From an optimization exercise on the open Yosys and OpenROAD flow, aimed at small area and a short achievable clock period; shortcuts taken in it are not production practice. Where RTL was checked, it was by simulation tests only, not by an equivalence proof against the original. Some runs may be left out. An edit can pass the tests and still lose a function that they never use. Only the layout flow was run in runs 1 and 5 to 10; the RTL was not checked for function there. Power and IR-drop figures of this design are not reliable: the tool's default activity estimate is inflated in some of its runs.

## flow/flow/run.sh

```bash
#!/bin/bash
# Layout flow: the standard synthesis, then the synthesized netlist is
# replaced by the gate-level netlist that flow/gen.py builds for the same RTL
# (same registers, names and cell types, taken from the standard synthesis),
# then the standard flow from floorplan to finish. Port buffers use
# buf_1. Falls back to the standard flow if the netlist cannot be built.
set -u
R=orfs/results/sky130hd/matrix_mul_sa_pipe/base
export BUFFER_PORTS_ARGS="-buffer_cell sky130_fd_sc_hd__buf_1"
if bash standard.sh synth > synth.log 2>&1 \
   && cp $R/1_2_yosys.v std_synth.v \
   && python3 flow/gen.py net std_synth.v gen_netlist.v > gen.log 2>&1; then
    cp gen_netlist.v $R/1_2_yosys.v
    rm -f $R/1_synth.odb $R/1_synth.sdc
    echo "using generated netlist" > flow_choice.log
else
    echo "generated netlist failed; standard flow" > flow_choice.log
fi
bash standard.sh > layout.log 2>&1
```

## flow/flow/gen.py

```python
#!/usr/bin/env python3
"""Generator for the 3x3 streaming matrix multiplier.

  python3 gen.py rtl OUTDIR            write OUTDIR/pe.v and OUTDIR/matrix_mul_sa_pipe.v
  python3 gen.py net STD.v OUT.v       write a gate-level sky130hd netlist of the same
                                       design to OUT.v, taking register instance names
                                       and cell types from the standard synthesis STD.v

The RTL and the netlist come from one description, so they match at every
register: the netlist only chooses cells and signal polarities.

Each PE(i,j) is a two-stage multiply-accumulate unit. Stage 1 forms the
Baugh-Wooley partial products of a*b and reduces them with a Dadda tree of
full/half adders to T1 rows, which are registered (some bits inverted).
Stage 2 adds those rows to base = load ? 3K : acc, with K the Baugh-Wooley
constant, so three products after a load acc holds their exact sum.
"""
import re
import sys

W = 17                      # accumulator width
T1 = 2                      # rows left after stage 1
PREFIX = "ks"                # carry-propagate adder: "ks" Kogge-Stone, "sk" Sklansky
MULT = "booth"              # "bw" Baugh-Wooley array, "booth" radix-4 Booth on b
if MULT == "bw":
    K = (1 << 16) + (1 << 15) + (1 << 8)          # a*b = tree + K (mod 2^17)
else:
    K = -((1 << 8) + (1 << 10) + (1 << 12) + (1 << 14))
K3 = (3 * K) % (1 << W)
BW = 12 if MULT == "booth" else 8                 # width of a stored b operand

# rough delays (ns) used only to order adder inputs
D_FA, D_HA, D_INV, D_G = 0.42, 0.25, 0.05, 0.12


# ----------------------------------------------------------------------------
# logical signals carry an RTL expression name and, in the netlist, a literal
# (net, pol): the net holds the value when pol == 0 and its complement when 1.
class Sig:
    def __init__(self, rtl, net, pol, t):
        self.rtl, self.net, self.pol, self.t = rtl, net, pol, t


class Builder:
    def __init__(self, prefix):
        self.prefix = prefix
        self.rtl = []          # RTL assigns
        self.rtl_wires = []
        self.cells = []        # (type, {pin: net})
        self.nets = []
        self.n = 0
        self.invs = {}

    def wire(self, kind):
        self.n += 1
        return f"{kind}{self.n}"

    def net(self):
        self.n += 1
        name = f"{self.prefix}n{self.n}"
        self.nets.append(name)
        return name

    def cell(self, typ, **pins):
        self.cells.append((typ, pins))

    def lit(self, s, pol):
        """net carrying s's value xor pol"""
        if s.pol == pol:
            return s.net
        if s.net not in self.invs:
            y = self.net()
            self.cell("inv_1", A=s.net, Y=y)
            self.invs[s.net] = y
        return self.invs[s.net]

    def rtl_assign(self, expr, kind="w"):
        name = self.wire(kind)
        self.rtl_wires.append(name)
        self.rtl.append(f"    assign {name} = {expr};")
        return name

    # --- adders on logical signals
    def fa(self, x, y, z):
        pols = [x.pol, y.pol, z.pol]
        p = 1 if sum(pols) >= 2 else 0
        t = max(s.t + (D_INV if s.pol != p else 0) for s in (x, y, z))
        a, b, c = (self.lit(s, p) for s in (x, y, z))
        so, co = self.net(), self.net()
        self.cell("fa_1", A=a, B=b, CIN=c, SUM=so, COUT=co)
        rs = self.rtl_assign(f"{x.rtl} ^ {y.rtl} ^ {z.rtl}", "s")
        rc = self.rtl_assign(f"({x.rtl} & {y.rtl}) | ({x.rtl} & {z.rtl}) | ({y.rtl} & {z.rtl})", "c")
        return Sig(rs, so, p, t + D_FA), Sig(rc, co, p, t + D_FA)

    def ha(self, x, y):
        t = max(x.t, y.t)
        so, co = self.net(), self.net()
        if x.pol == 0 and y.pol == 0:
            self.cell("ha_1", A=x.net, B=y.net, SUM=so, COUT=co)
            t += D_HA
        elif x.pol == 1 and y.pol == 1:
            self.cell("xnor2_1", A=x.net, B=y.net, Y=so)       # ~(~x ^ ~y) = ~(x ^ y)
            self.cell("or2_1", A=x.net, B=y.net, X=co)         # ~x | ~y = ~(x & y)
            t += D_G + 0.05
            rs = self.rtl_assign(f"{x.rtl} ^ {y.rtl}", "s")
            rc = self.rtl_assign(f"{x.rtl} & {y.rtl}", "c")
            return Sig(rs, so, 1, t), Sig(rc, co, 1, t)
        else:
            if x.pol == 1:
                x, y = y, x                                     # x true, y inverted
            self.cell("xnor2_1", A=x.net, B=y.net, Y=so)       # ~(x ^ ~y) = x ^ y
            self.cell("nor2b_1", A=y.net, B_N=x.net, Y=co)     # ~(~y) & x = x & y
            t += D_G + 0.05
        rs = self.rtl_assign(f"{x.rtl} ^ {y.rtl}", "s")
        rc = self.rtl_assign(f"{x.rtl} & {y.rtl}", "c")
        return Sig(rs, so, 0, t), Sig(rc, co, 0, t)

    def reduce(self, cols, final):
        """Dadda reduction of columns of Sig to at most `final` bits each."""
        ncol = len(cols)
        d = [2]
        while d[-1] < max(len(x) for x in cols):
            d.append(d[-1] * 3 // 2)
        targets = [t for t in reversed(d[:-1]) if t >= final]
        for target in targets:
            new_cols = [[] for _ in range(ncol)]
            carries = [[] for _ in range(ncol + 1)]
            for c in range(ncol):
                bits = sorted(cols[c], key=lambda s: s.t)
                h = len(bits) + len(carries[c])
                out = []
                while h > target:
                    if h - target >= 2 and len(bits) >= 3:
                        # earliest bit plus the two next best matching its polarity
                        first = bits[0]
                        rest = bits[1:]
                        rest.sort(key=lambda s: (s.t + (D_INV if s.pol != first.pol else 0)))
                        grp = [first] + rest[:2]
                        for g in grp:
                            bits.remove(g)
                        s, cy = self.fa(*grp)
                        h -= 2
                    elif len(bits) >= 2:
                        s, cy = self.ha(bits.pop(0), bits.pop(0))
                        h -= 1
                    else:
                        break
                    out.append(s)
                    if c + 1 < ncol:
                        carries[c + 1].append(cy)
                new_cols[c] = bits + out + carries[c]
            cols = new_cols
        return cols


# ----------------------------------------------------------------------------
def build_pe(prefix, a_nets, b_nets, ld_net, nld_net, acc_nets, regnames):
    """Build one PE. Returns (builder, rtl_regs, q_info, acc_d_nets).

    a_nets/b_nets: nets of operand bits (true polarity); acc_nets: Q nets of
    the accumulator flip-flops; regnames: callable giving register nets."""
    B = Builder(prefix)
    cols = [[] for _ in range(W)]
    if MULT == "bw":
        # stage 1: partial products, all carried inverted
        for i in range(8):
            for j in range(8):
                y = B.net()
                if (i == 7) != (j == 7):
                    B.cell("and2_1", A=a_nets[i], B=b_nets[j], X=y)
                    r = B.rtl_assign(f"~(a[{i}] & b[{j}])", "p")
                else:
                    B.cell("nand2_1", A=a_nets[i], B=b_nets[j], Y=y)
                    r = B.rtl_assign(f"a[{i}] & b[{j}]", "p")
                cols[i + j].append(Sig(r, y, 1, D_G))
    else:
        # radix-4 Booth: b arrives encoded as one[k] = b[k], two[k] = b[4+k],
        # nneg[k] = b[8+k]; row k = (sel ^ neg) with sel = one & a[j] | two & a[j-1],
        # its top bit inverted (sign extension folded into K), plus neg at 2k
        for k in range(4):
            one, two, nneg = b_nets[k], b_nets[4 + k], b_nets[8 + k]
            ro, rt, rn = f"b[{k}]", f"b[{4 + k}]", f"b[{8 + k}]"
            for j in range(9):
                ns = B.net()
                aj = a_nets[min(j, 7)]
                raj = f"a[{min(j, 7)}]"
                if j == 0:
                    B.cell("nand2_1", A=one, B=aj, Y=ns)
                    rsel = f"({ro} & {raj})"
                else:
                    am = a_nets[j - 1]
                    B.cell("a22oi_1", A1=one, A2=aj, B1=two, B2=am, Y=ns)
                    rsel = f"(({ro} & {raj}) | ({rt} & a[{j - 1}]))"
                y = B.net()
                if j < 8:
                    # ~x = ~sel ^ neg = ~(nsel ^ nneg)
                    B.cell("xnor2_1", A=ns, B=nneg, Y=y)
                    r = B.rtl_assign(f"{rsel} ^ ~{rn}", "p")
                else:
                    # bit is ~x, carried inverted: net = x = ~sel ^ ~nneg
                    B.cell("xor2_1", A=ns, B=nneg, X=y)
                    r = B.rtl_assign(f"~({rsel} ^ ~{rn})", "p")
                cols[2 * k + j].append(Sig(r, y, 1, D_G + 0.2))
            r = B.rtl_assign(f"~{rn}", "p")
            cols[2 * k].append(Sig(r, nneg, 1, 0.0))
        # column 0 holds x[0][0] and neg[0]; add them here so that no stage-1
        # register is a plain copy of an operand bit
        s0, c0 = B.ha(cols[0][0], cols[0][1])
        cols[0] = [s0]
        cols[1].append(c0)
    cols = B.reduce(cols, T1)
    # registered rows: register q{k}_{c} holds the row bit, inverted when its
    # literal is inverted (so the flip-flop needs no inverter)
    qregs = []       # (regname, rtl expr for D, d_net, pol)
    qsigs = [[] for _ in range(W)]
    for c in range(W):
        assert len(cols[c]) <= T1
        for k, s in enumerate(cols[c]):
            name = f"q{k}_{c}"
            expr = f"~{s.rtl}" if s.pol else s.rtl
            qnet = regnames(name)
            qregs.append((name, expr, s.net))
            qsigs[c].append(Sig(f"({'~' if s.pol else ''}{name})", qnet, s.pol, 0.0))
    # stage 2: base, nand2/nor2 give base inverted
    cols2 = [[] for _ in range(W)]
    for c in range(W):
        y = B.net()
        if (K3 >> c) & 1:
            B.cell("nor2_1", A=acc_nets[c], B=ld_net, Y=y)
            r = B.rtl_assign(f"acc[{c}] | load", "b")
        else:
            B.cell("nand2_1", A=acc_nets[c], B=nld_net, Y=y)
            r = B.rtl_assign(f"acc[{c}] & nload", "b")
        cols2[c].append(Sig(r, y, 1, D_G + 0.1))
        cols2[c].extend(qsigs[c])
    cols2 = B.reduce(cols2, 2)
    # carry-propagate adder: Sklansky prefix with polarity tracking
    g, p, h = [], [], []
    for c in range(W):
        bits = cols2[c]
        if len(bits) == 2:
            u, v = bits
            gn, hn = B.net(), B.net()
            if u.pol == 0 and v.pol == 0:
                B.cell("nand2_1", A=u.net, B=v.net, Y=gn)
                gs = Sig(None, gn, 1, 0)
                B.cell("xor2_1", A=u.net, B=v.net, X=hn)
                hs = Sig(None, hn, 0, 0)
            elif u.pol == 1 and v.pol == 1:
                B.cell("nor2_1", A=u.net, B=v.net, Y=gn)
                gs = Sig(None, gn, 0, 0)
                B.cell("xor2_1", A=u.net, B=v.net, X=hn)
                hs = Sig(None, hn, 0, 0)
            else:
                if u.pol == 1:
                    u, v = v, u
                B.cell("nor2b_1", A=v.net, B_N=u.net, Y=gn)
                gs = Sig(None, gn, 0, 0)
                B.cell("xnor2_1", A=u.net, B=v.net, Y=hn)
                hs = Sig(None, hn, 0, 0)
            g.append(gs)
            p.append(hs)
            h.append(hs)
        elif len(bits) == 1:
            g.append(None)
            p.append(bits[0])
            h.append(bits[0])
        else:
            g.append(None)
            p.append(None)
            h.append(None)
    # rtl for stage 2 result rows
    r0 = [cols2[c][0].rtl if len(cols2[c]) > 0 else "1'b0" for c in range(W)]
    r1 = [cols2[c][1].rtl if len(cols2[c]) > 1 else "1'b0" for c in range(W)]

    def combine(hi, lo):
        """(G,P) of hi range combined with lower range lo; None means 0 for G."""
        Gh, Ph = hi
        Gl, Pl = lo
        if Gl is None:
            G = Gh
        elif Ph is None:
            G = Gh
        elif Gh is None:
            # G = Ph & Gl
            G = and_sig(B, Ph, Gl)
        else:
            G = aoi_sig(B, Gh, Ph, Gl)
        if Ph is None or Pl is None:
            P = None
        else:
            P = and_sig(B, Ph, Pl)
        return (G, P)

    # prefix over bits 0..W-2 (carries into bits 1..W-1)
    n = W - 1
    node = [(g[i], p[i]) for i in range(n)]
    lvl = 1
    while lvl < n:
        new = list(node)
        for i in range(n):
            if PREFIX == "sk" and (i // lvl) % 2 == 1:
                new[i] = combine(node[i], node[(i // lvl) * lvl - 1])
            elif PREFIX == "ks" and i >= lvl:
                new[i] = combine(node[i], node[i - lvl])
        node = new
        lvl *= 2
    carry = [None] + [node[i][0] for i in range(n)]
    acc_d = []
    for c in range(W):
        y = B.net()
        hs, cs = h[c], carry[c]
        if hs is None and cs is None:
            raise RuntimeError("constant sum bit")
        if cs is None:
            if hs.pol == 0:
                acc_d.append(hs.net)
                continue
            B.cell("inv_1", A=hs.net, Y=y)
        elif hs is None:
            if cs.pol == 0:
                acc_d.append(cs.net)
                continue
            B.cell("inv_1", A=cs.net, Y=y)
        elif hs.pol == cs.pol:
            B.cell("xor2_1", A=hs.net, B=cs.net, X=y)
        else:
            B.cell("xnor2_1", A=hs.net, B=cs.net, Y=y)
        acc_d.append(y)
    return B, qregs, r0, r1, acc_d


def and_sig(B, x, y):
    """x & y with polarity tracking."""
    o = B.net()
    if x.pol == 0 and y.pol == 0:
        B.cell("nand2_1", A=x.net, B=y.net, Y=o)
        return Sig(None, o, 1, 0)
    if x.pol == 1 and y.pol == 1:
        B.cell("nor2_1", A=x.net, B=y.net, Y=o)
        return Sig(None, o, 0, 0)
    if x.pol == 1:
        x, y = y, x
    # x true, y inverted: x & ~ny
    B.cell("nor2b_1", A=y.net, B_N=x.net, Y=o)
    return Sig(None, o, 0, 0)


def aoi_sig(B, gh, ph, gl):
    """gh | (ph & gl) with polarity tracking."""
    o = B.net()
    pols = [gh.pol, ph.pol, gl.pol]
    pol = 1 if sum(pols) >= 2 else 0
    a1, a2, b1 = B.lit(ph, pol), B.lit(gl, pol), B.lit(gh, pol)
    if pol == 0:
        B.cell("a21oi_1", A1=a1, A2=a2, B1=b1, Y=o)
        return Sig(None, o, 1, 0)
    # inputs inverted: ~G = ngh & (nph | ngl) -> G = o21ai
    B.cell("o21ai_1", A1=a1, A2=a2, B1=b1, Y=o)
    return Sig(None, o, 0, 0)


# ----------------------------------------------------------------------------
PES = [  # name, a operand reg, b operand reg, load group
    ("pe_11", "x1d1", "y1d1", 1),
    ("pe_12", "x1d2", "y2d1", 2),
    ("pe_13", "x1d3", "y3d1", 3),
    ("pe_21", "x2d1", "y1d2", 2),
    ("pe_22", "x2d2", "y2d2", 3),
    ("pe_23", "x2d2", "y3d1", 3),
    ("pe_31", "x3d1", "y1d3", 3),
    ("pe_32", "x3d1", "y2d2", 3),
    ("pe_33", "x3d1", "y3d1", 3),
]
OPREGS = [("x1d1", "x_1"), ("x1d2", "x1d1"), ("x1d3", "x1d2"),
          ("x2d1", "x_2"), ("x2d2", "x2d1"), ("x3d1", "x_3"),
          ("y1d1", "y_1"), ("y1d2", "y1d1"), ("y1d3", "y1d2"),
          ("y2d1", "y_2"), ("y2d2", "y2d1"), ("y3d1", "y_3")]


def pe_template():
    """Build the PE once with placeholder nets to get its RTL."""
    a = [f"a[{i}]" for i in range(8)]
    b = [f"b[{i}]" for i in range(BW)]
    acc = [f"acc[{i}]" for i in range(W)]
    return build_pe("t_", a, b, "load", "nload", acc, lambda q: q)


def write_rtl(outdir):
    B, qregs, r0, r1, _ = pe_template()
    o = []
    o.append("// Generated by gen/gen.py (see gen/README.md): two-stage signed 8x8")
    o.append("// multiply-accumulate unit. Stage 1 reduces the " + ("Baugh-Wooley" if MULT == "bw" else "radix-4 Booth") + " partial products")
    o.append(f"// of a*b with a Dadda tree to {T1} rows and registers them (bits marked ~ are")
    o.append("// stored inverted). Stage 2 adds the rows to base = load ? 3K : acc, where")
    o.append("// K is the constant left out of stage 1, so")
    o.append("// three products after a load acc holds their exact sum (mod 2^17).")
    o.append("// nload must be ~load.")
    o.append("module pe (")
    o.append("    input                    clk,")
    o.append("    input                    load,")
    o.append("    input                    nload,")
    o.append("    input  signed [7:0]      a,")
    o.append(f"    input         [{BW - 1}:0]      b,")
    o.append("    output reg signed [16:0] acc")
    o.append(");")
    for w in B.rtl_wires:
        o.append(f"    wire {w};")
    for name, _, _ in qregs:
        o.append(f"    reg {name};")
    o.extend(B.rtl)
    o.append("    always @(posedge clk) begin")
    for name, expr, _ in qregs:
        o.append(f"        {name} <= {expr};")
    o.append("    end")
    o.append("    wire [16:0] r0 = {" + ", ".join(reversed(r0)) + "};")
    o.append("    wire [16:0] r1 = {" + ", ".join(reversed(r1)) + "};")
    o.append("    always @(posedge clk)")
    o.append("        acc <= r0 + r1;")
    o.append("endmodule")
    open(f"{outdir}/pe.v", "w").write("\n".join(o) + "\n")
    open(f"{outdir}/matrix_mul_sa_pipe.v", "w").write(top_rtl())


def booth_enc_exprs(y):
    """RTL expressions of the 12 stored Booth bits of port y: one[0..3],
    two[0..3], nneg[0..3]."""
    one, two, nneg = [], [], []
    for k in range(4):
        if k == 0:
            one.append(f"{y}[0]")
            two.append(f"({y}[1] & ~{y}[0])")
        else:
            one.append(f"({y}[{2 * k}] ^ {y}[{2 * k - 1}])")
            two.append(f"(({y}[{2 * k + 1}] ^ {y}[{2 * k}]) & ~({y}[{2 * k}] ^ {y}[{2 * k - 1}]))")
        nneg.append(f"~{y}[{2 * k + 1}]")
    return one + two + nneg


def top_rtl():
    t = TOP_RTL.replace("@BW1@", str(BW - 1))
    if MULT == "booth":
        enc = ["    // y operands are stored radix-4 Booth encoded: bits 3:0 one, 7:4 two,",
               "    // 11:8 inverted sign of each digit"]
        for i in (1, 2, 3):
            ex = booth_enc_exprs(f"y_{i}")
            enc.append(f"    wire [11:0] ye{i} = {{" + ", ".join(reversed(ex)) + "};")
        t = t.replace("@YENC@", "\n".join(enc) + "\n")
        for i in (1, 2, 3):
            t = t.replace(f"@Y{i}@", f"ye{i}")
    else:
        t = t.replace("@YENC@", "")
        for i in (1, 2, 3):
            t = t.replace(f"@Y{i}@", f"y_{i}")
    return t


TOP_RTL = """// 3x3 matrix multiplier on a skewed stream, one matrix pair every 4 cycles.
module matrix_mul_sa_pipe #(
    parameter DW = 8
)(
    input                    clk,
    input                    rst_n,
    input                    start,
    input  signed [DW-1:0]   x_1, x_2, x_3, y_1, y_2, y_3,
    output                   p11_v, p1221_v, p132231_v, p3223_v, p33_v,
    output signed [2*DW:0]   p_1_1, p_1_2, p_1_3, p_2_1, p_2_2, p_2_3, p_3_1, p_3_2, p_3_3
);
    // window phase: ph = cycle mod 4 once start is high; run set from cycle 4;
    // results of window n are valid in cycles 4n+5, 4n+6, 4n+7
    reg [1:0] ph;
    reg       run;
    reg       v0, v1, v2;
    always @(posedge clk or negedge rst_n) begin
        if (!rst_n) begin
            ph  <= 2'd0;
            run <= 1'b0;
            v0  <= 1'b0;
            v1  <= 1'b0;
            v2  <= 1'b0;
        end else begin
            ph  <= ph + {1'b0, start};
            run <= run | (start & (ph == 2'd3));
            v0  <= start & run & (ph == 2'd0);
            v1  <= start & run & (ph == 2'd1);
            v2  <= start & run & (ph == 2'd2);
        end
    end
    assign p11_v     = v0;
    assign p1221_v   = v1;
    assign p132231_v = v2;
    assign p3223_v   = v2;
    assign p33_v     = v2;

    // operand delay lines (no reset: only values from the current stream are used)
    reg signed [DW-1:0] x1d1, x1d2, x1d3, x2d1, x2d2, x3d1;
    reg        [@BW1@:0] y1d1, y1d2, y1d3, y2d1, y2d2, y3d1;
@YENC@    always @(posedge clk) begin
        x1d1 <= x_1; x1d2 <= x1d1; x1d3 <= x1d2;
        x2d1 <= x_2; x2d2 <= x2d1;
        x3d1 <= x_3;
        y1d1 <= @Y1@; y1d2 <= y1d1; y1d3 <= y1d2;
        y2d1 <= @Y2@; y2d2 <= y2d1;
        y3d1 <= @Y3@;
    end

    // PE(i,j) accumulates from phase max(i,j) + 1 on; load strobes (and their
    // complements) are registered from the next phase
    wire [1:0] ph_nx = ph + {1'b0, start};
    reg ld1, ld2, ld3, nld1, nld2, nld3;
    always @(posedge clk) begin
        ld1  <= (ph_nx == 2'd2);
        ld2  <= (ph_nx == 2'd3);
        ld3  <= (ph_nx == 2'd0);
        nld1 <= (ph_nx != 2'd2);
        nld2 <= (ph_nx != 2'd3);
        nld3 <= (ph_nx != 2'd0);
    end

    pe pe_11 (.clk(clk), .load(ld1), .nload(nld1), .a(x1d1), .b(y1d1), .acc(p_1_1));
    pe pe_12 (.clk(clk), .load(ld2), .nload(nld2), .a(x1d2), .b(y2d1), .acc(p_1_2));
    pe pe_13 (.clk(clk), .load(ld3), .nload(nld3), .a(x1d3), .b(y3d1), .acc(p_1_3));
    pe pe_21 (.clk(clk), .load(ld2), .nload(nld2), .a(x2d1), .b(y1d2), .acc(p_2_1));
    pe pe_22 (.clk(clk), .load(ld3), .nload(nld3), .a(x2d2), .b(y2d2), .acc(p_2_2));
    pe pe_23 (.clk(clk), .load(ld3), .nload(nld3), .a(x2d2), .b(y3d1), .acc(p_2_3));
    pe pe_31 (.clk(clk), .load(ld3), .nload(nld3), .a(x3d1), .b(y1d3), .acc(p_3_1));
    pe pe_32 (.clk(clk), .load(ld3), .nload(nld3), .a(x3d1), .b(y2d2), .acc(p_3_2));
    pe pe_33 (.clk(clk), .load(ld3), .nload(nld3), .a(x3d1), .b(y3d1), .acc(p_3_3));
endmodule
"""


# ----------------------------------------------------------------------------
def esc(name):
    return "\\" + name + " "


def write_net(std_path, out_path):
    # registers of the standard synthesis: base name -> (instance name, cell)
    std = {}
    for m in re.finditer(r"(sky130_fd_sc_hd__d\w+)\s+\\(\S+)\s*\(", open(std_path).read()):
        cell, inst = m.group(1), m.group(2)
        base = inst.split("$")[0]
        std[base] = (inst, cell)
    cells = []       # (type, inst, pins)
    nets = set()
    regs_used = {}

    def reg(base, d, q, reset=False):
        if base not in std:
            raise RuntimeError(f"register {base} not in standard synthesis")
        inst, cell = std[base]
        want = "dfrtp" if reset else "dfxtp"
        if not cell.startswith(f"sky130_fd_sc_hd__{want}"):
            raise RuntimeError(f"register {base} is {cell}, expected {want}")
        pins = {"CLK": "clk", "D": d, "Q": q}
        if reset:
            pins["RESET_B"] = "rst_n"
        cells.append((cell[len("sky130_fd_sc_hd__"):], esc(inst), pins))
        regs_used[base] = True

    cnt = [0]

    def gate(typ, **pins):
        cnt[0] += 1
        cells.append((typ, f"_g{cnt[0]}_", pins))

    def net(name):
        nets.add(name)
        return name

    # operand registers
    opq = {}
    for r, src in OPREGS:
        opq[r] = [net(f"{r}_q{i}") for i in range(BW if r[0] == "y" else 8)]
    enc = {}
    if MULT == "booth":
        for yi in ("y_1", "y_2", "y_3"):
            e = [net(f"{yi}_e{i}") for i in range(12)]
            b = [f"{yi}[{i}]" for i in range(8)]
            for k in range(4):
                if k == 0:
                    gate("buf_1", A=b[0], X=e[0])
                    gate("nor2b_1", A=b[0], B_N=b[1], Y=e[4])
                else:
                    x = net(f"{yi}_x{k}")
                    gate("xor2_1", A=b[2 * k], B=b[2 * k - 1], X=e[k])
                    gate("xnor2_1", A=b[2 * k + 1], B=b[2 * k], Y=x)
                    gate("nor2_1", A=e[k], B=x, Y=e[4 + k])
                gate("inv_1", A=b[2 * k + 1], Y=e[8 + k])
            enc[yi] = e
    for r, src in OPREGS:
        for i in range(len(opq[r])):
            if src in enc:
                d = enc[src][i]
            elif src.startswith(("x_", "y_")):
                d = f"{src}[{i}]"
            else:
                d = opq[src][i]
            reg(f"{r}[{i}]", d, opq[r][i])
    # control
    ph = [net("ph_q0"), net("ph_q1")]
    run, v0, v1 = net("run_q"), "p11_v", "p1221_v"
    v2 = "p132231_v"
    phd = [net("ph_d0"), net("ph_d1")]
    t0 = net("ph_t")
    gate("xor2_1", A="ph_q0", B="start", X=phd[0])
    gate("and2_1", A="ph_q0", B="start", X=t0)
    gate("xor2_1", A="ph_q1", B=t0, X=phd[1])
    reg("ph[0]", phd[0], ph[0], True)
    reg("ph[1]", phd[1], ph[1], True)
    rund = net("run_d")
    gate("a31o_1", A1="start", A2=ph[0], A3=ph[1], B1=run, X=rund)
    reg("run", rund, run, True)
    for v, vd, g in ((v0, "v0_d", None), (v1, "v1_d", None), (v2, "v2_d", None)):
        net(vd)
    gate("and4bb_1", A_N=ph[0], B_N=ph[1], C="start", D=run, X="v0_d")
    gate("and4b_1", A_N=ph[1], B=ph[0], C="start", D=run, X="v1_d")
    gate("and4b_1", A_N=ph[0], B=ph[1], C="start", D=run, X="v2_d")
    reg("v0", "v0_d", v0, True)
    reg("v1", "v1_d", v1, True)
    reg("v2", "v2_d", v2, True)
    gate("buf_1", A=v2, X="p3223_v")
    gate("buf_1", A=v2, X="p33_v")
    ld = {k: net(f"ld{k}_q") for k in (1, 2, 3)}
    nld = {k: net(f"nld{k}_q") for k in (1, 2, 3)}
    for k in (1, 2, 3):
        net(f"ld{k}_d")
        net(f"nld{k}_d")
    gate("nor2b_1", A=phd[0], B_N=phd[1], Y="ld1_d")       # ph_nx == 2
    gate("nand2b_1", A_N=phd[0], B=phd[1], Y="nld1_d")
    gate("and2_1", A=phd[0], B=phd[1], X="ld2_d")          # ph_nx == 3
    gate("nand2_1", A=phd[0], B=phd[1], Y="nld2_d")
    gate("nor2_1", A=phd[0], B=phd[1], Y="ld3_d")          # ph_nx == 0
    gate("or2_1", A=phd[0], B=phd[1], X="nld3_d")
    for k in (1, 2, 3):
        reg(f"ld{k}", f"ld{k}_d", ld[k])
        reg(f"nld{k}", f"nld{k}_d", nld[k])
    # PEs
    outname = {"pe_11": "p_1_1", "pe_12": "p_1_2", "pe_13": "p_1_3",
               "pe_21": "p_2_1", "pe_22": "p_2_2", "pe_23": "p_2_3",
               "pe_31": "p_3_1", "pe_32": "p_3_2", "pe_33": "p_3_3"}
    for name, ra, rb, grp in PES:
        acc = [f"{outname[name]}[{c}]" for c in range(W)]
        qnets = {}

        def regnames(q, name=name, qnets=qnets):
            qnets[q] = net(f"{name}_{q}")
            return qnets[q]
        B, qregs, _, _, acc_d = build_pe(f"{name}_", opq[ra], opq[rb], ld[grp], nld[grp], acc, regnames)
        for n_ in B.nets:
            nets.add(n_)
        for typ, pins in B.cells:
            cnt[0] += 1
            cells.append((typ, f"_g{cnt[0]}_", pins))
        for q, expr, dnet in qregs:
            reg(f"{name}.{q}", dnet, qnets[q])
        for c in range(W):
            reg(f"{name}.acc[{c}]", acc_d[c], acc[c])
    # size flip-flops by fanout (the drive strength may differ from synthesis)
    fo = {}
    for typ, inst, pins in cells:
        for k, v in pins.items():
            if k not in ("X", "Y", "Q", "SUM", "COUT"):
                fo[v] = fo.get(v, 0) + 1
    for idx, (typ, inst, pins) in enumerate(cells):
        if typ.startswith("dfxtp"):
            n_ = fo.get(pins["Q"], 0)
            if n_ > 12:
                cells[idx] = ("dfxtp_4", inst, pins)
            elif n_ > 5:
                cells[idx] = ("dfxtp_2", inst, pins)
    missing = set(std) - set(regs_used)
    if missing:
        raise RuntimeError(f"standard registers not built: {sorted(missing)[:5]}")
    # write
    o = []
    ports = ["clk", "rst_n", "start", "x_1", "x_2", "x_3", "y_1", "y_2", "y_3",
             "p11_v", "p1221_v", "p132231_v", "p3223_v", "p33_v"] + \
            [f"p_{i}_{j}" for i in (1, 2, 3) for j in (1, 2, 3)]
    o.append("module matrix_mul_sa_pipe(" + ", ".join(ports) + ");")
    for p_ in ("clk", "rst_n", "start"):
        o.append(f"  input {p_};")
    for p_ in ("x_1", "x_2", "x_3", "y_1", "y_2", "y_3"):
        o.append(f"  input [7:0] {p_};")
    for p_ in ("p11_v", "p1221_v", "p132231_v", "p3223_v", "p33_v"):
        o.append(f"  output {p_};")
    for i in (1, 2, 3):
        for j in (1, 2, 3):
            o.append(f"  output [16:0] p_{i}_{j};")
    for n_ in sorted(nets):
        o.append(f"  wire {n_};")
    for typ, inst, pins in cells:
        conns = ", ".join(f".{k}({v})" for k, v in pins.items())
        o.append(f"  sky130_fd_sc_hd__{typ} {inst}({conns});")
    o.append("endmodule")
    open(out_path, "w").write("\n".join(o) + "\n")
    from collections import Counter
    cc = Counter(t for t, _, _ in cells)
    sys.stderr.write("cells: " + ", ".join(f"{k} {v}" for k, v in sorted(cc.items())) + "\n")


if __name__ == "__main__":
    if sys.argv[1] == "rtl":
        write_rtl(sys.argv[2])
    elif sys.argv[1] == "net":
        write_net(sys.argv[2], sys.argv[3])
```

## flow/standard.sh

```bash
#!/bin/bash
# synth_recipe.tcl (not shown) runs the flow's synth.tcl, then flattens the netlist and writes it again
# the make line also repeats each setting of config.mk as NAME=value (left out here)
make -C /OpenROAD-flow-scripts/flow DESIGN_CONFIG=/design/flow/config.mk WORK_HOME=/design/flow/orfs CLKGATE_MAP_FILE= SYNTH_SCRIPT=/design/flow/synth_recipe.tcl "${@:-finish}"
```

## flow/config.mk

```make
export PLATFORM = sky130hd
export DESIGN_NAME = matrix_mul_sa_pipe
export DESIGN_NICKNAME = matrix_mul_sa_pipe
export VERILOG_FILES = /design/flow/design.v
export SDC_FILE = /design/flow/constraint.sdc
export NUM_CORES = 4
export LEC_CHECK = 0
export CAP_MARGIN = 20
export CORE_MARGIN = 2
export CORE_UTILIZATION = 40
export SETUP_SLACK_MARGIN = 3.2
export SLEW_MARGIN = 20
export TNS_END_PERCENT = 100
```

## flow/constraint.sdc

```tcl
create_clock -name core_clock -period 5.5 [get_ports {clk}]
set_input_delay 1.1000 -clock core_clock [delete_from_list [all_inputs] [get_ports {clk}]]
set_output_delay 1.1000 -clock core_clock [all_outputs]
set_load 0.01 [all_outputs]
```

## flow/design.v

```verilog
module pe (
    input                    clk,
    input                    load,
    input                    nload,
    input  signed [7:0]      a,
    input         [11:0]      b,
    output reg signed [16:0] acc
);
    wire p3;
    wire p6;
    wire p9;
    wire p12;
    wire p15;
    wire p18;
    wire p21;
    wire p24;
    wire p27;
    wire p28;
    wire p31;
    wire p34;
    wire p37;
    wire p40;
    wire p43;
    wire p46;
    wire p49;
    wire p52;
    wire p55;
    wire p56;
    wire p59;
    wire p62;
    wire p65;
    wire p68;
    wire p71;
    wire p74;
    wire p77;
    wire p80;
    wire p83;
    wire p84;
    wire p87;
    wire p90;
    wire p93;
    wire p96;
    wire p99;
    wire p102;
    wire p105;
    wire p108;
    wire p111;
    wire p112;
    wire s115;
    wire c116;
    wire s119;
    wire c120;
    wire s123;
    wire c124;
    wire s127;
    wire c128;
    wire s131;
    wire c132;
    wire s135;
    wire c136;
    wire s139;
    wire c140;
    wire s143;
    wire c144;
    wire s147;
    wire c148;
    wire s151;
    wire c152;
    wire s155;
    wire c156;
    wire s159;
    wire c160;
    wire s163;
    wire c164;
    wire s167;
    wire c168;
    wire s171;
    wire c172;
    wire s175;
    wire c176;
    wire s179;
    wire c180;
    wire s183;
    wire c184;
    wire s187;
    wire c188;
    wire s191;
    wire c192;
    wire s195;
    wire c196;
    wire s199;
    wire c200;
    wire b202;
    wire b204;
    wire b206;
    wire b208;
    wire b210;
    wire b212;
    wire b214;
    wire b216;
    wire b218;
    wire b220;
    wire b222;
    wire b224;
    wire b226;
    wire b228;
    wire b230;
    wire b232;
    wire b234;
    wire s237;
    wire c238;
    wire s241;
    wire c242;
    wire s245;
    wire c246;
    wire s249;
    wire c250;
    wire s253;
    wire c254;
    wire s257;
    wire c258;
    wire s261;
    wire c262;
    wire s265;
    wire c266;
    wire s269;
    wire c270;
    wire s273;
    wire c274;
    wire s277;
    wire c278;
    wire s281;
    wire c282;
    wire s285;
    wire c286;
    wire s289;
    wire c290;
    reg q0_0;
    reg q0_1;
    reg q1_1;
    reg q0_2;
    reg q1_2;
    reg q0_3;
    reg q1_3;
    reg q0_4;
    reg q1_4;
    reg q0_5;
    reg q1_5;
    reg q0_6;
    reg q1_6;
    reg q0_7;
    reg q1_7;
    reg q0_8;
    reg q1_8;
    reg q0_9;
    reg q1_9;
    reg q0_10;
    reg q1_10;
    reg q0_11;
    reg q1_11;
    reg q0_12;
    reg q1_12;
    reg q0_13;
    reg q1_13;
    reg q0_14;
    assign p3 = (b[0] & a[0]) ^ ~b[8];
    assign p6 = ((b[0] & a[1]) | (b[4] & a[0])) ^ ~b[8];
    assign p9 = ((b[0] & a[2]) | (b[4] & a[1])) ^ ~b[8];
    assign p12 = ((b[0] & a[3]) | (b[4] & a[2])) ^ ~b[8];
    assign p15 = ((b[0] & a[4]) | (b[4] & a[3])) ^ ~b[8];
    assign p18 = ((b[0] & a[5]) | (b[4] & a[4])) ^ ~b[8];
    assign p21 = ((b[0] & a[6]) | (b[4] & a[5])) ^ ~b[8];
    assign p24 = ((b[0] & a[7]) | (b[4] & a[6])) ^ ~b[8];
    assign p27 = ~(((b[0] & a[7]) | (b[4] & a[7])) ^ ~b[8]);
    assign p28 = ~b[8];
    assign p31 = (b[1] & a[0]) ^ ~b[9];
    assign p34 = ((b[1] & a[1]) | (b[5] & a[0])) ^ ~b[9];
    assign p37 = ((b[1] & a[2]) | (b[5] & a[1])) ^ ~b[9];
    assign p40 = ((b[1] & a[3]) | (b[5] & a[2])) ^ ~b[9];
    assign p43 = ((b[1] & a[4]) | (b[5] & a[3])) ^ ~b[9];
    assign p46 = ((b[1] & a[5]) | (b[5] & a[4])) ^ ~b[9];
    assign p49 = ((b[1] & a[6]) | (b[5] & a[5])) ^ ~b[9];
    assign p52 = ((b[1] & a[7]) | (b[5] & a[6])) ^ ~b[9];
    assign p55 = ~(((b[1] & a[7]) | (b[5] & a[7])) ^ ~b[9]);
    assign p56 = ~b[9];
    assign p59 = (b[2] & a[0]) ^ ~b[10];
    assign p62 = ((b[2] & a[1]) | (b[6] & a[0])) ^ ~b[10];
    assign p65 = ((b[2] & a[2]) | (b[6] & a[1])) ^ ~b[10];
    assign p68 = ((b[2] & a[3]) | (b[6] & a[2])) ^ ~b[10];
    assign p71 = ((b[2] & a[4]) | (b[6] & a[3])) ^ ~b[10];
    assign p74 = ((b[2] & a[5]) | (b[6] & a[4])) ^ ~b[10];
    assign p77 = ((b[2] & a[6]) | (b[6] & a[5])) ^ ~b[10];
    assign p80 = ((b[2] & a[7]) | (b[6] & a[6])) ^ ~b[10];
    assign p83 = ~(((b[2] & a[7]) | (b[6] & a[7])) ^ ~b[10]);
    assign p84 = ~b[10];
    assign p87 = (b[3] & a[0]) ^ ~b[11];
    assign p90 = ((b[3] & a[1]) | (b[7] & a[0])) ^ ~b[11];
    assign p93 = ((b[3] & a[2]) | (b[7] & a[1])) ^ ~b[11];
    assign p96 = ((b[3] & a[3]) | (b[7] & a[2])) ^ ~b[11];
    assign p99 = ((b[3] & a[4]) | (b[7] & a[3])) ^ ~b[11];
    assign p102 = ((b[3] & a[5]) | (b[7] & a[4])) ^ ~b[11];
    assign p105 = ((b[3] & a[6]) | (b[7] & a[5])) ^ ~b[11];
    assign p108 = ((b[3] & a[7]) | (b[7] & a[6])) ^ ~b[11];
    assign p111 = ~(((b[3] & a[7]) | (b[7] & a[7])) ^ ~b[11]);
    assign p112 = ~b[11];
    assign s115 = p3 ^ p28;
    assign c116 = p3 & p28;
    assign s119 = p112 ^ p21;
    assign c120 = p112 & p21;
    assign s123 = p24 ^ p46;
    assign c124 = p24 & p46;
    assign s127 = p27 ^ p49;
    assign c128 = p27 & p49;
    assign s131 = p84 ^ p15;
    assign c132 = p84 & p15;
    assign s135 = p18 ^ p40;
    assign c136 = p18 & p40;
    assign s139 = p43 ^ p65 ^ p87;
    assign c140 = (p43 & p65) | (p43 & p87) | (p65 & p87);
    assign s143 = p68 ^ p90 ^ s123;
    assign c144 = (p68 & p90) | (p68 & s123) | (p90 & s123);
    assign s147 = p71 ^ p93 ^ s127;
    assign c148 = (p71 & p93) | (p71 & s127) | (p93 & s127);
    assign s151 = p52 ^ p74 ^ p96;
    assign c152 = (p52 & p74) | (p52 & p96) | (p74 & p96);
    assign s155 = p55 ^ p77;
    assign c156 = p55 & p77;
    assign s159 = p56 ^ p9;
    assign c160 = p56 & p9;
    assign s163 = p12 ^ p34;
    assign c164 = p12 & p34;
    assign s167 = p37 ^ p59 ^ s131;
    assign c168 = (p37 & p59) | (p37 & s131) | (p59 & s131);
    assign s171 = p62 ^ s135 ^ c132;
    assign c172 = (p62 & s135) | (p62 & c132) | (s135 & c132);
    assign s175 = s119 ^ c136 ^ s139;
    assign c176 = (s119 & c136) | (s119 & s139) | (c136 & s139);
    assign s179 = c120 ^ c140 ^ s143;
    assign c180 = (c120 & c140) | (c120 & s143) | (c140 & s143);
    assign s183 = c124 ^ s147 ^ c144;
    assign c184 = (c124 & s147) | (c124 & c144) | (s147 & c144);
    assign s187 = c128 ^ s151 ^ c148;
    assign c188 = (c128 & s151) | (c128 & c148) | (s151 & c148);
    assign s191 = p99 ^ s155 ^ c152;
    assign c192 = (p99 & s155) | (p99 & c152) | (s155 & c152);
    assign s195 = p80 ^ p102 ^ c156;
    assign c196 = (p80 & p102) | (p80 & c156) | (p102 & c156);
    assign s199 = p83 ^ p105;
    assign c200 = p83 & p105;
    assign b202 = acc[0] & nload;
    assign b204 = acc[1] & nload;
    assign b206 = acc[2] & nload;
    assign b208 = acc[3] & nload;
    assign b210 = acc[4] & nload;
    assign b212 = acc[5] & nload;
    assign b214 = acc[6] & nload;
    assign b216 = acc[7] & nload;
    assign b218 = acc[8] | load;
    assign b220 = acc[9] & nload;
    assign b222 = acc[10] & nload;
    assign b224 = acc[11] & nload;
    assign b226 = acc[12] & nload;
    assign b228 = acc[13] & nload;
    assign b230 = acc[14] & nload;
    assign b232 = acc[15] & nload;
    assign b234 = acc[16] | load;
    assign s237 = (~q0_1) ^ (~q1_1);
    assign c238 = (~q0_1) & (~q1_1);
    assign s241 = (~q0_2) ^ (~q1_2) ^ b206;
    assign c242 = ((~q0_2) & (~q1_2)) | ((~q0_2) & b206) | ((~q1_2) & b206);
    assign s245 = (~q0_3) ^ (~q1_3) ^ b208;
    assign c246 = ((~q0_3) & (~q1_3)) | ((~q0_3) & b208) | ((~q1_3) & b208);
    assign s249 = (~q0_4) ^ (~q1_4) ^ b210;
    assign c250 = ((~q0_4) & (~q1_4)) | ((~q0_4) & b210) | ((~q1_4) & b210);
    assign s253 = (~q0_5) ^ (~q1_5) ^ b212;
    assign c254 = ((~q0_5) & (~q1_5)) | ((~q0_5) & b212) | ((~q1_5) & b212);
    assign s257 = (~q0_6) ^ (~q1_6) ^ b214;
    assign c258 = ((~q0_6) & (~q1_6)) | ((~q0_6) & b214) | ((~q1_6) & b214);
    assign s261 = (~q0_7) ^ (~q1_7) ^ b216;
    assign c262 = ((~q0_7) & (~q1_7)) | ((~q0_7) & b216) | ((~q1_7) & b216);
    assign s265 = (~q0_8) ^ (~q1_8) ^ b218;
    assign c266 = ((~q0_8) & (~q1_8)) | ((~q0_8) & b218) | ((~q1_8) & b218);
    assign s269 = (~q0_9) ^ (~q1_9) ^ b220;
    assign c270 = ((~q0_9) & (~q1_9)) | ((~q0_9) & b220) | ((~q1_9) & b220);
    assign s273 = (~q0_10) ^ (~q1_10) ^ b222;
    assign c274 = ((~q0_10) & (~q1_10)) | ((~q0_10) & b222) | ((~q1_10) & b222);
    assign s277 = (~q0_11) ^ (~q1_11) ^ b224;
    assign c278 = ((~q0_11) & (~q1_11)) | ((~q0_11) & b224) | ((~q1_11) & b224);
    assign s281 = (~q0_12) ^ (~q1_12) ^ b226;
    assign c282 = ((~q0_12) & (~q1_12)) | ((~q0_12) & b226) | ((~q1_12) & b226);
    assign s285 = (~q0_13) ^ (~q1_13) ^ b228;
    assign c286 = ((~q0_13) & (~q1_13)) | ((~q0_13) & b228) | ((~q1_13) & b228);
    assign s289 = (~q0_14) ^ b230;
    assign c290 = (~q0_14) & b230;
    always @(posedge clk) begin
        q0_0 <= ~s115;
        q0_1 <= ~p6;
        q1_1 <= ~c116;
        q0_2 <= ~p31;
        q1_2 <= ~s159;
        q0_3 <= ~s163;
        q1_3 <= ~c160;
        q0_4 <= ~s167;
        q1_4 <= ~c164;
        q0_5 <= ~s171;
        q1_5 <= ~c168;
        q0_6 <= ~s175;
        q1_6 <= ~c172;
        q0_7 <= ~s179;
        q1_7 <= ~c176;
        q0_8 <= ~s183;
        q1_8 <= ~c180;
        q0_9 <= ~s187;
        q1_9 <= ~c184;
        q0_10 <= ~s191;
        q1_10 <= ~c188;
        q0_11 <= ~s195;
        q1_11 <= ~c192;
        q0_12 <= ~s199;
        q1_12 <= ~c196;
        q0_13 <= ~p108;
        q1_13 <= ~c200;
        q0_14 <= ~p111;
    end
    wire [16:0] r0 = {b234, b232, s289, s285, s281, s277, s273, s269, s265, s261, s257, s253, s249, s245, s241, b204, (~q0_0)};
    wire [16:0] r1 = {1'b0, c290, c286, c282, c278, c274, c270, c266, c262, c258, c254, c250, c246, c242, c238, s237, b202};
    always @(posedge clk)
        acc <= r0 + r1;
endmodule
module matrix_mul_sa_pipe #(
    parameter DW = 8
)(
    input                    clk,
    input                    rst_n,
    input                    start,
    input  signed [DW-1:0]   x_1, x_2, x_3, y_1, y_2, y_3,
    output                   p11_v, p1221_v, p132231_v, p3223_v, p33_v,
    output signed [2*DW:0]   p_1_1, p_1_2, p_1_3, p_2_1, p_2_2, p_2_3, p_3_1, p_3_2, p_3_3
);
    reg [1:0] ph;
    reg       run;
    reg       v0, v1, v2;
    always @(posedge clk or negedge rst_n) begin
        if (!rst_n) begin
            ph  <= 2'd0;
            run <= 1'b0;
            v0  <= 1'b0;
            v1  <= 1'b0;
            v2  <= 1'b0;
        end else begin
            ph  <= ph + {1'b0, start};
            run <= run | (start & (ph == 2'd3));
            v0  <= start & run & (ph == 2'd0);
            v1  <= start & run & (ph == 2'd1);
            v2  <= start & run & (ph == 2'd2);
        end
    end
    assign p11_v     = v0;
    assign p1221_v   = v1;
    assign p132231_v = v2;
    assign p3223_v   = v2;
    assign p33_v     = v2;
    reg signed [DW-1:0] x1d1, x1d2, x1d3, x2d1, x2d2, x3d1;
    reg        [11:0] y1d1, y1d2, y1d3, y2d1, y2d2, y3d1;
    wire [11:0] ye1 = {~y_1[7], ~y_1[5], ~y_1[3], ~y_1[1], ((y_1[7] ^ y_1[6]) & ~(y_1[6] ^ y_1[5])), ((y_1[5] ^ y_1[4]) & ~(y_1[4] ^ y_1[3])), ((y_1[3] ^ y_1[2]) & ~(y_1[2] ^ y_1[1])), (y_1[1] & ~y_1[0]), (y_1[6] ^ y_1[5]), (y_1[4] ^ y_1[3]), (y_1[2] ^ y_1[1]), y_1[0]};
    wire [11:0] ye2 = {~y_2[7], ~y_2[5], ~y_2[3], ~y_2[1], ((y_2[7] ^ y_2[6]) & ~(y_2[6] ^ y_2[5])), ((y_2[5] ^ y_2[4]) & ~(y_2[4] ^ y_2[3])), ((y_2[3] ^ y_2[2]) & ~(y_2[2] ^ y_2[1])), (y_2[1] & ~y_2[0]), (y_2[6] ^ y_2[5]), (y_2[4] ^ y_2[3]), (y_2[2] ^ y_2[1]), y_2[0]};
    wire [11:0] ye3 = {~y_3[7], ~y_3[5], ~y_3[3], ~y_3[1], ((y_3[7] ^ y_3[6]) & ~(y_3[6] ^ y_3[5])), ((y_3[5] ^ y_3[4]) & ~(y_3[4] ^ y_3[3])), ((y_3[3] ^ y_3[2]) & ~(y_3[2] ^ y_3[1])), (y_3[1] & ~y_3[0]), (y_3[6] ^ y_3[5]), (y_3[4] ^ y_3[3]), (y_3[2] ^ y_3[1]), y_3[0]};
    always @(posedge clk) begin
        x1d1 <= x_1; x1d2 <= x1d1; x1d3 <= x1d2;
        x2d1 <= x_2; x2d2 <= x2d1;
        x3d1 <= x_3;
        y1d1 <= ye1; y1d2 <= y1d1; y1d3 <= y1d2;
        y2d1 <= ye2; y2d2 <= y2d1;
        y3d1 <= ye3;
    end
    wire [1:0] ph_nx = ph + {1'b0, start};
    reg ld1, ld2, ld3, nld1, nld2, nld3;
    always @(posedge clk) begin
        ld1  <= (ph_nx == 2'd2);
        ld2  <= (ph_nx == 2'd3);
        ld3  <= (ph_nx == 2'd0);
        nld1 <= (ph_nx != 2'd2);
        nld2 <= (ph_nx != 2'd3);
        nld3 <= (ph_nx != 2'd0);
    end
    pe pe_11 (.clk(clk), .load(ld1), .nload(nld1), .a(x1d1), .b(y1d1), .acc(p_1_1));
    pe pe_12 (.clk(clk), .load(ld2), .nload(nld2), .a(x1d2), .b(y2d1), .acc(p_1_2));
    pe pe_13 (.clk(clk), .load(ld3), .nload(nld3), .a(x1d3), .b(y3d1), .acc(p_1_3));
    pe pe_21 (.clk(clk), .load(ld2), .nload(nld2), .a(x2d1), .b(y1d2), .acc(p_2_1));
    pe pe_22 (.clk(clk), .load(ld3), .nload(nld3), .a(x2d2), .b(y2d2), .acc(p_2_2));
    pe pe_23 (.clk(clk), .load(ld3), .nload(nld3), .a(x2d2), .b(y3d1), .acc(p_2_3));
    pe pe_31 (.clk(clk), .load(ld3), .nload(nld3), .a(x3d1), .b(y1d3), .acc(p_3_1));
    pe pe_32 (.clk(clk), .load(ld3), .nload(nld3), .a(x3d1), .b(y2d2), .acc(p_3_2));
    pe pe_33 (.clk(clk), .load(ld3), .nload(nld3), .a(x3d1), .b(y3d1), .acc(p_3_3));
endmodule
```

Run 1, met4 routing:
(2 px per um)
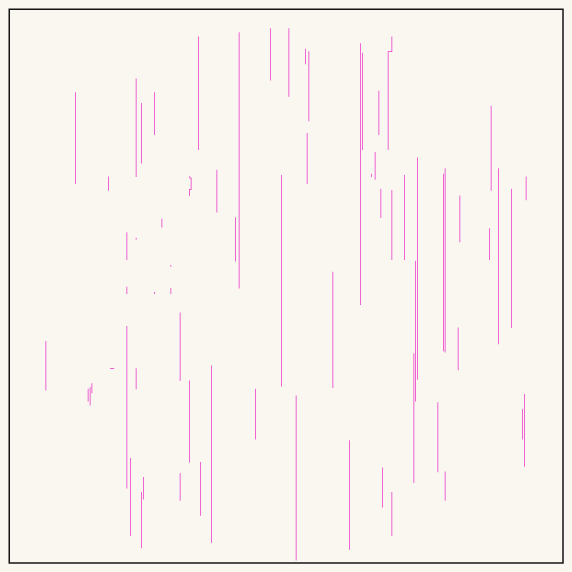
nets with wire on the layer	51
longest straight run	131 um
main direction	vertical
share of all routed wire	2.9%

Run 1, cells coloured by class:
(1.5 px per um) Fill, decap, tap and diode cells in grey.
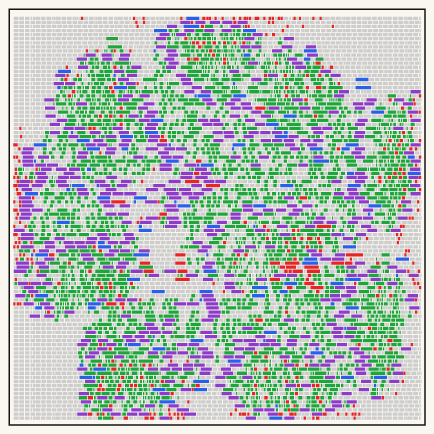
colour	class	cells	share of their area
red	remaining buffers and delay cells	403	7.2%
blue	clock drivers and dummy loads	120	5.8%
purple	registers	537	29%
green	remaining logic cells	2,503	58%

==> notes.md, run 1 <==
Status
The flow ran to the end and the layout has no timing, DRC or antenna violations.

Clock tree
The clock net in this run drives a total of 537 sinks. The cell sitting at the root of the clock tree is a sky130_fd_sc_hd__clkbuf_16. The H-tree was split into 3 levels.

STA
Setup repair after global routing could not meet its margin everywhere. The portion of the clock cycle consumed by the worst path in the final layout is 0.4479. In this run the tightest slew margin relative to its limit is 0.4889. Counting I/O delays and the setup requirement, the final critical path takes 2.464 ns.

Floorplanning
The die width is 276.2 um. The floorplan step defined a die boundary enclosing 0.07627 mm^2. The die height is 276.2 um.

Global route
The via count of the first global-routing pass is 23,020. The first global-routing pass estimated 127,400 um of wire.

Critical path
STA puts the critical path data required time at 6.01 ns. The cell repeated most along the worst path is sky130_fd_sc_hd__nand2_2. On the worst path, the slowest cell contributes a delay of 0.54 ns.

The nature of the critical path endpoint is a flip-flop.

Logic synthesis
The mean instance size in the synthesized netlist is 9.731 um^2.

Drt
After the first detailed-routing iteration, the DRC count stood at 1,377. The pre-antenna-repair detailed-routing pass consisted of 6 iterations. The average vias per placed instance is 5.203.

Final layout
Fill cells in the final layout number 6,423. After routing the design area is 0.03954 mm^2. The layout cell share with drive strength beyond 1 is 0.3174.

The final standard cell utilization of the core is 0.5402.

Placed design
The count of buffers from port buffering is 208.

Job
Across the run, the number of max-cap violations was 0.
Run 1, clock distribution:
(1.5 px per um)
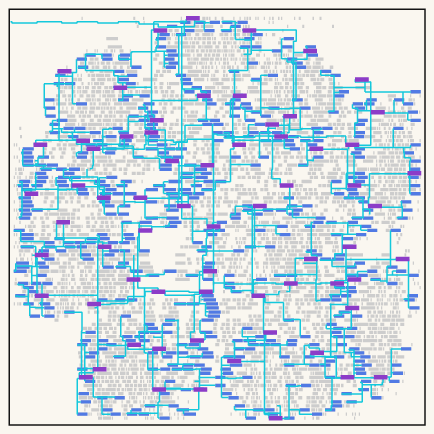
[cyan] clock wires | length: 7,600 um
[purple] clock-net drivers | count: 66
[blue] flip-flops | count: 537
flops lie	spread over the die
Max Clock Skew: 0.02211 ns
clock latency on the worst-skew pair: 0.61 ns

Run 1, power grid:
(1.5 px per um) Pins as bars on the die edge.
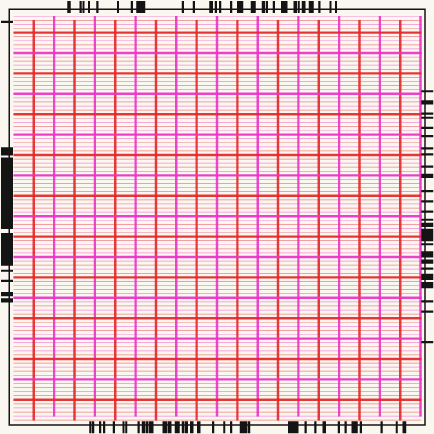
colour	net
magenta	VDD
red	VSS
met4 straps	20
rows	99

## run 1: worst register-to-register path, cell delays in order, from the launching register on
cell                      delay [ns]
sky130_fd_sc_hd__dfxtp_4        0.39
sky130_fd_sc_hd__buf_4          0.14
sky130_fd_sc_hd__buf_12         0.13
sky130_fd_sc_hd__nand2_2        0.07
sky130_fd_sc_hd__fa_1           0.54
sky130_fd_sc_hd__xor2_2         0.31
sky130_fd_sc_hd__nand2_2        0.18
sky130_fd_sc_hd__o21ai_4        0.21
sky130_fd_sc_hd__a21oi_4        0.06
sky130_fd_sc_hd__o21ai_2        0.18
sky130_fd_sc_hd__xor2_1         0.16
## run 1: flip-flops by register name (all words and copies together), names as in the netlist, 2 cells and up
signal     count
x1d1           8
pe_22.acc     17
x3d1           8
pe_33.acc     17
pe_31.acc     17
y2d1          12
pe_13.acc     17
x1d2           8
y2d2          12
pe_12.acc     17
x2d2           8
x2d1           8
y1d3          12
ph             2
pe_11.acc     17
pe_21.acc     17
y1d1          12
y1d2          12
y3d1          12
pe_23.acc     17
pe_32.acc     17
x1d3           8
## run 1: cell type report
type,instances,area (um^2),area share
Multi-Input combinational cell,2455,22090,0.5586
Sequential cell,537,11090,0.2805
Timing Repair Buffer,403,2751,0.06958
Clock buffer,83,1785,0.04515
Tap cell,959,1200,0.03034
Clock inverter,37,446.7,0.01130
Inverter,48,180.2,0.004556
## run 1: per-stage QoR
step	instances
2_1_floorplan	3045
6_report	4522
4_1_cts	4411
3_3_place_gp	4208
3_5_place_dp	4208
5_1_grt	4522
## run 1: per-layer routing
| layer | track usage | vias to the layer above | routed length [um] |
|---|---|---|---|
| met5 | 0 | - | 69 |
| met4 | 0.05969 | 12 | 2489 |
| met3 | 0.04301 | 157 | 4957 |
| met2 | 0.3482 | 680 | 42070 |
| met1 | 0.2783 | 11536 | 37310 |
| li1 | - | 11144 | - |
## run 1: final timing paths
kind	slack [ns]	to	from
setup / recovery	3.04	pe_33.acc[15]$_DFF_P_	nld3$_DFF_P_
hold / removal	0.35	v1$_DFF_PN0_	rst_n
setup reg to reg	3.04	pe_33.acc[15]$_DFF_P_	nld3$_DFF_P_
hold reg to reg	0.43	y1d2[7]$_DFF_P_	y1d1[7]$_DFF_P_
max in group asynchronous	4.92	v2$_DFF_PN0_	rst_n
min in group core_clock	0.43	y1d2[7]$_DFF_P_	y1d1[7]$_DFF_P_
## run 1: placed cells by master (no fill, tap or decap), drive strengths merged
cell type  instances
bufbuf             1
clkinvlp           3
a22oi            288
fa               216
buf              382
xor2             281
and4bb             1
nor2             280
a31o               1
or2              109
and4b              2
clkbuf           103
xnor2            459
dfxtp            531
clkinv            21
dfrtp              6
nor2b              4
nand2b             1
a21oi            243
nand2            370
bufinv             8
o21ai            198
inv               53
and2               2
## run 1: timing repair
item                                    in CTS  in global routing
endpoints found under the setup margin     163                135
pin swaps                                   69                209
resized for setup                          255                550
setup buffers                               79                108
gates cloned                                 4                  3
==> run 1 -> run 2 <==
--- a/flow/design.v
+++ b/flow/design.v
@@ -247,12 +247,12 @@
     assign c196 = (p80 & p102) | (p80 & c156) | (p102 & c156);
     assign s199 = p83 ^ p105;
     assign c200 = p83 & p105;
-    assign b202 = acc[0] & nload;
-    assign b204 = acc[1] & nload;
-    assign b206 = acc[2] & nload;
-    assign b208 = acc[3] & nload;
-    assign b210 = acc[4] & nload;
-    assign b212 = acc[5] & nload;
+    assign b202 = acc[0] & ~load;
+    assign b204 = acc[1] & ~load;
+    assign b206 = acc[2] & ~load;
+    assign b208 = acc[3] & ~load;
+    assign b210 = acc[4] & ~load;
+    assign b212 = acc[5] & ~load;
     assign b214 = acc[6] & nload;
     assign b216 = acc[7] & nload;
     assign b218 = acc[8] | load;
--- a/flow/flow/gen.py
+++ b/flow/flow/gen.py
@@ -223,11 +223,22 @@
             qsigs[c].append(Sig(f"({'~' if s.pol else ''}{name})", qnet, s.pol, 0.0))
     # stage 2: base, nand2/nor2 give base inverted
     cols2 = [[] for _ in range(W)]
+    # split the gates between load and nload so that each drives about half
+    ones = [c for c in range(W) if (K3 >> c) & 1]
+    zeros = [c for c in range(W) if not (K3 >> c) & 1]
+    use_ld = set(ones + zeros[:max(0, W // 2 - len(ones))])
     for c in range(W):
         y = B.net()
-        if (K3 >> c) & 1:
+        one = (K3 >> c) & 1
+        if one and c in use_ld:
             B.cell("nor2_1", A=acc_nets[c], B=ld_net, Y=y)
             r = B.rtl_assign(f"acc[{c}] | load", "b")
+        elif one:
+            B.cell("and2b_1", A_N=acc_nets[c], B=nld_net, X=y)
+            r = B.rtl_assign(f"acc[{c}] | ~nload", "b")
+        elif c in use_ld:
+            B.cell("or2b_1", A=ld_net, B_N=acc_nets[c], X=y)
+            r = B.rtl_assign(f"acc[{c}] & ~load", "b")
         else:
             B.cell("nand2_1", A=acc_nets[c], B=nld_net, Y=y)
             r = B.rtl_assign(f"acc[{c}] & nload", "b")
@@ -240,15 +251,20 @@
         bits = cols2[c]
         if len(bits) == 2:
             u, v = bits
-            gn, hn = B.net(), B.net()
+            # generate g = u & v, propagate p = u | v (prefix), half sum h = u ^ v
+            gn, pn, hn = B.net(), B.net(), B.net()
             if u.pol == 0 and v.pol == 0:
                 B.cell("nand2_1", A=u.net, B=v.net, Y=gn)
                 gs = Sig(None, gn, 1, 0)
+                B.cell("nor2_1", A=u.net, B=v.net, Y=pn)
+                ps = Sig(None, pn, 1, 0)
                 B.cell("xor2_1", A=u.net, B=v.net, X=hn)
                 hs = Sig(None, hn, 0, 0)
             elif u.pol == 1 and v.pol == 1:
                 B.cell("nor2_1", A=u.net, B=v.net, Y=gn)
                 gs = Sig(None, gn, 0, 0)
+                B.cell("nand2_1", A=u.net, B=v.net, Y=pn)
+                ps = Sig(None, pn, 0, 0)
                 B.cell("xor2_1", A=u.net, B=v.net, X=hn)
                 hs = Sig(None, hn, 0, 0)
             else:
@@ -256,10 +272,12 @@
                     u, v = v, u
                 B.cell("nor2b_1", A=v.net, B_N=u.net, Y=gn)
                 gs = Sig(None, gn, 0, 0)
+                B.cell("nand2b_1", A_N=u.net, B=v.net, Y=pn)
+                ps = Sig(None, pn, 0, 0)
                 B.cell("xnor2_1", A=u.net, B=v.net, Y=hn)
                 hs = Sig(None, hn, 0, 0)
             g.append(gs)
-            p.append(hs)
+            p.append(ps)
             h.append(hs)
         elif len(bits) == 1:
             g.append(None)
--- a/flow/config.mk
+++ b/flow/config.mk
@@ -8,6 +8,4 @@
 export CAP_MARGIN = 20
 export CORE_MARGIN = 2
 export CORE_UTILIZATION = 40
-export SETUP_SLACK_MARGIN = 3.2
 export SLEW_MARGIN = 20
-export TNS_END_PERCENT = 100
Run 2, clock distribution:
(1.5 px per um)
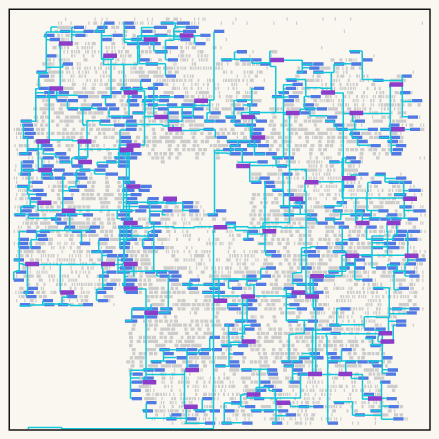
[blue] flip-flops | count: 537
[cyan] clock wires | length: 7,280 um
[purple] clock-net drivers | count: 61
routed clock nets	62

Run 2, met4 routing:
(2 px per um)
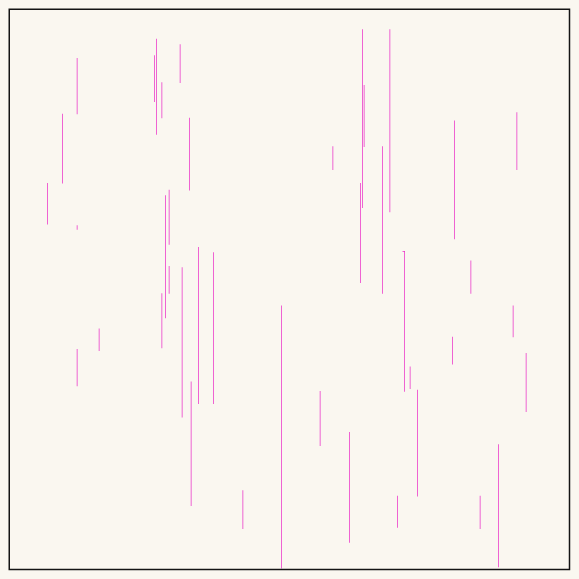
nets with wire on the layer	19
longest straight run	131 um
wire length on this layer	1,650 um
main direction	vertical
DR vias: 22,801
final routed wirelength across all metal layers: 78,310 um

==> run 2 against run 1 <==
  * Core utilization shrank 7.9 points
  * Critical path depth decreased by 2
  * Routed wire length fell by 9.9%
  * Sequential share of layout area up 4.0 points
  * Setup slack lost 0.30 ns
  * Final area fell by 13%
  * Synthesized cell count grew 4.4%
==> notes.md, run 2 <==
Status
Outcome: no timing/DRC/antenna violations (unchanged).

Floorplanning
The die height came to 279.4 um (was 276.2 um). The die width is 279.4 um (was 276.2 um).

Final layout
The sequential cell area in the final layout was 0.01106 mm^2 (was 0.01109 mm^2). The area of the multi-input gates is 0.01909 mm^2 (was 0.02209 mm^2). The layout cell share with drive strength beyond 1 is 0.06489 (was 0.3174). The total of fill cells in the finished design came to 7,292 (was 6,423). The leading cell type in the layout, fill and taps excluded is sky130_fd_sc_hd__xnor2_1 (unchanged). The final standard cell utilization of the core is 0.4610 (was 0.5402).

The final design area excluding fillers is 0.03450 mm^2 (was 0.03954 mm^2). Most used cells in the layout excluding fill and tap cells: sky130_fd_sc_hd__xnor2_1, sky130_fd_sc_hd__nand2_1, sky130_fd_sc_hd__dfxtp_1 (was sky130_fd_sc_hd__xnor2_1, sky130_fd_sc_hd__dfxtp_1, sky130_fd_sc_hd__a22oi_1).

STA
The portion of the clock cycle consumed by the worst path in the final layout is 0.5024 (was 0.4479). Unrepaired setup endpoints after global routing: no (was yes). The clock skew is 0.01793 ns (was 0.02211 ns). The headroom to the max-slew limit is 0.4414 (was 0.4889). The post-route minimum period is 2.763 ns (was 2.464 ns).

The max-slew violation count came to 0 (unchanged).

Global route
The wire length of the first global-routing pass is 123,600 um (was 127,400 um). The via count of the first global-routing pass came to 22,838 (was 23,020).

Critical path
The reg-to-reg startpoint was nld3$_DFF_P_ (unchanged). The beginning of the critical path is nld3$_DFF_P_ (unchanged). The nature of the critical path endpoint is a flip-flop (unchanged). The endpoint of the worst-slack reg-to-reg timing path is pe_23.acc[16]$_DFF_P_ (was pe_33.acc[15]$_DFF_P_).

The slack of the worst reg-to-reg path is 2.74 ns (was 3.04 ns).

Clock tree
The post-CTS repair timing setup buffer count is 0 (was 79). The post-cts resize count is 0 (was 255). The clock latency on the worst-skew pair was 0.62 ns (was 0.61 ns). The cell chosen for the clock root was sky130_fd_sc_hd__clkbuf_16 (unchanged). The number of clock sinks seen by CTS is 537 (unchanged).

The H-tree level count is 2 (was 3). The number of hold buffers added after cts came to 0 (unchanged).

Logic synthesis
The mean instance size in the synthesized netlist was 9.543 um^2 (was 9.731 um^2).

Drt
The initial detailed-routing violation count came to 1,742 (was 1,377). The number of optimization iterations in the first detailed-route pass is 5 (was 6). The average vias per placed instance is 5.104 (was 5.203). The number of remaining DRC errors was 0 (unchanged).

Job
The number of max-cap violations is 0 (unchanged).

Placed design
The count of buffers from port buffering came to 208 (unchanged).
==> run 2: critical path, stage by stage (launching register included) <==
cell                      delay, ns
sky130_fd_sc_hd__dfxtp_4       0.88
sky130_fd_sc_hd__nand2_1       0.18
sky130_fd_sc_hd__fa_1          0.59
sky130_fd_sc_hd__nand2_1       0.10
sky130_fd_sc_hd__a21oi_1       0.20
sky130_fd_sc_hd__o21ai_1       0.12
sky130_fd_sc_hd__a21oi_1       0.27
sky130_fd_sc_hd__o21ai_1       0.13
sky130_fd_sc_hd__xnor2_1       0.13
==> run 2: area by class of cell <==
type	count	share of cell area
Clock inverter	34	0.01280
Sequential cell	537	0.3205
Tap cell	969	0.03515
Multi-Input combinational cell	2590	0.5534
Inverter	48	0.005223
Timing Repair Buffer	208	0.02263
Clock buffer	81	0.05027
==> run 2: worst max path at each step <==
stage,to,cells after the start
after floorplan,pe_13.acc[15]$_DFF_P_,8
after global placement,pe_23.acc[16]$_DFF_P_,8
after detailed placement,pe_23.acc[16]$_DFF_P_,8
after CTS,pe_23.acc[16]$_DFF_P_,8
after global routing,pe_23.acc[16]$_DFF_P_,8
final,pe_23.acc[16]$_DFF_P_,8
==> run 2: metrics by stage <==
stage / setup slack [ns] / hold slack, ns / instances
3_3_place_gp: 2.765 / 0.4157 / 4352
3_5_place_dp: 2.750 / 0.4159 / 4352
2_1_floorplan: 3.385 / 0.3839 / 3180
5_1_grt: 2.518 / 0.3485 / 4467
4_1_cts: 2.744 / 0.3148 / 4467
6_report: 2.737 / 0.3428 / 4467
==> run 2: metal layers <==
| layer | track usage | routed length [um] | vias to the layer above |
|---|---|---|---|
| met5 | 0 | 11 | - |
| met4 | 0.05005 | 1645 | 2 |
| met2 | 0.3219 | 35460 | 607 |
| li1 | - | - | 11193 |
| met3 | 0.03194 | 4545 | 96 |
| met1 | 0.2772 | 36640 | 10903 |
==> run 2 -> run 3 <==
--- a/flow/config.mk
+++ b/flow/config.mk
@@ -8,4 +8,6 @@
 export CAP_MARGIN = 20
 export CORE_MARGIN = 2
 export CORE_UTILIZATION = 40
+export SETUP_SLACK_MARGIN = 3.15
 export SLEW_MARGIN = 20
+export TNS_END_PERCENT = 100
Run 3, clock distribution:
(1.5 px per um)
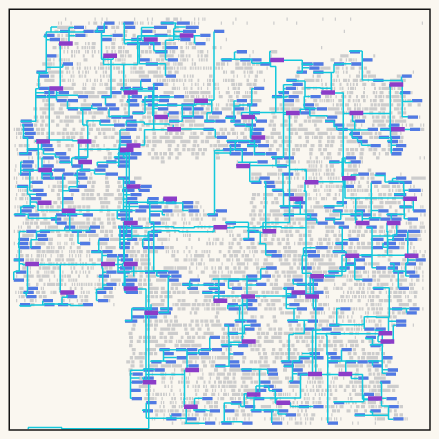
Max Clock Skew: 0.02299 ns

Run 3, power grid:
(1.5 px per um) Pins as bars on the die edge.
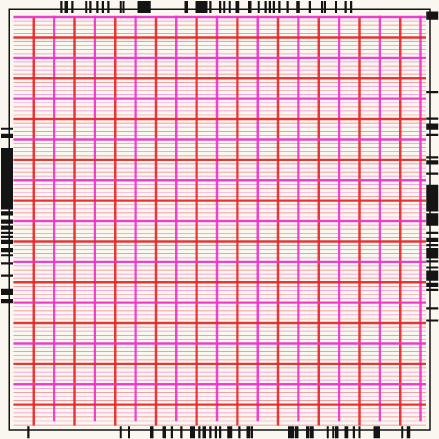
colour	net
magenta	VDD
red	VSS
signal pins	209
met5 straps	20
met1 rails	101

==> run 3 against run 2 <==
  * Still clean on timing, DRC and antenna
  * Die area stayed put
  * Synthesized cell count stayed put
  * Critical path depth is 1 higher
  * Global-route usage is 0.81 points higher
  * Clock skew is 0.0051 ns higher
  * Register-to-register slack better by 0.31 ns
  * First-iteration DRC count is 5.9% lower
  * Final area is 5.5% higher
  * Non-clock buffer count is 57 higher
  * Routed wire length is 7.8% higher
==> notes.md, run 3 <==
STA
The max-slew violation count was 0 (unchanged). The final sum of negative setup slack is 0 ns (unchanged). The post-route minimum period is 2.449 ns (was 2.763 ns). The number of failing setup endpoints in the final timing report is 0 (unchanged). The portion of the clock cycle consumed by the worst path in the final layout is 0.4453 (was 0.5024). The setup slack after layout is 3.051 ns (was 2.737 ns). Unrepaired setup endpoints after global routing: yes (was no). The headroom to the max-slew limit is 0.5735 (was 0.4414). The final worst hold slack is 0.3390 ns (was 0.3428 ns).

Final layout
The final standard cell utilization of the core is 0.4864 (was 0.4610). Most used cells in the layout excluding fill and tap cells: sky130_fd_sc_hd__xnor2_1, sky130_fd_sc_hd__nand2_1, sky130_fd_sc_hd__dfxtp_1 (unchanged). The final non-filler cell total is 4,525 (was 4,467). The leading cell type in the layout, fill and taps excluded is sky130_fd_sc_hd__xnor2_1 (unchanged).

The layout overhead on the synthesized area came to 19.93% (was 13.68%). The final design area excluding fillers was 0.03639 mm^2 (was 0.03450 mm^2).

Placed design
The cell count after placement is 4,352 (unchanged). The count of buffers from port buffering is 208 (unchanged). The pre-CTS setup slack is 2.750 ns (unchanged).

Clock tree
The clock latency on the worst-skew pair is 0.63 ns (was 0.62 ns). The number of hold buffers added after cts came to 0 (unchanged). The number of buffers on the longest clock path was 3 (unchanged). The cell chosen for the clock root was sky130_fd_sc_hd__clkbuf_16 (unchanged).

The number of clock sinks seen by CTS came to 537 (unchanged). The H-tree level count was 2 (unchanged).

Logic synthesis
The mean instance size in the synthesized netlist is 9.543 um^2 (unchanged). The cell count after synthesis is 3,180 (unchanged).

Global route
The wire length of the first global-routing pass is 127,400 um (was 123,600 um). The via count of the first global-routing pass came to 23,116 (was 22,838). The total routing resource utilization after global routing is 0.2069 (was 0.1989). The pin count of the biggest net entering global routing was 34 (was 55).

Critical path
In this design, the critical path's most frequently occurring cell is sky130_fd_sc_hd__o21ai_1. The reg-to-reg startpoint is ld3$_DFF_P_ (was nld3$_DFF_P_). The buffer and inverter count on the worst path is 1 (was 0). The dominant delay contributor by cell family on the critical path is adder cells (was flip-flops). The endpoint of the worst-slack reg-to-reg timing path is pe_23.acc[12]$_DFF_P_ (was pe_23.acc[16]$_DFF_P_). The highest cell delay on the worst timing path was 0.63 ns (was 0.88 ns). Cell-by-cell listing of the critical path: buf_12 > or2b_1 > fa_2 > nor2_4 > a21oi_4 > o21ai_1 > a21oi_1 > o21ai_1 > xor2_1 (was nand2_1 > fa_1 > nand2_1 > a21oi_1 > o21ai_1 > a21oi_1 > o21ai_1 > xnor2_1). The sort of element at the start of the critical path is a flip-flop (unchanged).

The critical path's slowest cell is sky130_fd_sc_hd__fa_2 (was sky130_fd_sc_hd__dfxtp_4). The required arrival time at the worst endpoint is 6.00 ns (was 6.01 ns). The slack of the worst reg-to-reg path is 3.05 ns (was 2.74 ns). The nature of the critical path endpoint is a flip-flop (unchanged).

Drt
The average vias per placed instance is 5.164 (was 5.104). The number of optimization iterations in the first detailed-route pass is 6 (was 5). The number of remaining DRC errors was 0 (unchanged). The initial detailed-routing violation count is 1,639 (was 1,742).

The total detailed-routing wirelength was 84,450 um (was 78,310 um). The detailed-route wire length per cell is 18.66 um (was 17.53 um). The post-route antenna net violation count is 0 (unchanged). The detailed-route via count is 23,368 (was 22,801).

Floorplanning
The die width is 279.4 um (unchanged). The area enclosed by the die boundary is 0.07808 mm^2 (unchanged). The die height is 279.4 um (unchanged).

Job
The number of max-cap violations is 0 (unchanged).

Status
Outcome: no timing/DRC/antenna violations (unchanged).
run 3: worst max path at each step:
stage	from	slack, ns	depth (start not counted)	end
finish	ld3$_DFF_P_	3.05	9	pe_23.acc[12]$_DFF_P_
global route	ld3$_DFF_P_	3.00	9	pe_33.acc[14]$_DFF_P_
CTS	ld3$_DFF_P_	3.11	9	pe_32.acc[10]$_DFF_P_
detailed placement	nld3$_DFF_P_	2.75	8	pe_23.acc[16]$_DFF_P_
global placement	nld3$_DFF_P_	2.76	8	pe_23.acc[16]$_DFF_P_
floorplan	ld3$_DFF_P_	3.38	8	pe_13.acc[15]$_DFF_P_
run 3: layout make-up:
| cell class | count | area, um^2 |
|---|---|---|
| timing repair buffer | 265 | 1444 |
| multi-input combinational | 2590 | 20300 |
| sequential | 537 | 11070 |
| clock buffer | 81 | 1734 |
| fill | 7127 | 38430 |
| clock inverter | 34 | 441.7 |
| inverter | 48 | 180.2 |
| antenna | 1 | 2.502 |
| tap | 969 | 1212 |
run 3: per-layer routing:
layer,global-route usage,up-vias,share of wire,wire [um]
met1,0.2824,11198,0.45,37890
li1,-,11337,-,-
met5,0,-,0.00015,13
met4,0.06801,2,0.026,2213
met3,0.03478,122,0.063,5342
met2,0.3337,709,0.46,38990
run 3: worst reg2reg max path: cells and delay by family (launching register included):
family,cells,cell delay (ns)
simple gates,2,0.36
buf+inv,1,0.18
xor+xnor,1,0.16
flops,1,0.42
compound gates,4,0.59
fa+ha+maj,1,0.63
run 3: repair_timing:
action | 4_1_cts | 5_1_grt
gates cloned | 1 | 1
gates resized for setup | 100 | 252
pin swaps | 15 | 63
endpoints found under the hold margin | 0 | 0
buffers inserted | 23 | 32
endpoints found under the setup margin | 101 | 93
==> run 3 -> run 4 <==
--- a/flow/config.mk
+++ b/flow/config.mk
@@ -8,6 +8,9 @@
 export CAP_MARGIN = 20
 export CORE_MARGIN = 2
 export CORE_UTILIZATION = 40
+export CTS_BUF_LIST = sky130_fd_sc_hd__clkbuf_16
+export CTS_CLUSTER_DIAMETER = 80
+export CTS_CLUSTER_SIZE = 25
 export SETUP_SLACK_MARGIN = 3.15
 export SLEW_MARGIN = 20
 export TNS_END_PERCENT = 100
Run 4, clock distribution:
(1.5 px per um)
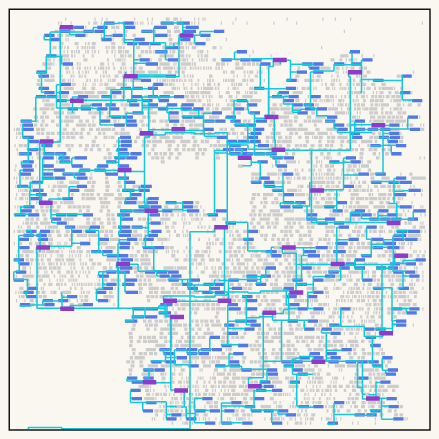
Max Clock Skew: 0.04251 ns
clock latency on the worst-skew pair: 0.59 ns

Run 4, cells coloured by class:
(1.5 px per um) Fill, decap, tap and diode cells in grey.
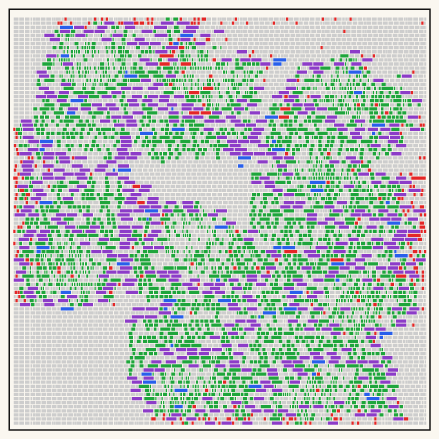
colour	class	cells	share of their area
purple	registers	537	32%
blue	clock drivers and dummy loads	66	3.6%
green	remaining logic cells	2,638	60%
red	remaining buffers and delay cells	281	4.5%

==> run 4 against run 3 <==
  * Sequential cell count stayed put
  * Clock-buffer cell count is 44 lower
  * Still clean
  * Area after synthesis unchanged
  * Worst hold slack better by 0.027 ns
  * Register-to-register slack gained 0.04 ns
  * Largest cell class unchanged
  * Critical endpoint is now pe_21.acc[13]$_DFF_P_
  * Critical path type unchanged
  * Non-clock buffer count increased by 16
  * Setup slack improved by 0.042 ns
  * Highest routed layer unchanged
  * Routed wire length fell by 0.32%
  * Fmax up 1.7%
==> notes.md, run 4 <==
Status
Outcome: no timing/DRC/antenna violations (unchanged).

Job
The number of max-cap violations is 0 (unchanged).

STA
The max-slew violation count was 0 (unchanged). The final sum of negative setup slack is 0 ns (unchanged). The setup slack after layout is 3.093 ns (was 3.051 ns).

The headroom to the max-slew limit is 0.5542 (was 0.5735). The number of failing setup endpoints in the final timing report is 0 (unchanged). The number of hold violations in the final report was 0 (unchanged). The post-route minimum period is 2.407 ns (was 2.449 ns). The portion of the clock cycle consumed by the worst path in the final layout is 0.4376 (was 0.4453).

Clock tree
The number of hold buffers added after cts is 0 (unchanged). The number of buffers on the longest clock path is 3 (unchanged). The number of clock sinks seen by CTS is 537 (unchanged).

The H-tree level count was 2 (unchanged). The cell chosen for the clock root is sky130_fd_sc_hd__clkbuf_16 (unchanged).

Placed design
The pre-CTS setup slack is 2.750 ns (unchanged). The count of buffers from port buffering is 208 (unchanged).

Critical path
The reg-to-reg startpoint is ld2$_DFF_P_ (was ld3$_DFF_P_). The required arrival time at the worst endpoint came to 5.96 ns (was 6.00 ns). The count of cell instances traversed by the critical path was 9 (unchanged).

The dominant delay contributor by cell family on the critical path is compound AO/OA/AOI/OAI gates (was adder cells). Cell-by-cell listing of the critical path: buf_4 > or2b_1 > fa_2 > nand2_1 > a21oi_2 > o21ai_1 > a21oi_2 > o21ai_1 > xor2_1 (was buf_12 > or2b_1 > fa_2 > nor2_4 > a21oi_4 > o21ai_1 > a21oi_1 > o21ai_1 > xor2_1). The buffer and inverter count on the worst path is 1 (unchanged). The beginning of the critical path is ld2$_DFF_P_ (was ld3$_DFF_P_). The highest cell delay on the worst timing path was 0.57 ns (was 0.63 ns). The critical path's slowest cell is sky130_fd_sc_hd__fa_2 (unchanged). The nature of the critical path endpoint is a flip-flop (unchanged). The sort of element at the start of the critical path is a flip-flop (unchanged).

Drt
The initial detailed-routing violation count came to 1,614 (was 1,639). The detailed-route wire length per cell was 18.74 um (was 18.66 um). The post-route antenna net violation count came to 0 (unchanged). The total detailed-routing wirelength is 84,180 um (was 84,450 um). The detailed-route via count came to 23,238 (was 23,368).

The number of optimization iterations in the first detailed-route pass is 9 (was 6). The number of remaining DRC errors came to 0 (unchanged). The average vias per placed instance was 5.172 (was 5.164).

Global route
The total routing resource utilization after global routing came to 0.2039 (was 0.2069). The pin count of the biggest net entering global routing is 34 (unchanged). The wire length of the first global-routing pass is 125,600 um (was 127,400 um). The via count of the first global-routing pass came to 22,833 (was 23,116).

Floorplanning
The die height came to 279.4 um (unchanged). The die width is 279.4 um (unchanged). The area enclosed by the die boundary is 0.07808 mm^2 (unchanged). The initial core utilization is 0.4056 (unchanged).

Logic synthesis
The mean instance size in the synthesized netlist is 9.543 um^2 (unchanged). The cell count after synthesis came to 3,180 (unchanged). The yosys synthesis warning count is 2 (unchanged).

Final layout
The layout cell share with drive strength beyond 1 is 0.1624 (was 0.1637). Most used cells in the layout excluding fill and tap cells: sky130_fd_sc_hd__xnor2_1, sky130_fd_sc_hd__nand2_1, sky130_fd_sc_hd__dfxtp_1 (unchanged). The leading cell type in the layout, fill and taps excluded is sky130_fd_sc_hd__xnor2_1 (unchanged). The layout overhead on the synthesized area was 17.54% (was 19.93%).
[run 4: routing by layer]
| metal | routed length, um | vias up | part of all wire | global-route usage |
|---|---|---|---|---|
| met5 | 11 | - | 0.00013 | 0 |
| met4 | 2365 | 2 | 0.028 | 0.06074 |
| met3 | 5254 | 107 | 0.062 | 0.03686 |
| met2 | 38680 | 655 | 0.46 | 0.3274 |
| met1 | 37870 | 11180 | 0.45 | 0.2802 |
| li1 | - | 11294 | - | - |
[run 4: worst paths after layout]
| check | to | slack (ns) |
|---|---|---|
| setup / recovery | pe_21.acc[13]$_DFF_P_ | 3.09 |
| hold / removal | ph[0]$_DFF_PN0_ | 0.37 |
| setup reg to reg | pe_21.acc[13]$_DFF_P_ | 3.09 |
| hold reg to reg | y1d2[4]$_DFF_P_ | 0.42 |
| max in group asynchronous | run$_DFF_PN0_ | 4.90 |
| min in group core_clock | y1d2[4]$_DFF_P_ | 0.42 |
[run 4: what timing repair did]
item	in CTS	in global routing
gates cloned	0	2
endpoints found under the setup margin	96	95
gates resized for setup	83	278
buffers inserted	27	44
pin swaps	12	69
[run 4: layout make-up]
type / count / area [um^2]
fill: 7196 / 39160
clock buffer: 37 / 925.9
timing repair buffer: 281 / 1563
clock inverter: 29 / 317.8
inverter: 48 / 180.2
antenna: 2 / 5.005
tap: 969 / 1212
sequential: 537 / 11070
multi-input combinational: 2590 / 20400
[run 4: per-stage QoR]
| step | instance area [um^2] | utilization | hold slack, ns | std cells |
|---|---|---|---|---|
| CTS | 34170 | 0.4566 | 0.3322 | 4445 |
| detailed placement | 32320 | 0.4320 | 0.4159 | 4352 |
| finish | 35670 | 0.4767 | 0.3664 | 4493 |
| global route | 35660 | 0.4766 | 0.3687 | 4491 |
| global placement | 32320 | 0.4320 | 0.4157 | 4352 |
| floorplan | 30350 | - | 0.3839 | 3180 |
==> run 4 -> run 5 <==
--- a/flow/design.v
+++ b/flow/design.v
@@ -247,12 +247,12 @@
     assign c196 = (p80 & p102) | (p80 & c156) | (p102 & c156);
     assign s199 = p83 ^ p105;
     assign c200 = p83 & p105;
-    assign b202 = acc[0] & ~load;
-    assign b204 = acc[1] & ~load;
-    assign b206 = acc[2] & ~load;
-    assign b208 = acc[3] & ~load;
-    assign b210 = acc[4] & ~load;
-    assign b212 = acc[5] & ~load;
+    assign b202 = acc[0] & nload;
+    assign b204 = acc[1] & nload;
+    assign b206 = acc[2] & nload;
+    assign b208 = acc[3] & nload;
+    assign b210 = acc[4] & nload;
+    assign b212 = acc[5] & nload;
     assign b214 = acc[6] & nload;
     assign b216 = acc[7] & nload;
     assign b218 = acc[8] | load;
@@ -383,13 +383,27 @@
         nld2 <= (ph_nx != 2'd3);
         nld3 <= (ph_nx != 2'd0);
     end
+    reg ld3r, nld3s, ld3s, nld3r;
+    always @(posedge clk or negedge rst_n) begin
+        if (!rst_n) begin
+            ld3r  <= 1'b0;
+            nld3s <= 1'b1;
+            ld3s  <= 1'b1;
+            nld3r <= 1'b0;
+        end else begin
+            ld3r  <= (ph_nx == 2'd0);
+            nld3s <= (ph_nx != 2'd0);
+            ld3s  <= (ph_nx == 2'd0);
+            nld3r <= (ph_nx != 2'd0);
+        end
+    end
     pe pe_11 (.clk(clk), .load(ld1), .nload(nld1), .a(x1d1), .b(y1d1), .acc(p_1_1));
     pe pe_12 (.clk(clk), .load(ld2), .nload(nld2), .a(x1d2), .b(y2d1), .acc(p_1_2));
     pe pe_13 (.clk(clk), .load(ld3), .nload(nld3), .a(x1d3), .b(y3d1), .acc(p_1_3));
     pe pe_21 (.clk(clk), .load(ld2), .nload(nld2), .a(x2d1), .b(y1d2), .acc(p_2_1));
     pe pe_22 (.clk(clk), .load(ld3), .nload(nld3), .a(x2d2), .b(y2d2), .acc(p_2_2));
-    pe pe_23 (.clk(clk), .load(ld3), .nload(nld3), .a(x2d2), .b(y3d1), .acc(p_2_3));
-    pe pe_31 (.clk(clk), .load(ld3), .nload(nld3), .a(x3d1), .b(y1d3), .acc(p_3_1));
-    pe pe_32 (.clk(clk), .load(ld3), .nload(nld3), .a(x3d1), .b(y2d2), .acc(p_3_2));
-    pe pe_33 (.clk(clk), .load(ld3), .nload(nld3), .a(x3d1), .b(y3d1), .acc(p_3_3));
+    pe pe_23 (.clk(clk), .load(ld3r), .nload(nld3s), .a(x2d2), .b(y3d1), .acc(p_2_3));
+    pe pe_31 (.clk(clk), .load(ld3r), .nload(nld3s), .a(x3d1), .b(y1d3), .acc(p_3_1));
+    pe pe_32 (.clk(clk), .load(ld3s), .nload(nld3r), .a(x3d1), .b(y2d2), .acc(p_3_2));
+    pe pe_33 (.clk(clk), .load(ld3s), .nload(nld3r), .a(x3d1), .b(y3d1), .acc(p_3_3));
 endmodule
--- a/flow/flow/gen.py
+++ b/flow/flow/gen.py
@@ -223,22 +223,11 @@
             qsigs[c].append(Sig(f"({'~' if s.pol else ''}{name})", qnet, s.pol, 0.0))
     # stage 2: base, nand2/nor2 give base inverted
     cols2 = [[] for _ in range(W)]
-    # split the gates between load and nload so that each drives about half
-    ones = [c for c in range(W) if (K3 >> c) & 1]
-    zeros = [c for c in range(W) if not (K3 >> c) & 1]
-    use_ld = set(ones + zeros[:max(0, W // 2 - len(ones))])
     for c in range(W):
         y = B.net()
-        one = (K3 >> c) & 1
-        if one and c in use_ld:
+        if (K3 >> c) & 1:
             B.cell("nor2_1", A=acc_nets[c], B=ld_net, Y=y)
             r = B.rtl_assign(f"acc[{c}] | load", "b")
-        elif one:
-            B.cell("and2b_1", A_N=acc_nets[c], B=nld_net, X=y)
-            r = B.rtl_assign(f"acc[{c}] | ~nload", "b")
-        elif c in use_ld:
-            B.cell("or2b_1", A=ld_net, B_N=acc_nets[c], X=y)
-            r = B.rtl_assign(f"acc[{c}] & ~load", "b")
         else:
             B.cell("nand2_1", A=acc_nets[c], B=nld_net, Y=y)
             r = B.rtl_assign(f"acc[{c}] & nload", "b")
@@ -379,17 +368,27 @@
 
 
 # ----------------------------------------------------------------------------
-PES = [  # name, a operand reg, b operand reg, load group
-    ("pe_11", "x1d1", "y1d1", 1),
-    ("pe_12", "x1d2", "y2d1", 2),
-    ("pe_13", "x1d3", "y3d1", 3),
-    ("pe_21", "x2d1", "y1d2", 2),
-    ("pe_22", "x2d2", "y2d2", 3),
-    ("pe_23", "x2d2", "y3d1", 3),
-    ("pe_31", "x3d1", "y1d3", 3),
-    ("pe_32", "x3d1", "y2d2", 3),
-    ("pe_33", "x3d1", "y3d1", 3),
+PES = [  # name, a operand reg, b operand reg, load strobe pair
+    ("pe_11", "x1d1", "y1d1", "1"),
+    ("pe_12", "x1d2", "y2d1", "2"),
+    ("pe_13", "x1d3", "y3d1", "3"),
+    ("pe_21", "x2d1", "y1d2", "2"),
+    ("pe_22", "x2d2", "y2d2", "3"),
+    ("pe_23", "x2d2", "y3d1", "3b"),
+    ("pe_31", "x3d1", "y1d3", "3b"),
+    ("pe_32", "x3d1", "y2d2", "3c"),
+    ("pe_33", "x3d1", "y3d1", "3c"),
 ]
+# load strobe pairs: (ld register, nld register, phase of ph_nx, ld reset kind,
+# nld reset kind); the 3b/3c copies of pair 3 differ only in their reset value
+# so that they stay separate registers, each driving two PEs
+STROBES = {
+    "1": ("ld1", "nld1", 2, None, None),
+    "2": ("ld2", "nld2", 3, None, None),
+    "3": ("ld3", "nld3", 0, None, None),
+    "3b": ("ld3r", "nld3s", 0, "r", "s"),
+    "3c": ("ld3s", "nld3r", 0, "s", "r"),
+}
 OPREGS = [("x1d1", "x_1"), ("x1d2", "x1d1"), ("x1d3", "x1d2"),
           ("x2d1", "x_2"), ("x2d2", "x2d1"), ("x3d1", "x_3"),
           ("y1d1", "y_1"), ("y1d2", "y1d1"), ("y1d3", "y1d2"),
@@ -534,16 +533,32 @@
         nld2 <= (ph_nx != 2'd3);
         nld3 <= (ph_nx != 2'd0);
     end
+    // copies of ld3/nld3 for the other four phase-0 PEs (fanout); they differ
+    // from each other only in their reset values, which no result depends on
+    reg ld3r, nld3s, ld3s, nld3r;
+    always @(posedge clk or negedge rst_n) begin
+        if (!rst_n) begin
+            ld3r  <= 1'b0;
+            nld3s <= 1'b1;
+            ld3s  <= 1'b1;
+            nld3r <= 1'b0;
+        end else begin
+            ld3r  <= (ph_nx == 2'd0);
+            nld3s <= (ph_nx != 2'd0);
+            ld3s  <= (ph_nx == 2'd0);
+            nld3r <= (ph_nx != 2'd0);
+        end
+    end
 
     pe pe_11 (.clk(clk), .load(ld1), .nload(nld1), .a(x1d1), .b(y1d1), .acc(p_1_1));
     pe pe_12 (.clk(clk), .load(ld2), .nload(nld2), .a(x1d2), .b(y2d1), .acc(p_1_2));
     pe pe_13 (.clk(clk), .load(ld3), .nload(nld3), .a(x1d3), .b(y3d1), .acc(p_1_3));
     pe pe_21 (.clk(clk), .load(ld2), .nload(nld2), .a(x2d1), .b(y1d2), .acc(p_2_1));
     pe pe_22 (.clk(clk), .load(ld3), .nload(nld3), .a(x2d2), .b(y2d2), .acc(p_2_2));
-    pe pe_23 (.clk(clk), .load(ld3), .nload(nld3), .a(x2d2), .b(y3d1), .acc(p_2_3));
-    pe pe_31 (.clk(clk), .load(ld3), .nload(nld3), .a(x3d1), .b(y1d3), .acc(p_3_1));
-    pe pe_32 (.clk(clk), .load(ld3), .nload(nld3), .a(x3d1), .b(y2d2), .acc(p_3_2));
-    pe pe_33 (.clk(clk), .load(ld3), .nload(nld3), .a(x3d1), .b(y3d1), .acc(p_3_3));
+    pe pe_23 (.clk(clk), .load(ld3r), .nload(nld3s), .a(x2d2), .b(y3d1), .acc(p_2_3));
+    pe pe_31 (.clk(clk), .load(ld3r), .nload(nld3s), .a(x3d1), .b(y1d3), .acc(p_3_1));
+    pe pe_32 (.clk(clk), .load(ld3s), .nload(nld3r), .a(x3d1), .b(y2d2), .acc(p_3_2));
+    pe pe_33 (.clk(clk), .load(ld3s), .nload(nld3r), .a(x3d1), .b(y3d1), .acc(p_3_3));
 endmodule
 """
 
@@ -564,16 +579,20 @@
     nets = set()
     regs_used = {}
 
-    def reg(base, d, q, reset=False):
+    def reg(base, d, q, reset=None):
         if base not in std:
             raise RuntimeError(f"register {base} not in standard synthesis")
         inst, cell = std[base]
-        want = "dfrtp" if reset else "dfxtp"
+        if reset is True:
+            reset = "r"
+        want = {None: "dfxtp", "r": "dfrtp", "s": "dfstp"}[reset]
         if not cell.startswith(f"sky130_fd_sc_hd__{want}"):
             raise RuntimeError(f"register {base} is {cell}, expected {want}")
         pins = {"CLK": "clk", "D": d, "Q": q}
-        if reset:
+        if reset == "r":
             pins["RESET_B"] = "rst_n"
+        elif reset == "s":
+            pins["SET_B"] = "rst_n"
         cells.append((cell[len("sky130_fd_sc_hd__"):], esc(inst), pins))
         regs_used[base] = True
 
@@ -640,20 +659,21 @@
     reg("v2", "v2_d", v2, True)
     gate("buf_1", A=v2, X="p3223_v")
     gate("buf_1", A=v2, X="p33_v")
-    ld = {k: net(f"ld{k}_q") for k in (1, 2, 3)}
-    nld = {k: net(f"nld{k}_q") for k in (1, 2, 3)}
-    for k in (1, 2, 3):
-        net(f"ld{k}_d")
-        net(f"nld{k}_d")
-    gate("nor2b_1", A=phd[0], B_N=phd[1], Y="ld1_d")       # ph_nx == 2
-    gate("nand2b_1", A_N=phd[0], B=phd[1], Y="nld1_d")
-    gate("and2_1", A=phd[0], B=phd[1], X="ld2_d")          # ph_nx == 3
-    gate("nand2_1", A=phd[0], B=phd[1], Y="nld2_d")
-    gate("nor2_1", A=phd[0], B=phd[1], Y="ld3_d")          # ph_nx == 0
-    gate("or2_1", A=phd[0], B=phd[1], X="nld3_d")
-    for k in (1, 2, 3):
-        reg(f"ld{k}", f"ld{k}_d", ld[k])
-        reg(f"nld{k}", f"nld{k}_d", nld[k])
+    # ph_nx == 2, 3, 0 and complements
+    for n_ in ("eq2", "ne2", "eq3", "ne3", "eq0", "ne0"):
+        net(n_)
+    gate("nor2b_1", A=phd[0], B_N=phd[1], Y="eq2")
+    gate("nand2b_1", A_N=phd[0], B=phd[1], Y="ne2")
+    gate("and2_1", A=phd[0], B=phd[1], X="eq3")
+    gate("nand2_1", A=phd[0], B=phd[1], Y="ne3")
+    gate("nor2_1", A=phd[0], B=phd[1], Y="eq0")
+    gate("or2_1", A=phd[0], B=phd[1], X="ne0")
+    ld, nld = {}, {}
+    for key, (lr, nr, ph_, lk, nk) in STROBES.items():
+        ld[key] = net(f"{lr}_q")
+        nld[key] = net(f"{nr}_q")
+        reg(lr, f"eq{ph_}", ld[key], lk)
+        reg(nr, f"ne{ph_}", nld[key], nk)
     # PEs
     outname = {"pe_11": "p_1_1", "pe_12": "p_1_2", "pe_13": "p_1_3",
                "pe_21": "p_2_1", "pe_22": "p_2_2", "pe_23": "p_2_3",
@@ -682,12 +702,12 @@
             if k not in ("X", "Y", "Q", "SUM", "COUT"):
                 fo[v] = fo.get(v, 0) + 1
     for idx, (typ, inst, pins) in enumerate(cells):
-        if typ.startswith("dfxtp"):
+        if typ.startswith(("dfxtp", "dfrtp", "dfstp")):
             n_ = fo.get(pins["Q"], 0)
             if n_ > 12:
-                cells[idx] = ("dfxtp_4", inst, pins)
+                cells[idx] = (typ[:5] + "_4", inst, pins)
             elif n_ > 5:
-                cells[idx] = ("dfxtp_2", inst, pins)
+                cells[idx] = (typ[:5] + "_2", inst, pins)
     missing = set(std) - set(regs_used)
     if missing:
         raise RuntimeError(f"standard registers not built: {sorted(missing)[:5]}")
--- a/flow/config.mk
+++ b/flow/config.mk
@@ -8,9 +8,6 @@
 export CAP_MARGIN = 20
 export CORE_MARGIN = 2
 export CORE_UTILIZATION = 40
-export CTS_BUF_LIST = sky130_fd_sc_hd__clkbuf_16
-export CTS_CLUSTER_DIAMETER = 80
-export CTS_CLUSTER_SIZE = 25
-export SETUP_SLACK_MARGIN = 3.15
+export SETUP_SLACK_MARGIN = 3.2
 export SLEW_MARGIN = 20
 export TNS_END_PERCENT = 100
Run 5, clock distribution:
(1.5 px per um)
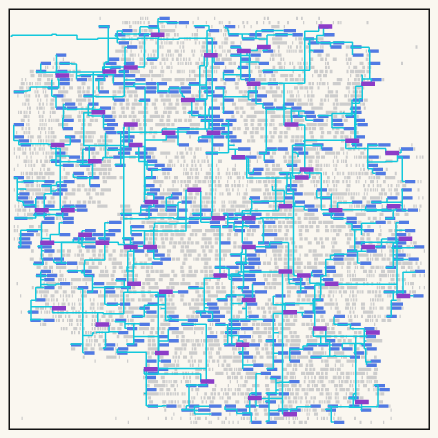
[purple] clock-net drivers | count: 61
[blue] flip-flops | count: 541
[cyan] clock wires | length: 7,480 um
routed clock nets	62
flops lie	spread over the die

Run 5, power grid:
(1.5 px per um) Pins as bars on the die edge.
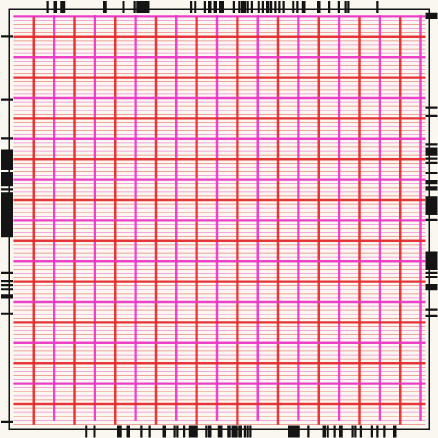
colour	net
red	VSS
magenta	VDD
met4 straps	20
met5 straps	20
rows	100
met1 rails	101
width of the die: 279.0 um
vertical die dimension: 279.0 um
total core area: 0.07470 mm^2

==> run 5 against run 4 <==
  * First-iteration DRC count shrank 6.5%
  * Synthesized cell count grew 0.13%
  * Setup slack lost 0.089 ns
  * Fmax shrank 3.6%
  * Clock-buffer cell count grew 43
  * Routed wire length shrank 0.38%
  * Clock skew grew 0.0011 ns
  * Critical path type unchanged
  * Largest cell class unchanged
  * Highest routed layer unchanged
==> notes.md, run 5 <==
Status
Outcome: no timing/DRC/antenna violations (unchanged).

Critical path
The critical path's slowest cell is sky130_fd_sc_hd__dfstp_4 (was sky130_fd_sc_hd__fa_2). The required arrival time at the worst endpoint is 5.99 ns (was 5.96 ns). The highest cell delay on the worst timing path came to 0.67 ns (was 0.57 ns).

The endpoint of the worst-slack reg-to-reg timing path is pe_23.acc[14]$_DFF_P_ (was pe_21.acc[13]$_DFF_P_). The beginning of the critical path is nld3s$_DFF_PN1_ (was ld2$_DFF_P_).

Final layout
The layout cell share with drive strength beyond 1 is 0.1938 (was 0.1624). The total of fill cells in the finished design is 7,054 (was 7,196). Most used cells in the layout excluding fill and tap cells: sky130_fd_sc_hd__xnor2_1, sky130_fd_sc_hd__nand2_1, sky130_fd_sc_hd__dfxtp_1 (unchanged).

The final standard cell utilization of the core was 0.4873 (was 0.4767). The sequential cell area in the final layout came to 0.01120 mm^2 (was 0.01107 mm^2). The area of the multi-input gates is 0.01998 mm^2 (was 0.02040 mm^2).

The layout overhead on the synthesized area was 20.35% (was 17.54%). The leading cell type in the layout, fill and taps excluded is sky130_fd_sc_hd__xnor2_1 (unchanged).

Global route
The via count of the first global-routing pass is 23,101 (was 22,833). The total routing resource utilization after global routing is 0.2090 (was 0.2039).

Logic synthesis
The yosys synthesis warning count came to 2 (unchanged). The mean instance size in the synthesized netlist is 9.500 um^2 (was 9.543 um^2).

STA
The final sum of negative setup slack is 0 ns (unchanged). The post-route minimum period is 2.496 ns (was 2.407 ns). The number of hold violations in the final report came to 0 (unchanged). The portion of the clock cycle consumed by the worst path in the final layout was 0.4538 (was 0.4376). The clock skew is 0.04361 ns (was 0.04251 ns). The number of failing setup endpoints in the final timing report is 0 (unchanged). The max-slew violation count is 0 (unchanged).

Job
The number of max-cap violations is 0 (unchanged).

Drt
The detailed-route wire length per cell is 18.51 um (was 18.74 um). The number of remaining DRC errors is 0 (unchanged). The total detailed-routing wirelength came to 83,850 um (was 84,180 um). The initial detailed-routing violation count is 1,509 (was 1,614). The average vias per placed instance is 5.150 (was 5.172). The post-route antenna net violation count is 0 (unchanged).

Worst hold path
In this run the most critical hold path is launched from x1d2[0]$_DFF_P_.

Clock tree
The cell chosen for the clock root is sky130_fd_sc_hd__clkbuf_16 (unchanged). The H-tree level count came to 2 (unchanged).

Placed design
The count of buffers from port buffering is 208 (unchanged).
run 5: final cells by class:
| class | count | share of cell area |
|---|---|---|
| diodes | 1 | 0.00006874 |
| multi-input cells | 2590 | 0.5489 |
| inverters | 48 | 0.004949 |
| well taps | 969 | 0.03331 |
| clock buffers | 80 | 0.04781 |
| flip-flops and latches | 541 | 0.3078 |
| clock inverters | 35 | 0.01186 |
| repair buffers | 266 | 0.04534 |
run 5: through the flow:
stage               area, um^2  setup slack, ns  hold slack [ns]  instances
global placement         32220            2.836           0.4210       4356
finish                   36400            3.004           0.4107       4530
floorplan                30250            3.242           0.3839       3184
CTS                      35060            3.048           0.4254       4501
global route             36400            2.901           0.4376       4529
detailed placement       32220            2.777           0.4200       4356
run 5: worst max-delay path by stage:
stage / endpoint / depth (start not counted)
3_3_place_gp: pe_31.acc[16]$_DFF_P_ / 8
2_1_floorplan: pe_23.acc[15]$_DFF_P_ / 8
6_report: pe_23.acc[14]$_DFF_P_ / 9
5_1_grt: pe_31.acc[15]$_DFF_P_ / 10
3_5_place_dp: pe_31.acc[16]$_DFF_P_ / 8
4_1_cts: pe_31.acc[16]$_DFF_P_ / 10
run 5: timing repair:
action,4_1_cts,5_1_grt
gates resized for setup,134,311
setup buffers,30,24
setup endpoints to repair,130,115
pin swaps,10,59
cloned,0,4
run 5: per-layer routing:
layer  track usage  wire length (um)  part of all wire  vias up
li1              -                 -                 -    11346
met1        0.2838             37510              0.45    11223
met2        0.3417             38990              0.46      631
met3       0.03255              4739             0.057      129
met4       0.06562              2599             0.031        2
met5             0                13           0.00016        -
run 5: critical path, delay by kind of cell, from the launching register on:
kind                       cells  cell delay [ns]
DFF                            1             0.67
AOI/OAI and AO/OA              4             0.61
adders and majority gates      1             0.57
and+or+nand+nor                2             0.19
buffers and inverters          1             0.18
xor gates and xnor gates       1             0.14
==> run 5 -> run 6 <==
--- a/flow/config.mk
+++ b/flow/config.mk
@@ -8,6 +8,9 @@
 export CAP_MARGIN = 20
 export CORE_MARGIN = 2
 export CORE_UTILIZATION = 40
+export CTS_BUF_LIST = sky130_fd_sc_hd__clkbuf_16
+export CTS_CLUSTER_DIAMETER = 80
+export CTS_CLUSTER_SIZE = 25
 export SETUP_SLACK_MARGIN = 3.2
 export SLEW_MARGIN = 20
 export TNS_END_PERCENT = 100
Run 6, wires after detailed routing:
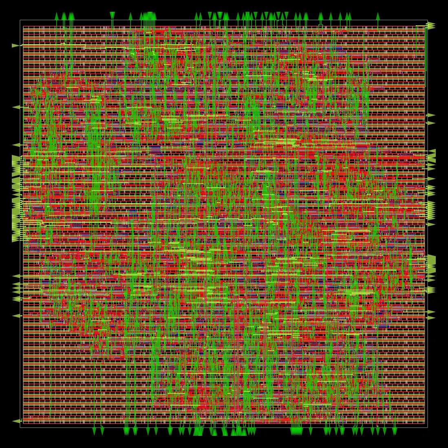
Routed wire per std cell: 18.46 um
DR vias: 23,066
metal1 wirelength: 37,500 um
final routed wirelength across all metal layers: 82,830 um

Run 6, clock distribution:
(1.5 px per um)
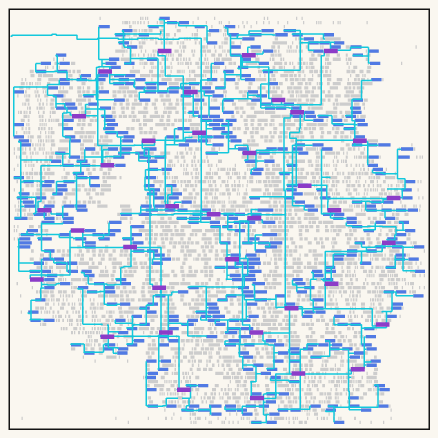
[blue] flip-flops | count: 541
[cyan] clock wires | length: 6,800 um
[purple] clock-net drivers | count: 36
routed clock nets	37
flops lie	spread over the die

==> run 6 against run 5 <==
  * Global-route usage down 0.14 points
  * Critical path depth grew 1
  * Worst hold slack improved by 0.024 ns
  * Final area decreased by 1.9%
  * Clock-buffer cell count shrank 42
  * Sequential share of layout area is 0.55 points higher
  * Synthesized cell count unchanged
  * Routed wire length is 1.2% lower
  * Core utilization shrank 0.94 points
==> notes.md, run 6 <==
Status
Outcome: no timing/DRC/antenna violations (unchanged).

Critical path
The sort of element at the start of the critical path is a flip-flop (unchanged). The slack of the worst reg-to-reg path is 2.96 ns (was 3.00 ns). Cell-by-cell listing of the critical path: buf_6 > buf_12 > nand2_1 > fa_1 > nand2_1 > nand2_1 > nor2_1 > nand2_1 > o21ai_1 > xor2_1 (was buf_6 > nand2_1 > fa_2 > nand2_1 > a21oi_2 > o21ai_1 > a21oi_2 > o21ai_1 > xor2_1). The required arrival time at the worst endpoint is 6.03 ns (was 5.99 ns). The nature of the critical path endpoint is a flip-flop (unchanged). The highest cell delay on the worst timing path is 0.64 ns (was 0.67 ns).

The dominant delay contributor by cell family on the critical path is simple AND/OR/NAND/NOR gates (was flip-flops). The cell that appears most often on the critical path is sky130_fd_sc_hd__nand2_1. The critical path's slowest cell is sky130_fd_sc_hd__dfstp_4 (unchanged). The buffer and inverter count on the worst path came to 2 (was 1).

Clock tree
The number of buffers inserted during clock tree synthesis is 36 (was 61). The number of hold buffers added after cts was 0 (unchanged). The number of buffers on the longest clock path was 3 (unchanged). The number of clock sinks seen by CTS was 541 (unchanged). The clock latency on the worst-skew pair was 0.61 ns (was 0.64 ns). The H-tree level count is 2 (unchanged). The cell chosen for the clock root is sky130_fd_sc_hd__clkbuf_16 (unchanged).

Final layout
The layout overhead on the synthesized area is 18.03% (was 20.35%). The total of fill cells in the finished design is 7,194 (was 7,054). The sequential cell area in the final layout is 0.01118 mm^2 (was 0.01120 mm^2). The final non-filler cell total is 4,487 (was 4,530). The area of the multi-input gates is 0.02026 mm^2 (was 0.01998 mm^2). The layout cell share with drive strength beyond 1 is 0.1806 (was 0.1938). The leading cell type in the layout, fill and taps excluded is sky130_fd_sc_hd__xnor2_1 (unchanged).

STA
The post-route minimum period is 2.541 ns (was 2.496 ns). The number of hold violations in the final report is 0 (unchanged). The clock skew was 0.04422 ns (was 0.04361 ns).

The headroom to the max-slew limit is 0.4405 (was 0.4362). The portion of the clock cycle consumed by the worst path in the final layout is 0.4620 (was 0.4538). The max-slew violation count came to 0 (unchanged). Unrepaired setup endpoints after global routing: yes (unchanged). The final sum of negative setup slack was 0 ns (unchanged).

Floorplanning
The initial core utilization is 0.4049 (unchanged). The area enclosed by the die boundary is 0.07784 mm^2 (unchanged). The die height is 279.0 um (unchanged). The die width is 279.0 um (unchanged). The placeable core area is 0.07470 mm^2 (unchanged).

Global route
The total routing resource utilization after global routing is 0.2076 (was 0.2090). The wire length of the first global-routing pass is 127,500 um (was 128,400 um). The pin count of the biggest net entering global routing is 34 (unchanged).

The via count of the first global-routing pass is 22,755 (was 23,101). The initial antenna violation count is 1 (unchanged).

Placed design
The pre-CTS setup slack came to 2.777 ns (unchanged). The count of buffers from port buffering is 208 (unchanged). The cell count after placement is 4,356 (unchanged). The last weighted congestion value of the routability-driven placer was 0.9228 (unchanged).

Logic synthesis
The cell count after synthesis was 3,184 (unchanged). The yosys synthesis warning count is 2 (unchanged). The mean instance size in the synthesized netlist is 9.500 um^2 (unchanged).

Drt
The initial detailed-routing violation count is 1,544 (was 1,509). The post-route antenna net violation count was 0 (unchanged). The number of remaining DRC errors was 0 (unchanged). The number of optimization iterations in the first detailed-route pass came to 5 (was 6). The average vias per placed instance is 5.141 (was 5.150).

Job
The number of max-cap violations was 0 (unchanged).
-- run 6: cell count changes in the layout (fill, tap and decap cells not counted), moves of 11 or more --
cell / before / now
sky130_fd_sc_hd__a21oi_1: 134 / 121
sky130_fd_sc_hd__buf_1: 135 / 187
sky130_fd_sc_hd__buf_2: 40 / 19
sky130_fd_sc_hd__clkbuf_16: 67 / 39
sky130_fd_sc_hd__clkbuf_2: 27 / 2
sky130_fd_sc_hd__dfxtp_1: 378 / 389
sky130_fd_sc_hd__nand2_1: 448 / 436
sky130_fd_sc_hd__o21ai_1: 153 / 133
sky130_fd_sc_hd__o21ai_2: 43 / 63
-- run 6: area by class of cell --
cell class,count,share of cell area
tap,969,0.03396
inverter,48,0.005047
sequential,541,0.3133
clock buffer,38,0.02663
multi-input combinational,2590,0.5674
antenna,1,0.00007009
timing repair buffer,272,0.04416
clock inverter,28,0.009427
-- run 6: metrics by stage --
step / instance area [um^2] / util / hold WS, ns
CTS: 34180 / 0.4576 / 0.4374
floorplan: 30250 / - / 0.3839
global route: 35700 / 0.4779 / 0.4462
finish: 35700 / 0.4780 / 0.4350
detailed placement: 32220 / 0.4314 / 0.4200
global placement: 32220 / 0.4314 / 0.4210
-- run 6: repair_timing --
action,CTS,global route
gates cloned,1,1
setup buffers,31,31
pin swaps,15,87
gates resized for setup,101,337
hold endpoints to repair,0,0
setup endpoints to repair,107,91
-- run 6: per-layer routing --
layer / vias up / share of wire / GRT usage
met5: - / 0 / 0
met4: 0 / 0.025 / 0.05735
met3: 98 / 0.053 / 0.02719
met2: 585 / 0.47 / 0.3427
met1: 11105 / 0.45 / 0.2856
li1: 11278 / - / -
-- run 6: worst paths after layout --
check / startpoint / depth (start not counted) / to
worst max-delay path: nld3s$_DFF_PN1_ / 10 / pe_23.acc[9]$_DFF_P_
worst min-delay path: x1d2[0]$_DFF_P_ / 0 / x1d3[0]$_DFF_P_
worst max register to register: nld3s$_DFF_PN1_ / 10 / pe_23.acc[9]$_DFF_P_
worst min register to register: x1d2[0]$_DFF_P_ / 0 / x1d3[0]$_DFF_P_
max in group asynchronous: rst_n / 1 / nld3r$_DFF_PN0_
min in group asynchronous: rst_n / 1 / v1$_DFF_PN0_
==> run 6 -> run 7 <==
--- a/flow/design.v
+++ b/flow/design.v
@@ -383,27 +383,20 @@
         nld2 <= (ph_nx != 2'd3);
         nld3 <= (ph_nx != 2'd0);
     end
-    reg ld3r, nld3s, ld3s, nld3r;
+    reg nld3r;
     always @(posedge clk or negedge rst_n) begin
-        if (!rst_n) begin
-            ld3r  <= 1'b0;
-            nld3s <= 1'b1;
-            ld3s  <= 1'b1;
+        if (!rst_n)
             nld3r <= 1'b0;
-        end else begin
-            ld3r  <= (ph_nx == 2'd0);
-            nld3s <= (ph_nx != 2'd0);
-            ld3s  <= (ph_nx == 2'd0);
+        else
             nld3r <= (ph_nx != 2'd0);
-        end
     end
     pe pe_11 (.clk(clk), .load(ld1), .nload(nld1), .a(x1d1), .b(y1d1), .acc(p_1_1));
     pe pe_12 (.clk(clk), .load(ld2), .nload(nld2), .a(x1d2), .b(y2d1), .acc(p_1_2));
     pe pe_13 (.clk(clk), .load(ld3), .nload(nld3), .a(x1d3), .b(y3d1), .acc(p_1_3));
     pe pe_21 (.clk(clk), .load(ld2), .nload(nld2), .a(x2d1), .b(y1d2), .acc(p_2_1));
     pe pe_22 (.clk(clk), .load(ld3), .nload(nld3), .a(x2d2), .b(y2d2), .acc(p_2_2));
-    pe pe_23 (.clk(clk), .load(ld3r), .nload(nld3s), .a(x2d2), .b(y3d1), .acc(p_2_3));
-    pe pe_31 (.clk(clk), .load(ld3r), .nload(nld3s), .a(x3d1), .b(y1d3), .acc(p_3_1));
-    pe pe_32 (.clk(clk), .load(ld3s), .nload(nld3r), .a(x3d1), .b(y2d2), .acc(p_3_2));
-    pe pe_33 (.clk(clk), .load(ld3s), .nload(nld3r), .a(x3d1), .b(y3d1), .acc(p_3_3));
+    pe pe_23 (.clk(clk), .load(ld3), .nload(nld3), .a(x2d2), .b(y3d1), .acc(p_2_3));
+    pe pe_31 (.clk(clk), .load(ld3), .nload(nld3r), .a(x3d1), .b(y1d3), .acc(p_3_1));
+    pe pe_32 (.clk(clk), .load(ld3), .nload(nld3r), .a(x3d1), .b(y2d2), .acc(p_3_2));
+    pe pe_33 (.clk(clk), .load(ld3), .nload(nld3r), .a(x3d1), .b(y3d1), .acc(p_3_3));
 endmodule
--- a/flow/flow/gen.py
+++ b/flow/flow/gen.py
@@ -20,7 +20,7 @@
 
 W = 17                      # accumulator width
 T1 = 2                      # rows left after stage 1
-PREFIX = "ks"                # carry-propagate adder: "ks" Kogge-Stone, "sk" Sklansky
+PREFIX = "sk"                # carry-propagate adder: "ks" Kogge-Stone, "sk" Sklansky
 MULT = "booth"              # "bw" Baugh-Wooley array, "booth" radix-4 Booth on b
 if MULT == "bw":
     K = (1 << 16) + (1 << 15) + (1 << 8)          # a*b = tree + K (mod 2^17)
@@ -374,20 +374,19 @@
     ("pe_13", "x1d3", "y3d1", "3"),
     ("pe_21", "x2d1", "y1d2", "2"),
     ("pe_22", "x2d2", "y2d2", "3"),
-    ("pe_23", "x2d2", "y3d1", "3b"),
+    ("pe_23", "x2d2", "y3d1", "3"),
     ("pe_31", "x3d1", "y1d3", "3b"),
-    ("pe_32", "x3d1", "y2d2", "3c"),
-    ("pe_33", "x3d1", "y3d1", "3c"),
+    ("pe_32", "x3d1", "y2d2", "3b"),
+    ("pe_33", "x3d1", "y3d1", "3b"),
 ]
-# load strobe pairs: (ld register, nld register, phase of ph_nx, ld reset kind,
-# nld reset kind); the 3b/3c copies of pair 3 differ only in their reset value
-# so that they stay separate registers, each driving two PEs
+# load strobe pairs: (ld register, nld register, phase of ph_nx, nld reset
+# kind); pair 3b shares ld3 and has its own copy of nld3 that differs only in
+# its reset value, so that it stays a separate register (fanout)
 STROBES = {
-    "1": ("ld1", "nld1", 2, None, None),
-    "2": ("ld2", "nld2", 3, None, None),
-    "3": ("ld3", "nld3", 0, None, None),
-    "3b": ("ld3r", "nld3s", 0, "r", "s"),
-    "3c": ("ld3s", "nld3r", 0, "s", "r"),
+    "1": ("ld1", "nld1", 2, None),
+    "2": ("ld2", "nld2", 3, None),
+    "3": ("ld3", "nld3", 0, None),
+    "3b": ("ld3", "nld3r", 0, "r"),
 }
 OPREGS = [("x1d1", "x_1"), ("x1d2", "x1d1"), ("x1d3", "x1d2"),
           ("x2d1", "x_2"), ("x2d2", "x2d1"), ("x3d1", "x_3"),
@@ -533,21 +532,14 @@
         nld2 <= (ph_nx != 2'd3);
         nld3 <= (ph_nx != 2'd0);
     end
-    // copies of ld3/nld3 for the other four phase-0 PEs (fanout); they differ
-    // from each other only in their reset values, which no result depends on
-    reg ld3r, nld3s, ld3s, nld3r;
+    // copy of nld3 for three of the six phase-0 PEs (fanout); it differs from
+    // nld3 only in its reset value, which no result depends on
+    reg nld3r;
     always @(posedge clk or negedge rst_n) begin
-        if (!rst_n) begin
-            ld3r  <= 1'b0;
-            nld3s <= 1'b1;
-            ld3s  <= 1'b1;
+        if (!rst_n)
             nld3r <= 1'b0;
-        end else begin
-            ld3r  <= (ph_nx == 2'd0);
-            nld3s <= (ph_nx != 2'd0);
-            ld3s  <= (ph_nx == 2'd0);
+        else
             nld3r <= (ph_nx != 2'd0);
-        end
     end
 
     pe pe_11 (.clk(clk), .load(ld1), .nload(nld1), .a(x1d1), .b(y1d1), .acc(p_1_1));
@@ -555,15 +547,18 @@
     pe pe_13 (.clk(clk), .load(ld3), .nload(nld3), .a(x1d3), .b(y3d1), .acc(p_1_3));
     pe pe_21 (.clk(clk), .load(ld2), .nload(nld2), .a(x2d1), .b(y1d2), .acc(p_2_1));
     pe pe_22 (.clk(clk), .load(ld3), .nload(nld3), .a(x2d2), .b(y2d2), .acc(p_2_2));
-    pe pe_23 (.clk(clk), .load(ld3r), .nload(nld3s), .a(x2d2), .b(y3d1), .acc(p_2_3));
-    pe pe_31 (.clk(clk), .load(ld3r), .nload(nld3s), .a(x3d1), .b(y1d3), .acc(p_3_1));
-    pe pe_32 (.clk(clk), .load(ld3s), .nload(nld3r), .a(x3d1), .b(y2d2), .acc(p_3_2));
-    pe pe_33 (.clk(clk), .load(ld3s), .nload(nld3r), .a(x3d1), .b(y3d1), .acc(p_3_3));
+    pe pe_23 (.clk(clk), .load(ld3), .nload(nld3), .a(x2d2), .b(y3d1), .acc(p_2_3));
+    pe pe_31 (.clk(clk), .load(ld3), .nload(nld3r), .a(x3d1), .b(y1d3), .acc(p_3_1));
+    pe pe_32 (.clk(clk), .load(ld3), .nload(nld3r), .a(x3d1), .b(y2d2), .acc(p_3_2));
+    pe pe_33 (.clk(clk), .load(ld3), .nload(nld3r), .a(x3d1), .b(y3d1), .acc(p_3_3));
 endmodule
 """
 
 
 # ----------------------------------------------------------------------------
+PORT_NETS = {"p11_v", "p1221_v", "p132231_v", "p3223_v", "p33_v"}
+
+
 def esc(name):
     return "\\" + name + " "
 
@@ -669,10 +664,11 @@
     gate("nor2_1", A=phd[0], B=phd[1], Y="eq0")
     gate("or2_1", A=phd[0], B=phd[1], X="ne0")
     ld, nld = {}, {}
-    for key, (lr, nr, ph_, lk, nk) in STROBES.items():
+    for key, (lr, nr, ph_, nk) in STROBES.items():
         ld[key] = net(f"{lr}_q")
         nld[key] = net(f"{nr}_q")
-        reg(lr, f"eq{ph_}", ld[key], lk)
+        if lr not in regs_used:
+            reg(lr, f"eq{ph_}", ld[key])
         reg(nr, f"ne{ph_}", nld[key], nk)
     # PEs
     outname = {"pe_11": "p_1_1", "pe_12": "p_1_2", "pe_13": "p_1_3",
@@ -695,6 +691,24 @@
             reg(f"{name}.{q}", dnet, qnets[q])
         for c in range(W):
             reg(f"{name}.acc[{c}]", acc_d[c], acc[c])
+    # drop gates whose outputs drive nothing (registers always stay)
+    outs = ("X", "Y", "SUM", "COUT")
+    while True:
+        used = set()
+        for typ, inst, pins in cells:
+            for k, v in pins.items():
+                if k not in outs and k != "Q":
+                    used.add(v)
+        keep = []
+        for cell in cells:
+            typ, inst, pins = cell
+            o_ = [v for k, v in pins.items() if k in outs]
+            if o_ and not typ.startswith("d") and not any(v in used or v in PORT_NETS or v.startswith("p_") for v in o_):
+                continue
+            keep.append(cell)
+        if len(keep) == len(cells):
+            break
+        cells[:] = keep
     # size flip-flops by fanout (the drive strength may differ from synthesis)
     fo = {}
     for typ, inst, pins in cells:
Run 7, power grid:
(1.5 px per um) Pins as bars on the die edge.
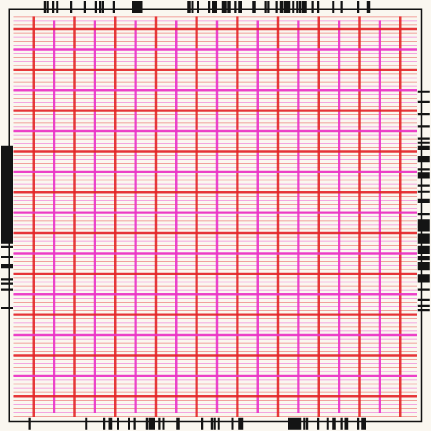
total core area: 0.07173 mm^2
width of the die: 273.8 um
vertical die dimension: 273.8 um

Run 7, cells coloured by class:
(1.5 px per um) Fill, decap, tap and diode cells in grey.
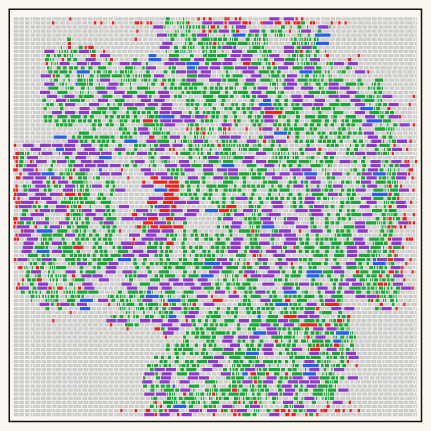
colour	class	cells	share of their area
red	remaining buffers and delay cells	314	6.2%
green	remaining logic cells	2,386	57%
purple	registers	538	33%
blue	clock drivers and dummy loads	61	3.8%

==> run 7 against run 6 <==
  * Still clean on timing, DRC and antenna
  * Synthesized cell count fell by 8.0%
  * First-iteration DRC count fell by 15%
  * Worst hold slack got worse by 0.0078 ns
  * Critical path type unchanged
  * Critical endpoint is now pe_33.acc[13]$_DFF_P_
  * Largest cell class unchanged
==> notes.md, run 7 <==
Placed design
The pre-CTS setup slack is 2.635 ns (was 2.777 ns). The cell area reported after detailed placement was 0.03113 mm^2 (was 0.03222 mm^2). The cell count after placement is 4,082 (was 4,356).

The count of buffers from port buffering is 208 (unchanged).

STA
The clock skew came to 0.03055 ns (was 0.04422 ns). The final sum of negative setup slack is 0 ns (unchanged). The max-slew violation count is 0 (unchanged). The post-route minimum period is 2.409 ns (was 2.541 ns). The setup slack after layout is 3.091 ns (was 2.959 ns). The number of hold violations in the final report is 0 (unchanged). The portion of the clock cycle consumed by the worst path in the final layout came to 0.4379 (was 0.4620).

Final layout
The final non-filler cell total is 4,249 (was 4,487). The layout cell share with drive strength beyond 1 was 0.1801 (was 0.1806). The leading cell type in the layout, fill and taps excluded is sky130_fd_sc_hd__xnor2_1 (unchanged).

Critical path
The required arrival time at the worst endpoint is 5.99 ns (was 6.03 ns). The critical path's slowest cell was sky130_fd_sc_hd__dfrtp_4 (was sky130_fd_sc_hd__dfstp_4). Cell-by-cell listing of the critical path: buf_12 > buf_16 > nand2_1 > fa_1 > nand2_1 > nand2_1 > nor2_2 > nand2_1 > o21ai_1 > xor2_1 (was buf_6 > buf_12 > nand2_1 > fa_1 > nand2_1 > nand2_1 > nor2_1 > nand2_1 > o21ai_1 > xor2_1). The reg-to-reg startpoint is nld3r$_DFF_PN0_ (was nld3s$_DFF_PN1_). The beginning of the critical path was nld3r$_DFF_PN0_ (was nld3s$_DFF_PN1_). The highest cell delay on the worst timing path was 0.52 ns (was 0.64 ns).

Drt
The detailed-route wire length per cell came to 18.00 um (was 18.46 um). The average vias per placed instance is 5.052 (was 5.141). The post-route antenna net violation count is 0 (unchanged). The detailed-route via count is 21,464 (was 23,066).

Clock tree
The clock latency on the worst-skew pair was 0.59 ns (was 0.61 ns). The number of buffers on the longest clock path is 3 (unchanged). The number of clock sinks seen by CTS is 538 (was 541). The number of buffers inserted during clock tree synthesis is 34 (was 36).

Global route
The via count of the first global-routing pass came to 20,675 (was 22,755). The pin count of the biggest net entering global routing is 37 (was 34). The wire length of the first global-routing pass is 114,100 um (was 127,500 um). The total routing resource utilization after global routing is 0.1939 (was 0.2076). The initial antenna violation count was 10 (was 1).

Status
Outcome: no timing/DRC/antenna violations (unchanged).

Logic synthesis
The mean instance size in the synthesized netlist is 9.942 um^2 (was 9.500 um^2). The cell count after synthesis came to 2,929 (was 3,184). The yosys synthesis warning count came to 2 (unchanged).

Worst hold path
The source of the worst hold timing path is y1d1[5]$_DFF_P_ (was x1d2[0]$_DFF_P_).

Job
The number of max-cap violations is 0 (unchanged).
run 7: critical path, delay by kind of cell, from the launching register on:
kind,cells,cell delay (ns)
fa+ha+maj,1,0.45
xor+xnor,1,0.19
buf+inv,2,0.33
flops,1,0.52
compound gates,1,0.17
simple gates,5,0.67
run 7: worst paths after layout:
kind	to	slack, ns	depth (start not counted)
max	pe_33.acc[13]$_DFF_P_	3.09	10
min	y1d2[5]$_DFF_P_	0.43	0
max reg2reg	pe_33.acc[13]$_DFF_P_	3.09	10
min reg2reg	y1d2[5]$_DFF_P_	0.43	0
max in group asynchronous	nld3r$_DFF_PN0_	4.64	1
min in group asynchronous	v1$_DFF_PN0_	0.47	1
run 7: cell type report:
type	instances	area (um^2)
clock buffers	35	875.8
clock inverters	26	402.9
fillers	6655	36800
inverters	102	382.9
multi-input cells	2284	18900
flip-flops and latches	538	11100
well taps	950	1189
repair buffers	314	2081
run 7: through the flow:
| stage | hold slack, ns | util |
|---|---|---|
| finish | 0.4272 | 0.4870 |
| global route | 0.4277 | 0.4870 |
| CTS | 0.4285 | 0.4655 |
| detailed placement | 0.4200 | 0.4340 |
| global placement | 0.4201 | 0.4340 |
| floorplan | 0.3839 | - |
run 7: metal layers:
metal  vias up  wire [um]  global-route usage
met1     10420      34180              0.2600
li1      10370          -                   -
met5         -        102                   0
met2       540      35410              0.3178
met3       116       4950             0.04439
met4        18       1855             0.04314
run 7: timing repair:
item	in CTS	in global routing
buffers inserted	47	55
setup endpoints to repair	131	103
gates cloned	3	1
pin swaps	25	119
resized for setup	105	277
==> run 7 -> run 8 <==
--- a/flow/flow/gen.py
+++ b/flow/flow/gen.py
@@ -20,7 +20,7 @@
 
 W = 17                      # accumulator width
 T1 = 2                      # rows left after stage 1
-PREFIX = "sk"                # carry-propagate adder: "ks" Kogge-Stone, "sk" Sklansky
+PREFIX = "ks"                # carry-propagate adder: "ks" Kogge-Stone, "sk" Sklansky
 MULT = "booth"              # "bw" Baugh-Wooley array, "booth" radix-4 Booth on b
 if MULT == "bw":
     K = (1 << 16) + (1 << 15) + (1 << 8)          # a*b = tree + K (mod 2^17)
Run 8, power grid:
(1.5 px per um) Pins as bars on the die edge.
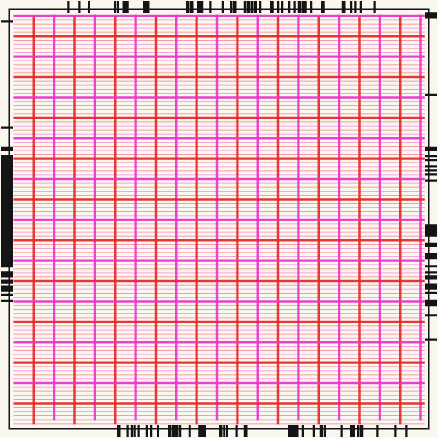
width of the die: 278.6 um
vertical die dimension: 278.6 um

Run 8, cells coloured by class:
(1.5 px per um) Fill, decap, tap and diode cells in grey.
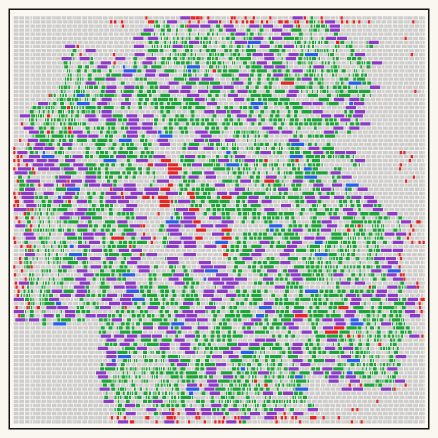
total core area: 0.07457 mm^2
sequential share of cell area: 0.3159
Final Util: 0.4716
Cell Rows: 100
area of all placed cells without fillers: 0.03517 mm^2

==> run 8 against run 7 <==
  * Clock-buffer cell count increased by 2
  * Final area increased by 0.67%
  * Synthesized cell count increased by 8.6%
  * Critical path depth decreased by 1
  * Sequential cell count unchanged
  * Core utilization decreased by 1.5 points
==> notes.md, run 8 <==
Status
Outcome: no timing/DRC/antenna violations (unchanged).

Logic synthesis
The yosys synthesis warning count is 2 (unchanged). The mean instance size in the synthesized netlist is 9.484 um^2 (was 9.942 um^2).

Global route
The total routing resource utilization after global routing is 0.2074 (was 0.1939). The via count of the first global-routing pass was 22,585 (was 20,675).

Floorplanning
The area enclosed by the die boundary is 0.07763 mm^2 (was 0.07497 mm^2). The initial core utilization is 0.4045 (was 0.4060).

Critical path
The endpoint of the worst setup timing path is pe_33.acc[11]$_DFF_P_ (was pe_33.acc[13]$_DFF_P_). The slack of the worst reg-to-reg path is 3.13 ns (was 3.09 ns). The worst reg-to-reg path cell count came to 9 (was 10).

The required arrival time at the worst endpoint came to 6.00 ns (was 5.99 ns). The sort of element at the start of the critical path is a flip-flop (unchanged).

Job
The number of max-cap violations is 0 (unchanged).

Placed design
The cell count after placement came to 4,353 (was 4,082). The count of buffers from port buffering came to 208 (unchanged).

Drt
The average vias per placed instance was 5.179 (was 5.052). The total detailed-routing wirelength is 84,860 um (was 76,500 um). The detailed-route wire length per cell is 19.00 um (was 18.00 um). The number of remaining DRC errors is 0 (unchanged). The number of optimization iterations in the first detailed-route pass is 5 (unchanged). The post-route antenna net violation count is 0 (unchanged).

STA
The max-slew violation count was 0 (unchanged). Unrepaired setup endpoints after global routing: yes (unchanged). The post-route minimum period is 2.367 ns (was 2.409 ns). The number of failing setup endpoints in the final timing report is 0 (unchanged).

The clock skew is 0.02798 ns (was 0.03055 ns).

Final layout
The total of fill cells in the finished design is 7,219 (was 6,655). Most used cells in the layout excluding fill and tap cells: sky130_fd_sc_hd__nand2_1, sky130_fd_sc_hd__xnor2_1, sky130_fd_sc_hd__dfxtp_1 (was sky130_fd_sc_hd__xnor2_1, sky130_fd_sc_hd__dfxtp_1, sky130_fd_sc_hd__nand2_1). The leading cell type in the layout, fill and taps excluded is sky130_fd_sc_hd__nand2_1 (was sky130_fd_sc_hd__xnor2_1).

Clock tree
The number of clock sinks seen by CTS was 538 (unchanged). The cell chosen for the clock root is sky130_fd_sc_hd__clkbuf_16 (unchanged). The number of buffers on the longest clock path is 3 (unchanged).

The H-tree level count is 2 (unchanged).

Worst hold path
The count of cells along the worst hold path was 0 (unchanged).
run 8: what timing repair did:
| item | in CTS | in global routing |
|---|---|---|
| gates cloned | 0 | 4 |
| setup buffers | 12 | 32 |
| pin swaps | 0 | 44 |
| resized for setup | 37 | 321 |
| setup endpoints to repair | 118 | 102 |
run 8: cell type report:
type                    count  area (um^2)  share of cell area
well taps                 969         1212             0.03448
clock buffers              37        925.9             0.02633
clock inverters            26        245.2            0.006973
diodes                      2        5.005           0.0001423
inverters                  48        180.2            0.005123
repair buffers            256         1476             0.04198
flip-flops and latches    538        11110              0.3159
multi-input cells        2590        20010              0.5690
run 8: through the flow:
stage / cell area [um^2] / hold WS, ns / setup WS [ns]
floorplan: 30170 / 0.3839 / 3.331
global placement: 32140 / 0.4115 / 2.849
detailed placement: 32140 / 0.4149 / 2.839
CTS: 33620 / 0.4128 / 3.126
global route: 35160 / 0.4304 / 3.056
finish: 35170 / 0.4107 / 3.133
run 8: per-layer routing:
| layer | share of wire | global-route usage |
|---|---|---|
| met2 | 0.46 | 0.3328 |
| met1 | 0.45 | 0.2841 |
| met3 | 0.061 | 0.04117 |
| met4 | 0.026 | 0.05776 |
| met5 | 0.0011 | 0 |
run 8: worst max-delay path, stage by stage (launching register included):
cell	delay [ns]
sky130_fd_sc_hd__dfrtp_4	0.57
sky130_fd_sc_hd__buf_12	0.18
sky130_fd_sc_hd__nand2_1	0.09
sky130_fd_sc_hd__fa_2	0.50
sky130_fd_sc_hd__nand2_2	0.14
sky130_fd_sc_hd__nand2_1	0.11
sky130_fd_sc_hd__o21ai_2	0.24
sky130_fd_sc_hd__inv_1	0.08
sky130_fd_sc_hd__o21ai_1	0.23
sky130_fd_sc_hd__xor2_1	0.16
run 8: worst min path at each step:
| stage | start | end |
|---|---|---|
| after CTS | y1d1[7]$_DFF_P_ | y1d2[7]$_DFF_P_ |
| after floorplan | x2d1[0]$_DFF_P_ | x2d2[0]$_DFF_P_ |
| after global placement | y1d1[7]$_DFF_P_ | y1d2[7]$_DFF_P_ |
| after detailed placement | y1d1[7]$_DFF_P_ | y1d2[7]$_DFF_P_ |
| after global routing | y1d1[7]$_DFF_P_ | y1d2[7]$_DFF_P_ |
| final | y1d1[7]$_DFF_P_ | y1d2[7]$_DFF_P_ |
==> run 8 -> run 9 <==
--- a/flow/design.v
+++ b/flow/design.v
@@ -90,51 +90,34 @@
     wire c196;
     wire s199;
     wire c200;
-    wire b202;
-    wire b204;
-    wire b206;
-    wire b208;
-    wire b210;
-    wire b212;
-    wire b214;
-    wire b216;
-    wire b218;
-    wire b220;
-    wire b222;
-    wire b224;
-    wire b226;
-    wire b228;
-    wire b230;
-    wire b232;
-    wire b234;
-    wire s237;
-    wire c238;
-    wire s241;
-    wire c242;
-    wire s245;
-    wire c246;
-    wire s249;
-    wire c250;
+    wire s203;
+    wire c204;
+    wire s208;
+    wire c209;
+    wire s213;
+    wire c214;
+    wire s218;
+    wire c219;
+    wire s223;
+    wire c224;
+    wire s228;
+    wire c229;
+    wire s233;
+    wire c234;
+    wire s238;
+    wire c239;
+    wire s243;
+    wire c244;
+    wire s248;
+    wire c249;
     wire s253;
     wire c254;
-    wire s257;
-    wire c258;
-    wire s261;
-    wire c262;
-    wire s265;
-    wire c266;
-    wire s269;
-    wire c270;
-    wire s273;
-    wire c274;
-    wire s277;
-    wire c278;
-    wire s281;
-    wire c282;
-    wire s285;
-    wire c286;
-    wire s289;
-    wire c290;
+    wire s258;
+    wire c259;
+    wire s263;
+    wire c264;
+    wire s267;
+    wire c268;
     reg q0_0;
     reg q0_1;
     reg q1_1;
@@ -247,51 +230,34 @@
     assign c196 = (p80 & p102) | (p80 & c156) | (p102 & c156);
     assign s199 = p83 ^ p105;
     assign c200 = p83 & p105;
-    assign b202 = acc[0] & nload;
-    assign b204 = acc[1] & nload;
-    assign b206 = acc[2] & nload;
-    assign b208 = acc[3] & nload;
-    assign b210 = acc[4] & nload;
-    assign b212 = acc[5] & nload;
-    assign b214 = acc[6] & nload;
-    assign b216 = acc[7] & nload;
-    assign b218 = acc[8] | load;
-    assign b220 = acc[9] & nload;
-    assign b222 = acc[10] & nload;
-    assign b224 = acc[11] & nload;
-    assign b226 = acc[12] & nload;
-    assign b228 = acc[13] & nload;
-    assign b230 = acc[14] & nload;
-    assign b232 = acc[15] & nload;
-    assign b234 = acc[16] | load;
-    assign s237 = (~q0_1) ^ (~q1_1);
-    assign c238 = (~q0_1) & (~q1_1);
-    assign s241 = (~q0_2) ^ (~q1_2) ^ b206;
-    assign c242 = ((~q0_2) & (~q1_2)) | ((~q0_2) & b206) | ((~q1_2) & b206);
-    assign s245 = (~q0_3) ^ (~q1_3) ^ b208;
-    assign c246 = ((~q0_3) & (~q1_3)) | ((~q0_3) & b208) | ((~q1_3) & b208);
-    assign s249 = (~q0_4) ^ (~q1_4) ^ b210;
-    assign c250 = ((~q0_4) & (~q1_4)) | ((~q0_4) & b210) | ((~q1_4) & b210);
-    assign s253 = (~q0_5) ^ (~q1_5) ^ b212;
-    assign c254 = ((~q0_5) & (~q1_5)) | ((~q0_5) & b212) | ((~q1_5) & b212);
-    assign s257 = (~q0_6) ^ (~q1_6) ^ b214;
-    assign c258 = ((~q0_6) & (~q1_6)) | ((~q0_6) & b214) | ((~q1_6) & b214);
-    assign s261 = (~q0_7) ^ (~q1_7) ^ b216;
-    assign c262 = ((~q0_7) & (~q1_7)) | ((~q0_7) & b216) | ((~q1_7) & b216);
-    assign s265 = (~q0_8) ^ (~q1_8) ^ b218;
-    assign c266 = ((~q0_8) & (~q1_8)) | ((~q0_8) & b218) | ((~q1_8) & b218);
-    assign s269 = (~q0_9) ^ (~q1_9) ^ b220;
-    assign c270 = ((~q0_9) & (~q1_9)) | ((~q0_9) & b220) | ((~q1_9) & b220);
-    assign s273 = (~q0_10) ^ (~q1_10) ^ b222;
-    assign c274 = ((~q0_10) & (~q1_10)) | ((~q0_10) & b222) | ((~q1_10) & b222);
-    assign s277 = (~q0_11) ^ (~q1_11) ^ b224;
-    assign c278 = ((~q0_11) & (~q1_11)) | ((~q0_11) & b224) | ((~q1_11) & b224);
-    assign s281 = (~q0_12) ^ (~q1_12) ^ b226;
-    assign c282 = ((~q0_12) & (~q1_12)) | ((~q0_12) & b226) | ((~q1_12) & b226);
-    assign s285 = (~q0_13) ^ (~q1_13) ^ b228;
-    assign c286 = ((~q0_13) & (~q1_13)) | ((~q0_13) & b228) | ((~q1_13) & b228);
-    assign s289 = (~q0_14) ^ b230;
-    assign c290 = (~q0_14) & b230;
+    assign s203 = acc[1] ^ (~q0_1);
+    assign c204 = acc[1] & (~q0_1);
+    assign s208 = acc[2] ^ (~q0_2) ^ (~q1_2);
+    assign c209 = (acc[2] & (~q0_2)) | (acc[2] & (~q1_2)) | ((~q0_2) & (~q1_2));
+    assign s213 = acc[3] ^ (~q0_3) ^ (~q1_3);
+    assign c214 = (acc[3] & (~q0_3)) | (acc[3] & (~q1_3)) | ((~q0_3) & (~q1_3));
+    assign s218 = acc[4] ^ (~q0_4) ^ (~q1_4);
+    assign c219 = (acc[4] & (~q0_4)) | (acc[4] & (~q1_4)) | ((~q0_4) & (~q1_4));
+    assign s223 = acc[5] ^ (~q0_5) ^ (~q1_5);
+    assign c224 = (acc[5] & (~q0_5)) | (acc[5] & (~q1_5)) | ((~q0_5) & (~q1_5));
+    assign s228 = acc[6] ^ (~q0_6) ^ (~q1_6);
+    assign c229 = (acc[6] & (~q0_6)) | (acc[6] & (~q1_6)) | ((~q0_6) & (~q1_6));
+    assign s233 = acc[7] ^ (~q0_7) ^ (~q1_7);
+    assign c234 = (acc[7] & (~q0_7)) | (acc[7] & (~q1_7)) | ((~q0_7) & (~q1_7));
+    assign s238 = acc[8] ^ (~q0_8) ^ (~q1_8);
+    assign c239 = (acc[8] & (~q0_8)) | (acc[8] & (~q1_8)) | ((~q0_8) & (~q1_8));
+    assign s243 = acc[9] ^ (~q0_9) ^ (~q1_9);
+    assign c244 = (acc[9] & (~q0_9)) | (acc[9] & (~q1_9)) | ((~q0_9) & (~q1_9));
+    assign s248 = acc[10] ^ (~q0_10) ^ (~q1_10);
+    assign c249 = (acc[10] & (~q0_10)) | (acc[10] & (~q1_10)) | ((~q0_10) & (~q1_10));
+    assign s253 = acc[11] ^ (~q0_11) ^ (~q1_11);
+    assign c254 = (acc[11] & (~q0_11)) | (acc[11] & (~q1_11)) | ((~q0_11) & (~q1_11));
+    assign s258 = acc[12] ^ (~q0_12) ^ (~q1_12);
+    assign c259 = (acc[12] & (~q0_12)) | (acc[12] & (~q1_12)) | ((~q0_12) & (~q1_12));
+    assign s263 = acc[13] ^ (~q0_13) ^ (~q1_13);
+    assign c264 = (acc[13] & (~q0_13)) | (acc[13] & (~q1_13)) | ((~q0_13) & (~q1_13));
+    assign s267 = acc[14] ^ (~q0_14);
+    assign c268 = acc[14] & (~q0_14);
     always @(posedge clk) begin
         q0_0 <= ~s115;
         q0_1 <= ~p6;
@@ -322,10 +288,28 @@
         q1_13 <= ~c200;
         q0_14 <= ~p111;
     end
-    wire [16:0] r0 = {b234, b232, s289, s285, s281, s277, s273, s269, s265, s261, s257, s253, s249, s245, s241, b204, (~q0_0)};
-    wire [16:0] r1 = {1'b0, c290, c286, c282, c278, c274, c270, c266, c262, c258, c254, c250, c246, c242, c238, s237, b202};
-    always @(posedge clk)
-        acc <= r0 + r1;
+    wire [16:0] r0 = {acc[16], acc[15], s267, s263, s258, s253, s248, s243, s238, s233, s228, s223, s218, s213, s208, (~q1_1), acc[0]};
+    wire [16:0] r1 = {1'b0, c268, c264, c259, c254, c249, c244, c239, c234, c229, c224, c219, c214, c209, c204, s203, (~q0_0)};
+    wire [16:0] sum = r0 + r1;
+    always @(posedge clk) begin
+        acc[0] <= ~load & sum[0];
+        acc[1] <= ~load & sum[1];
+        acc[2] <= ~load & sum[2];
+        acc[3] <= ~load & sum[3];
+        acc[4] <= ~load & sum[4];
+        acc[5] <= ~load & sum[5];
+        acc[6] <= ~load & sum[6];
+        acc[7] <= ~load & sum[7];
+        acc[8] <= ~nload | sum[8];
+        acc[9] <= ~load & sum[9];
+        acc[10] <= ~load & sum[10];
+        acc[11] <= ~load & sum[11];
+        acc[12] <= ~load & sum[12];
+        acc[13] <= ~load & sum[13];
+        acc[14] <= ~load & sum[14];
+        acc[15] <= ~load & sum[15];
+        acc[16] <= ~nload | sum[16];
+    end
 endmodule
 module matrix_mul_sa_pipe #(
     parameter DW = 8
@@ -376,19 +360,12 @@
     wire [1:0] ph_nx = ph + {1'b0, start};
     reg ld1, ld2, ld3, nld1, nld2, nld3;
     always @(posedge clk) begin
-        ld1  <= (ph_nx == 2'd2);
-        ld2  <= (ph_nx == 2'd3);
-        ld3  <= (ph_nx == 2'd0);
-        nld1 <= (ph_nx != 2'd2);
-        nld2 <= (ph_nx != 2'd3);
-        nld3 <= (ph_nx != 2'd0);
-    end
-    reg nld3r;
-    always @(posedge clk or negedge rst_n) begin
-        if (!rst_n)
-            nld3r <= 1'b0;
-        else
-            nld3r <= (ph_nx != 2'd0);
+        ld1  <= (ph_nx == 2'd1);
+        ld2  <= (ph_nx == 2'd2);
+        ld3  <= (ph_nx == 2'd3);
+        nld1 <= (ph_nx != 2'd1);
+        nld2 <= (ph_nx != 2'd2);
+        nld3 <= (ph_nx != 2'd3);
     end
     pe pe_11 (.clk(clk), .load(ld1), .nload(nld1), .a(x1d1), .b(y1d1), .acc(p_1_1));
     pe pe_12 (.clk(clk), .load(ld2), .nload(nld2), .a(x1d2), .b(y2d1), .acc(p_1_2));
@@ -396,7 +373,7 @@
     pe pe_21 (.clk(clk), .load(ld2), .nload(nld2), .a(x2d1), .b(y1d2), .acc(p_2_1));
     pe pe_22 (.clk(clk), .load(ld3), .nload(nld3), .a(x2d2), .b(y2d2), .acc(p_2_2));
     pe pe_23 (.clk(clk), .load(ld3), .nload(nld3), .a(x2d2), .b(y3d1), .acc(p_2_3));
-    pe pe_31 (.clk(clk), .load(ld3), .nload(nld3r), .a(x3d1), .b(y1d3), .acc(p_3_1));
-    pe pe_32 (.clk(clk), .load(ld3), .nload(nld3r), .a(x3d1), .b(y2d2), .acc(p_3_2));
-    pe pe_33 (.clk(clk), .load(ld3), .nload(nld3r), .a(x3d1), .b(y3d1), .acc(p_3_3));
+    pe pe_31 (.clk(clk), .load(ld3), .nload(nld3), .a(x3d1), .b(y1d3), .acc(p_3_1));
+    pe pe_32 (.clk(clk), .load(ld3), .nload(nld3), .a(x3d1), .b(y2d2), .acc(p_3_2));
+    pe pe_33 (.clk(clk), .load(ld3), .nload(nld3), .a(x3d1), .b(y3d1), .acc(p_3_3));
 endmodule
--- a/flow/flow/gen.py
+++ b/flow/flow/gen.py
@@ -224,14 +224,7 @@
     # stage 2: base, nand2/nor2 give base inverted
     cols2 = [[] for _ in range(W)]
     for c in range(W):
-        y = B.net()
-        if (K3 >> c) & 1:
-            B.cell("nor2_1", A=acc_nets[c], B=ld_net, Y=y)
-            r = B.rtl_assign(f"acc[{c}] | load", "b")
-        else:
-            B.cell("nand2_1", A=acc_nets[c], B=nld_net, Y=y)
-            r = B.rtl_assign(f"acc[{c}] & nload", "b")
-        cols2[c].append(Sig(r, y, 1, D_G + 0.1))
+        cols2[c].append(Sig(f"acc[{c}]", acc_nets[c], 0, 0.0))
         cols2[c].extend(qsigs[c])
     cols2 = B.reduce(cols2, 2)
     # carry-propagate adder: Sklansky prefix with polarity tracking
@@ -313,26 +306,28 @@
         node = new
         lvl *= 2
     carry = [None] + [node[i][0] for i in range(n)]
+    # acc D = clr ? K3 : sum; ns = ~sum bit, then nor2(clr, ns) = ~clr & sum
+    # or nand2(nclr, ns) = clr | sum
     acc_d = []
     for c in range(W):
-        y = B.net()
         hs, cs = h[c], carry[c]
         if hs is None and cs is None:
             raise RuntimeError("constant sum bit")
         if cs is None:
-            if hs.pol == 0:
-                acc_d.append(hs.net)
-                continue
-            B.cell("inv_1", A=hs.net, Y=y)
+            ns = B.lit(hs, 1)
         elif hs is None:
-            if cs.pol == 0:
-                acc_d.append(cs.net)
-                continue
-            B.cell("inv_1", A=cs.net, Y=y)
-        elif hs.pol == cs.pol:
-            B.cell("xor2_1", A=hs.net, B=cs.net, X=y)
+            ns = B.lit(cs, 1)
+        else:
+            ns = B.net()
+            if hs.pol == cs.pol:
+                B.cell("xnor2_1", A=hs.net, B=cs.net, Y=ns)
+            else:
+                B.cell("xor2_1", A=hs.net, B=cs.net, X=ns)
+        y = B.net()
+        if (K3 >> c) & 1:
+            B.cell("nand2_1", A=nld_net, B=ns, Y=y)
         else:
-            B.cell("xnor2_1", A=hs.net, B=cs.net, Y=y)
+            B.cell("nor2_1", A=ld_net, B=ns, Y=y)
         acc_d.append(y)
     return B, qregs, r0, r1, acc_d
 
@@ -375,18 +370,15 @@
     ("pe_21", "x2d1", "y1d2", "2"),
     ("pe_22", "x2d2", "y2d2", "3"),
     ("pe_23", "x2d2", "y3d1", "3"),
-    ("pe_31", "x3d1", "y1d3", "3b"),
-    ("pe_32", "x3d1", "y2d2", "3b"),
-    ("pe_33", "x3d1", "y3d1", "3b"),
+    ("pe_31", "x3d1", "y1d3", "3"),
+    ("pe_32", "x3d1", "y2d2", "3"),
+    ("pe_33", "x3d1", "y3d1", "3"),
 ]
-# load strobe pairs: (ld register, nld register, phase of ph_nx, nld reset
-# kind); pair 3b shares ld3 and has its own copy of nld3 that differs only in
-# its reset value, so that it stays a separate register (fanout)
+# load strobe pairs: (ld register, nld register, phase of ph_nx, nld reset kind)
 STROBES = {
-    "1": ("ld1", "nld1", 2, None),
-    "2": ("ld2", "nld2", 3, None),
-    "3": ("ld3", "nld3", 0, None),
-    "3b": ("ld3", "nld3r", 0, "r"),
+    "1": ("ld1", "nld1", 1, None),
+    "2": ("ld2", "nld2", 2, None),
+    "3": ("ld3", "nld3", 3, None),
 }
 OPREGS = [("x1d1", "x_1"), ("x1d2", "x1d1"), ("x1d3", "x1d2"),
           ("x2d1", "x_2"), ("x2d2", "x2d1"), ("x3d1", "x_3"),
@@ -408,10 +400,9 @@
     o.append("// Generated by gen/gen.py (see gen/README.md): two-stage signed 8x8")
     o.append("// multiply-accumulate unit. Stage 1 reduces the " + ("Baugh-Wooley" if MULT == "bw" else "radix-4 Booth") + " partial products")
     o.append(f"// of a*b with a Dadda tree to {T1} rows and registers them (bits marked ~ are")
-    o.append("// stored inverted). Stage 2 adds the rows to base = load ? 3K : acc, where")
-    o.append("// K is the constant left out of stage 1, so")
+    o.append("// stored inverted). Stage 2 adds the rows to acc, or sets acc to 3K when load")
+    o.append("// (nload = ~load) is high, where K is the constant left out of stage 1, so")
     o.append("// three products after a load acc holds their exact sum (mod 2^17).")
-    o.append("// nload must be ~load.")
     o.append("module pe (")
     o.append("    input                    clk,")
     o.append("    input                    load,")
@@ -431,8 +422,14 @@
     o.append("    end")
     o.append("    wire [16:0] r0 = {" + ", ".join(reversed(r0)) + "};")
     o.append("    wire [16:0] r1 = {" + ", ".join(reversed(r1)) + "};")
-    o.append("    always @(posedge clk)")
-    o.append("        acc <= r0 + r1;")
+    o.append("    wire [16:0] sum = r0 + r1;")
+    o.append("    always @(posedge clk) begin")
+    for c in range(W):
+        if (K3 >> c) & 1:
+            o.append(f"        acc[{c}] <= ~nload | sum[{c}];")
+        else:
+            o.append(f"        acc[{c}] <= ~load & sum[{c}];")
+    o.append("    end")
     o.append("endmodule")
     open(f"{outdir}/pe.v", "w").write("\n".join(o) + "\n")
     open(f"{outdir}/matrix_mul_sa_pipe.v", "w").write(top_rtl())
@@ -520,26 +517,18 @@
         y3d1 <= @Y3@;
     end
 
-    // PE(i,j) accumulates from phase max(i,j) + 1 on; load strobes (and their
-    // complements) are registered from the next phase
+    // PE(i,j) accumulates in phases max(i,j) + 1 .. max(i,j) + 3; in phase
+    // max(i,j), after its result was shown, it is set to its start value. The
+    // load strobes (and their complements) are registered from the next phase.
     wire [1:0] ph_nx = ph + {1'b0, start};
     reg ld1, ld2, ld3, nld1, nld2, nld3;
     always @(posedge clk) begin
-        ld1  <= (ph_nx == 2'd2);
-        ld2  <= (ph_nx == 2'd3);
-        ld3  <= (ph_nx == 2'd0);
-        nld1 <= (ph_nx != 2'd2);
-        nld2 <= (ph_nx != 2'd3);
-        nld3 <= (ph_nx != 2'd0);
-    end
-    // copy of nld3 for three of the six phase-0 PEs (fanout); it differs from
-    // nld3 only in its reset value, which no result depends on
-    reg nld3r;
-    always @(posedge clk or negedge rst_n) begin
-        if (!rst_n)
-            nld3r <= 1'b0;
-        else
-            nld3r <= (ph_nx != 2'd0);
+        ld1  <= (ph_nx == 2'd1);
+        ld2  <= (ph_nx == 2'd2);
+        ld3  <= (ph_nx == 2'd3);
+        nld1 <= (ph_nx != 2'd1);
+        nld2 <= (ph_nx != 2'd2);
+        nld3 <= (ph_nx != 2'd3);
     end
 
     pe pe_11 (.clk(clk), .load(ld1), .nload(nld1), .a(x1d1), .b(y1d1), .acc(p_1_1));
@@ -548,9 +537,9 @@
     pe pe_21 (.clk(clk), .load(ld2), .nload(nld2), .a(x2d1), .b(y1d2), .acc(p_2_1));
     pe pe_22 (.clk(clk), .load(ld3), .nload(nld3), .a(x2d2), .b(y2d2), .acc(p_2_2));
     pe pe_23 (.clk(clk), .load(ld3), .nload(nld3), .a(x2d2), .b(y3d1), .acc(p_2_3));
-    pe pe_31 (.clk(clk), .load(ld3), .nload(nld3r), .a(x3d1), .b(y1d3), .acc(p_3_1));
-    pe pe_32 (.clk(clk), .load(ld3), .nload(nld3r), .a(x3d1), .b(y2d2), .acc(p_3_2));
-    pe pe_33 (.clk(clk), .load(ld3), .nload(nld3r), .a(x3d1), .b(y3d1), .acc(p_3_3));
+    pe pe_31 (.clk(clk), .load(ld3), .nload(nld3), .a(x3d1), .b(y1d3), .acc(p_3_1));
+    pe pe_32 (.clk(clk), .load(ld3), .nload(nld3), .a(x3d1), .b(y2d2), .acc(p_3_2));
+    pe pe_33 (.clk(clk), .load(ld3), .nload(nld3), .a(x3d1), .b(y3d1), .acc(p_3_3));
 endmodule
 """
 
@@ -655,14 +644,14 @@
     gate("buf_1", A=v2, X="p3223_v")
     gate("buf_1", A=v2, X="p33_v")
     # ph_nx == 2, 3, 0 and complements
-    for n_ in ("eq2", "ne2", "eq3", "ne3", "eq0", "ne0"):
+    for n_ in ("eq1", "ne1", "eq2", "ne2", "eq3", "ne3"):
         net(n_)
-    gate("nor2b_1", A=phd[0], B_N=phd[1], Y="eq2")
+    gate("nor2b_1", A=phd[1], B_N=phd[0], Y="eq1")         # ph_nx == 1
+    gate("nand2b_1", A_N=phd[1], B=phd[0], Y="ne1")
+    gate("nor2b_1", A=phd[0], B_N=phd[1], Y="eq2")         # ph_nx == 2
     gate("nand2b_1", A_N=phd[0], B=phd[1], Y="ne2")
-    gate("and2_1", A=phd[0], B=phd[1], X="eq3")
+    gate("and2_1", A=phd[0], B=phd[1], X="eq3")            # ph_nx == 3
     gate("nand2_1", A=phd[0], B=phd[1], Y="ne3")
-    gate("nor2_1", A=phd[0], B=phd[1], Y="eq0")
-    gate("or2_1", A=phd[0], B=phd[1], X="ne0")
     ld, nld = {}, {}
     for key, (lr, nr, ph_, nk) in STROBES.items():
         ld[key] = net(f"{lr}_q")
Run 9, clock distribution:
(1.5 px per um)
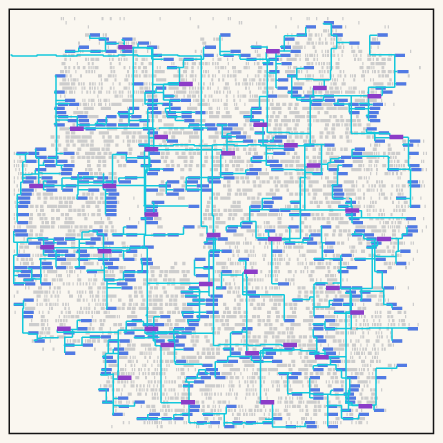
Max Clock Skew: 0.01701 ns

Run 9, met4 routing:
(2 px per um)
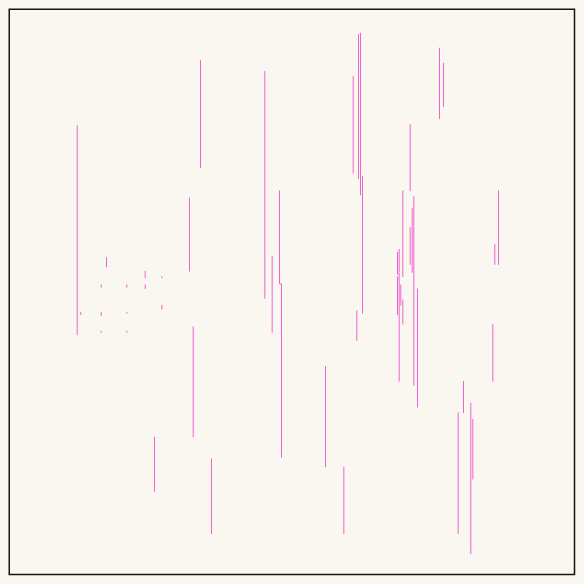
nets with wire on the layer	33
longest straight run	114 um

==> run 9 against run 8 <==
  * Cell count grew 3.9%
  * Via count is 0.16% lower
  * Non-clock buffer count shrank 32
  * First-iteration DRC count increased by 23%
  * Worst hold slack worse by 0.041 ns
  * Area after synthesis is 2.4% higher
  * Register-to-register slack improved by 0.18 ns
  * Clock-buffer cell count up 1
  * Final area decreased by 1.3%
==> notes.md, run 9 <==
Clock tree
The number of hold buffers added after cts was 0 (unchanged). The clock latency on the worst-skew pair is 0.58 ns (was 0.59 ns). The number of clock sinks seen by CTS came to 537 (was 538).

Final layout
The leading cell type in the layout, fill and taps excluded is sky130_fd_sc_hd__xnor2_1 (was sky130_fd_sc_hd__nand2_1). The total of fill cells in the finished design is 7,449 (was 7,219). The final non-filler cell total is 4,639 (was 4,466). Most used cells in the layout excluding fill and tap cells: sky130_fd_sc_hd__xnor2_1, sky130_fd_sc_hd__dfxtp_1, sky130_fd_sc_hd__nand2_1 (was sky130_fd_sc_hd__nand2_1, sky130_fd_sc_hd__xnor2_1, sky130_fd_sc_hd__dfxtp_1). The layout cell share with drive strength beyond 1 was 0.09038 (was 0.1591). The layout overhead on the synthesized area is 12.37% (was 16.57%).

Drt
The detailed-route via count is 23,091 (was 23,128). The post-route antenna net violation count is 0 (unchanged). The average vias per placed instance is 4.978 (was 5.179).

The initial detailed-routing violation count is 1,719 (was 1,402).

STA
The number of hold violations in the final report is 0 (unchanged). The number of failing setup endpoints in the final timing report is 0 (unchanged). The final worst hold slack is 0.3699 ns (was 0.4107 ns).

The final sum of negative setup slack is 0 ns (unchanged). Unrepaired setup endpoints after global routing: yes (unchanged). The max-slew violation count is 0 (unchanged).

Status
Outcome: no timing/DRC/antenna violations (unchanged).

Critical path
Cell-by-cell listing of the critical path: buf_1 (was buf_12 > nand2_1 > fa_2 > nand2_2 > nand2_1 > o21ai_2 > inv_1 > o21ai_1 > xor2_1). The reg-to-reg startpoint is x3d1[6]$_DFF_P_ (was nld3r$_DFF_PN0_). The dominant delay contributor by cell family on the critical path is flip-flops (unchanged). The slack of the worst reg-to-reg path is 3.31 ns (was 3.13 ns). The sort of element at the start of the critical path is a flip-flop (unchanged). The worst reg-to-reg path cell count is 5 (was 9).

Floorplanning
The number of standard-cell rows in the floorplan was 101 (was 100).

Global route
The via count of the first global-routing pass is 23,047 (was 22,585). The total routing resource utilization after global routing is 0.2036 (was 0.2074).

Placed design
The last weighted congestion value of the routability-driven placer was 0.8985 (was 0.9019).

Logic synthesis
The cell count after synthesis is 3,324 (was 3,181). The yosys synthesis warning count came to 2 (unchanged).
-- run 9: layer usage --
layer	track usage	routed length, um	share of wire
met3	0.04392	5350	0.065
met4	0.04514	1703	0.021
met1	0.2690	35930	0.44
met5	0	107	0.0013
met2	0.3407	39150	0.48
-- run 9: worst max path at each step --
| stage | end | slack, ns | cells past startpoint | from |
|---|---|---|---|---|
| 6_report | p_2_3[3] | 3.26 | 1 | pe_23.acc[3]$_DFF_P_ |
| 5_1_grt | pe_12.acc[16]$_DFF_P_ | 3.16 | 9 | pe_12.acc[3]$_DFF_P_ |
| 4_1_cts | p_2_3[15] | 3.19 | 1 | pe_23.acc[15]$_DFF_P_ |
| 3_5_place_dp | pe_23.acc[15]$_DFF_P_ | 3.14 | 9 | pe_23.acc[2]$_DFF_P_ |
| 3_3_place_gp | pe_23.acc[15]$_DFF_P_ | 3.15 | 9 | pe_23.acc[2]$_DFF_P_ |
| 2_1_floorplan | pe_33.q0_8$_DFF_P_ | 3.46 | 5 | x3d1[7]$_DFF_P_ |
-- run 9: final cells by class --
cell class / instances / area, um^2 / area share
Antenna cell: 2 / 5.005 / 0.0001442
Clock buffer: 38 / 950.9 / 0.02740
Clock inverter: 26 / 291.5 / 0.008400
Inverter: 192 / 720.7 / 0.02077
Multi-Input combinational cell: 2590 / 19380 / 0.5583
Sequential cell: 537 / 11070 / 0.3189
Tap cell: 1030 / 1289 / 0.03713
Timing Repair Buffer: 224 / 1002 / 0.02888
-- run 9: worst reg2reg max path, stage by stage (launching register included) --
cell and delay [ns]:
sky130_fd_sc_hd__dfxtp_4 0.52, sky130_fd_sc_hd__a22oi_1 0.17, sky130_fd_sc_hd__xnor2_1 0.26, sky130_fd_sc_hd__xnor2_1 0.17
sky130_fd_sc_hd__fa_1 0.47, sky130_fd_sc_hd__fa_1 0.47
-- run 9: what timing repair did --
action / 4_1_cts / 5_1_grt
pin swaps: 0 / 4
buffers inserted: 1 / 14
setup endpoints to repair: 33 / 77
gates cloned: 0 / 0
resized for setup: 31 / 95
-- run 9: through the flow --
stage / cell area (um^2) / setup slack, ns / utilization
floorplan: 30880 / 3.460 / -
global placement: 32940 / 3.149 / 0.4323
detailed placement: 32940 / 3.137 / 0.4323
CTS: 34240 / 3.186 / 0.4494
global route: 34700 / 3.156 / 0.4554
finish: 34710 / 3.255 / 0.4554
==> run 9 -> run 10 <==
--- a/flow/flow/run.sh
+++ b/flow/flow/run.sh
@@ -3,10 +3,10 @@
 # replaced by the gate-level netlist that flow/gen.py builds for the same RTL
 # (same registers, names and cell types, taken from the standard synthesis),
 # then the standard flow from floorplan to finish. Port buffers use
-# buf_1. Falls back to the standard flow if the netlist cannot be built.
+# buf_2. Falls back to the standard flow if the netlist cannot be built.
 set -u
 R=orfs/results/sky130hd/matrix_mul_sa_pipe/base
-export BUFFER_PORTS_ARGS="-buffer_cell sky130_fd_sc_hd__buf_1"
+export BUFFER_PORTS_ARGS="-buffer_cell sky130_fd_sc_hd__buf_2"
 if bash standard.sh synth > synth.log 2>&1 \
    && cp $R/1_2_yosys.v std_synth.v \
    && python3 flow/gen.py net std_synth.v gen_netlist.v > gen.log 2>&1; then
--- a/flow/flow/gen.py
+++ b/flow/flow/gen.py
@@ -20,7 +20,8 @@
 
 W = 17                      # accumulator width
 T1 = 2                      # rows left after stage 1
-PREFIX = "ks"                # carry-propagate adder: "ks" Kogge-Stone, "sk" Sklansky
+PREFIX = "hc"                # carry-propagate adder: "ks" Kogge-Stone, "sk" Sklansky,
+                             # "hc" Han-Carlson
 MULT = "booth"              # "bw" Baugh-Wooley array, "booth" radix-4 Booth on b
 if MULT == "bw":
     K = (1 << 16) + (1 << 15) + (1 << 8)          # a*b = tree + K (mod 2^17)
@@ -303,8 +304,14 @@
                 new[i] = combine(node[i], node[(i // lvl) * lvl - 1])
             elif PREFIX == "ks" and i >= lvl:
                 new[i] = combine(node[i], node[i - lvl])
+            elif PREFIX == "hc" and i % 2 == 1 and i >= lvl:
+                new[i] = combine(node[i], node[i - lvl])
         node = new
         lvl *= 2
+    if PREFIX == "hc":
+        # Han-Carlson: odd bits went through Kogge-Stone; even bits take one more level
+        for i in range(2, n, 2):
+            node[i] = combine(node[i], node[i - 1])
     carry = [None] + [node[i][0] for i in range(n)]
     # acc D = clr ? K3 : sum; ns = ~sum bit, then nor2(clr, ns) = ~clr & sum
     # or nand2(nclr, ns) = clr | sum
--- a/flow/config.mk
+++ b/flow/config.mk
@@ -7,10 +7,10 @@
 export LEC_CHECK = 0
 export CAP_MARGIN = 20
 export CORE_MARGIN = 2
-export CORE_UTILIZATION = 40
+export CORE_UTILIZATION = 60
 export CTS_BUF_LIST = sky130_fd_sc_hd__clkbuf_16
 export CTS_CLUSTER_DIAMETER = 80
 export CTS_CLUSTER_SIZE = 25
-export SETUP_SLACK_MARGIN = 3.2
+export SETUP_SLACK_MARGIN = 3.25
 export SLEW_MARGIN = 20
 export TNS_END_PERCENT = 100
Run 10, wires after detailed routing:
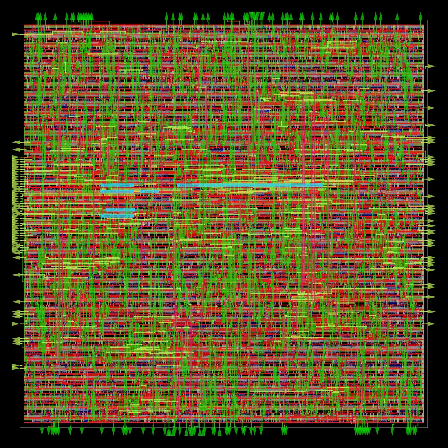
metal1 wirelength: 30,780 um
final routed wirelength across all metal layers: 74,080 um
wire length on met2: 35,430 um
Routed wire per std cell: 18.34 um

Run 10, met4 routing:
(2 px per um)
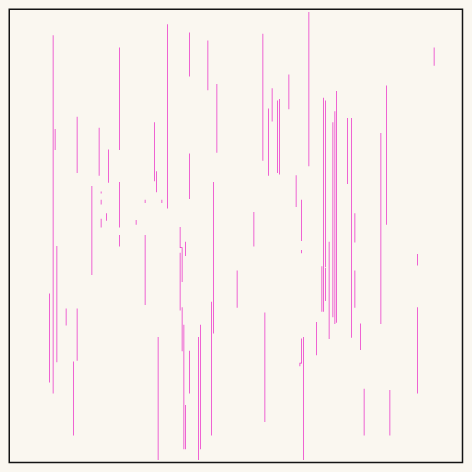
DR vias: 22,350

==> run 10 against run 9 <==
  * Still clean on timing, DRC and antenna
  * Worst hold slack lost 0.12 ns
  * Clock skew grew 0.026 ns
  * Sequential cell count is the same
  * Routed wire length shrank 9.9%
  * Final area shrank 0.56%
  * Setup slack lost 0.028 ns
  * Non-clock buffer count grew 78
  * Area after synthesis shrank 4.3%
  * Critical path depth is the same
  * Critical path type unchanged
==> notes.md, run 10 <==
Status
Outcome: no timing/DRC/antenna violations (unchanged).

Final layout
The layout cell share with drive strength beyond 1 came to 0.2437 (was 0.09038). The final design area excluding fillers is 0.03451 mm^2 (was 0.03471 mm^2). The final standard cell utilization of the core is 0.7080 (was 0.4554). The final non-filler cell total was 4,040 (was 4,639).

STA
The post-route minimum period is 2.273 ns (was 2.245 ns). The final sum of negative setup slack is 0 ns (unchanged). The number of failing setup endpoints in the final timing report came to 0 (unchanged).

The final worst hold slack was 0.2492 ns (was 0.3699 ns). The max-slew violation count is 0 (unchanged). The number of hold violations in the final report is 0 (unchanged).

The portion of the clock cycle consumed by the worst path in the final layout came to 0.4133 (was 0.4082). The headroom to the max-slew limit is 0.5575 (was 0.4410). Unrepaired setup endpoints after global routing: yes (unchanged).

Floorplanning
The number of standard-cell rows in the floorplan is 81 (was 101). The die width came to 225.9 um (was 281.9 um). The area enclosed by the die boundary is 0.05103 mm^2 (was 0.07945 mm^2). The initial core utilization is 0.6061 (was 0.4053).

Drt
The post-route antenna net violation count is 0 (unchanged).

Critical path
The sort of element at the start of the critical path was a flip-flop (unchanged). The endpoint of the worst-slack reg-to-reg timing path is pe_13.acc[11]$_DFF_P_ (was pe_33.q0_8$_DFF_P_). The nature of the critical path endpoint is a primary output (unchanged).

The reg-to-reg startpoint is pe_13.acc[8]$_DFF_P_ (was x3d1[6]$_DFF_P_). The worst reg-to-reg path cell count came to 10 (was 5). The critical path's slowest cell is sky130_fd_sc_hd__dfrtp_1 (was sky130_fd_sc_hd__dfxtp_1). The highest cell delay on the worst timing path is 0.39 ns (was 0.34 ns). Cell-by-cell listing of the critical path: buf_2 (was buf_1). The dominant delay contributor by cell family on the critical path is flip-flops (unchanged).

The required arrival time at the worst endpoint is 4.40 ns (about the same). The buffer and inverter count on the worst path is 1 (unchanged).

Global route
The via count of the first global-routing pass is 22,247 (was 23,047). The total routing resource utilization after global routing is 0.2802 (was 0.2036). The wire length of the first global-routing pass is 114,100 um (was 127,000 um). The pin count of the biggest net entering global routing is 50 (was 61).

Job
The number of max-cap violations is 0 (unchanged).

Placed design
The last weighted congestion value of the routability-driven placer is 0.8827 (was 0.8985). The cell count after placement came to 3,886 (was 4,558). The pre-CTS setup slack was 3.066 ns (was 3.137 ns).

Clock tree
The cell chosen for the clock root is sky130_fd_sc_hd__clkbuf_16 (unchanged). The number of buffers on the longest clock path was 3 (unchanged). The number of buffers inserted during clock tree synthesis is 31 (was 36).

Logic synthesis
The cell count after synthesis was 3,018 (was 3,324).
## run 10: cell types whose count changed in the layout (fill, tap and decap cells not counted), moves of 45 or more
cell,change
sky130_fd_sc_hd__a21oi_2,+53
sky130_fd_sc_hd__buf_4,+86
sky130_fd_sc_hd__buf_1,-172
sky130_fd_sc_hd__a21oi_1,-118
sky130_fd_sc_hd__o21ai_1,-142
sky130_fd_sc_hd__xnor2_1,-45
sky130_fd_sc_hd__buf_2,+146
sky130_fd_sc_hd__dfxtp_2,+91
sky130_fd_sc_hd__nor2_1,-64
sky130_fd_sc_hd__nand2_1,-115
sky130_fd_sc_hd__dfxtp_1,-96
## run 10: layer usage
layer,up-vias,share of wire,track usage
met5,-,0.0020,0
met4,12,0.039,0.08780
met3,167,0.065,0.04320
met2,713,0.48,0.4715
met1,10948,0.42,0.3720
li1,10510,-,-
## run 10: area by class of cell
cell class | instances | area, um^2
Timing Repair Buffer | 302 | 2027
Clock buffer | 32 | 800.8
Clock inverter | 26 | 226.5
Antenna cell | 3 | 7.507
Tap cell | 664 | 830.8
Fill cell | 3837 | 14240
Multi-Input combinational cell | 2284 | 18700
Sequential cell | 537 | 11200
Inverter | 192 | 720.7
## run 10: worst register-to-register path: stages (launching register included)
cell,delay (ns)
sky130_fd_sc_hd__dfxtp_2,0.35
sky130_fd_sc_hd__inv_1,0.05
sky130_fd_sc_hd__fa_1,0.59
sky130_fd_sc_hd__nor2_1,0.09
sky130_fd_sc_hd__a21oi_2,0.22
sky130_fd_sc_hd__o21ai_2,0.12
sky130_fd_sc_hd__a21oi_1,0.19
sky130_fd_sc_hd__o21ai_2,0.12
sky130_fd_sc_hd__a21oi_1,0.17
sky130_fd_sc_hd__xor2_1,0.16
sky130_fd_sc_hd__nor2_1,0.06
## run 10: worst max path at each step
stage,from,to,depth (start not counted)
global placement,pe_13.acc[5]$_DFF_P_,pe_13.acc[15]$_DFF_P_,10
CTS,v2$_DFF_PN0_,p132231_v,1
detailed placement,pe_13.acc[3]$_DFF_P_,pe_13.acc[9]$_DFF_P_,10
finish,v2$_DFF_PN0_,p132231_v,1
floorplan,pe_13.acc[2]$_DFF_P_,pe_13.acc[9]$_DFF_P_,10
global route,pe_13.acc[8]$_DFF_P_,pe_13.acc[11]$_DFF_P_,10
## run 10: timing repair
item	in CTS	in global routing
gates cloned	0	0
hold buffers	0	0
gates resized for setup	153	256
setup buffers	34	59
endpoints found under the setup margin	130	143
pin swaps	14	163
==> run 10 -> run 11 <==
==> flow/design.v (replaced) <==
module pe (
    input                    clk,
    input                    load,
    input                    nload,
    input  signed [7:0]      a,
    input         [11:0]      b,
    output reg signed [16:0] acc
);
    wire p3;
    wire p6;
    wire p9;
    wire p12;
    wire p15;
    wire p18;
    wire p21;
    wire p24;
    wire p27;
    wire p30;
    wire p33;
    wire p36;
    wire p39;
    wire p42;
    wire p45;
    wire p48;
    wire p51;
    wire p54;
    wire p57;
    wire p60;
    wire p63;
    wire p66;
    wire p69;
    wire p72;
    wire p75;
    wire p78;
    wire p81;
    wire p84;
    wire p87;
    wire p90;
    wire p93;
    wire p96;
    wire p99;
    wire p102;
    wire p105;
    wire p108;
    wire s111;
    wire c112;
    wire s115;
    wire c116;
    wire s119;
    wire c120;
    wire s123;
    wire c124;
    wire s127;
    wire c128;
    wire s131;
    wire c132;
    wire s135;
    wire c136;
    wire s139;
    wire c140;
    wire s143;
    wire c144;
    wire s147;
    wire c148;
    wire s151;
    wire c152;
    wire s155;
    wire c156;
    wire s159;
    wire c160;
    wire s163;
    wire c164;
    wire s167;
    wire c168;
    wire s171;
    wire c172;
    wire s175;
    wire c176;
    wire s179;
    wire c180;
    wire s183;
    wire c184;
    wire s187;
    wire c188;
    wire s191;
    wire c192;
    wire s195;
    wire c196;
    wire s199;
    wire c200;
    wire s203;
    wire c204;
    wire s207;
    wire c208;
    wire s211;
    wire c212;
    wire s215;
    wire c216;
    wire s219;
    wire c220;
    wire s223;
    wire c224;
    wire s227;
    wire c228;
    wire s231;
    wire c232;
    wire s235;
    wire c236;
    wire s239;
    wire c240;
    wire s243;
    wire c244;
    wire s247;
    wire c248;
    wire s251;
    wire c252;
    reg q0_0;
    reg q0_1;
    reg q1_1;
    reg q0_2;
    reg q1_2;
    reg q0_3;
    reg q1_3;
    reg q0_4;
    reg q1_4;
    reg q0_5;
    reg q1_5;
    reg q0_6;
    reg q1_6;
    reg q0_7;
    reg q1_7;
    reg q0_8;
    reg q1_8;
    reg q0_9;
    reg q1_9;
    reg q0_10;
    reg q1_10;
    reg q0_11;
    reg q1_11;
    reg q0_12;
    reg q1_12;
    reg q0_13;
    reg q1_13;
    reg q0_14;
    assign p3 = (b[0] & a[0]) ^ b[8];
    assign p6 = ((b[0] & a[1]) | (b[4] & a[0])) ^ b[8];
    assign p9 = ((b[0] & a[2]) | (b[4] & a[1])) ^ b[8];
    assign p12 = ((b[0] & a[3]) | (b[4] & a[2])) ^ b[8];
    assign p15 = ((b[0] & a[4]) | (b[4] & a[3])) ^ b[8];
    assign p18 = ((b[0] & a[5]) | (b[4] & a[4])) ^ b[8];
    assign p21 = ((b[0] & a[6]) | (b[4] & a[5])) ^ b[8];
    assign p24 = ((b[0] & a[7]) | (b[4] & a[6])) ^ b[8];
    assign p27 = ~(((b[0] & a[7]) | (b[4] & a[7])) ^ b[8]);
    assign p30 = (b[1] & a[0]) ^ b[9];
    assign p33 = ((b[1] & a[1]) | (b[5] & a[0])) ^ b[9];
    assign p36 = ((b[1] & a[2]) | (b[5] & a[1])) ^ b[9];
    assign p39 = ((b[1] & a[3]) | (b[5] & a[2])) ^ b[9];
    assign p42 = ((b[1] & a[4]) | (b[5] & a[3])) ^ b[9];
    assign p45 = ((b[1] & a[5]) | (b[5] & a[4])) ^ b[9];
    assign p48 = ((b[1] & a[6]) | (b[5] & a[5])) ^ b[9];
    assign p51 = ((b[1] & a[7]) | (b[5] & a[6])) ^ b[9];
    assign p54 = ~(((b[1] & a[7]) | (b[5] & a[7])) ^ b[9]);
    assign p57 = (b[2] & a[0]) ^ b[10];
    assign p60 = ((b[2] & a[1]) | (b[6] & a[0])) ^ b[10];
    assign p63 = ((b[2] & a[2]) | (b[6] & a[1])) ^ b[10];
    assign p66 = ((b[2] & a[3]) | (b[6] & a[2])) ^ b[10];
    assign p69 = ((b[2] & a[4]) | (b[6] & a[3])) ^ b[10];
    assign p72 = ((b[2] & a[5]) | (b[6] & a[4])) ^ b[10];
    assign p75 = ((b[2] & a[6]) | (b[6] & a[5])) ^ b[10];
    assign p78 = ((b[2] & a[7]) | (b[6] & a[6])) ^ b[10];
    assign p81 = ~(((b[2] & a[7]) | (b[6] & a[7])) ^ b[10]);
    assign p84 = (b[3] & a[0]) ^ b[11];
    assign p87 = ((b[3] & a[1]) | (b[7] & a[0])) ^ b[11];
    assign p90 = ((b[3] & a[2]) | (b[7] & a[1])) ^ b[11];
    assign p93 = ((b[3] & a[3]) | (b[7] & a[2])) ^ b[11];
    assign p96 = ((b[3] & a[4]) | (b[7] & a[3])) ^ b[11];
    assign p99 = ((b[3] & a[5]) | (b[7] & a[4])) ^ b[11];
    assign p102 = ((b[3] & a[6]) | (b[7] & a[5])) ^ b[11];
    assign p105 = ((b[3] & a[7]) | (b[7] & a[6])) ^ b[11];
    assign p108 = ~(((b[3] & a[7]) | (b[7] & a[7])) ^ b[11]);
    assign s111 = p3 ^ b[8];
    assign c112 = p3 & b[8];
    assign s115 = b[11] ^ p21;
    assign c116 = b[11] & p21;
    assign s119 = p24 ^ p45;
    assign c120 = p24 & p45;
    assign s123 = p27 ^ p48;
    assign c124 = p27 & p48;
    assign s127 = b[10] ^ p15;
    assign c128 = b[10] & p15;
    assign s131 = p18 ^ p39;
    assign c132 = p18 & p39;
    assign s135 = p42 ^ p63 ^ p84;
    assign c136 = (p42 & p63) | (p42 & p84) | (p63 & p84);
    assign s139 = p66 ^ p87 ^ s119;
    assign c140 = (p66 & p87) | (p66 & s119) | (p87 & s119);
    assign s143 = p69 ^ p90 ^ s123;
    assign c144 = (p69 & p90) | (p69 & s123) | (p90 & s123);
    assign s147 = p51 ^ p72 ^ p93;
    assign c148 = (p51 & p72) | (p51 & p93) | (p72 & p93);
    assign s151 = p54 ^ p75;
    assign c152 = p54 & p75;
    assign s155 = b[9] ^ p9;
    assign c156 = b[9] & p9;
    assign s159 = p12 ^ p33;
    assign c160 = p12 & p33;
    assign s163 = p36 ^ p57 ^ s127;
    assign c164 = (p36 & p57) | (p36 & s127) | (p57 & s127);
    assign s167 = p60 ^ s131 ^ c128;
    assign c168 = (p60 & s131) | (p60 & c128) | (s131 & c128);
    assign s171 = s115 ^ c132 ^ s135;
    assign c172 = (s115 & c132) | (s115 & s135) | (c132 & s135);
    assign s175 = c116 ^ c136 ^ s139;
    assign c176 = (c116 & c136) | (c116 & s139) | (c136 & s139);
    assign s179 = c120 ^ s143 ^ c140;
    assign c180 = (c120 & s143) | (c120 & c140) | (s143 & c140);
    assign s183 = c124 ^ s147 ^ c144;
    assign c184 = (c124 & s147) | (c124 & c144) | (s147 & c144);
    assign s187 = p96 ^ s151 ^ c148;
    assign c188 = (p96 & s151) | (p96 & c148) | (s151 & c148);
    assign s191 = p78 ^ p99 ^ c152;
    assign c192 = (p78 & p99) | (p78 & c152) | (p99 & c152);
    assign s195 = p81 ^ p102;
    assign c196 = p81 & p102;
    assign s199 = acc[1] ^ (q0_1);
    assign c200 = acc[1] & (q0_1);
    assign s203 = acc[2] ^ (q0_2) ^ (q1_2);
    assign c204 = (acc[2] & (q0_2)) | (acc[2] & (q1_2)) | ((q0_2) & (q1_2));
    assign s207 = acc[3] ^ (q0_3) ^ (q1_3);
    assign c208 = (acc[3] & (q0_3)) | (acc[3] & (q1_3)) | ((q0_3) & (q1_3));
    assign s211 = acc[4] ^ (q0_4) ^ (q1_4);
    assign c212 = (acc[4] & (q0_4)) | (acc[4] & (q1_4)) | ((q0_4) & (q1_4));
    assign s215 = acc[5] ^ (q0_5) ^ (q1_5);
    assign c216 = (acc[5] & (q0_5)) | (acc[5] & (q1_5)) | ((q0_5) & (q1_5));
    assign s219 = acc[6] ^ (q0_6) ^ (q1_6);
    assign c220 = (acc[6] & (q0_6)) | (acc[6] & (q1_6)) | ((q0_6) & (q1_6));
    assign s223 = acc[7] ^ (q0_7) ^ (q1_7);
    assign c224 = (acc[7] & (q0_7)) | (acc[7] & (q1_7)) | ((q0_7) & (q1_7));
    assign s227 = acc[8] ^ (q0_8) ^ (q1_8);
    assign c228 = (acc[8] & (q0_8)) | (acc[8] & (q1_8)) | ((q0_8) & (q1_8));
    assign s231 = acc[9] ^ (q0_9) ^ (q1_9);
    assign c232 = (acc[9] & (q0_9)) | (acc[9] & (q1_9)) | ((q0_9) & (q1_9));
    assign s235 = acc[10] ^ (q0_10) ^ (q1_10);
    assign c236 = (acc[10] & (q0_10)) | (acc[10] & (q1_10)) | ((q0_10) & (q1_10));
    assign s239 = acc[11] ^ (q0_11) ^ (q1_11);
    assign c240 = (acc[11] & (q0_11)) | (acc[11] & (q1_11)) | ((q0_11) & (q1_11));
    assign s243 = acc[12] ^ (q0_12) ^ (q1_12);
    assign c244 = (acc[12] & (q0_12)) | (acc[12] & (q1_12)) | ((q0_12) & (q1_12));
    assign s247 = acc[13] ^ (q0_13) ^ (q1_13);
    assign c248 = (acc[13] & (q0_13)) | (acc[13] & (q1_13)) | ((q0_13) & (q1_13));
    assign s251 = acc[14] ^ (q0_14);
    assign c252 = acc[14] & (q0_14);
    always @(posedge clk) begin
        q0_0 <= s111;
        q0_1 <= p6;
        q1_1 <= c112;
        q0_2 <= p30;
        q1_2 <= s155;
        q0_3 <= s159;
        q1_3 <= c156;
        q0_4 <= s163;
        q1_4 <= c160;
        q0_5 <= s167;
        q1_5 <= c164;
        q0_6 <= s171;
        q1_6 <= c168;
        q0_7 <= s175;
        q1_7 <= c172;
        q0_8 <= s179;
        q1_8 <= c176;
        q0_9 <= s183;
        q1_9 <= c180;
        q0_10 <= s187;
        q1_10 <= c184;
        q0_11 <= s191;
        q1_11 <= c188;
        q0_12 <= s195;
        q1_12 <= c192;
        q0_13 <= p105;
        q1_13 <= c196;
        q0_14 <= p108;
    end
    wire [16:0] r0 = {acc[16], acc[15], s251, s247, s243, s239, s235, s231, s227, s223, s219, s215, s211, s207, s203, (q1_1), acc[0]};
    wire [16:0] r1 = {1'b0, c252, c248, c244, c240, c236, c232, c228, c224, c220, c216, c212, c208, c204, c200, s199, (q0_0)};
    wire [16:0] sum = r0 + r1;
    always @(posedge clk) begin
        acc[0] <= ~load & sum[0];
        acc[1] <= ~load & sum[1];
        acc[2] <= ~load & sum[2];
        acc[3] <= ~load & sum[3];
        acc[4] <= ~load & sum[4];
        acc[5] <= ~load & sum[5];
        acc[6] <= ~load & sum[6];
        acc[7] <= ~load & sum[7];
        acc[8] <= ~nload | sum[8];
        acc[9] <= ~load & sum[9];
        acc[10] <= ~load & sum[10];
        acc[11] <= ~load & sum[11];
        acc[12] <= ~load & sum[12];
        acc[13] <= ~load & sum[13];
        acc[14] <= ~load & sum[14];
        acc[15] <= ~load & sum[15];
        acc[16] <= ~nload | sum[16];
    end
endmodule
module matrix_mul_sa_pipe #(
    parameter DW = 8
)(
    input                    clk,
    input                    rst_n,
    input                    start,
    input  signed [DW-1:0]   x_1, x_2, x_3, y_1, y_2, y_3,
    output                   p11_v, p1221_v, p132231_v, p3223_v, p33_v,
    output signed [2*DW:0]   p_1_1, p_1_2, p_1_3, p_2_1, p_2_2, p_2_3, p_3_1, p_3_2, p_3_3
);
    reg [1:0] ph;
    reg       run;
    reg       v0, v1, v2;
    always @(posedge clk or negedge rst_n) begin
        if (!rst_n) begin
            ph  <= 2'd0;
            run <= 1'b0;
            v0  <= 1'b0;
            v1  <= 1'b0;
            v2  <= 1'b0;
        end else begin
            ph  <= ph + {1'b0, start};
            run <= run | (start & (ph == 2'd3));
            v0  <= start & run & (ph == 2'd0);
            v1  <= start & run & (ph == 2'd1);
            v2  <= start & run & (ph == 2'd2);
        end
    end
    assign p11_v     = v0;
    assign p1221_v   = v1;
    assign p132231_v = v2;
    assign p3223_v   = v2;
    assign p33_v     = v2;
    reg signed [DW-1:0] x1d1, x1d2, x1d3, x2d1, x2d2, x3d1;
    reg        [11:0] y1d1, y1d2, y1d3, y2d1, y2d2, y3d1;
    wire [11:0] ye1 = {y_1[7], y_1[5], y_1[3], y_1[1], ((y_1[7] ^ y_1[6]) & ~(y_1[6] ^ y_1[5])), ((y_1[5] ^ y_1[4]) & ~(y_1[4] ^ y_1[3])), ((y_1[3] ^ y_1[2]) & ~(y_1[2] ^ y_1[1])), (y_1[1] & ~y_1[0]), (y_1[6] ^ y_1[5]), (y_1[4] ^ y_1[3]), (y_1[2] ^ y_1[1]), y_1[0]};
    wire [11:0] ye2 = {y_2[7], y_2[5], y_2[3], y_2[1], ((y_2[7] ^ y_2[6]) & ~(y_2[6] ^ y_2[5])), ((y_2[5] ^ y_2[4]) & ~(y_2[4] ^ y_2[3])), ((y_2[3] ^ y_2[2]) & ~(y_2[2] ^ y_2[1])), (y_2[1] & ~y_2[0]), (y_2[6] ^ y_2[5]), (y_2[4] ^ y_2[3]), (y_2[2] ^ y_2[1]), y_2[0]};
    wire [11:0] ye3 = {y_3[7], y_3[5], y_3[3], y_3[1], ((y_3[7] ^ y_3[6]) & ~(y_3[6] ^ y_3[5])), ((y_3[5] ^ y_3[4]) & ~(y_3[4] ^ y_3[3])), ((y_3[3] ^ y_3[2]) & ~(y_3[2] ^ y_3[1])), (y_3[1] & ~y_3[0]), (y_3[6] ^ y_3[5]), (y_3[4] ^ y_3[3]), (y_3[2] ^ y_3[1]), y_3[0]};
    always @(posedge clk) begin
        x1d1 <= x_1; x1d2 <= x1d1; x1d3 <= x1d2;
        x2d1 <= x_2; x2d2 <= x2d1;
        x3d1 <= x_3;
        y1d1 <= ye1; y1d2 <= y1d1; y1d3 <= y1d2;
        y2d1 <= ye2; y2d2 <= y2d1;
        y3d1 <= ye3;
    end
    wire [1:0] ph_nx = ph + {1'b0, start};
    reg ld1, ld2, ld3, nld1, nld2, nld3;
    always @(posedge clk) begin
        ld1  <= (ph_nx == 2'd1);
        ld2  <= (ph_nx == 2'd2);
        ld3  <= (ph_nx == 2'd3);
        nld1 <= (ph_nx != 2'd1);
        nld2 <= (ph_nx != 2'd2);
        nld3 <= (ph_nx != 2'd3);
    end
    pe pe_11 (.clk(clk), .load(ld1), .nload(nld1), .a(x1d1), .b(y1d1), .acc(p_1_1));
    pe pe_12 (.clk(clk), .load(ld2), .nload(nld2), .a(x1d2), .b(y2d1), .acc(p_1_2));
    pe pe_13 (.clk(clk), .load(ld3), .nload(nld3), .a(x1d3), .b(y3d1), .acc(p_1_3));
    pe pe_21 (.clk(clk), .load(ld2), .nload(nld2), .a(x2d1), .b(y1d2), .acc(p_2_1));
    pe pe_22 (.clk(clk), .load(ld3), .nload(nld3), .a(x2d2), .b(y2d2), .acc(p_2_2));
    pe pe_23 (.clk(clk), .load(ld3), .nload(nld3), .a(x2d2), .b(y3d1), .acc(p_2_3));
    pe pe_31 (.clk(clk), .load(ld3), .nload(nld3), .a(x3d1), .b(y1d3), .acc(p_3_1));
    pe pe_32 (.clk(clk), .load(ld3), .nload(nld3), .a(x3d1), .b(y2d2), .acc(p_3_2));
    pe pe_33 (.clk(clk), .load(ld3), .nload(nld3), .a(x3d1), .b(y3d1), .acc(p_3_3));
endmodule
--- a/flow/flow/gen.py
+++ b/flow/flow/gen.py
@@ -176,10 +176,10 @@
                 cols[i + j].append(Sig(r, y, 1, D_G))
     else:
         # radix-4 Booth: b arrives encoded as one[k] = b[k], two[k] = b[4+k],
-        # nneg[k] = b[8+k]; row k = (sel ^ neg) with sel = one & a[j] | two & a[j-1],
+        # neg[k] = b[8+k]; row k = (sel ^ neg) with sel = one & a[j] | two & a[j-1],
         # its top bit inverted (sign extension folded into K), plus neg at 2k
         for k in range(4):
-            one, two, nneg = b_nets[k], b_nets[4 + k], b_nets[8 + k]
+            one, two, neg = b_nets[k], b_nets[4 + k], b_nets[8 + k]
             ro, rt, rn = f"b[{k}]", f"b[{4 + k}]", f"b[{8 + k}]"
             for j in range(9):
                 ns = B.net()
@@ -194,16 +194,15 @@
                     rsel = f"(({ro} & {raj}) | ({rt} & a[{j - 1}]))"
                 y = B.net()
                 if j < 8:
-                    # ~x = ~sel ^ neg = ~(nsel ^ nneg)
-                    B.cell("xnor2_1", A=ns, B=nneg, Y=y)
-                    r = B.rtl_assign(f"{rsel} ^ ~{rn}", "p")
+                    # x = sel ^ neg = ~(nsel ^ neg)
+                    B.cell("xnor2_1", A=ns, B=neg, Y=y)
+                    r = B.rtl_assign(f"{rsel} ^ {rn}", "p")
                 else:
-                    # bit is ~x, carried inverted: net = x = ~sel ^ ~nneg
-                    B.cell("xor2_1", A=ns, B=nneg, X=y)
-                    r = B.rtl_assign(f"~({rsel} ^ ~{rn})", "p")
-                cols[2 * k + j].append(Sig(r, y, 1, D_G + 0.2))
-            r = B.rtl_assign(f"~{rn}", "p")
-            cols[2 * k].append(Sig(r, nneg, 1, 0.0))
+                    # the top bit enters inverted: ~x = nsel ^ neg
+                    B.cell("xor2_1", A=ns, B=neg, X=y)
+                    r = B.rtl_assign(f"~({rsel} ^ {rn})", "p")
+                cols[2 * k + j].append(Sig(r, y, 0, D_G + 0.2))
+            cols[2 * k].append(Sig(rn, neg, 0, 0.0))
         # column 0 holds x[0][0] and neg[0]; add them here so that no stage-1
         # register is a plain copy of an operand bit
         s0, c0 = B.ha(cols[0][0], cols[0][1])
@@ -444,7 +443,7 @@
 
 def booth_enc_exprs(y):
     """RTL expressions of the 12 stored Booth bits of port y: one[0..3],
-    two[0..3], nneg[0..3]."""
+    two[0..3], neg[0..3]."""
     one, two, nneg = [], [], []
     for k in range(4):
         if k == 0:
@@ -453,7 +452,7 @@
         else:
             one.append(f"({y}[{2 * k}] ^ {y}[{2 * k - 1}])")
             two.append(f"(({y}[{2 * k + 1}] ^ {y}[{2 * k}]) & ~({y}[{2 * k}] ^ {y}[{2 * k - 1}]))")
-        nneg.append(f"~{y}[{2 * k + 1}]")
+        nneg.append(f"{y}[{2 * k + 1}]")
     return one + two + nneg
 
 
@@ -461,7 +460,7 @@
     t = TOP_RTL.replace("@BW1@", str(BW - 1))
     if MULT == "booth":
         enc = ["    // y operands are stored radix-4 Booth encoded: bits 3:0 one, 7:4 two,",
-               "    // 11:8 inverted sign of each digit"]
+               "    // 11:8 sign of each digit"]
         for i in (1, 2, 3):
             ex = booth_enc_exprs(f"y_{i}")
             enc.append(f"    wire [11:0] ye{i} = {{" + ", ".join(reversed(ex)) + "};")
@@ -607,15 +606,15 @@
             e = [net(f"{yi}_e{i}") for i in range(12)]
             b = [f"{yi}[{i}]" for i in range(8)]
             for k in range(4):
+                e[8 + k] = b[2 * k + 1]          # sign bits are stored as they come
                 if k == 0:
-                    gate("buf_1", A=b[0], X=e[0])
+                    e[0] = b[0]
                     gate("nor2b_1", A=b[0], B_N=b[1], Y=e[4])
                 else:
                     x = net(f"{yi}_x{k}")
                     gate("xor2_1", A=b[2 * k], B=b[2 * k - 1], X=e[k])
                     gate("xnor2_1", A=b[2 * k + 1], B=b[2 * k], Y=x)
                     gate("nor2_1", A=e[k], B=x, Y=e[4 + k])
-                gate("inv_1", A=b[2 * k + 1], Y=e[8 + k])
             enc[yi] = e
     for r, src in OPREGS:
         for i in range(len(opq[r])):
--- a/flow/config.mk
+++ b/flow/config.mk
@@ -7,10 +7,10 @@
 export LEC_CHECK = 0
 export CAP_MARGIN = 20
 export CORE_MARGIN = 2
-export CORE_UTILIZATION = 60
+export CORE_UTILIZATION = 40
 export CTS_BUF_LIST = sky130_fd_sc_hd__clkbuf_16
 export CTS_CLUSTER_DIAMETER = 80
 export CTS_CLUSTER_SIZE = 25
-export SETUP_SLACK_MARGIN = 3.25
+export SETUP_SLACK_MARGIN = 3.3
 export SLEW_MARGIN = 20
 export TNS_END_PERCENT = 100
Run 11, clock distribution:
(1.5 px per um)
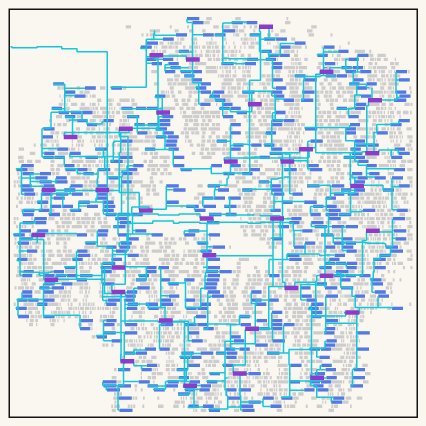
[cyan] clock wires | length: 6,590 um
[purple] clock-net drivers | count: 34
[blue] flip-flops | count: 537
flops lie	spread over the die
routed clock nets	35
clock latency on the worst-skew pair: 0.58 ns
Max Clock Skew: 0.02284 ns

Run 11, cells coloured by class:
(1.5 px per um) Fill, decap, tap and diode cells in grey.
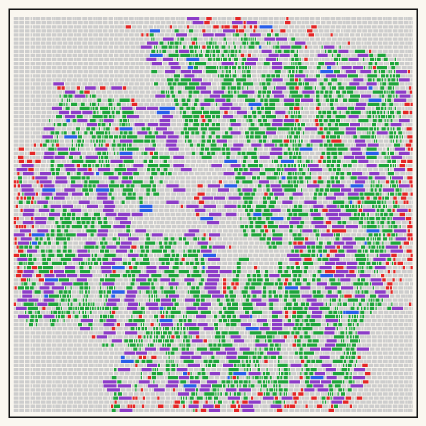
colour	class	cells	share of their area
blue	clock drivers and dummy loads	61	3.4%
green	remaining logic cells	2,221	55%
purple	registers	537	34%
red	remaining buffers and delay cells	313	7.4%
total core area: 0.07027 mm^2
Final Util: 0.4928
sequential share of cell area: 0.3292
Cell Rows: 97

==> run 11 against run 10 <==
  * Still clean
  * Die area increased by 44%
  * Final area rose by 0.34%
  * Critical path type is now flip-flop to flip-flop
  * Highest routed layer unchanged
==> notes.md, run 11 <==
Placed design
The last weighted congestion value of the routability-driven placer is 0.8916 (was 0.8827). The count of buffers from port buffering is 208 (unchanged).

STA
The number of hold violations in the final report is 0 (unchanged). The max-slew violation count is 0 (unchanged). The final sum of negative setup slack was 0 ns (unchanged). The portion of the clock cycle consumed by the worst path in the final layout was 0.4117 (was 0.4133). Unrepaired setup endpoints after global routing: yes (unchanged). The number of failing setup endpoints in the final timing report came to 0 (unchanged). The headroom to the max-slew limit is 0.4271 (was 0.5575).

The post-route minimum period was 2.265 ns (was 2.273 ns).

Status
Outcome: no timing/DRC/antenna violations (unchanged).

Floorplanning
The initial core utilization is 0.4057 (was 0.6061). The area enclosed by the die boundary was 0.07342 mm^2 (was 0.05103 mm^2). The die height is 271.0 um (was 225.9 um).

The die width came to 271.0 um (was 225.9 um).

Logic synthesis
The mean instance size in the synthesized netlist is 10.33 um^2 (was 9.789 um^2). The yosys synthesis warning count came to 2 (unchanged). The cell count after synthesis is 2,760 (was 3,018).

Critical path
The reg-to-reg startpoint is x3d1[6]$_DFF_P_ (was pe_13.acc[8]$_DFF_P_). The critical path's slowest cell was sky130_fd_sc_hd__fa_1 (was sky130_fd_sc_hd__dfrtp_1). The nature of the critical path endpoint was a flip-flop (was primary output).

The sort of element at the start of the critical path is a flip-flop (unchanged). The required arrival time at the worst endpoint is 5.96 ns (was 4.40 ns). Cell-by-cell listing of the critical path: buf_12 > a22oi_2 > xnor2_1 > ha_1 > fa_1 > fa_2 (was buf_2). The highest cell delay on the worst timing path is 0.53 ns (was 0.39 ns).

Clock tree
The number of buffers on the longest clock path is 3 (unchanged). The H-tree level count was 2 (was 1).

Global route
The pin count of the biggest net entering global routing is 70 (was 50). The total routing resource utilization after global routing is 0.2023 (was 0.2802). The initial antenna violation count came to 4 (was 10).

Drt
The detailed-route via count is 21,291 (was 22,350). The average vias per placed instance is 5.226 (was 5.532). The number of remaining DRC errors is 0 (unchanged).

The initial detailed-routing violation count is 1,297 (was 1,423).

Final layout
The layout overhead on the synthesized area is 21.47% (was 16.81%).
run 11: changes by cell type in the layout (fill, tap and decap cells not counted), moves of 29 or more:
| cell | delta |
|---|---|
| sky130_fd_sc_hd__o21ai_1 | +87 |
| sky130_fd_sc_hd__nor2b_1 | -68 |
| sky130_fd_sc_hd__xnor2_1 | -108 |
| sky130_fd_sc_hd__a21oi_2 | -54 |
| sky130_fd_sc_hd__dfxtp_4 | +62 |
| sky130_fd_sc_hd__dfxtp_1 | -35 |
| sky130_fd_sc_hd__ha_1 | +108 |
| sky130_fd_sc_hd__inv_1 | -144 |
| sky130_fd_sc_hd__or2_1 | -90 |
| sky130_fd_sc_hd__nor2_2 | +81 |
| sky130_fd_sc_hd__a21oi_1 | -29 |
| sky130_fd_sc_hd__buf_2 | -57 |
| sky130_fd_sc_hd__buf_6 | +57 |
run 11: routing by layer:
layer | global-route usage | routed length [um] | vias up
li1 | - | - | 10028
met1 | 0.2534 | 31950 | 10509
met2 | 0.3532 | 38150 | 605
met3 | 0.03399 | 4298 | 145
met4 | 0.06455 | 2461 | 4
met5 | 0 | 23 | -
run 11: final timing paths:
path / to / slack [ns] / depth (start not counted)
worst max-delay path: pe_31.q0_8$_DFF_P_ / 3.24 / 6
worst min-delay path: run$_DFF_PN0_ / 0.34 / 1
worst max register to register: pe_31.q0_8$_DFF_P_ / 3.24 / 6
worst min register to register: pe_11.acc[16]$_DFF_P_ / 0.41 / 1
max in group asynchronous: ph[0]$_DFF_PN0_ / 5.00 / 1
min in group core_clock: pe_11.acc[16]$_DFF_P_ / 0.41 / 1
run 11: area by class of cell:
cell class / count / area (um^2)
Fill cell: 6299 / 35640
Multi-Input combinational cell: 2176 / 18270
Sequential cell: 537 / 11400
Timing Repair Buffer: 313 / 2474
Tap cell: 940 / 1176
Clock buffer: 37 / 925.9
Clock inverter: 24 / 211.5
Inverter: 45 / 168.9
Antenna cell: 2 / 5.005
run 11: timing repair:
action	in CTS	in global routing
setup endpoints to repair	214	161
pin swaps	1	61
buffers inserted	52	52
resized for setup	304	309
hold buffers	0	0
run 11: stage by stage:
| stage | util | setup WS (ns) | cells | cell area (um^2) |
|---|---|---|---|---|
| 2_1_floorplan | - | 3.349 | 2760 | 28510 |
| 3_3_place_gp | 0.4372 | 3.116 | 3907 | 30730 |
| 3_5_place_dp | 0.4372 | 3.081 | 3907 | 30730 |
| 4_1_cts | 0.4724 | 3.236 | 4020 | 33200 |
| 5_1_grt | 0.4927 | 3.134 | 4072 | 34630 |
| 6_report | 0.4928 | 3.235 | 4074 | 34630 |
==> run 11 -> run 12 <==
--- a/flow/flow/run.sh
+++ b/flow/flow/run.sh
@@ -3,10 +3,10 @@
 # replaced by the gate-level netlist that flow/gen.py builds for the same RTL
 # (same registers, names and cell types, taken from the standard synthesis),
 # then the standard flow from floorplan to finish. Port buffers use
-# buf_2. Falls back to the standard flow if the netlist cannot be built.
+# buf_1. Falls back to the standard flow if the netlist cannot be built.
 set -u
 R=orfs/results/sky130hd/matrix_mul_sa_pipe/base
-export BUFFER_PORTS_ARGS="-buffer_cell sky130_fd_sc_hd__buf_2"
+export BUFFER_PORTS_ARGS="-buffer_cell sky130_fd_sc_hd__buf_1"
 if bash standard.sh synth > synth.log 2>&1 \
    && cp $R/1_2_yosys.v std_synth.v \
    && python3 flow/gen.py net std_synth.v gen_netlist.v > gen.log 2>&1; then
--- a/flow/config.mk
+++ b/flow/config.mk
@@ -11,6 +11,6 @@
 export CTS_BUF_LIST = sky130_fd_sc_hd__clkbuf_16
 export CTS_CLUSTER_DIAMETER = 80
 export CTS_CLUSTER_SIZE = 25
-export SETUP_SLACK_MARGIN = 3.3
+export SETUP_SLACK_MARGIN = 3.1
 export SLEW_MARGIN = 20
 export TNS_END_PERCENT = 100
Run 12, clock distribution:
(1.5 px per um)
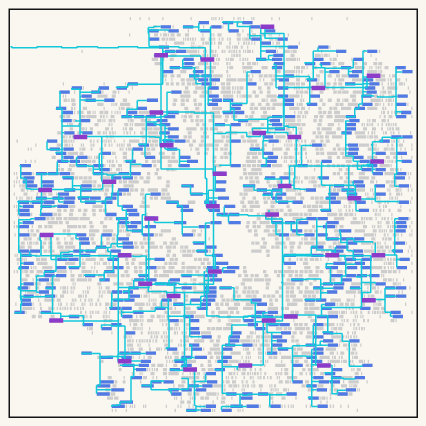

Run 12, wires after detailed routing:
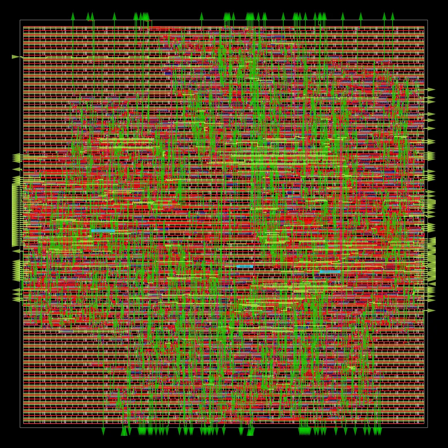
Routed wire per std cell: 17.45 um
DR vias: 19,980
total routing resource utilization after global routing: 0.1890
metal1 wirelength: 30,850 um
wire length on met2: 32,740 um

==> run 12 against run 11 <==
  * Critical path depth is 5 lower
  * Sequential share of layout area up 1.9 points
  * Highest routed layer unchanged
  * Die area unchanged
  * Still clean
  * Core utilization down 4.1 points
  * Cell count shrank 2.5%
  * Setup slack worse by 0.062 ns
  * Via count fell by 6.2%
  * Sequential cell count unchanged
  * Global-route usage decreased by 1.3 points
==> notes.md, run 12 <==
Job
The number of max-cap violations was 0 (unchanged).

Critical path
Cell-by-cell listing of the critical path: buf_1 (was buf_12 > a22oi_2 > xnor2_1 > ha_1 > fa_1 > fa_2). The required arrival time at the worst endpoint is 4.40 ns (was 5.96 ns). The beginning of the critical path is pe_11.acc[12]$_DFF_P_ (was x3d1[6]$_DFF_P_). The count of cell instances traversed by the critical path is 1 (was 6).

The highest cell delay on the worst timing path is 0.46 ns (was 0.53 ns). The reg-to-reg startpoint is y3d1[4]$_DFF_P_ (was x3d1[6]$_DFF_P_). The nature of the critical path endpoint is a primary output (was flip-flop). The worst reg-to-reg path cell count is 5 (was 6). The sort of element at the start of the critical path was a flip-flop (unchanged).

The dominant delay contributor by cell family on the critical path is flip-flops (was adder cells).

Drt
The post-route antenna net violation count is 0 (unchanged). The number of remaining DRC errors is 0 (unchanged). The initial detailed-routing violation count is 1,374 (was 1,297). The number of optimization iterations in the first detailed-route pass is 6 (was 5).

STA
The final sum of negative setup slack was 0 ns (unchanged). The max-slew violation count came to 0 (unchanged). The post-route minimum period was 2.326 ns (was 2.265 ns). The headroom to the max-slew limit is 0.4885 (was 0.4271).

The portion of the clock cycle consumed by the worst path in the final layout is 0.4229 (was 0.4117).

Floorplanning
The die height is 271.0 um (unchanged). The initial core utilization is 0.4057 (unchanged). The number of standard-cell rows in the floorplan is 97 (unchanged).

The placeable core area is 0.07027 mm^2 (unchanged). The die width is 271.0 um (unchanged). The area enclosed by the die boundary is 0.07342 mm^2 (unchanged).

Final layout
The leading cell type in the layout, fill and taps excluded was sky130_fd_sc_hd__dfxtp_1 (was sky130_fd_sc_hd__xnor2_1). The layout overhead on the synthesized area is 11.35% (was 21.47%). Most used cells in the layout excluding fill and tap cells: sky130_fd_sc_hd__dfxtp_1, sky130_fd_sc_hd__xnor2_1, sky130_fd_sc_hd__nor2_1 (was sky130_fd_sc_hd__xnor2_1, sky130_fd_sc_hd__nor2_1, sky130_fd_sc_hd__a22oi_1). The layout cell share with drive strength beyond 1 is 0.06895 (was 0.2918).

The total of fill cells in the finished design is 6,730 (was 6,299).

Global route
The pin count of the biggest net entering global routing is 63 (was 70). The wire length of the first global-routing pass is 110,500 um (was 118,600 um). The via count of the first global-routing pass is 20,113 (was 21,898).

Status
Outcome: no timing/DRC/antenna violations (unchanged).

Logic synthesis
The cell count after synthesis came to 2,760 (unchanged). The yosys synthesis warning count is 2 (unchanged). The mean instance size in the synthesized netlist is 10.33 um^2 (unchanged).

Clock tree
The number of clock sinks seen by CTS is 537 (unchanged). The number of buffers inserted during clock tree synthesis is 34 (unchanged). The cell chosen for the clock root was sky130_fd_sc_hd__clkbuf_16 (unchanged). The clock latency on the worst-skew pair came to 0.58 ns (about the same). The H-tree level count is 2 (unchanged).

Placed design
The count of buffers from port buffering came to 208 (unchanged). The last weighted congestion value of the routability-driven placer is 0.8413 (was 0.8916).
[run 12: worst paths after layout]
kind / endpoint / slack, ns
max: p_1_1[12] / 3.17
min: v1$_DFF_PN0_ / 0.38
max reg2reg: pe_13.q0_8$_DFF_P_ / 3.20
min reg2reg: pe_11.acc[16]$_DFF_P_ / 0.41
max in group asynchronous: ph[0]$_DFF_PN0_ / 4.86
min in group core_clock: pe_11.acc[16]$_DFF_P_ / 0.41
[run 12: cell type report]
type | instances | area, um^2 | share of cell area
Clock inverter | 24 | 216.5 | 0.006819
Multi-Input combinational cell | 2176 | 17360 | 0.5469
Timing Repair Buffer | 211 | 815.8 | 0.02570
Antenna cell | 1 | 2.502 | 0.00007883
Clock buffer | 38 | 950.9 | 0.02995
Tap cell | 940 | 1176 | 0.03705
Inverter | 45 | 168.9 | 0.005321
Sequential cell | 537 | 11050 | 0.3482
[run 12: worst register-to-register path: stages (launching register included)]
cell and delay (ns):
sky130_fd_sc_hd__dfxtp_4 0.55, sky130_fd_sc_hd__a22oi_1 0.15, sky130_fd_sc_hd__xor2_1 0.20, sky130_fd_sc_hd__ha_1 0.35, sky130_fd_sc_hd__fa_1 0.51, sky130_fd_sc_hd__fa_1 0.42
[run 12: what timing repair did]
action	4_1_cts	5_1_grt
resized for setup	1	23
hold buffers	0	0
pin swaps	0	0
endpoints found under the setup margin	2	33
cloned	0	0
buffers inserted	1	1
endpoints found under the hold margin	0	0
[run 12: routing by layer]
metal,vias to the layer above,GRT usage,share of wire
li1,9818,-,-
met1,9577,0.2535,0.44
met2,483,0.3154,0.47
met3,96,0.03319,0.060
met4,6,0.04682,0.022
met5,-,0,0.00049
[run 12: through the flow]
stage          worst slack, ns  hold WS [ns]  std cells  cell area, um^2    util
2_1_floorplan            3.349        0.3582       2760            28510       -
3_3_place_gp             3.165        0.3908       3907            30470  0.4335
6_report                 3.174        0.3761       3972            31750  0.4518
5_1_grt                  3.056        0.3603       3971            31740  0.4517
4_1_cts                  3.105        0.3366       3970            31650  0.4504
3_5_place_dp             3.119        0.3932       3907            30470  0.4335
==> run 12 -> run 13 <==
--- a/flow/config.mk
+++ b/flow/config.mk
@@ -11,6 +11,6 @@
 export CTS_BUF_LIST = sky130_fd_sc_hd__clkbuf_16
 export CTS_CLUSTER_DIAMETER = 80
 export CTS_CLUSTER_SIZE = 25
-export SETUP_SLACK_MARGIN = 3.1
+export SETUP_SLACK_MARGIN = 3.2
 export SLEW_MARGIN = 20
 export TNS_END_PERCENT = 100
Run 13, cells coloured by class:
(1.5 px per um) Fill, decap, tap and diode cells in grey.
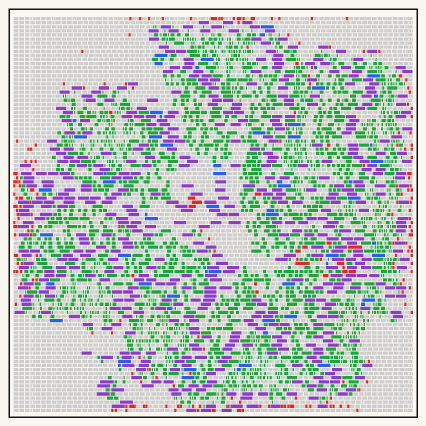
colour	class	cells	share of their area
blue	clock drivers and dummy loads	62	3.8%
red	remaining buffers and delay cells	227	3.5%
purple	registers	537	36%
green	remaining logic cells	2,221	57%

Run 13, met4 routing:
(2 px per um)
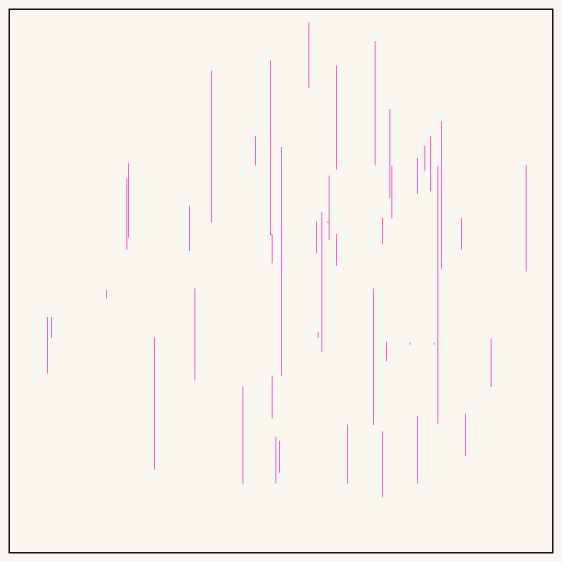
share of all routed wire	2.2%
wire length on this layer	1,570 um
nets with wire on the layer	27
final routed wirelength across all metal layers: 71,870 um
DR vias: 20,230

==> run 13 against run 12 <==
  * Area after synthesis is the same
  * Fmax grew 3.2%
  * Clock skew about the same
  * Non-clock buffer count up 16
  * Core utilization up 0.77 points
  * Worst hold slack got worse by 0.00087 ns
  * Die area unchanged
  * Final area rose by 1.7%
  * Critical path depth is the same
  * Sequential cell count did not move
  * Critical path type unchanged
==> notes.md, run 13 <==
Status
Outcome: no timing/DRC/antenna violations (unchanged).

Logic synthesis
The yosys synthesis warning count came to 2 (unchanged).

Clock tree
The number of buffers on the longest clock path is 3 (unchanged). The cell chosen for the clock root was sky130_fd_sc_hd__clkbuf_16 (unchanged). The number of hold buffers added after cts is 0 (unchanged). The number of buffers inserted during clock tree synthesis is 34 (unchanged). The number of clock sinks seen by CTS is 537 (unchanged). The clock latency on the worst-skew pair came to 0.59 ns (was 0.58 ns).

STA
The final sum of negative setup slack is 0 ns (unchanged). The post-route minimum period was 2.253 ns (was 2.326 ns). Unrepaired setup endpoints after global routing: yes (unchanged).

The portion of the clock cycle consumed by the worst path in the final layout is 0.4097 (was 0.4229).

Global route
The pin count of the biggest net entering global routing is 63 (unchanged). The wire length of the first global-routing pass is 110,600 um (was 110,500 um). The total routing resource utilization after global routing is 0.1894 (was 0.1890). The global routing met1 resource utilization is 0.2537 (was 0.2535).

Critical path
The required arrival time at the worst endpoint is 4.40 ns (about the same). The critical path's slowest cell was sky130_fd_sc_hd__dfxtp_2 (was sky130_fd_sc_hd__dfxtp_1).

Floorplanning
The area enclosed by the die boundary is 0.07342 mm^2 (unchanged). The placeable core area was 0.07027 mm^2 (unchanged). The die width was 271.0 um (unchanged).

Placed design
The cell count after placement is 3,907 (unchanged). The last weighted congestion value of the routability-driven placer was 0.8413 (unchanged). The count of buffers from port buffering is 208 (unchanged). The pre-CTS setup slack was 3.119 ns (unchanged).

Final layout
The final non-filler cell total is 3,989 (was 3,972). The final standard cell utilization of the core was 0.4594 (was 0.4518). The layout cell share with drive strength beyond 1 was 0.1221 (was 0.06895).

Drt
The detailed-route wire length per cell is 18.02 um (was 17.45 um).
==> run 13: per-stage QoR <==
step                      hold slack (ns)  instance area, um^2
final                              0.3752                32280
after global routing               0.3603                32280
after CTS                          0.3366                31760
after detailed placement           0.3932                30470
after global placement             0.3908                30470
after floorplan                    0.3582                28510
==> run 13: path summary, 6_finish.rpt <==
| path | startpoint | to | slack [ns] | depth (start not counted) |
|---|---|---|---|---|
| worst max-delay path | pe_21.acc[8]$_DFF_P_ | p_2_1[8] | 3.25 | 1 |
| min in group core_clock | nld1$_DFF_P_ | pe_11.acc[16]$_DFF_P_ | 0.41 | 1 |
| worst min-delay path | rst_n | v1$_DFF_PN0_ | 0.38 | 1 |
| max in group asynchronous | rst_n | ph[0]$_DFF_PN0_ | 4.86 | 1 |
| worst max register to register | y3d1[0]$_DFF_P_ | pe_13.q0_8$_DFF_P_ | 3.26 | 5 |
| worst min register to register | nld1$_DFF_P_ | pe_11.acc[16]$_DFF_P_ | 0.41 | 1 |
==> run 13: repair_timing <==
| action | CTS | global route |
|---|---|---|
| endpoints found under the setup margin | 78 | 105 |
| pin swaps | 0 | 4 |
| setup buffers | 2 | 16 |
| hold endpoints to repair | 0 | 0 |
| resized for setup | 71 | 106 |
==> run 13: area by class of cell <==
class	instances	area [um^2]	area share
multi-input cells	2176	17560	0.5438
flip-flops and latches	537	11130	0.3447
well taps	940	1176	0.03643
repair buffers	227	1084	0.03356
clock buffers	38	950.9	0.02946
clock inverters	24	216.5	0.006705
inverters	45	168.9	0.005232
diodes	2	5.005	0.0001550
==> run 13: per-layer routing <==
metal,part of all wire,vias up
met4,0.022,6
met5,0.00047,-
met3,0.065,103
li1,-,9859
met1,0.44,9697
met2,0.47,565
==> run 13 -> run 14 <==
--- a/flow/config.mk
+++ b/flow/config.mk
@@ -7,7 +7,7 @@
 export LEC_CHECK = 0
 export CAP_MARGIN = 20
 export CORE_MARGIN = 2
-export CORE_UTILIZATION = 40
+export CORE_UTILIZATION = 50
 export CTS_BUF_LIST = sky130_fd_sc_hd__clkbuf_16
 export CTS_CLUSTER_DIAMETER = 80
 export CTS_CLUSTER_SIZE = 25
Run 14, met4 routing:
(2 px per um)
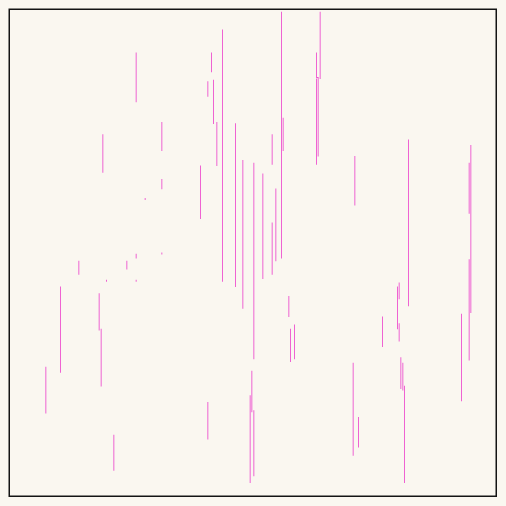
DR vias: 20,705
final routed wirelength across all metal layers: 71,360 um

Run 14, clock distribution:
(2 px per um)
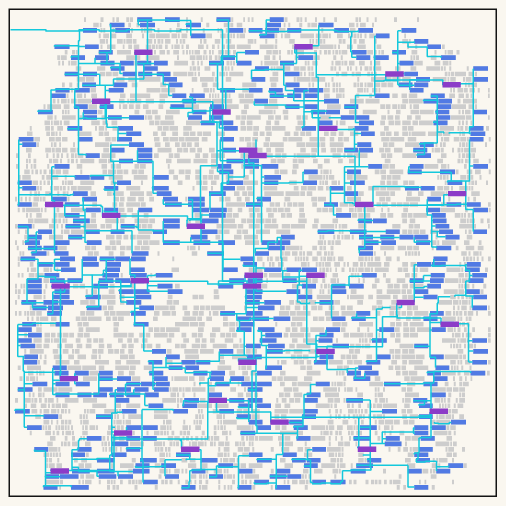
[cyan] clock wires | length: 6,250 um
[blue] flip-flops | count: 537
[purple] clock-net drivers | count: 31
routed clock nets	32
flops lie	spread over the die

==> run 14 against run 13 <==
  * Setup slack got worse by 0.019 ns
  * Core utilization grew 11 points
  * Sequential cell count did not move
  * Register-to-register slack lost 0.03 ns
  * Worst hold slack got worse by 0.056 ns
  * Clock skew increased by 0.0075 ns
  * Cell count decreased by 4.7%
  * Critical endpoint is now pe_32.q0_8$_DFF_P_
  * Global-route usage is 4.4 points higher
  * Critical path type is now flip-flop to flip-flop
  * Via count is 2.3% higher
  * Largest cell class unchanged
==> notes.md, run 14 <==
STA
The headroom to the max-slew limit was 0.4479 (was 0.4869). The post-route minimum period came to 2.273 ns (was 2.253 ns). The final sum of negative setup slack was 0 ns (unchanged).

The clock skew is 0.02782 ns (was 0.02034 ns).

Placed design
The last weighted congestion value of the routability-driven placer is 0.8520 (was 0.8413).

Status
Outcome: no timing/DRC/antenna violations (unchanged).

Global route
The wire length of the first global-routing pass came to 111,200 um (was 110,600 um). The total routing resource utilization after global routing is 0.2339 (was 0.1894).

Floorplanning
The area enclosed by the die boundary is 0.05894 mm^2 (was 0.07342 mm^2). The initial core utilization came to 0.5056 (was 0.4057). The die height is 242.8 um (was 271.0 um).

Clock tree
The number of hold buffers added after cts is 0 (unchanged). The cell chosen for the clock root is sky130_fd_sc_hd__clkbuf_16 (unchanged). The number of buffers inserted during clock tree synthesis is 31 (was 34).

Job
The number of max-cap violations is 0 (unchanged).

Drt
The post-route antenna net violation count came to 0 (unchanged). The detailed-route wire length per cell was 18.76 um (was 18.02 um).

Critical path
The sort of element at the start of the critical path is a flip-flop (unchanged). The beginning of the critical path is x3d1[7]$_DFF_P_ (was pe_21.acc[8]$_DFF_P_).

Final layout
The total of fill cells in the finished design was 4,945 (was 6,674).
run 14: cell count changes in the layout (fill, tap and decap cells not counted), moves of 5 or more:
| cell | delta |
|---|---|
| sky130_fd_sc_hd__dfxtp_1 | -53 |
| sky130_fd_sc_hd__a21oi_1 | -11 |
| sky130_fd_sc_hd__nor2_2 | +7 |
| sky130_fd_sc_hd__buf_4 | +8 |
| sky130_fd_sc_hd__clkbuf_16 | -6 |
| sky130_fd_sc_hd__dfxtp_2 | +38 |
| sky130_fd_sc_hd__a21oi_2 | +11 |
| sky130_fd_sc_hd__buf_2 | +47 |
| sky130_fd_sc_hd__clkbuf_2 | +18 |
| sky130_fd_sc_hd__nor2_1 | -5 |
| sky130_fd_sc_hd__buf_1 | -73 |
| sky130_fd_sc_hd__dfxtp_4 | +15 |
| sky130_fd_sc_hd__buf_6 | +5 |
run 14: worst paths after layout:
check / end / cells past startpoint
worst max-delay path: pe_32.q0_8$_DFF_P_ / 6
worst min-delay path: v0$_DFF_PN0_ / 1
worst max register to register: pe_32.q0_8$_DFF_P_ / 6
worst min register to register: pe_11.acc[8]$_DFF_P_ / 1
max in group asynchronous: ph[0]$_DFF_PN0_ / 1
min in group core_clock: pe_11.acc[8]$_DFF_P_ / 1
run 14: final cells by class:
cell class	count	share of cell area
tap	756	0.02938
antenna	3	0.0002332
clock buffer	32	0.02488
sequential	537	0.3489
inverter	45	0.005247
multi-input combinational	2176	0.5465
clock inverter	26	0.007618
timing repair buffer	228	0.03727
run 14: worst max-delay path: stages (launching register included):
cell	delay [ns]
sky130_fd_sc_hd__dfxtp_4	0.47
sky130_fd_sc_hd__buf_12	0.18
sky130_fd_sc_hd__a22oi_1	0.08
sky130_fd_sc_hd__xor2_1	0.18
sky130_fd_sc_hd__ha_1	0.32
sky130_fd_sc_hd__fa_1	0.51
sky130_fd_sc_hd__fa_1	0.41
run 14: metal layers:
metal	global-route usage	vias to the layer above	wire (um)
li1	-	9866	-
met1	0.2992	10131	29680
met2	0.4063	580	35640
met3	0.03870	116	4233
met4	0.06839	12	1732
met5	0	-	73
run 14: timing repair:
action / 4_1_cts / 5_1_grt
buffers inserted: 1 / 18
resized for setup: 164 / 178
endpoints found under the hold margin: 0 / 0
endpoints found under the setup margin: 133 / 168
pin swaps: 0 / 7
run 14: metrics by stage:
| stage | setup slack [ns] | utilization | cells | cell area [um^2] | hold slack, ns |
|---|---|---|---|---|---|
| 6_report | 3.227 | 0.5709 | 3803 | 32190 | 0.3189 |
| 5_1_grt | 3.106 | 0.5709 | 3802 | 32190 | 0.3144 |
| 4_1_cts | 3.134 | 0.5591 | 3782 | 31530 | 0.2899 |
| 3_5_place_dp | 3.124 | 0.5362 | 3723 | 30240 | 0.3715 |
| 3_3_place_gp | 3.165 | 0.5362 | 3723 | 30240 | 0.3657 |
| 2_1_floorplan | 3.349 | - | 2760 | 28510 | 0.3582 |
==> run 14 -> run 15 <==
--- a/flow/config.mk
+++ b/flow/config.mk
@@ -7,10 +7,10 @@
 export LEC_CHECK = 0
 export CAP_MARGIN = 20
 export CORE_MARGIN = 2
-export CORE_UTILIZATION = 50
-export CTS_BUF_LIST = sky130_fd_sc_hd__clkbuf_16
-export CTS_CLUSTER_DIAMETER = 80
-export CTS_CLUSTER_SIZE = 25
+export CORE_UTILIZATION = 40
+export CTS_BUF_LIST = sky130_fd_sc_hd__clkbuf_8
+export CTS_CLUSTER_DIAMETER = 60
+export CTS_CLUSTER_SIZE = 16
 export SETUP_SLACK_MARGIN = 3.2
 export SLEW_MARGIN = 20
 export TNS_END_PERCENT = 100
Run 15, cells coloured by class:
(1.5 px per um) Fill, decap, tap and diode cells in grey.
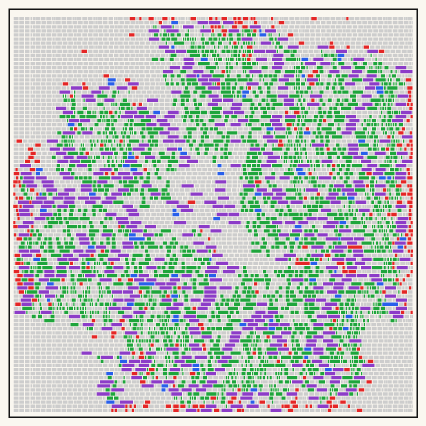
area of all placed cells without fillers: 0.03440 mm^2
sequential share of cell area: 0.3298

Run 15, power grid:
(1.5 px per um) Pins as bars on the die edge.
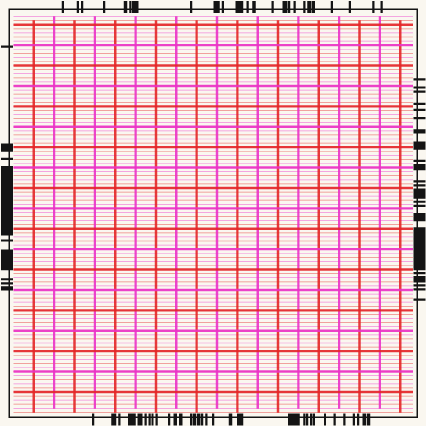
colour	net
red	VSS
magenta	VDD
met4 straps	19
met5 straps	19
rows	97
met1 rails	98
signal pins	209
vertical die dimension: 271.0 um
width of the die: 271.0 um

==> run 15 against run 14 <==
  * Still clean
  * Fmax down 0.14%
  * Worst hold slack worse by 0.028 ns
  * Critical path depth down 1
  * Setup slack worse by 0.0031 ns
  * Sequential cell count unchanged
  * Sequential share of layout area down 1.9 points
==> notes.md, run 15 <==
Status
Outcome: no timing/DRC/antenna violations (unchanged).

Global route
The met3 global-route usage was 0.03195 (was 0.03870). The met2 track demand over resource is 0.3255 (was 0.4063). The pin count of the biggest net entering global routing is 63 (was 64). The global routing met1 resource utilization is 0.2552 (was 0.2992).

The initial antenna violation count is 5 (was 9). The global-route layer with the greatest usage is met2 (unchanged). The via count of the first global-routing pass is 20,883 (unchanged). The wire length of the first global-routing pass is 113,100 um (was 111,200 um).

STA
The number of failing setup endpoints in the final timing report is 0 (unchanged). The clock skew is 0.03308 ns (was 0.02782 ns). The max-slew violation count is 0 (unchanged). Unrepaired setup endpoints after global routing: yes (unchanged). The final sum of negative setup slack is 0 ns (unchanged). The portion of the clock cycle consumed by the worst path in the final layout is 0.4137 (was 0.4132).

Placed design
The cell area reported after detailed placement was 0.03047 mm^2 (was 0.03024 mm^2). The last weighted congestion value of the routability-driven placer came to 0.8413 (was 0.8520). The cell count after placement is 3,907 (was 3,723).

Drt
The number of remaining DRC errors was 0 (unchanged). The total detailed-routing wirelength came to 73,400 um (was 71,360 um). The detailed-route wire length per cell is 17.79 um (was 18.76 um). The average vias per placed instance was 5.067 (was 5.444). The initial detailed-routing violation count came to 1,341 (was 1,469). The number of optimization iterations in the first detailed-route pass is 5 (was 6).

Clock tree
The clock latency on the worst-skew pair is 0.68 ns (was 0.63 ns). The number of buffers on the longest clock path is 3 (unchanged). The cell chosen for the clock root is sky130_fd_sc_hd__clkbuf_8 (was sky130_fd_sc_hd__clkbuf_16).

The number of hold buffers added after cts is 0 (unchanged). The number of clock sinks seen by CTS was 537 (unchanged). The number of buffers inserted during clock tree synthesis is 51 (was 31).

Critical path
Cell-by-cell listing of the critical path: a22oi_1 > xor2_1 > ha_1 > fa_1 > fa_1 (was buf_12 > a22oi_1 > xor2_1 > ha_1 > fa_1 > fa_1). The critical path's slowest cell is sky130_fd_sc_hd__dfxtp_4 (was sky130_fd_sc_hd__fa_1). The buffer and inverter count on the worst path came to 0 (was 1). The sort of element at the start of the critical path is a flip-flop (unchanged). The worst reg-to-reg path cell count is 5 (was 6). The cell repeated most along the worst path is sky130_fd_sc_hd__fa_1 (unchanged). The reg-to-reg startpoint is y3d1[4]$_DFF_P_ (was x3d1[7]$_DFF_P_). The nature of the critical path endpoint is a flip-flop (unchanged).

The highest cell delay on the worst timing path is 0.55 ns (was 0.51 ns). The endpoint of the worst-slack reg-to-reg timing path was pe_13.q0_8$_DFF_P_ (was pe_32.q0_8$_DFF_P_).

Floorplanning
The initial core utilization is 0.4057 (was 0.5056). The placeable core area is 0.07027 mm^2 (was 0.05639 mm^2). The number of standard-cell rows in the floorplan is 97 (was 87).

Final layout
The layout overhead on the synthesized area is 20.65% (was 12.92%). The final non-filler cell total is 4,125 (was 3,803). The sequential cell area in the final layout is 0.01134 mm^2 (was 0.01123 mm^2). The leading cell type in the layout, fill and taps excluded is sky130_fd_sc_hd__xnor2_1 (unchanged). The layout cell share with drive strength beyond 1 was 0.2612 (was 0.1679).

Logic synthesis
The yosys synthesis warning count is 2 (unchanged). The mean instance size in the synthesized netlist is 10.33 um^2 (unchanged).

Power and ir drop
run 15: cell type report:
class,count,area share
diodes,3,0.0002183
clock buffers,58,0.02321
clock inverters,34,0.009967
inverters,45,0.004911
multi-input cells,2176,0.5210
flip-flops and latches,537,0.3298
well taps,940,0.03419
repair buffers,332,0.07676
run 15: routing by layer:
| metal | wire (um) | vias up |
|---|---|---|
| met5 | 23 | - |
| met3 | 4386 | 126 |
| met2 | 34990 | 536 |
| met4 | 2056 | 4 |
| met1 | 31950 | 10122 |
| li1 | - | 10113 |
run 15: worst reg2reg max path, delay by kind of cell (launching register included):
family,cells,cell delay (ns)
DFF,1,0.55
xor gates and xnor gates,1,0.20
AOI/OAI and AO/OA,1,0.15
adders and majority gates,3,1.27
run 15: worst max-delay path by stage:
| stage | from | to | slack [ns] | cells after the start |
|---|---|---|---|---|
| 2_1_floorplan | x3d1[7]$_DFF_P_ | pe_33.q0_8$_DFF_P_ | 3.35 | 5 |
| 3_3_place_gp | x3d1[7]$_DFF_P_ | pe_33.q0_8$_DFF_P_ | 3.16 | 5 |
| 3_5_place_dp | x3d1[7]$_DFF_P_ | pe_33.q0_8$_DFF_P_ | 3.12 | 5 |
| 4_1_cts | pe_13.acc[10]$_DFF_P_ | p_1_3[10] | 3.13 | 1 |
| 5_1_grt | pe_12.acc[2]$_DFF_P_ | pe_12.acc[13]$_DFF_P_ | 3.12 | 10 |
| 6_report | y3d1[4]$_DFF_P_ | pe_13.q0_8$_DFF_P_ | 3.22 | 5 |
run 15: timing repair:
| item | 4_1_cts | 5_1_grt |
|---|---|---|
| gates resized for setup | 466 | 205 |
| cloned | 0 | 0 |
| setup endpoints to repair | 170 | 123 |
| pin swaps | 0 | 28 |
| setup buffers | 107 | 16 |
run 15: per-stage QoR:
stage	worst slack [ns]	utilization
final	3.224	0.4895
after global placement	3.165	0.4335
after detailed placement	3.119	0.4335
after global routing	3.121	0.4894
after floorplan	3.349	-
after CTS	3.125	0.4772
==> run 15 -> run 16 <==
--- a/flow/config.mk
+++ b/flow/config.mk
@@ -8,9 +8,9 @@
 export CAP_MARGIN = 20
 export CORE_MARGIN = 2
 export CORE_UTILIZATION = 40
-export CTS_BUF_LIST = sky130_fd_sc_hd__clkbuf_8
-export CTS_CLUSTER_DIAMETER = 60
-export CTS_CLUSTER_SIZE = 16
-export SETUP_SLACK_MARGIN = 3.2
+export CTS_BUF_LIST = sky130_fd_sc_hd__clkbuf_16
+export CTS_CLUSTER_DIAMETER = 70
+export CTS_CLUSTER_SIZE = 20
+export SETUP_SLACK_MARGIN = 3.25
 export SLEW_MARGIN = 20
 export TNS_END_PERCENT = 100
Run 16, wires after detailed routing:
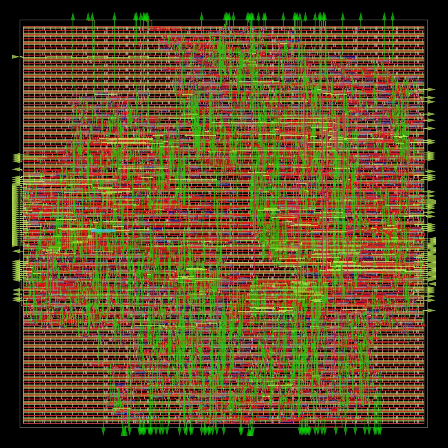
metal1 wirelength: 32,380 um
top metal layer carrying routed signals: met5
total routing resource utilization after global routing: 0.1927
sum of met3 wire segment lengths after detailed routing: 4027 um
wire length on met2: 34,380 um

Run 16, clock distribution:
(1.5 px per um)
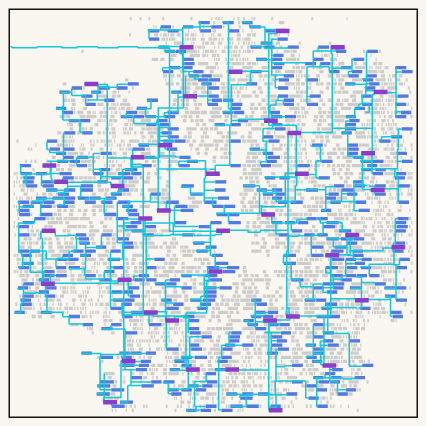
[purple] clock-net drivers | count: 40
[blue] flip-flops | count: 537
[cyan] clock wires | length: 6,870 um
flops lie	spread over the die
clock latency on the worst-skew pair: 0.59 ns
Max Clock Skew: 0.02317 ns

==> run 16 against run 15 <==
  * Via count is 2.7% lower
  * Global-route usage is 0.067 points lower
  * Register-to-register slack better by 0.02 ns
  * Sequential share of layout area is 1.1 points higher
  * Synthesized cell count stayed put
  * Core utilization is 2.0 points lower
  * Clock-buffer cell count is 16 lower
  * Worst hold slack better by 0.070 ns
  * Sequential cell count stayed put
  * Clock skew is 0.0099 ns lower
  * Highest routed layer unchanged
==> notes.md, run 16 <==
Floorplanning
The die width is 271.0 um (unchanged). The area enclosed by the die boundary is 0.07342 mm^2 (unchanged). The initial core utilization came to 0.4057 (unchanged). The placeable core area came to 0.07027 mm^2 (unchanged). The number of standard-cell rows in the floorplan is 97 (unchanged).

Final layout
The total of fill cells in the finished design is 6,600 (was 6,453). Most used cells in the layout excluding fill and tap cells: sky130_fd_sc_hd__xnor2_1, sky130_fd_sc_hd__nor2_1, sky130_fd_sc_hd__dfxtp_1 (was sky130_fd_sc_hd__xnor2_1, sky130_fd_sc_hd__nor2_1, sky130_fd_sc_hd__a22oi_1). The layout cell share with drive strength beyond 1 was 0.1925 (was 0.2612). The layout overhead on the synthesized area is 15.84% (was 20.65%).

STA
The post-route minimum period came to 2.254 ns (was 2.276 ns). Unrepaired setup endpoints after global routing: yes (unchanged). The final worst hold slack is 0.3611 ns (was 0.2914 ns). The number of hold violations in the final report is 0 (unchanged). The headroom to the max-slew limit is 0.4753 (was 0.4743).

Clock tree
The H-tree level count is 2 (unchanged). The number of hold buffers added after cts is 0 (unchanged). The cell chosen for the clock root was sky130_fd_sc_hd__clkbuf_16 (was sky130_fd_sc_hd__clkbuf_8). The number of buffers inserted during clock tree synthesis is 40 (was 51). The number of buffers on the longest clock path was 3 (unchanged). The number of clock sinks seen by CTS is 537 (unchanged).

Status
Outcome: no timing/DRC/antenna violations (unchanged).

Global route
The pin count of the biggest net entering global routing is 63 (unchanged). The via count of the first global-routing pass came to 20,282 (was 20,883).

Drt
The detailed-route via count is 20,334 (was 20,901). The average vias per placed instance is 5.072 (was 5.067). The post-route antenna net violation count was 0 (unchanged).

The detailed-route wire length per cell is 18.15 um (was 17.79 um). The number of remaining DRC errors came to 0 (unchanged).

Critical path
The sort of element at the start of the critical path is a flip-flop (unchanged). The dominant delay contributor by cell family on the critical path was adder cells (unchanged). The required arrival time at the worst endpoint is 5.95 ns (was 6.06 ns). The cell repeated most along the worst path is sky130_fd_sc_hd__fa_1 (unchanged). The nature of the critical path endpoint was a flip-flop (unchanged).

Logic synthesis
The yosys synthesis warning count is 2 (unchanged).

Placed design
The count of buffers from port buffering is 208 (unchanged). The last weighted congestion value of the routability-driven placer is 0.8413 (unchanged). The pre-CTS setup slack is 3.119 ns (unchanged).

Job
The number of max-cap violations is 0 (unchanged).
run 16: changes by cell type in the layout (fill, tap and decap cells not counted), moves of 25 or more:
cell | before | now
sky130_fd_sc_hd__buf_4 | 116 | 26
sky130_fd_sc_hd__nor2_2 | 65 | 40
sky130_fd_sc_hd__clkbuf_16 | 0 | 42
sky130_fd_sc_hd__nor2_1 | 311 | 337
sky130_fd_sc_hd__buf_2 | 48 | 103
sky130_fd_sc_hd__buf_6 | 107 | 10
sky130_fd_sc_hd__dfxtp_1 | 254 | 293
sky130_fd_sc_hd__clkbuf_8 | 59 | 0
run 16: cell type report:
cell class / instances / area [um^2] / share of cell area
well taps: 940 / 1176 / 0.03561
clock inverters: 28 / 294.0 / 0.008904
flip-flops and latches: 537 / 11250 / 0.3407
repair buffers: 237 / 1326 / 0.04016
multi-input cells: 2176 / 17750 / 0.5374
diodes: 4 / 10.01 / 0.0003031
inverters: 45 / 168.9 / 0.005115
clock buffers: 42 / 1051 / 0.03183
run 16: what timing repair did:
action / in CTS / in global routing
gates resized for setup: 249 / 171
setup buffers: 10 / 18
endpoints found under the setup margin: 171 / 126
pin swaps: 0 / 18
run 16: layer usage:
| metal | vias up | GRT usage | share of wire |
|---|---|---|---|
| li1 | 9902 | - | - |
| met1 | 9803 | 0.2611 | 0.45 |
| met2 | 521 | 0.3229 | 0.47 |
| met3 | 106 | 0.02192 | 0.055 |
| met4 | 2 | 0.05714 | 0.027 |
| met5 | - | 0 | 0.00018 |
run 16: worst paths after layout:
path | startpoint | end | slack (ns) | cells past startpoint
hold / removal | rst_n | v1$_DFF_PN0_ | 0.36 | 1
hold reg to reg | nld1$_DFF_P_ | pe_11.acc[16]$_DFF_P_ | 0.41 | 1
min in group core_clock | nld1$_DFF_P_ | pe_11.acc[16]$_DFF_P_ | 0.41 | 1
max in group asynchronous | rst_n | v0$_DFF_PN0_ | 4.88 | 1
setup reg to reg | x3d1[7]$_DFF_P_ | pe_32.q0_8$_DFF_P_ | 3.25 | 6
setup / recovery | x3d1[7]$_DFF_P_ | pe_32.q0_8$_DFF_P_ | 3.25 | 6
run 16: stage by stage:
stage	std cells	cell area, um^2	util
after floorplan	2760	28510	-
after global placement	3907	30470	0.4335
after global routing	4005	33010	0.4698
after CTS	3987	32310	0.4597
final	4009	33020	0.4700
after detailed placement	3907	30470	0.4335
==> run 16 -> run 17 <==
--- a/flow/flow/gen.py
+++ b/flow/flow/gen.py
@@ -20,7 +20,7 @@
 
 W = 17                      # accumulator width
 T1 = 2                      # rows left after stage 1
-PREFIX = "hc"                # carry-propagate adder: "ks" Kogge-Stone, "sk" Sklansky,
+PREFIX = "sk"                # carry-propagate adder: "ks" Kogge-Stone, "sk" Sklansky,
                              # "hc" Han-Carlson
 MULT = "booth"              # "bw" Baugh-Wooley array, "booth" radix-4 Booth on b
 if MULT == "bw":
--- a/flow/config.mk
+++ b/flow/config.mk
@@ -9,8 +9,8 @@
 export CORE_MARGIN = 2
 export CORE_UTILIZATION = 40
 export CTS_BUF_LIST = sky130_fd_sc_hd__clkbuf_16
-export CTS_CLUSTER_DIAMETER = 70
-export CTS_CLUSTER_SIZE = 20
-export SETUP_SLACK_MARGIN = 3.25
+export CTS_CLUSTER_DIAMETER = 80
+export CTS_CLUSTER_SIZE = 25
+export SETUP_SLACK_MARGIN = 3.2
 export SLEW_MARGIN = 20
 export TNS_END_PERCENT = 100
Run 17, wires after detailed routing:
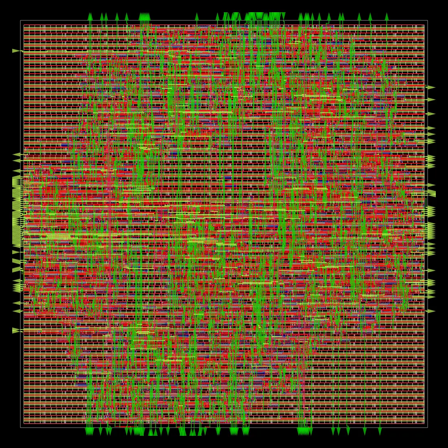
Routed wire per std cell: 17.27 um
top metal layer carrying routed signals: met4
sum of met3 wire segment lengths after detailed routing: 3694 um
final routed wirelength across all metal layers: 70,180 um

Run 17, clock distribution:
(1.5 px per um)
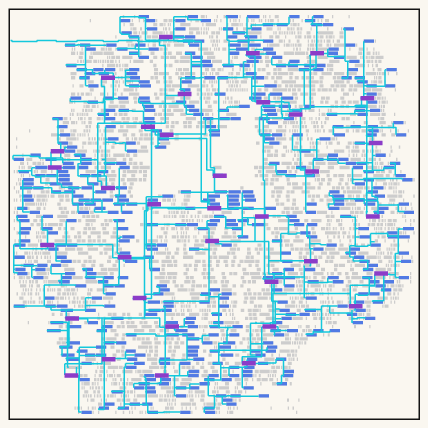
[cyan] clock wires | length: 6,710 um
[blue] flip-flops | count: 537
[purple] clock-net drivers | count: 35
flops lie	spread over the die

==> run 17 against run 16 <==
  * Still clean on timing, DRC and antenna
  * Fmax grew 0.16%
  * Core utilization down 0.95 points
  * Synthesized cell count up 1.6%
  * First-iteration DRC count fell by 22%
  * Final area down 0.49%
  * Critical path type is now flip-flop to primary output
  * Largest cell class unchanged
  * Highest routed layer is now met4
==> notes.md, run 17 <==
Status
Outcome: no timing/DRC/antenna violations (unchanged).

Floorplanning
The placeable core area came to 0.07136 mm^2 (was 0.07027 mm^2). The area enclosed by the die boundary was 0.07414 mm^2 (was 0.07342 mm^2). The die width was 272.3 um (was 271.0 um). The number of standard-cell rows in the floorplan came to 98 (was 97).

STA
The final sum of negative setup slack is 0 ns (unchanged). The post-route minimum period came to 2.250 ns (was 2.254 ns). The number of hold violations in the final report was 0 (unchanged). The clock skew was 0.01687 ns (was 0.02317 ns). The setup slack after layout is 3.250 ns (was 3.246 ns). The max-slew violation count is 0 (unchanged). Unrepaired setup endpoints after global routing: yes (unchanged). The headroom to the max-slew limit is 0.5519 (was 0.4753).

Critical path
The dominant delay contributor by cell family on the critical path is flip-flops (was adder cells). The highest cell delay on the worst timing path is 0.37 ns (was 0.51 ns). The endpoint of the worst-slack reg-to-reg timing path is pe_32.q0_8$_DFF_P_ (unchanged).

The slack of the worst reg-to-reg path is 3.25 ns (about the same). The buffer and inverter count on the worst path is 1 (unchanged). The reg-to-reg startpoint is x3d1[7]$_DFF_P_ (unchanged). The nature of the critical path endpoint is a primary output (was flip-flop).

The worst reg-to-reg path cell count was 5 (was 6). The count of cell instances traversed by the critical path is 1 (was 6). Cell-by-cell listing of the critical path: clkbuf_4 (was buf_12 > a22oi_1 > xor2_1 > ha_1 > fa_1 > fa_1).

Drt
The number of optimization iterations in the first detailed-route pass is 5 (unchanged). The detailed-route via count came to 20,191 (was 20,334). The post-route antenna net violation count is 0 (unchanged).

The initial detailed-routing violation count is 1,115 (was 1,429). The number of remaining DRC errors is 0 (unchanged).

Logic synthesis
The cell count after synthesis is 2,805 (was 2,760). The mean instance size in the synthesized netlist is 10.26 um^2 (was 10.33 um^2). The yosys synthesis warning count is 2 (unchanged).

Placed design
The count of buffers from port buffering came to 208 (unchanged). The last weighted congestion value of the routability-driven placer is 0.8343 (was 0.8413). The pre-CTS setup slack is 2.942 ns (was 3.119 ns).

Clock tree
The number of buffers inserted during clock tree synthesis is 35 (was 40). The number of buffers on the longest clock path is 3 (unchanged). The clock latency on the worst-skew pair is 0.58 ns (was 0.59 ns). The number of clock sinks seen by CTS is 537 (unchanged). The cell chosen for the clock root is sky130_fd_sc_hd__clkbuf_16 (unchanged).

Final layout
The layout cell share with drive strength beyond 1 was 0.1259 (was 0.1925). The final standard cell utilization of the core is 0.4605 (was 0.4700). The leading cell type in the layout, fill and taps excluded is sky130_fd_sc_hd__dfxtp_1 (was sky130_fd_sc_hd__xnor2_1).

Most used cells in the layout excluding fill and tap cells: sky130_fd_sc_hd__dfxtp_1, sky130_fd_sc_hd__xnor2_1, sky130_fd_sc_hd__nor2_1 (was sky130_fd_sc_hd__xnor2_1, sky130_fd_sc_hd__nor2_1, sky130_fd_sc_hd__dfxtp_1).

Global route
The total routing resource utilization after global routing is 0.1850 (was 0.1927). The initial antenna violation count is 1 (was 4). The wire length of the first global-routing pass is 109,700 um (was 112,100 um). The via count of the first global-routing pass was 19,997 (was 20,282).

Job
The number of max-cap violations was 0 (unchanged).
==> run 17: cell types whose count changed in the layout (fill, tap and decap cells not counted), moves of 18 or more <==
cell and delta:
sky130_fd_sc_hd__a21oi_2 -18, sky130_fd_sc_hd__xor2_1 +36, sky130_fd_sc_hd__dfxtp_4 -21, sky130_fd_sc_hd__buf_2 -78, sky130_fd_sc_hd__xnor2_1 -36, sky130_fd_sc_hd__dfxtp_2 -46
sky130_fd_sc_hd__a21oi_1 +47, sky130_fd_sc_hd__dfxtp_1 +67, sky130_fd_sc_hd__o21ai_2 -19, sky130_fd_sc_hd__nor2b_1 +45, sky130_fd_sc_hd__nand2_1 -25, sky130_fd_sc_hd__buf_1 +88
sky130_fd_sc_hd__inv_1 +39
==> run 17: how the worst max path moves through the flow <==
stage,startpoint,endpoint,slack [ns]
2_1_floorplan,x3d1[7]$_DFF_P_,pe_33.q0_8$_DFF_P_,3.35
3_3_place_gp,pe_22.acc[2]$_DFF_P_,pe_22.acc[12]$_DFF_P_,3.00
3_5_place_dp,pe_22.acc[2]$_DFF_P_,pe_22.acc[12]$_DFF_P_,2.94
4_1_cts,pe_32.acc[12]$_DFF_P_,p_3_2[12],3.20
5_1_grt,pe_33.q1_7$_DFF_P_,pe_33.acc[12]$_DFF_P_,3.15
6_report,pe_32.acc[13]$_DFF_P_,p_3_2[13],3.25
==> run 17: routing by layer <==
metal,global-route usage,part of all wire
met1,0.2514,0.45
met2,0.3046,0.47
met3,0.03033,0.053
met4,0.05061,0.024
met5,0,0
==> run 17: final cells by class <==
cell class,instances,area (um^2)
clock inverters,26,345.3
well taps,950,1189
fillers,6813,38500
multi-input cells,2176,17700
flip-flops and latches,537,11120
inverters,90,337.8
repair buffers,248,1250
clock buffers,37,925.9
==> run 17: timing repair <==
item / CTS / global route
endpoints found under the setup margin: 146 / 125
pin swaps: 0 / 35
buffers inserted: 4 / 35
gates resized for setup: 83 / 104
==> run 17: worst reg2reg max path, delay by kind of cell (launching register included) <==
kind	cells	cell delay, ns
compound gates	1	0.16
xor+xnor	1	0.18
flops	1	0.51
fa+ha+maj	3	1.29
==> run 17: stage by stage <==
step	area, um^2	instances	hold WS [ns]
detailed placement	30760	3962	0.3669
floorplan	28790	2805	0.3582
global route	32860	4064	0.3711
CTS	32250	4029	0.3460
finish	32860	4064	0.3812
global placement	30760	3962	0.3736
==> run 17 -> run 18 <==
--- a/flow/flow/gen.py
+++ b/flow/flow/gen.py
@@ -20,7 +20,7 @@
 
 W = 17                      # accumulator width
 T1 = 2                      # rows left after stage 1
-PREFIX = "sk"                # carry-propagate adder: "ks" Kogge-Stone, "sk" Sklansky,
+PREFIX = "hc"                # carry-propagate adder: "ks" Kogge-Stone, "sk" Sklansky,
                              # "hc" Han-Carlson
 MULT = "booth"              # "bw" Baugh-Wooley array, "booth" radix-4 Booth on b
 if MULT == "bw":
@@ -713,10 +713,8 @@
     for idx, (typ, inst, pins) in enumerate(cells):
         if typ.startswith(("dfxtp", "dfrtp", "dfstp")):
             n_ = fo.get(pins["Q"], 0)
-            if n_ > 12:
+            if n_ > 100:
                 cells[idx] = (typ[:5] + "_4", inst, pins)
-            elif n_ > 5:
-                cells[idx] = (typ[:5] + "_2", inst, pins)
     missing = set(std) - set(regs_used)
     if missing:
         raise RuntimeError(f"standard registers not built: {sorted(missing)[:5]}")
Run 18, wires after detailed routing:
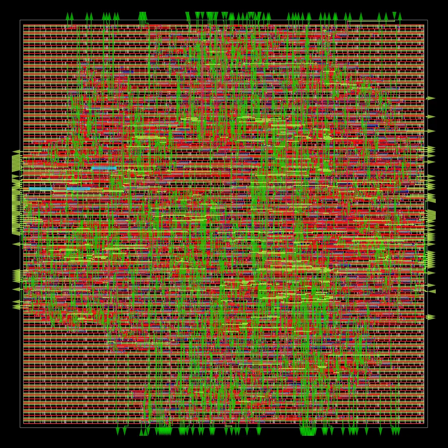
top metal layer carrying routed signals: met5
total routing resource utilization after global routing: 0.1874
final routed wirelength across all metal layers: 70,340 um
DR vias: 20,143
wire length on met2: 32,940 um

Run 18, met4 routing:
(2 px per um)
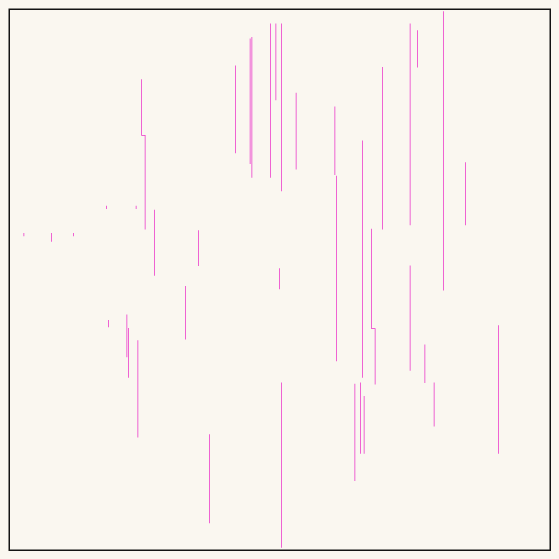
longest straight run	139 um
share of all routed wire	2.5%
nets with wire on the layer	27
main direction	vertical

==> run 18 against run 17 <==
  * Die area fell by 1.9%
  * Routed wire length increased by 0.24%
  * First-iteration DRC count rose by 20%
  * Clock skew up 0.0044 ns
  * Area after synthesis decreased by 1.9%
  * Critical path depth up 8
  * Largest cell class unchanged
==> notes.md, run 18 <==
Status
Outcome: no timing/DRC/antenna violations (unchanged).

Job
The number of max-cap violations is 0 (unchanged).

Critical path
The nature of the critical path endpoint is a flip-flop (was primary output). The slack of the worst reg-to-reg path is 3.22 ns (was 3.25 ns). The endpoint of the worst-slack reg-to-reg timing path is pe_33.acc[9]$_DFF_P_ (was pe_32.q0_8$_DFF_P_). The cell repeated most along the worst path is sky130_fd_sc_hd__o21ai_1.

The reg-to-reg startpoint was pe_33.acc[3]$_DFF_P_ (was x3d1[7]$_DFF_P_). The sort of element at the start of the critical path is a flip-flop (unchanged). Cell-by-cell listing of the critical path: fa_1 > nor2_2 > o21ai_1 > a21oi_2 > o21ai_1 > inv_1 > o21ai_1 > xnor2_1 > nor2_1 (was clkbuf_4). The critical path's slowest cell is sky130_fd_sc_hd__fa_1 (was sky130_fd_sc_hd__dfxtp_1). The worst reg-to-reg path cell count was 9 (was 5). The required arrival time at the worst endpoint is 5.99 ns (was 4.40 ns). The highest cell delay on the worst timing path came to 0.61 ns (was 0.37 ns).

STA
The max-slew violation count is 0 (unchanged). The headroom to the max-slew limit is 0.4742 (was 0.5519). The number of hold violations in the final report came to 0 (unchanged).

The post-route minimum period is 2.278 ns (was 2.250 ns). Unrepaired setup endpoints after global routing: yes (unchanged). The final sum of negative setup slack was 0 ns (unchanged). The slew at the pin closest to its max-slew limit is 0.7887 ns (was 0.6721 ns). The clock skew is 0.02131 ns (was 0.01687 ns).

The portion of the clock cycle consumed by the worst path in the final layout was 0.4141 (was 0.4092). The number of failing setup endpoints in the final timing report is 0 (unchanged).

Drt
The average vias per placed instance is 5.057 (was 4.968). The number of remaining DRC errors is 0 (unchanged). The number of optimization iterations in the first detailed-route pass is 5 (unchanged). The initial detailed-routing violation count is 1,337 (was 1,115). The detailed-route wire length per cell was 17.66 um (was 17.27 um). The post-route antenna net violation count is 0 (unchanged).

Clock tree
The number of buffers inserted during clock tree synthesis is 31 (was 35). The cell chosen for the clock root was sky130_fd_sc_hd__clkbuf_16 (unchanged). The clock transition at the registers of the reported paths is 0.10 ns (was 0.09 ns). The clock latency on the worst-skew pair is 0.63 ns (was 0.58 ns).

The H-tree level count is 1 (was 2). The number of hold buffers added after cts is 0 (unchanged). The number of buffers on the longest clock path is 3 (unchanged).

Final layout
The layout cell share with drive strength beyond 1 is 0.1569 (was 0.1259). Most used cells in the layout excluding fill and tap cells: sky130_fd_sc_hd__xnor2_1, sky130_fd_sc_hd__nor2_1, sky130_fd_sc_hd__dfxtp_1 (was sky130_fd_sc_hd__dfxtp_1, sky130_fd_sc_hd__xnor2_1, sky130_fd_sc_hd__nor2_1). The leading cell type in the layout, fill and taps excluded is sky130_fd_sc_hd__xnor2_1 (was sky130_fd_sc_hd__dfxtp_1). The layout overhead on the synthesized area is 14.60% (was 14.14%). The total of fill cells in the finished design is 6,682 (was 6,813).

Global route
The via count of the first global-routing pass is 19,367 (was 19,997). The initial antenna violation count came to 5 (was 1). The wire length of the first global-routing pass is 109,100 um (was 109,700 um). The pin count of the biggest net entering global routing was 67 (was 55).

Logic synthesis
The yosys synthesis warning count came to 2 (unchanged). The mean instance size in the synthesized netlist is 10.23 um^2 (was 10.26 um^2). The cell count after synthesis is 2,760 (was 2,805).

Floorplanning
The die height is 269.7 um (was 272.3 um). The placeable core area is 0.06991 mm^2 (was 0.07136 mm^2). The die width is 269.7 um (was 272.3 um). The area enclosed by the die boundary was 0.07273 mm^2 (was 0.07414 mm^2). The initial core utilization is 0.4039 (was 0.4034). The number of standard-cell rows in the floorplan was 97 (was 98).

Placed design
The count of buffers from port buffering came to 208 (unchanged). The cell count after placement is 3,913 (was 3,962).
## run 18: worst max-delay path by stage
stage	start	to	slack, ns
after floorplan	x3d1[4]$_DFF_P_	pe_33.q0_7$_DFF_P_	3.22
after global placement	x3d1[3]$_DFF_P_	pe_33.q0_7$_DFF_P_	2.93
after detailed placement	x3d1[3]$_DFF_P_	pe_33.q0_7$_DFF_P_	2.90
after CTS	pe_11.acc[11]$_DFF_P_	p_1_1[11]	3.20
after global routing	pe_33.acc[2]$_DFF_P_	pe_33.acc[9]$_DFF_P_	3.10
final	pe_33.acc[3]$_DFF_P_	pe_33.acc[9]$_DFF_P_	3.22
## run 18: critical path, delay by kind of cell (launching register included)
family	cells	cell delay, ns
compound gates	4	0.84
xor+xnor	1	0.14
fa+ha+maj	1	0.61
buf+inv	1	0.07
flops	1	0.35
simple gates	2	0.12
## run 18: layout make-up
class,count,area [um^2],share of cell area
repair buffers,229,1250,0.03863
diodes,3,7.507,0.0002320
inverters,45,168.9,0.005220
clock inverters,22,222.7,0.006882
multi-input cells,2176,17600,0.5440
flip-flops and latches,537,11150,0.3447
clock buffers,31,775.7,0.02397
well taps,940,1176,0.03635
## run 18: stage by stage
step	setup WS (ns)	utilization	hold slack [ns]	instance area (um^2)
final	3.222	0.4629	0.3384	32360
after global routing	3.097	0.4628	0.3250	32350
after CTS	3.200	0.4538	0.3133	31720
after detailed placement	2.896	0.4329	0.3748	30260
after global placement	2.934	0.4329	0.3776	30260
after floorplan	3.219	-	0.3582	28260
## run 18: layer usage
layer	vias up	share of wire	track usage
li1	9854	-	-
met1	9662	0.45	0.2604
met2	537	0.47	0.3062
met3	84	0.054	0.02583
met4	6	0.025	0.05044
met5	-	0.00060	0
## run 18: what timing repair did
item	in CTS	in global routing
buffers inserted	1	13
pin swaps	0	2
gates resized for setup	294	177
endpoints found under the setup margin	221	154

==> screenshots <==
Cells coloured by class.
picture 1
(1.5 px per um) Fill, decap, tap and diode cells in grey.
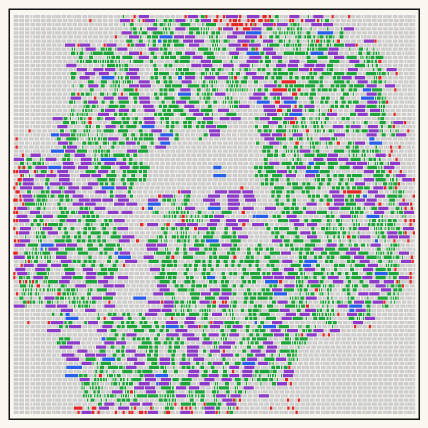
picture 2
(1.5 px per um) Fill, decap, tap and diode cells in grey.
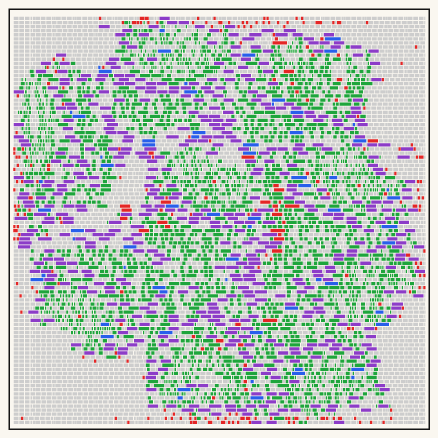
picture 3
(1.5 px per um) Fill, decap, tap and diode cells in grey.
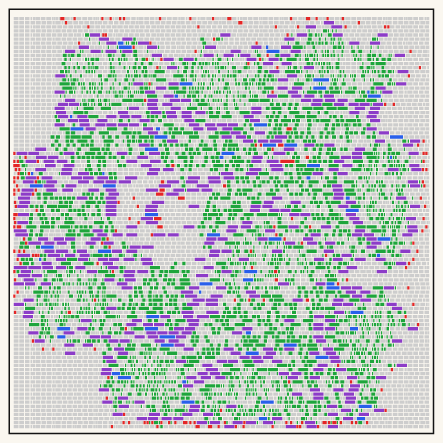
picture 4
(1.5 px per um) Fill, decap, tap and diode cells in grey.
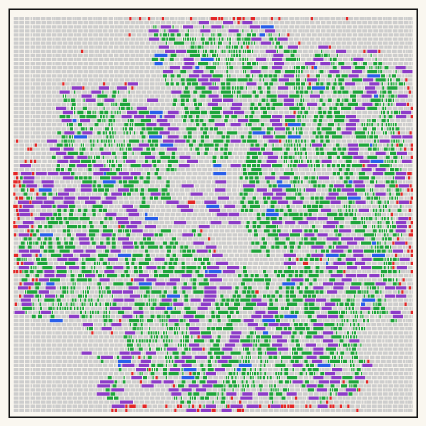
picture 5
(1.5 px per um) Fill, decap, tap and diode cells in grey.
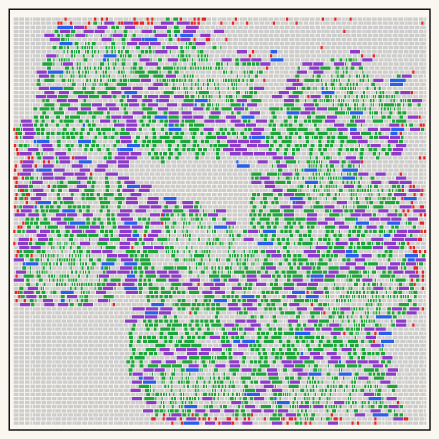
picture 6
(2 px per um) Fill, decap, tap and diode cells in grey.
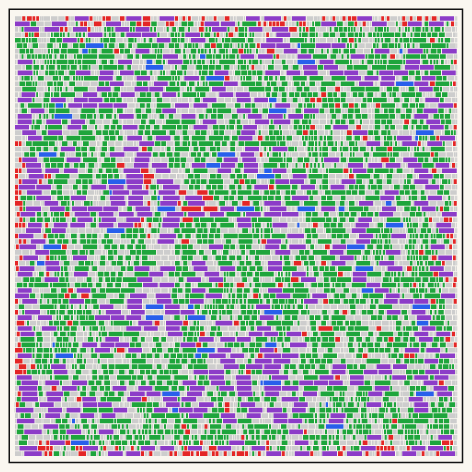
picture 1: run 17
picture 4: run 12
picture 2: run 6
picture 5: run 2
picture 6: run 10
picture 3: run 9
Of these, smallest die: picture 6
Of these, highest utilization: picture 6


==> notes/layouts.md <==
Pictures saved along the way, in no particular order.

Cells coloured by class.
(a)
(2 px per um) Fill, decap, tap and diode cells in grey.
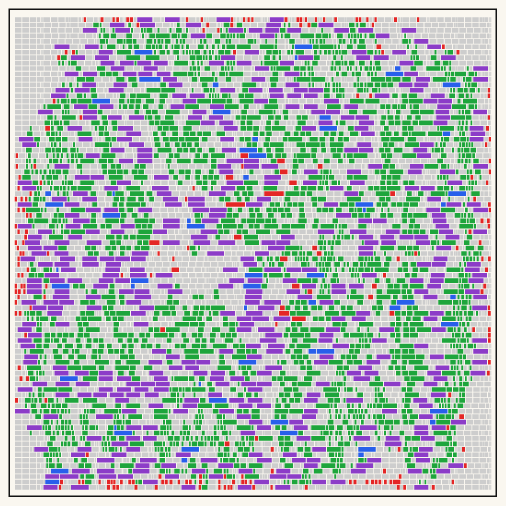
(b)
(1.5 px per um) Fill, decap, tap and diode cells in grey.
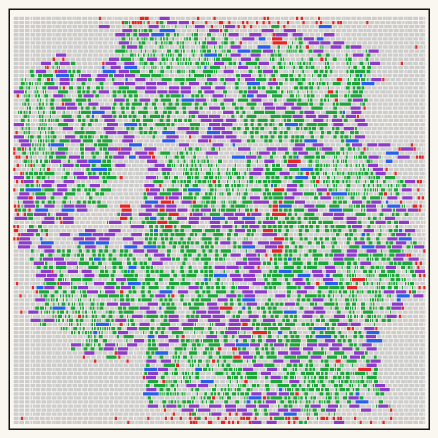
(c)
(1.5 px per um) Fill, decap, tap and diode cells in grey.
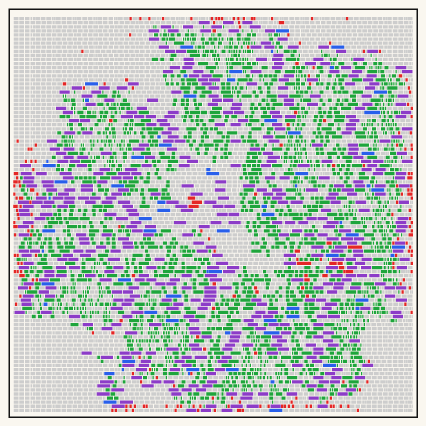
(d)
(1.5 px per um) Fill, decap, tap and diode cells in grey.
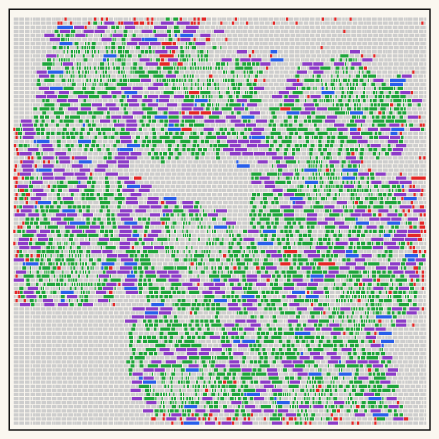
run 3: (d)
run 16: (c)
run 14: (a)
run 5: (b)

what the ideal ports hide:
The flow's constraints put no driver on any port. The routed layouts listed below were extracted and timed again, unchanged, in two steps.
Step 1 (the two cells are an assumption about what drives the block):
set clk [get_ports {clk}]
set_driving_cell -lib_cell sky130_fd_sc_hd__clkbuf_16 $clk
set_driving_cell -lib_cell sky130_fd_sc_hd__buf_2 [delete_from_list [all_inputs] $clk]
Step 2 moves the port delays by t, midway between the first and last clock arrival at a register: inputs arrive t later, outputs are due t later. That takes back most of the time a late clock gives input paths.
Three values: ideal, step 1, step 2; two values: the first two.
run | shift t [ns] | slack for setup (ns) | worst setup path after step 2 | clock arrival spread, ns | cell pins on the clock port's net
run 1 | 0.663 | 3.036 / 3.036 / 3.036 | register to register | 0.026 / 0.027 | 1
run 2 | 0.673 | 2.737 / 2.737 / 2.737 | register to register | 0.019 / 0.020 | 1
run 3 | 0.676 | 3.051 / 3.051 / 3.051 | register to register | 0.025 / 0.025 | 1
run 4 | 0.634 | 3.093 / 3.093 / 3.093 | register to register | 0.044 / 0.044 | 1
run 5 | 0.681 | 3.004 / 3.004 / 3.004 | register to register | 0.045 / 0.044 | 1
run 6 | 0.655 | 2.959 / 2.959 / 2.959 | register to register | 0.047 / 0.047 | 1
run 7 | 0.629 | 3.091 / 3.091 / 3.091 | register to register | 0.037 / 0.037 | 1
run 8 | 0.639 | 3.133 / 3.133 / 3.123 | input to register | 0.028 / 0.028 | 1
run 9 | 0.637 | 3.255 / 3.192 / 3.307 | register to register | 0.018 / 0.018 | 1
run 10 | 0.682 | 3.227 / 3.168 / 3.259 | register to register | 0.045 / 0.045 | 1
run 11 | 0.630 | 3.235 / 3.235 / 3.235 | register to register | 0.027 / 0.026 | 1
run 12 | 0.632 | 3.174 / 3.116 / 3.201 | register to register | 0.028 / 0.028 | 1
run 13 | 0.633 | 3.247 / 3.189 / 3.255 | register to register | 0.028 / 0.028 | 1
run 14 | 0.679 | 3.227 / 3.178 / 3.227 | register to register | 0.031 / 0.032 | 1
run 15 | 0.715 | 3.224 / 3.170 / 3.224 | register to register | 0.040 / 0.040 | 1
run 16 | 0.641 | 3.246 / 3.223 / 3.246 | register to register | 0.028 / 0.027 | 1
run 17 | 0.630 | 3.250 / 3.188 / 3.252 | register to register | 0.022 / 0.022 | 1
run 18 | 0.684 | 3.222 / 3.183 / 3.222 | register to register | 0.026 / 0.026 | 1
After both steps setup and hold are still met in every run listed. The setup slack of run 8, which loses most, moves by 0.000 ns with the drivers and by -0.010 ns with both steps.
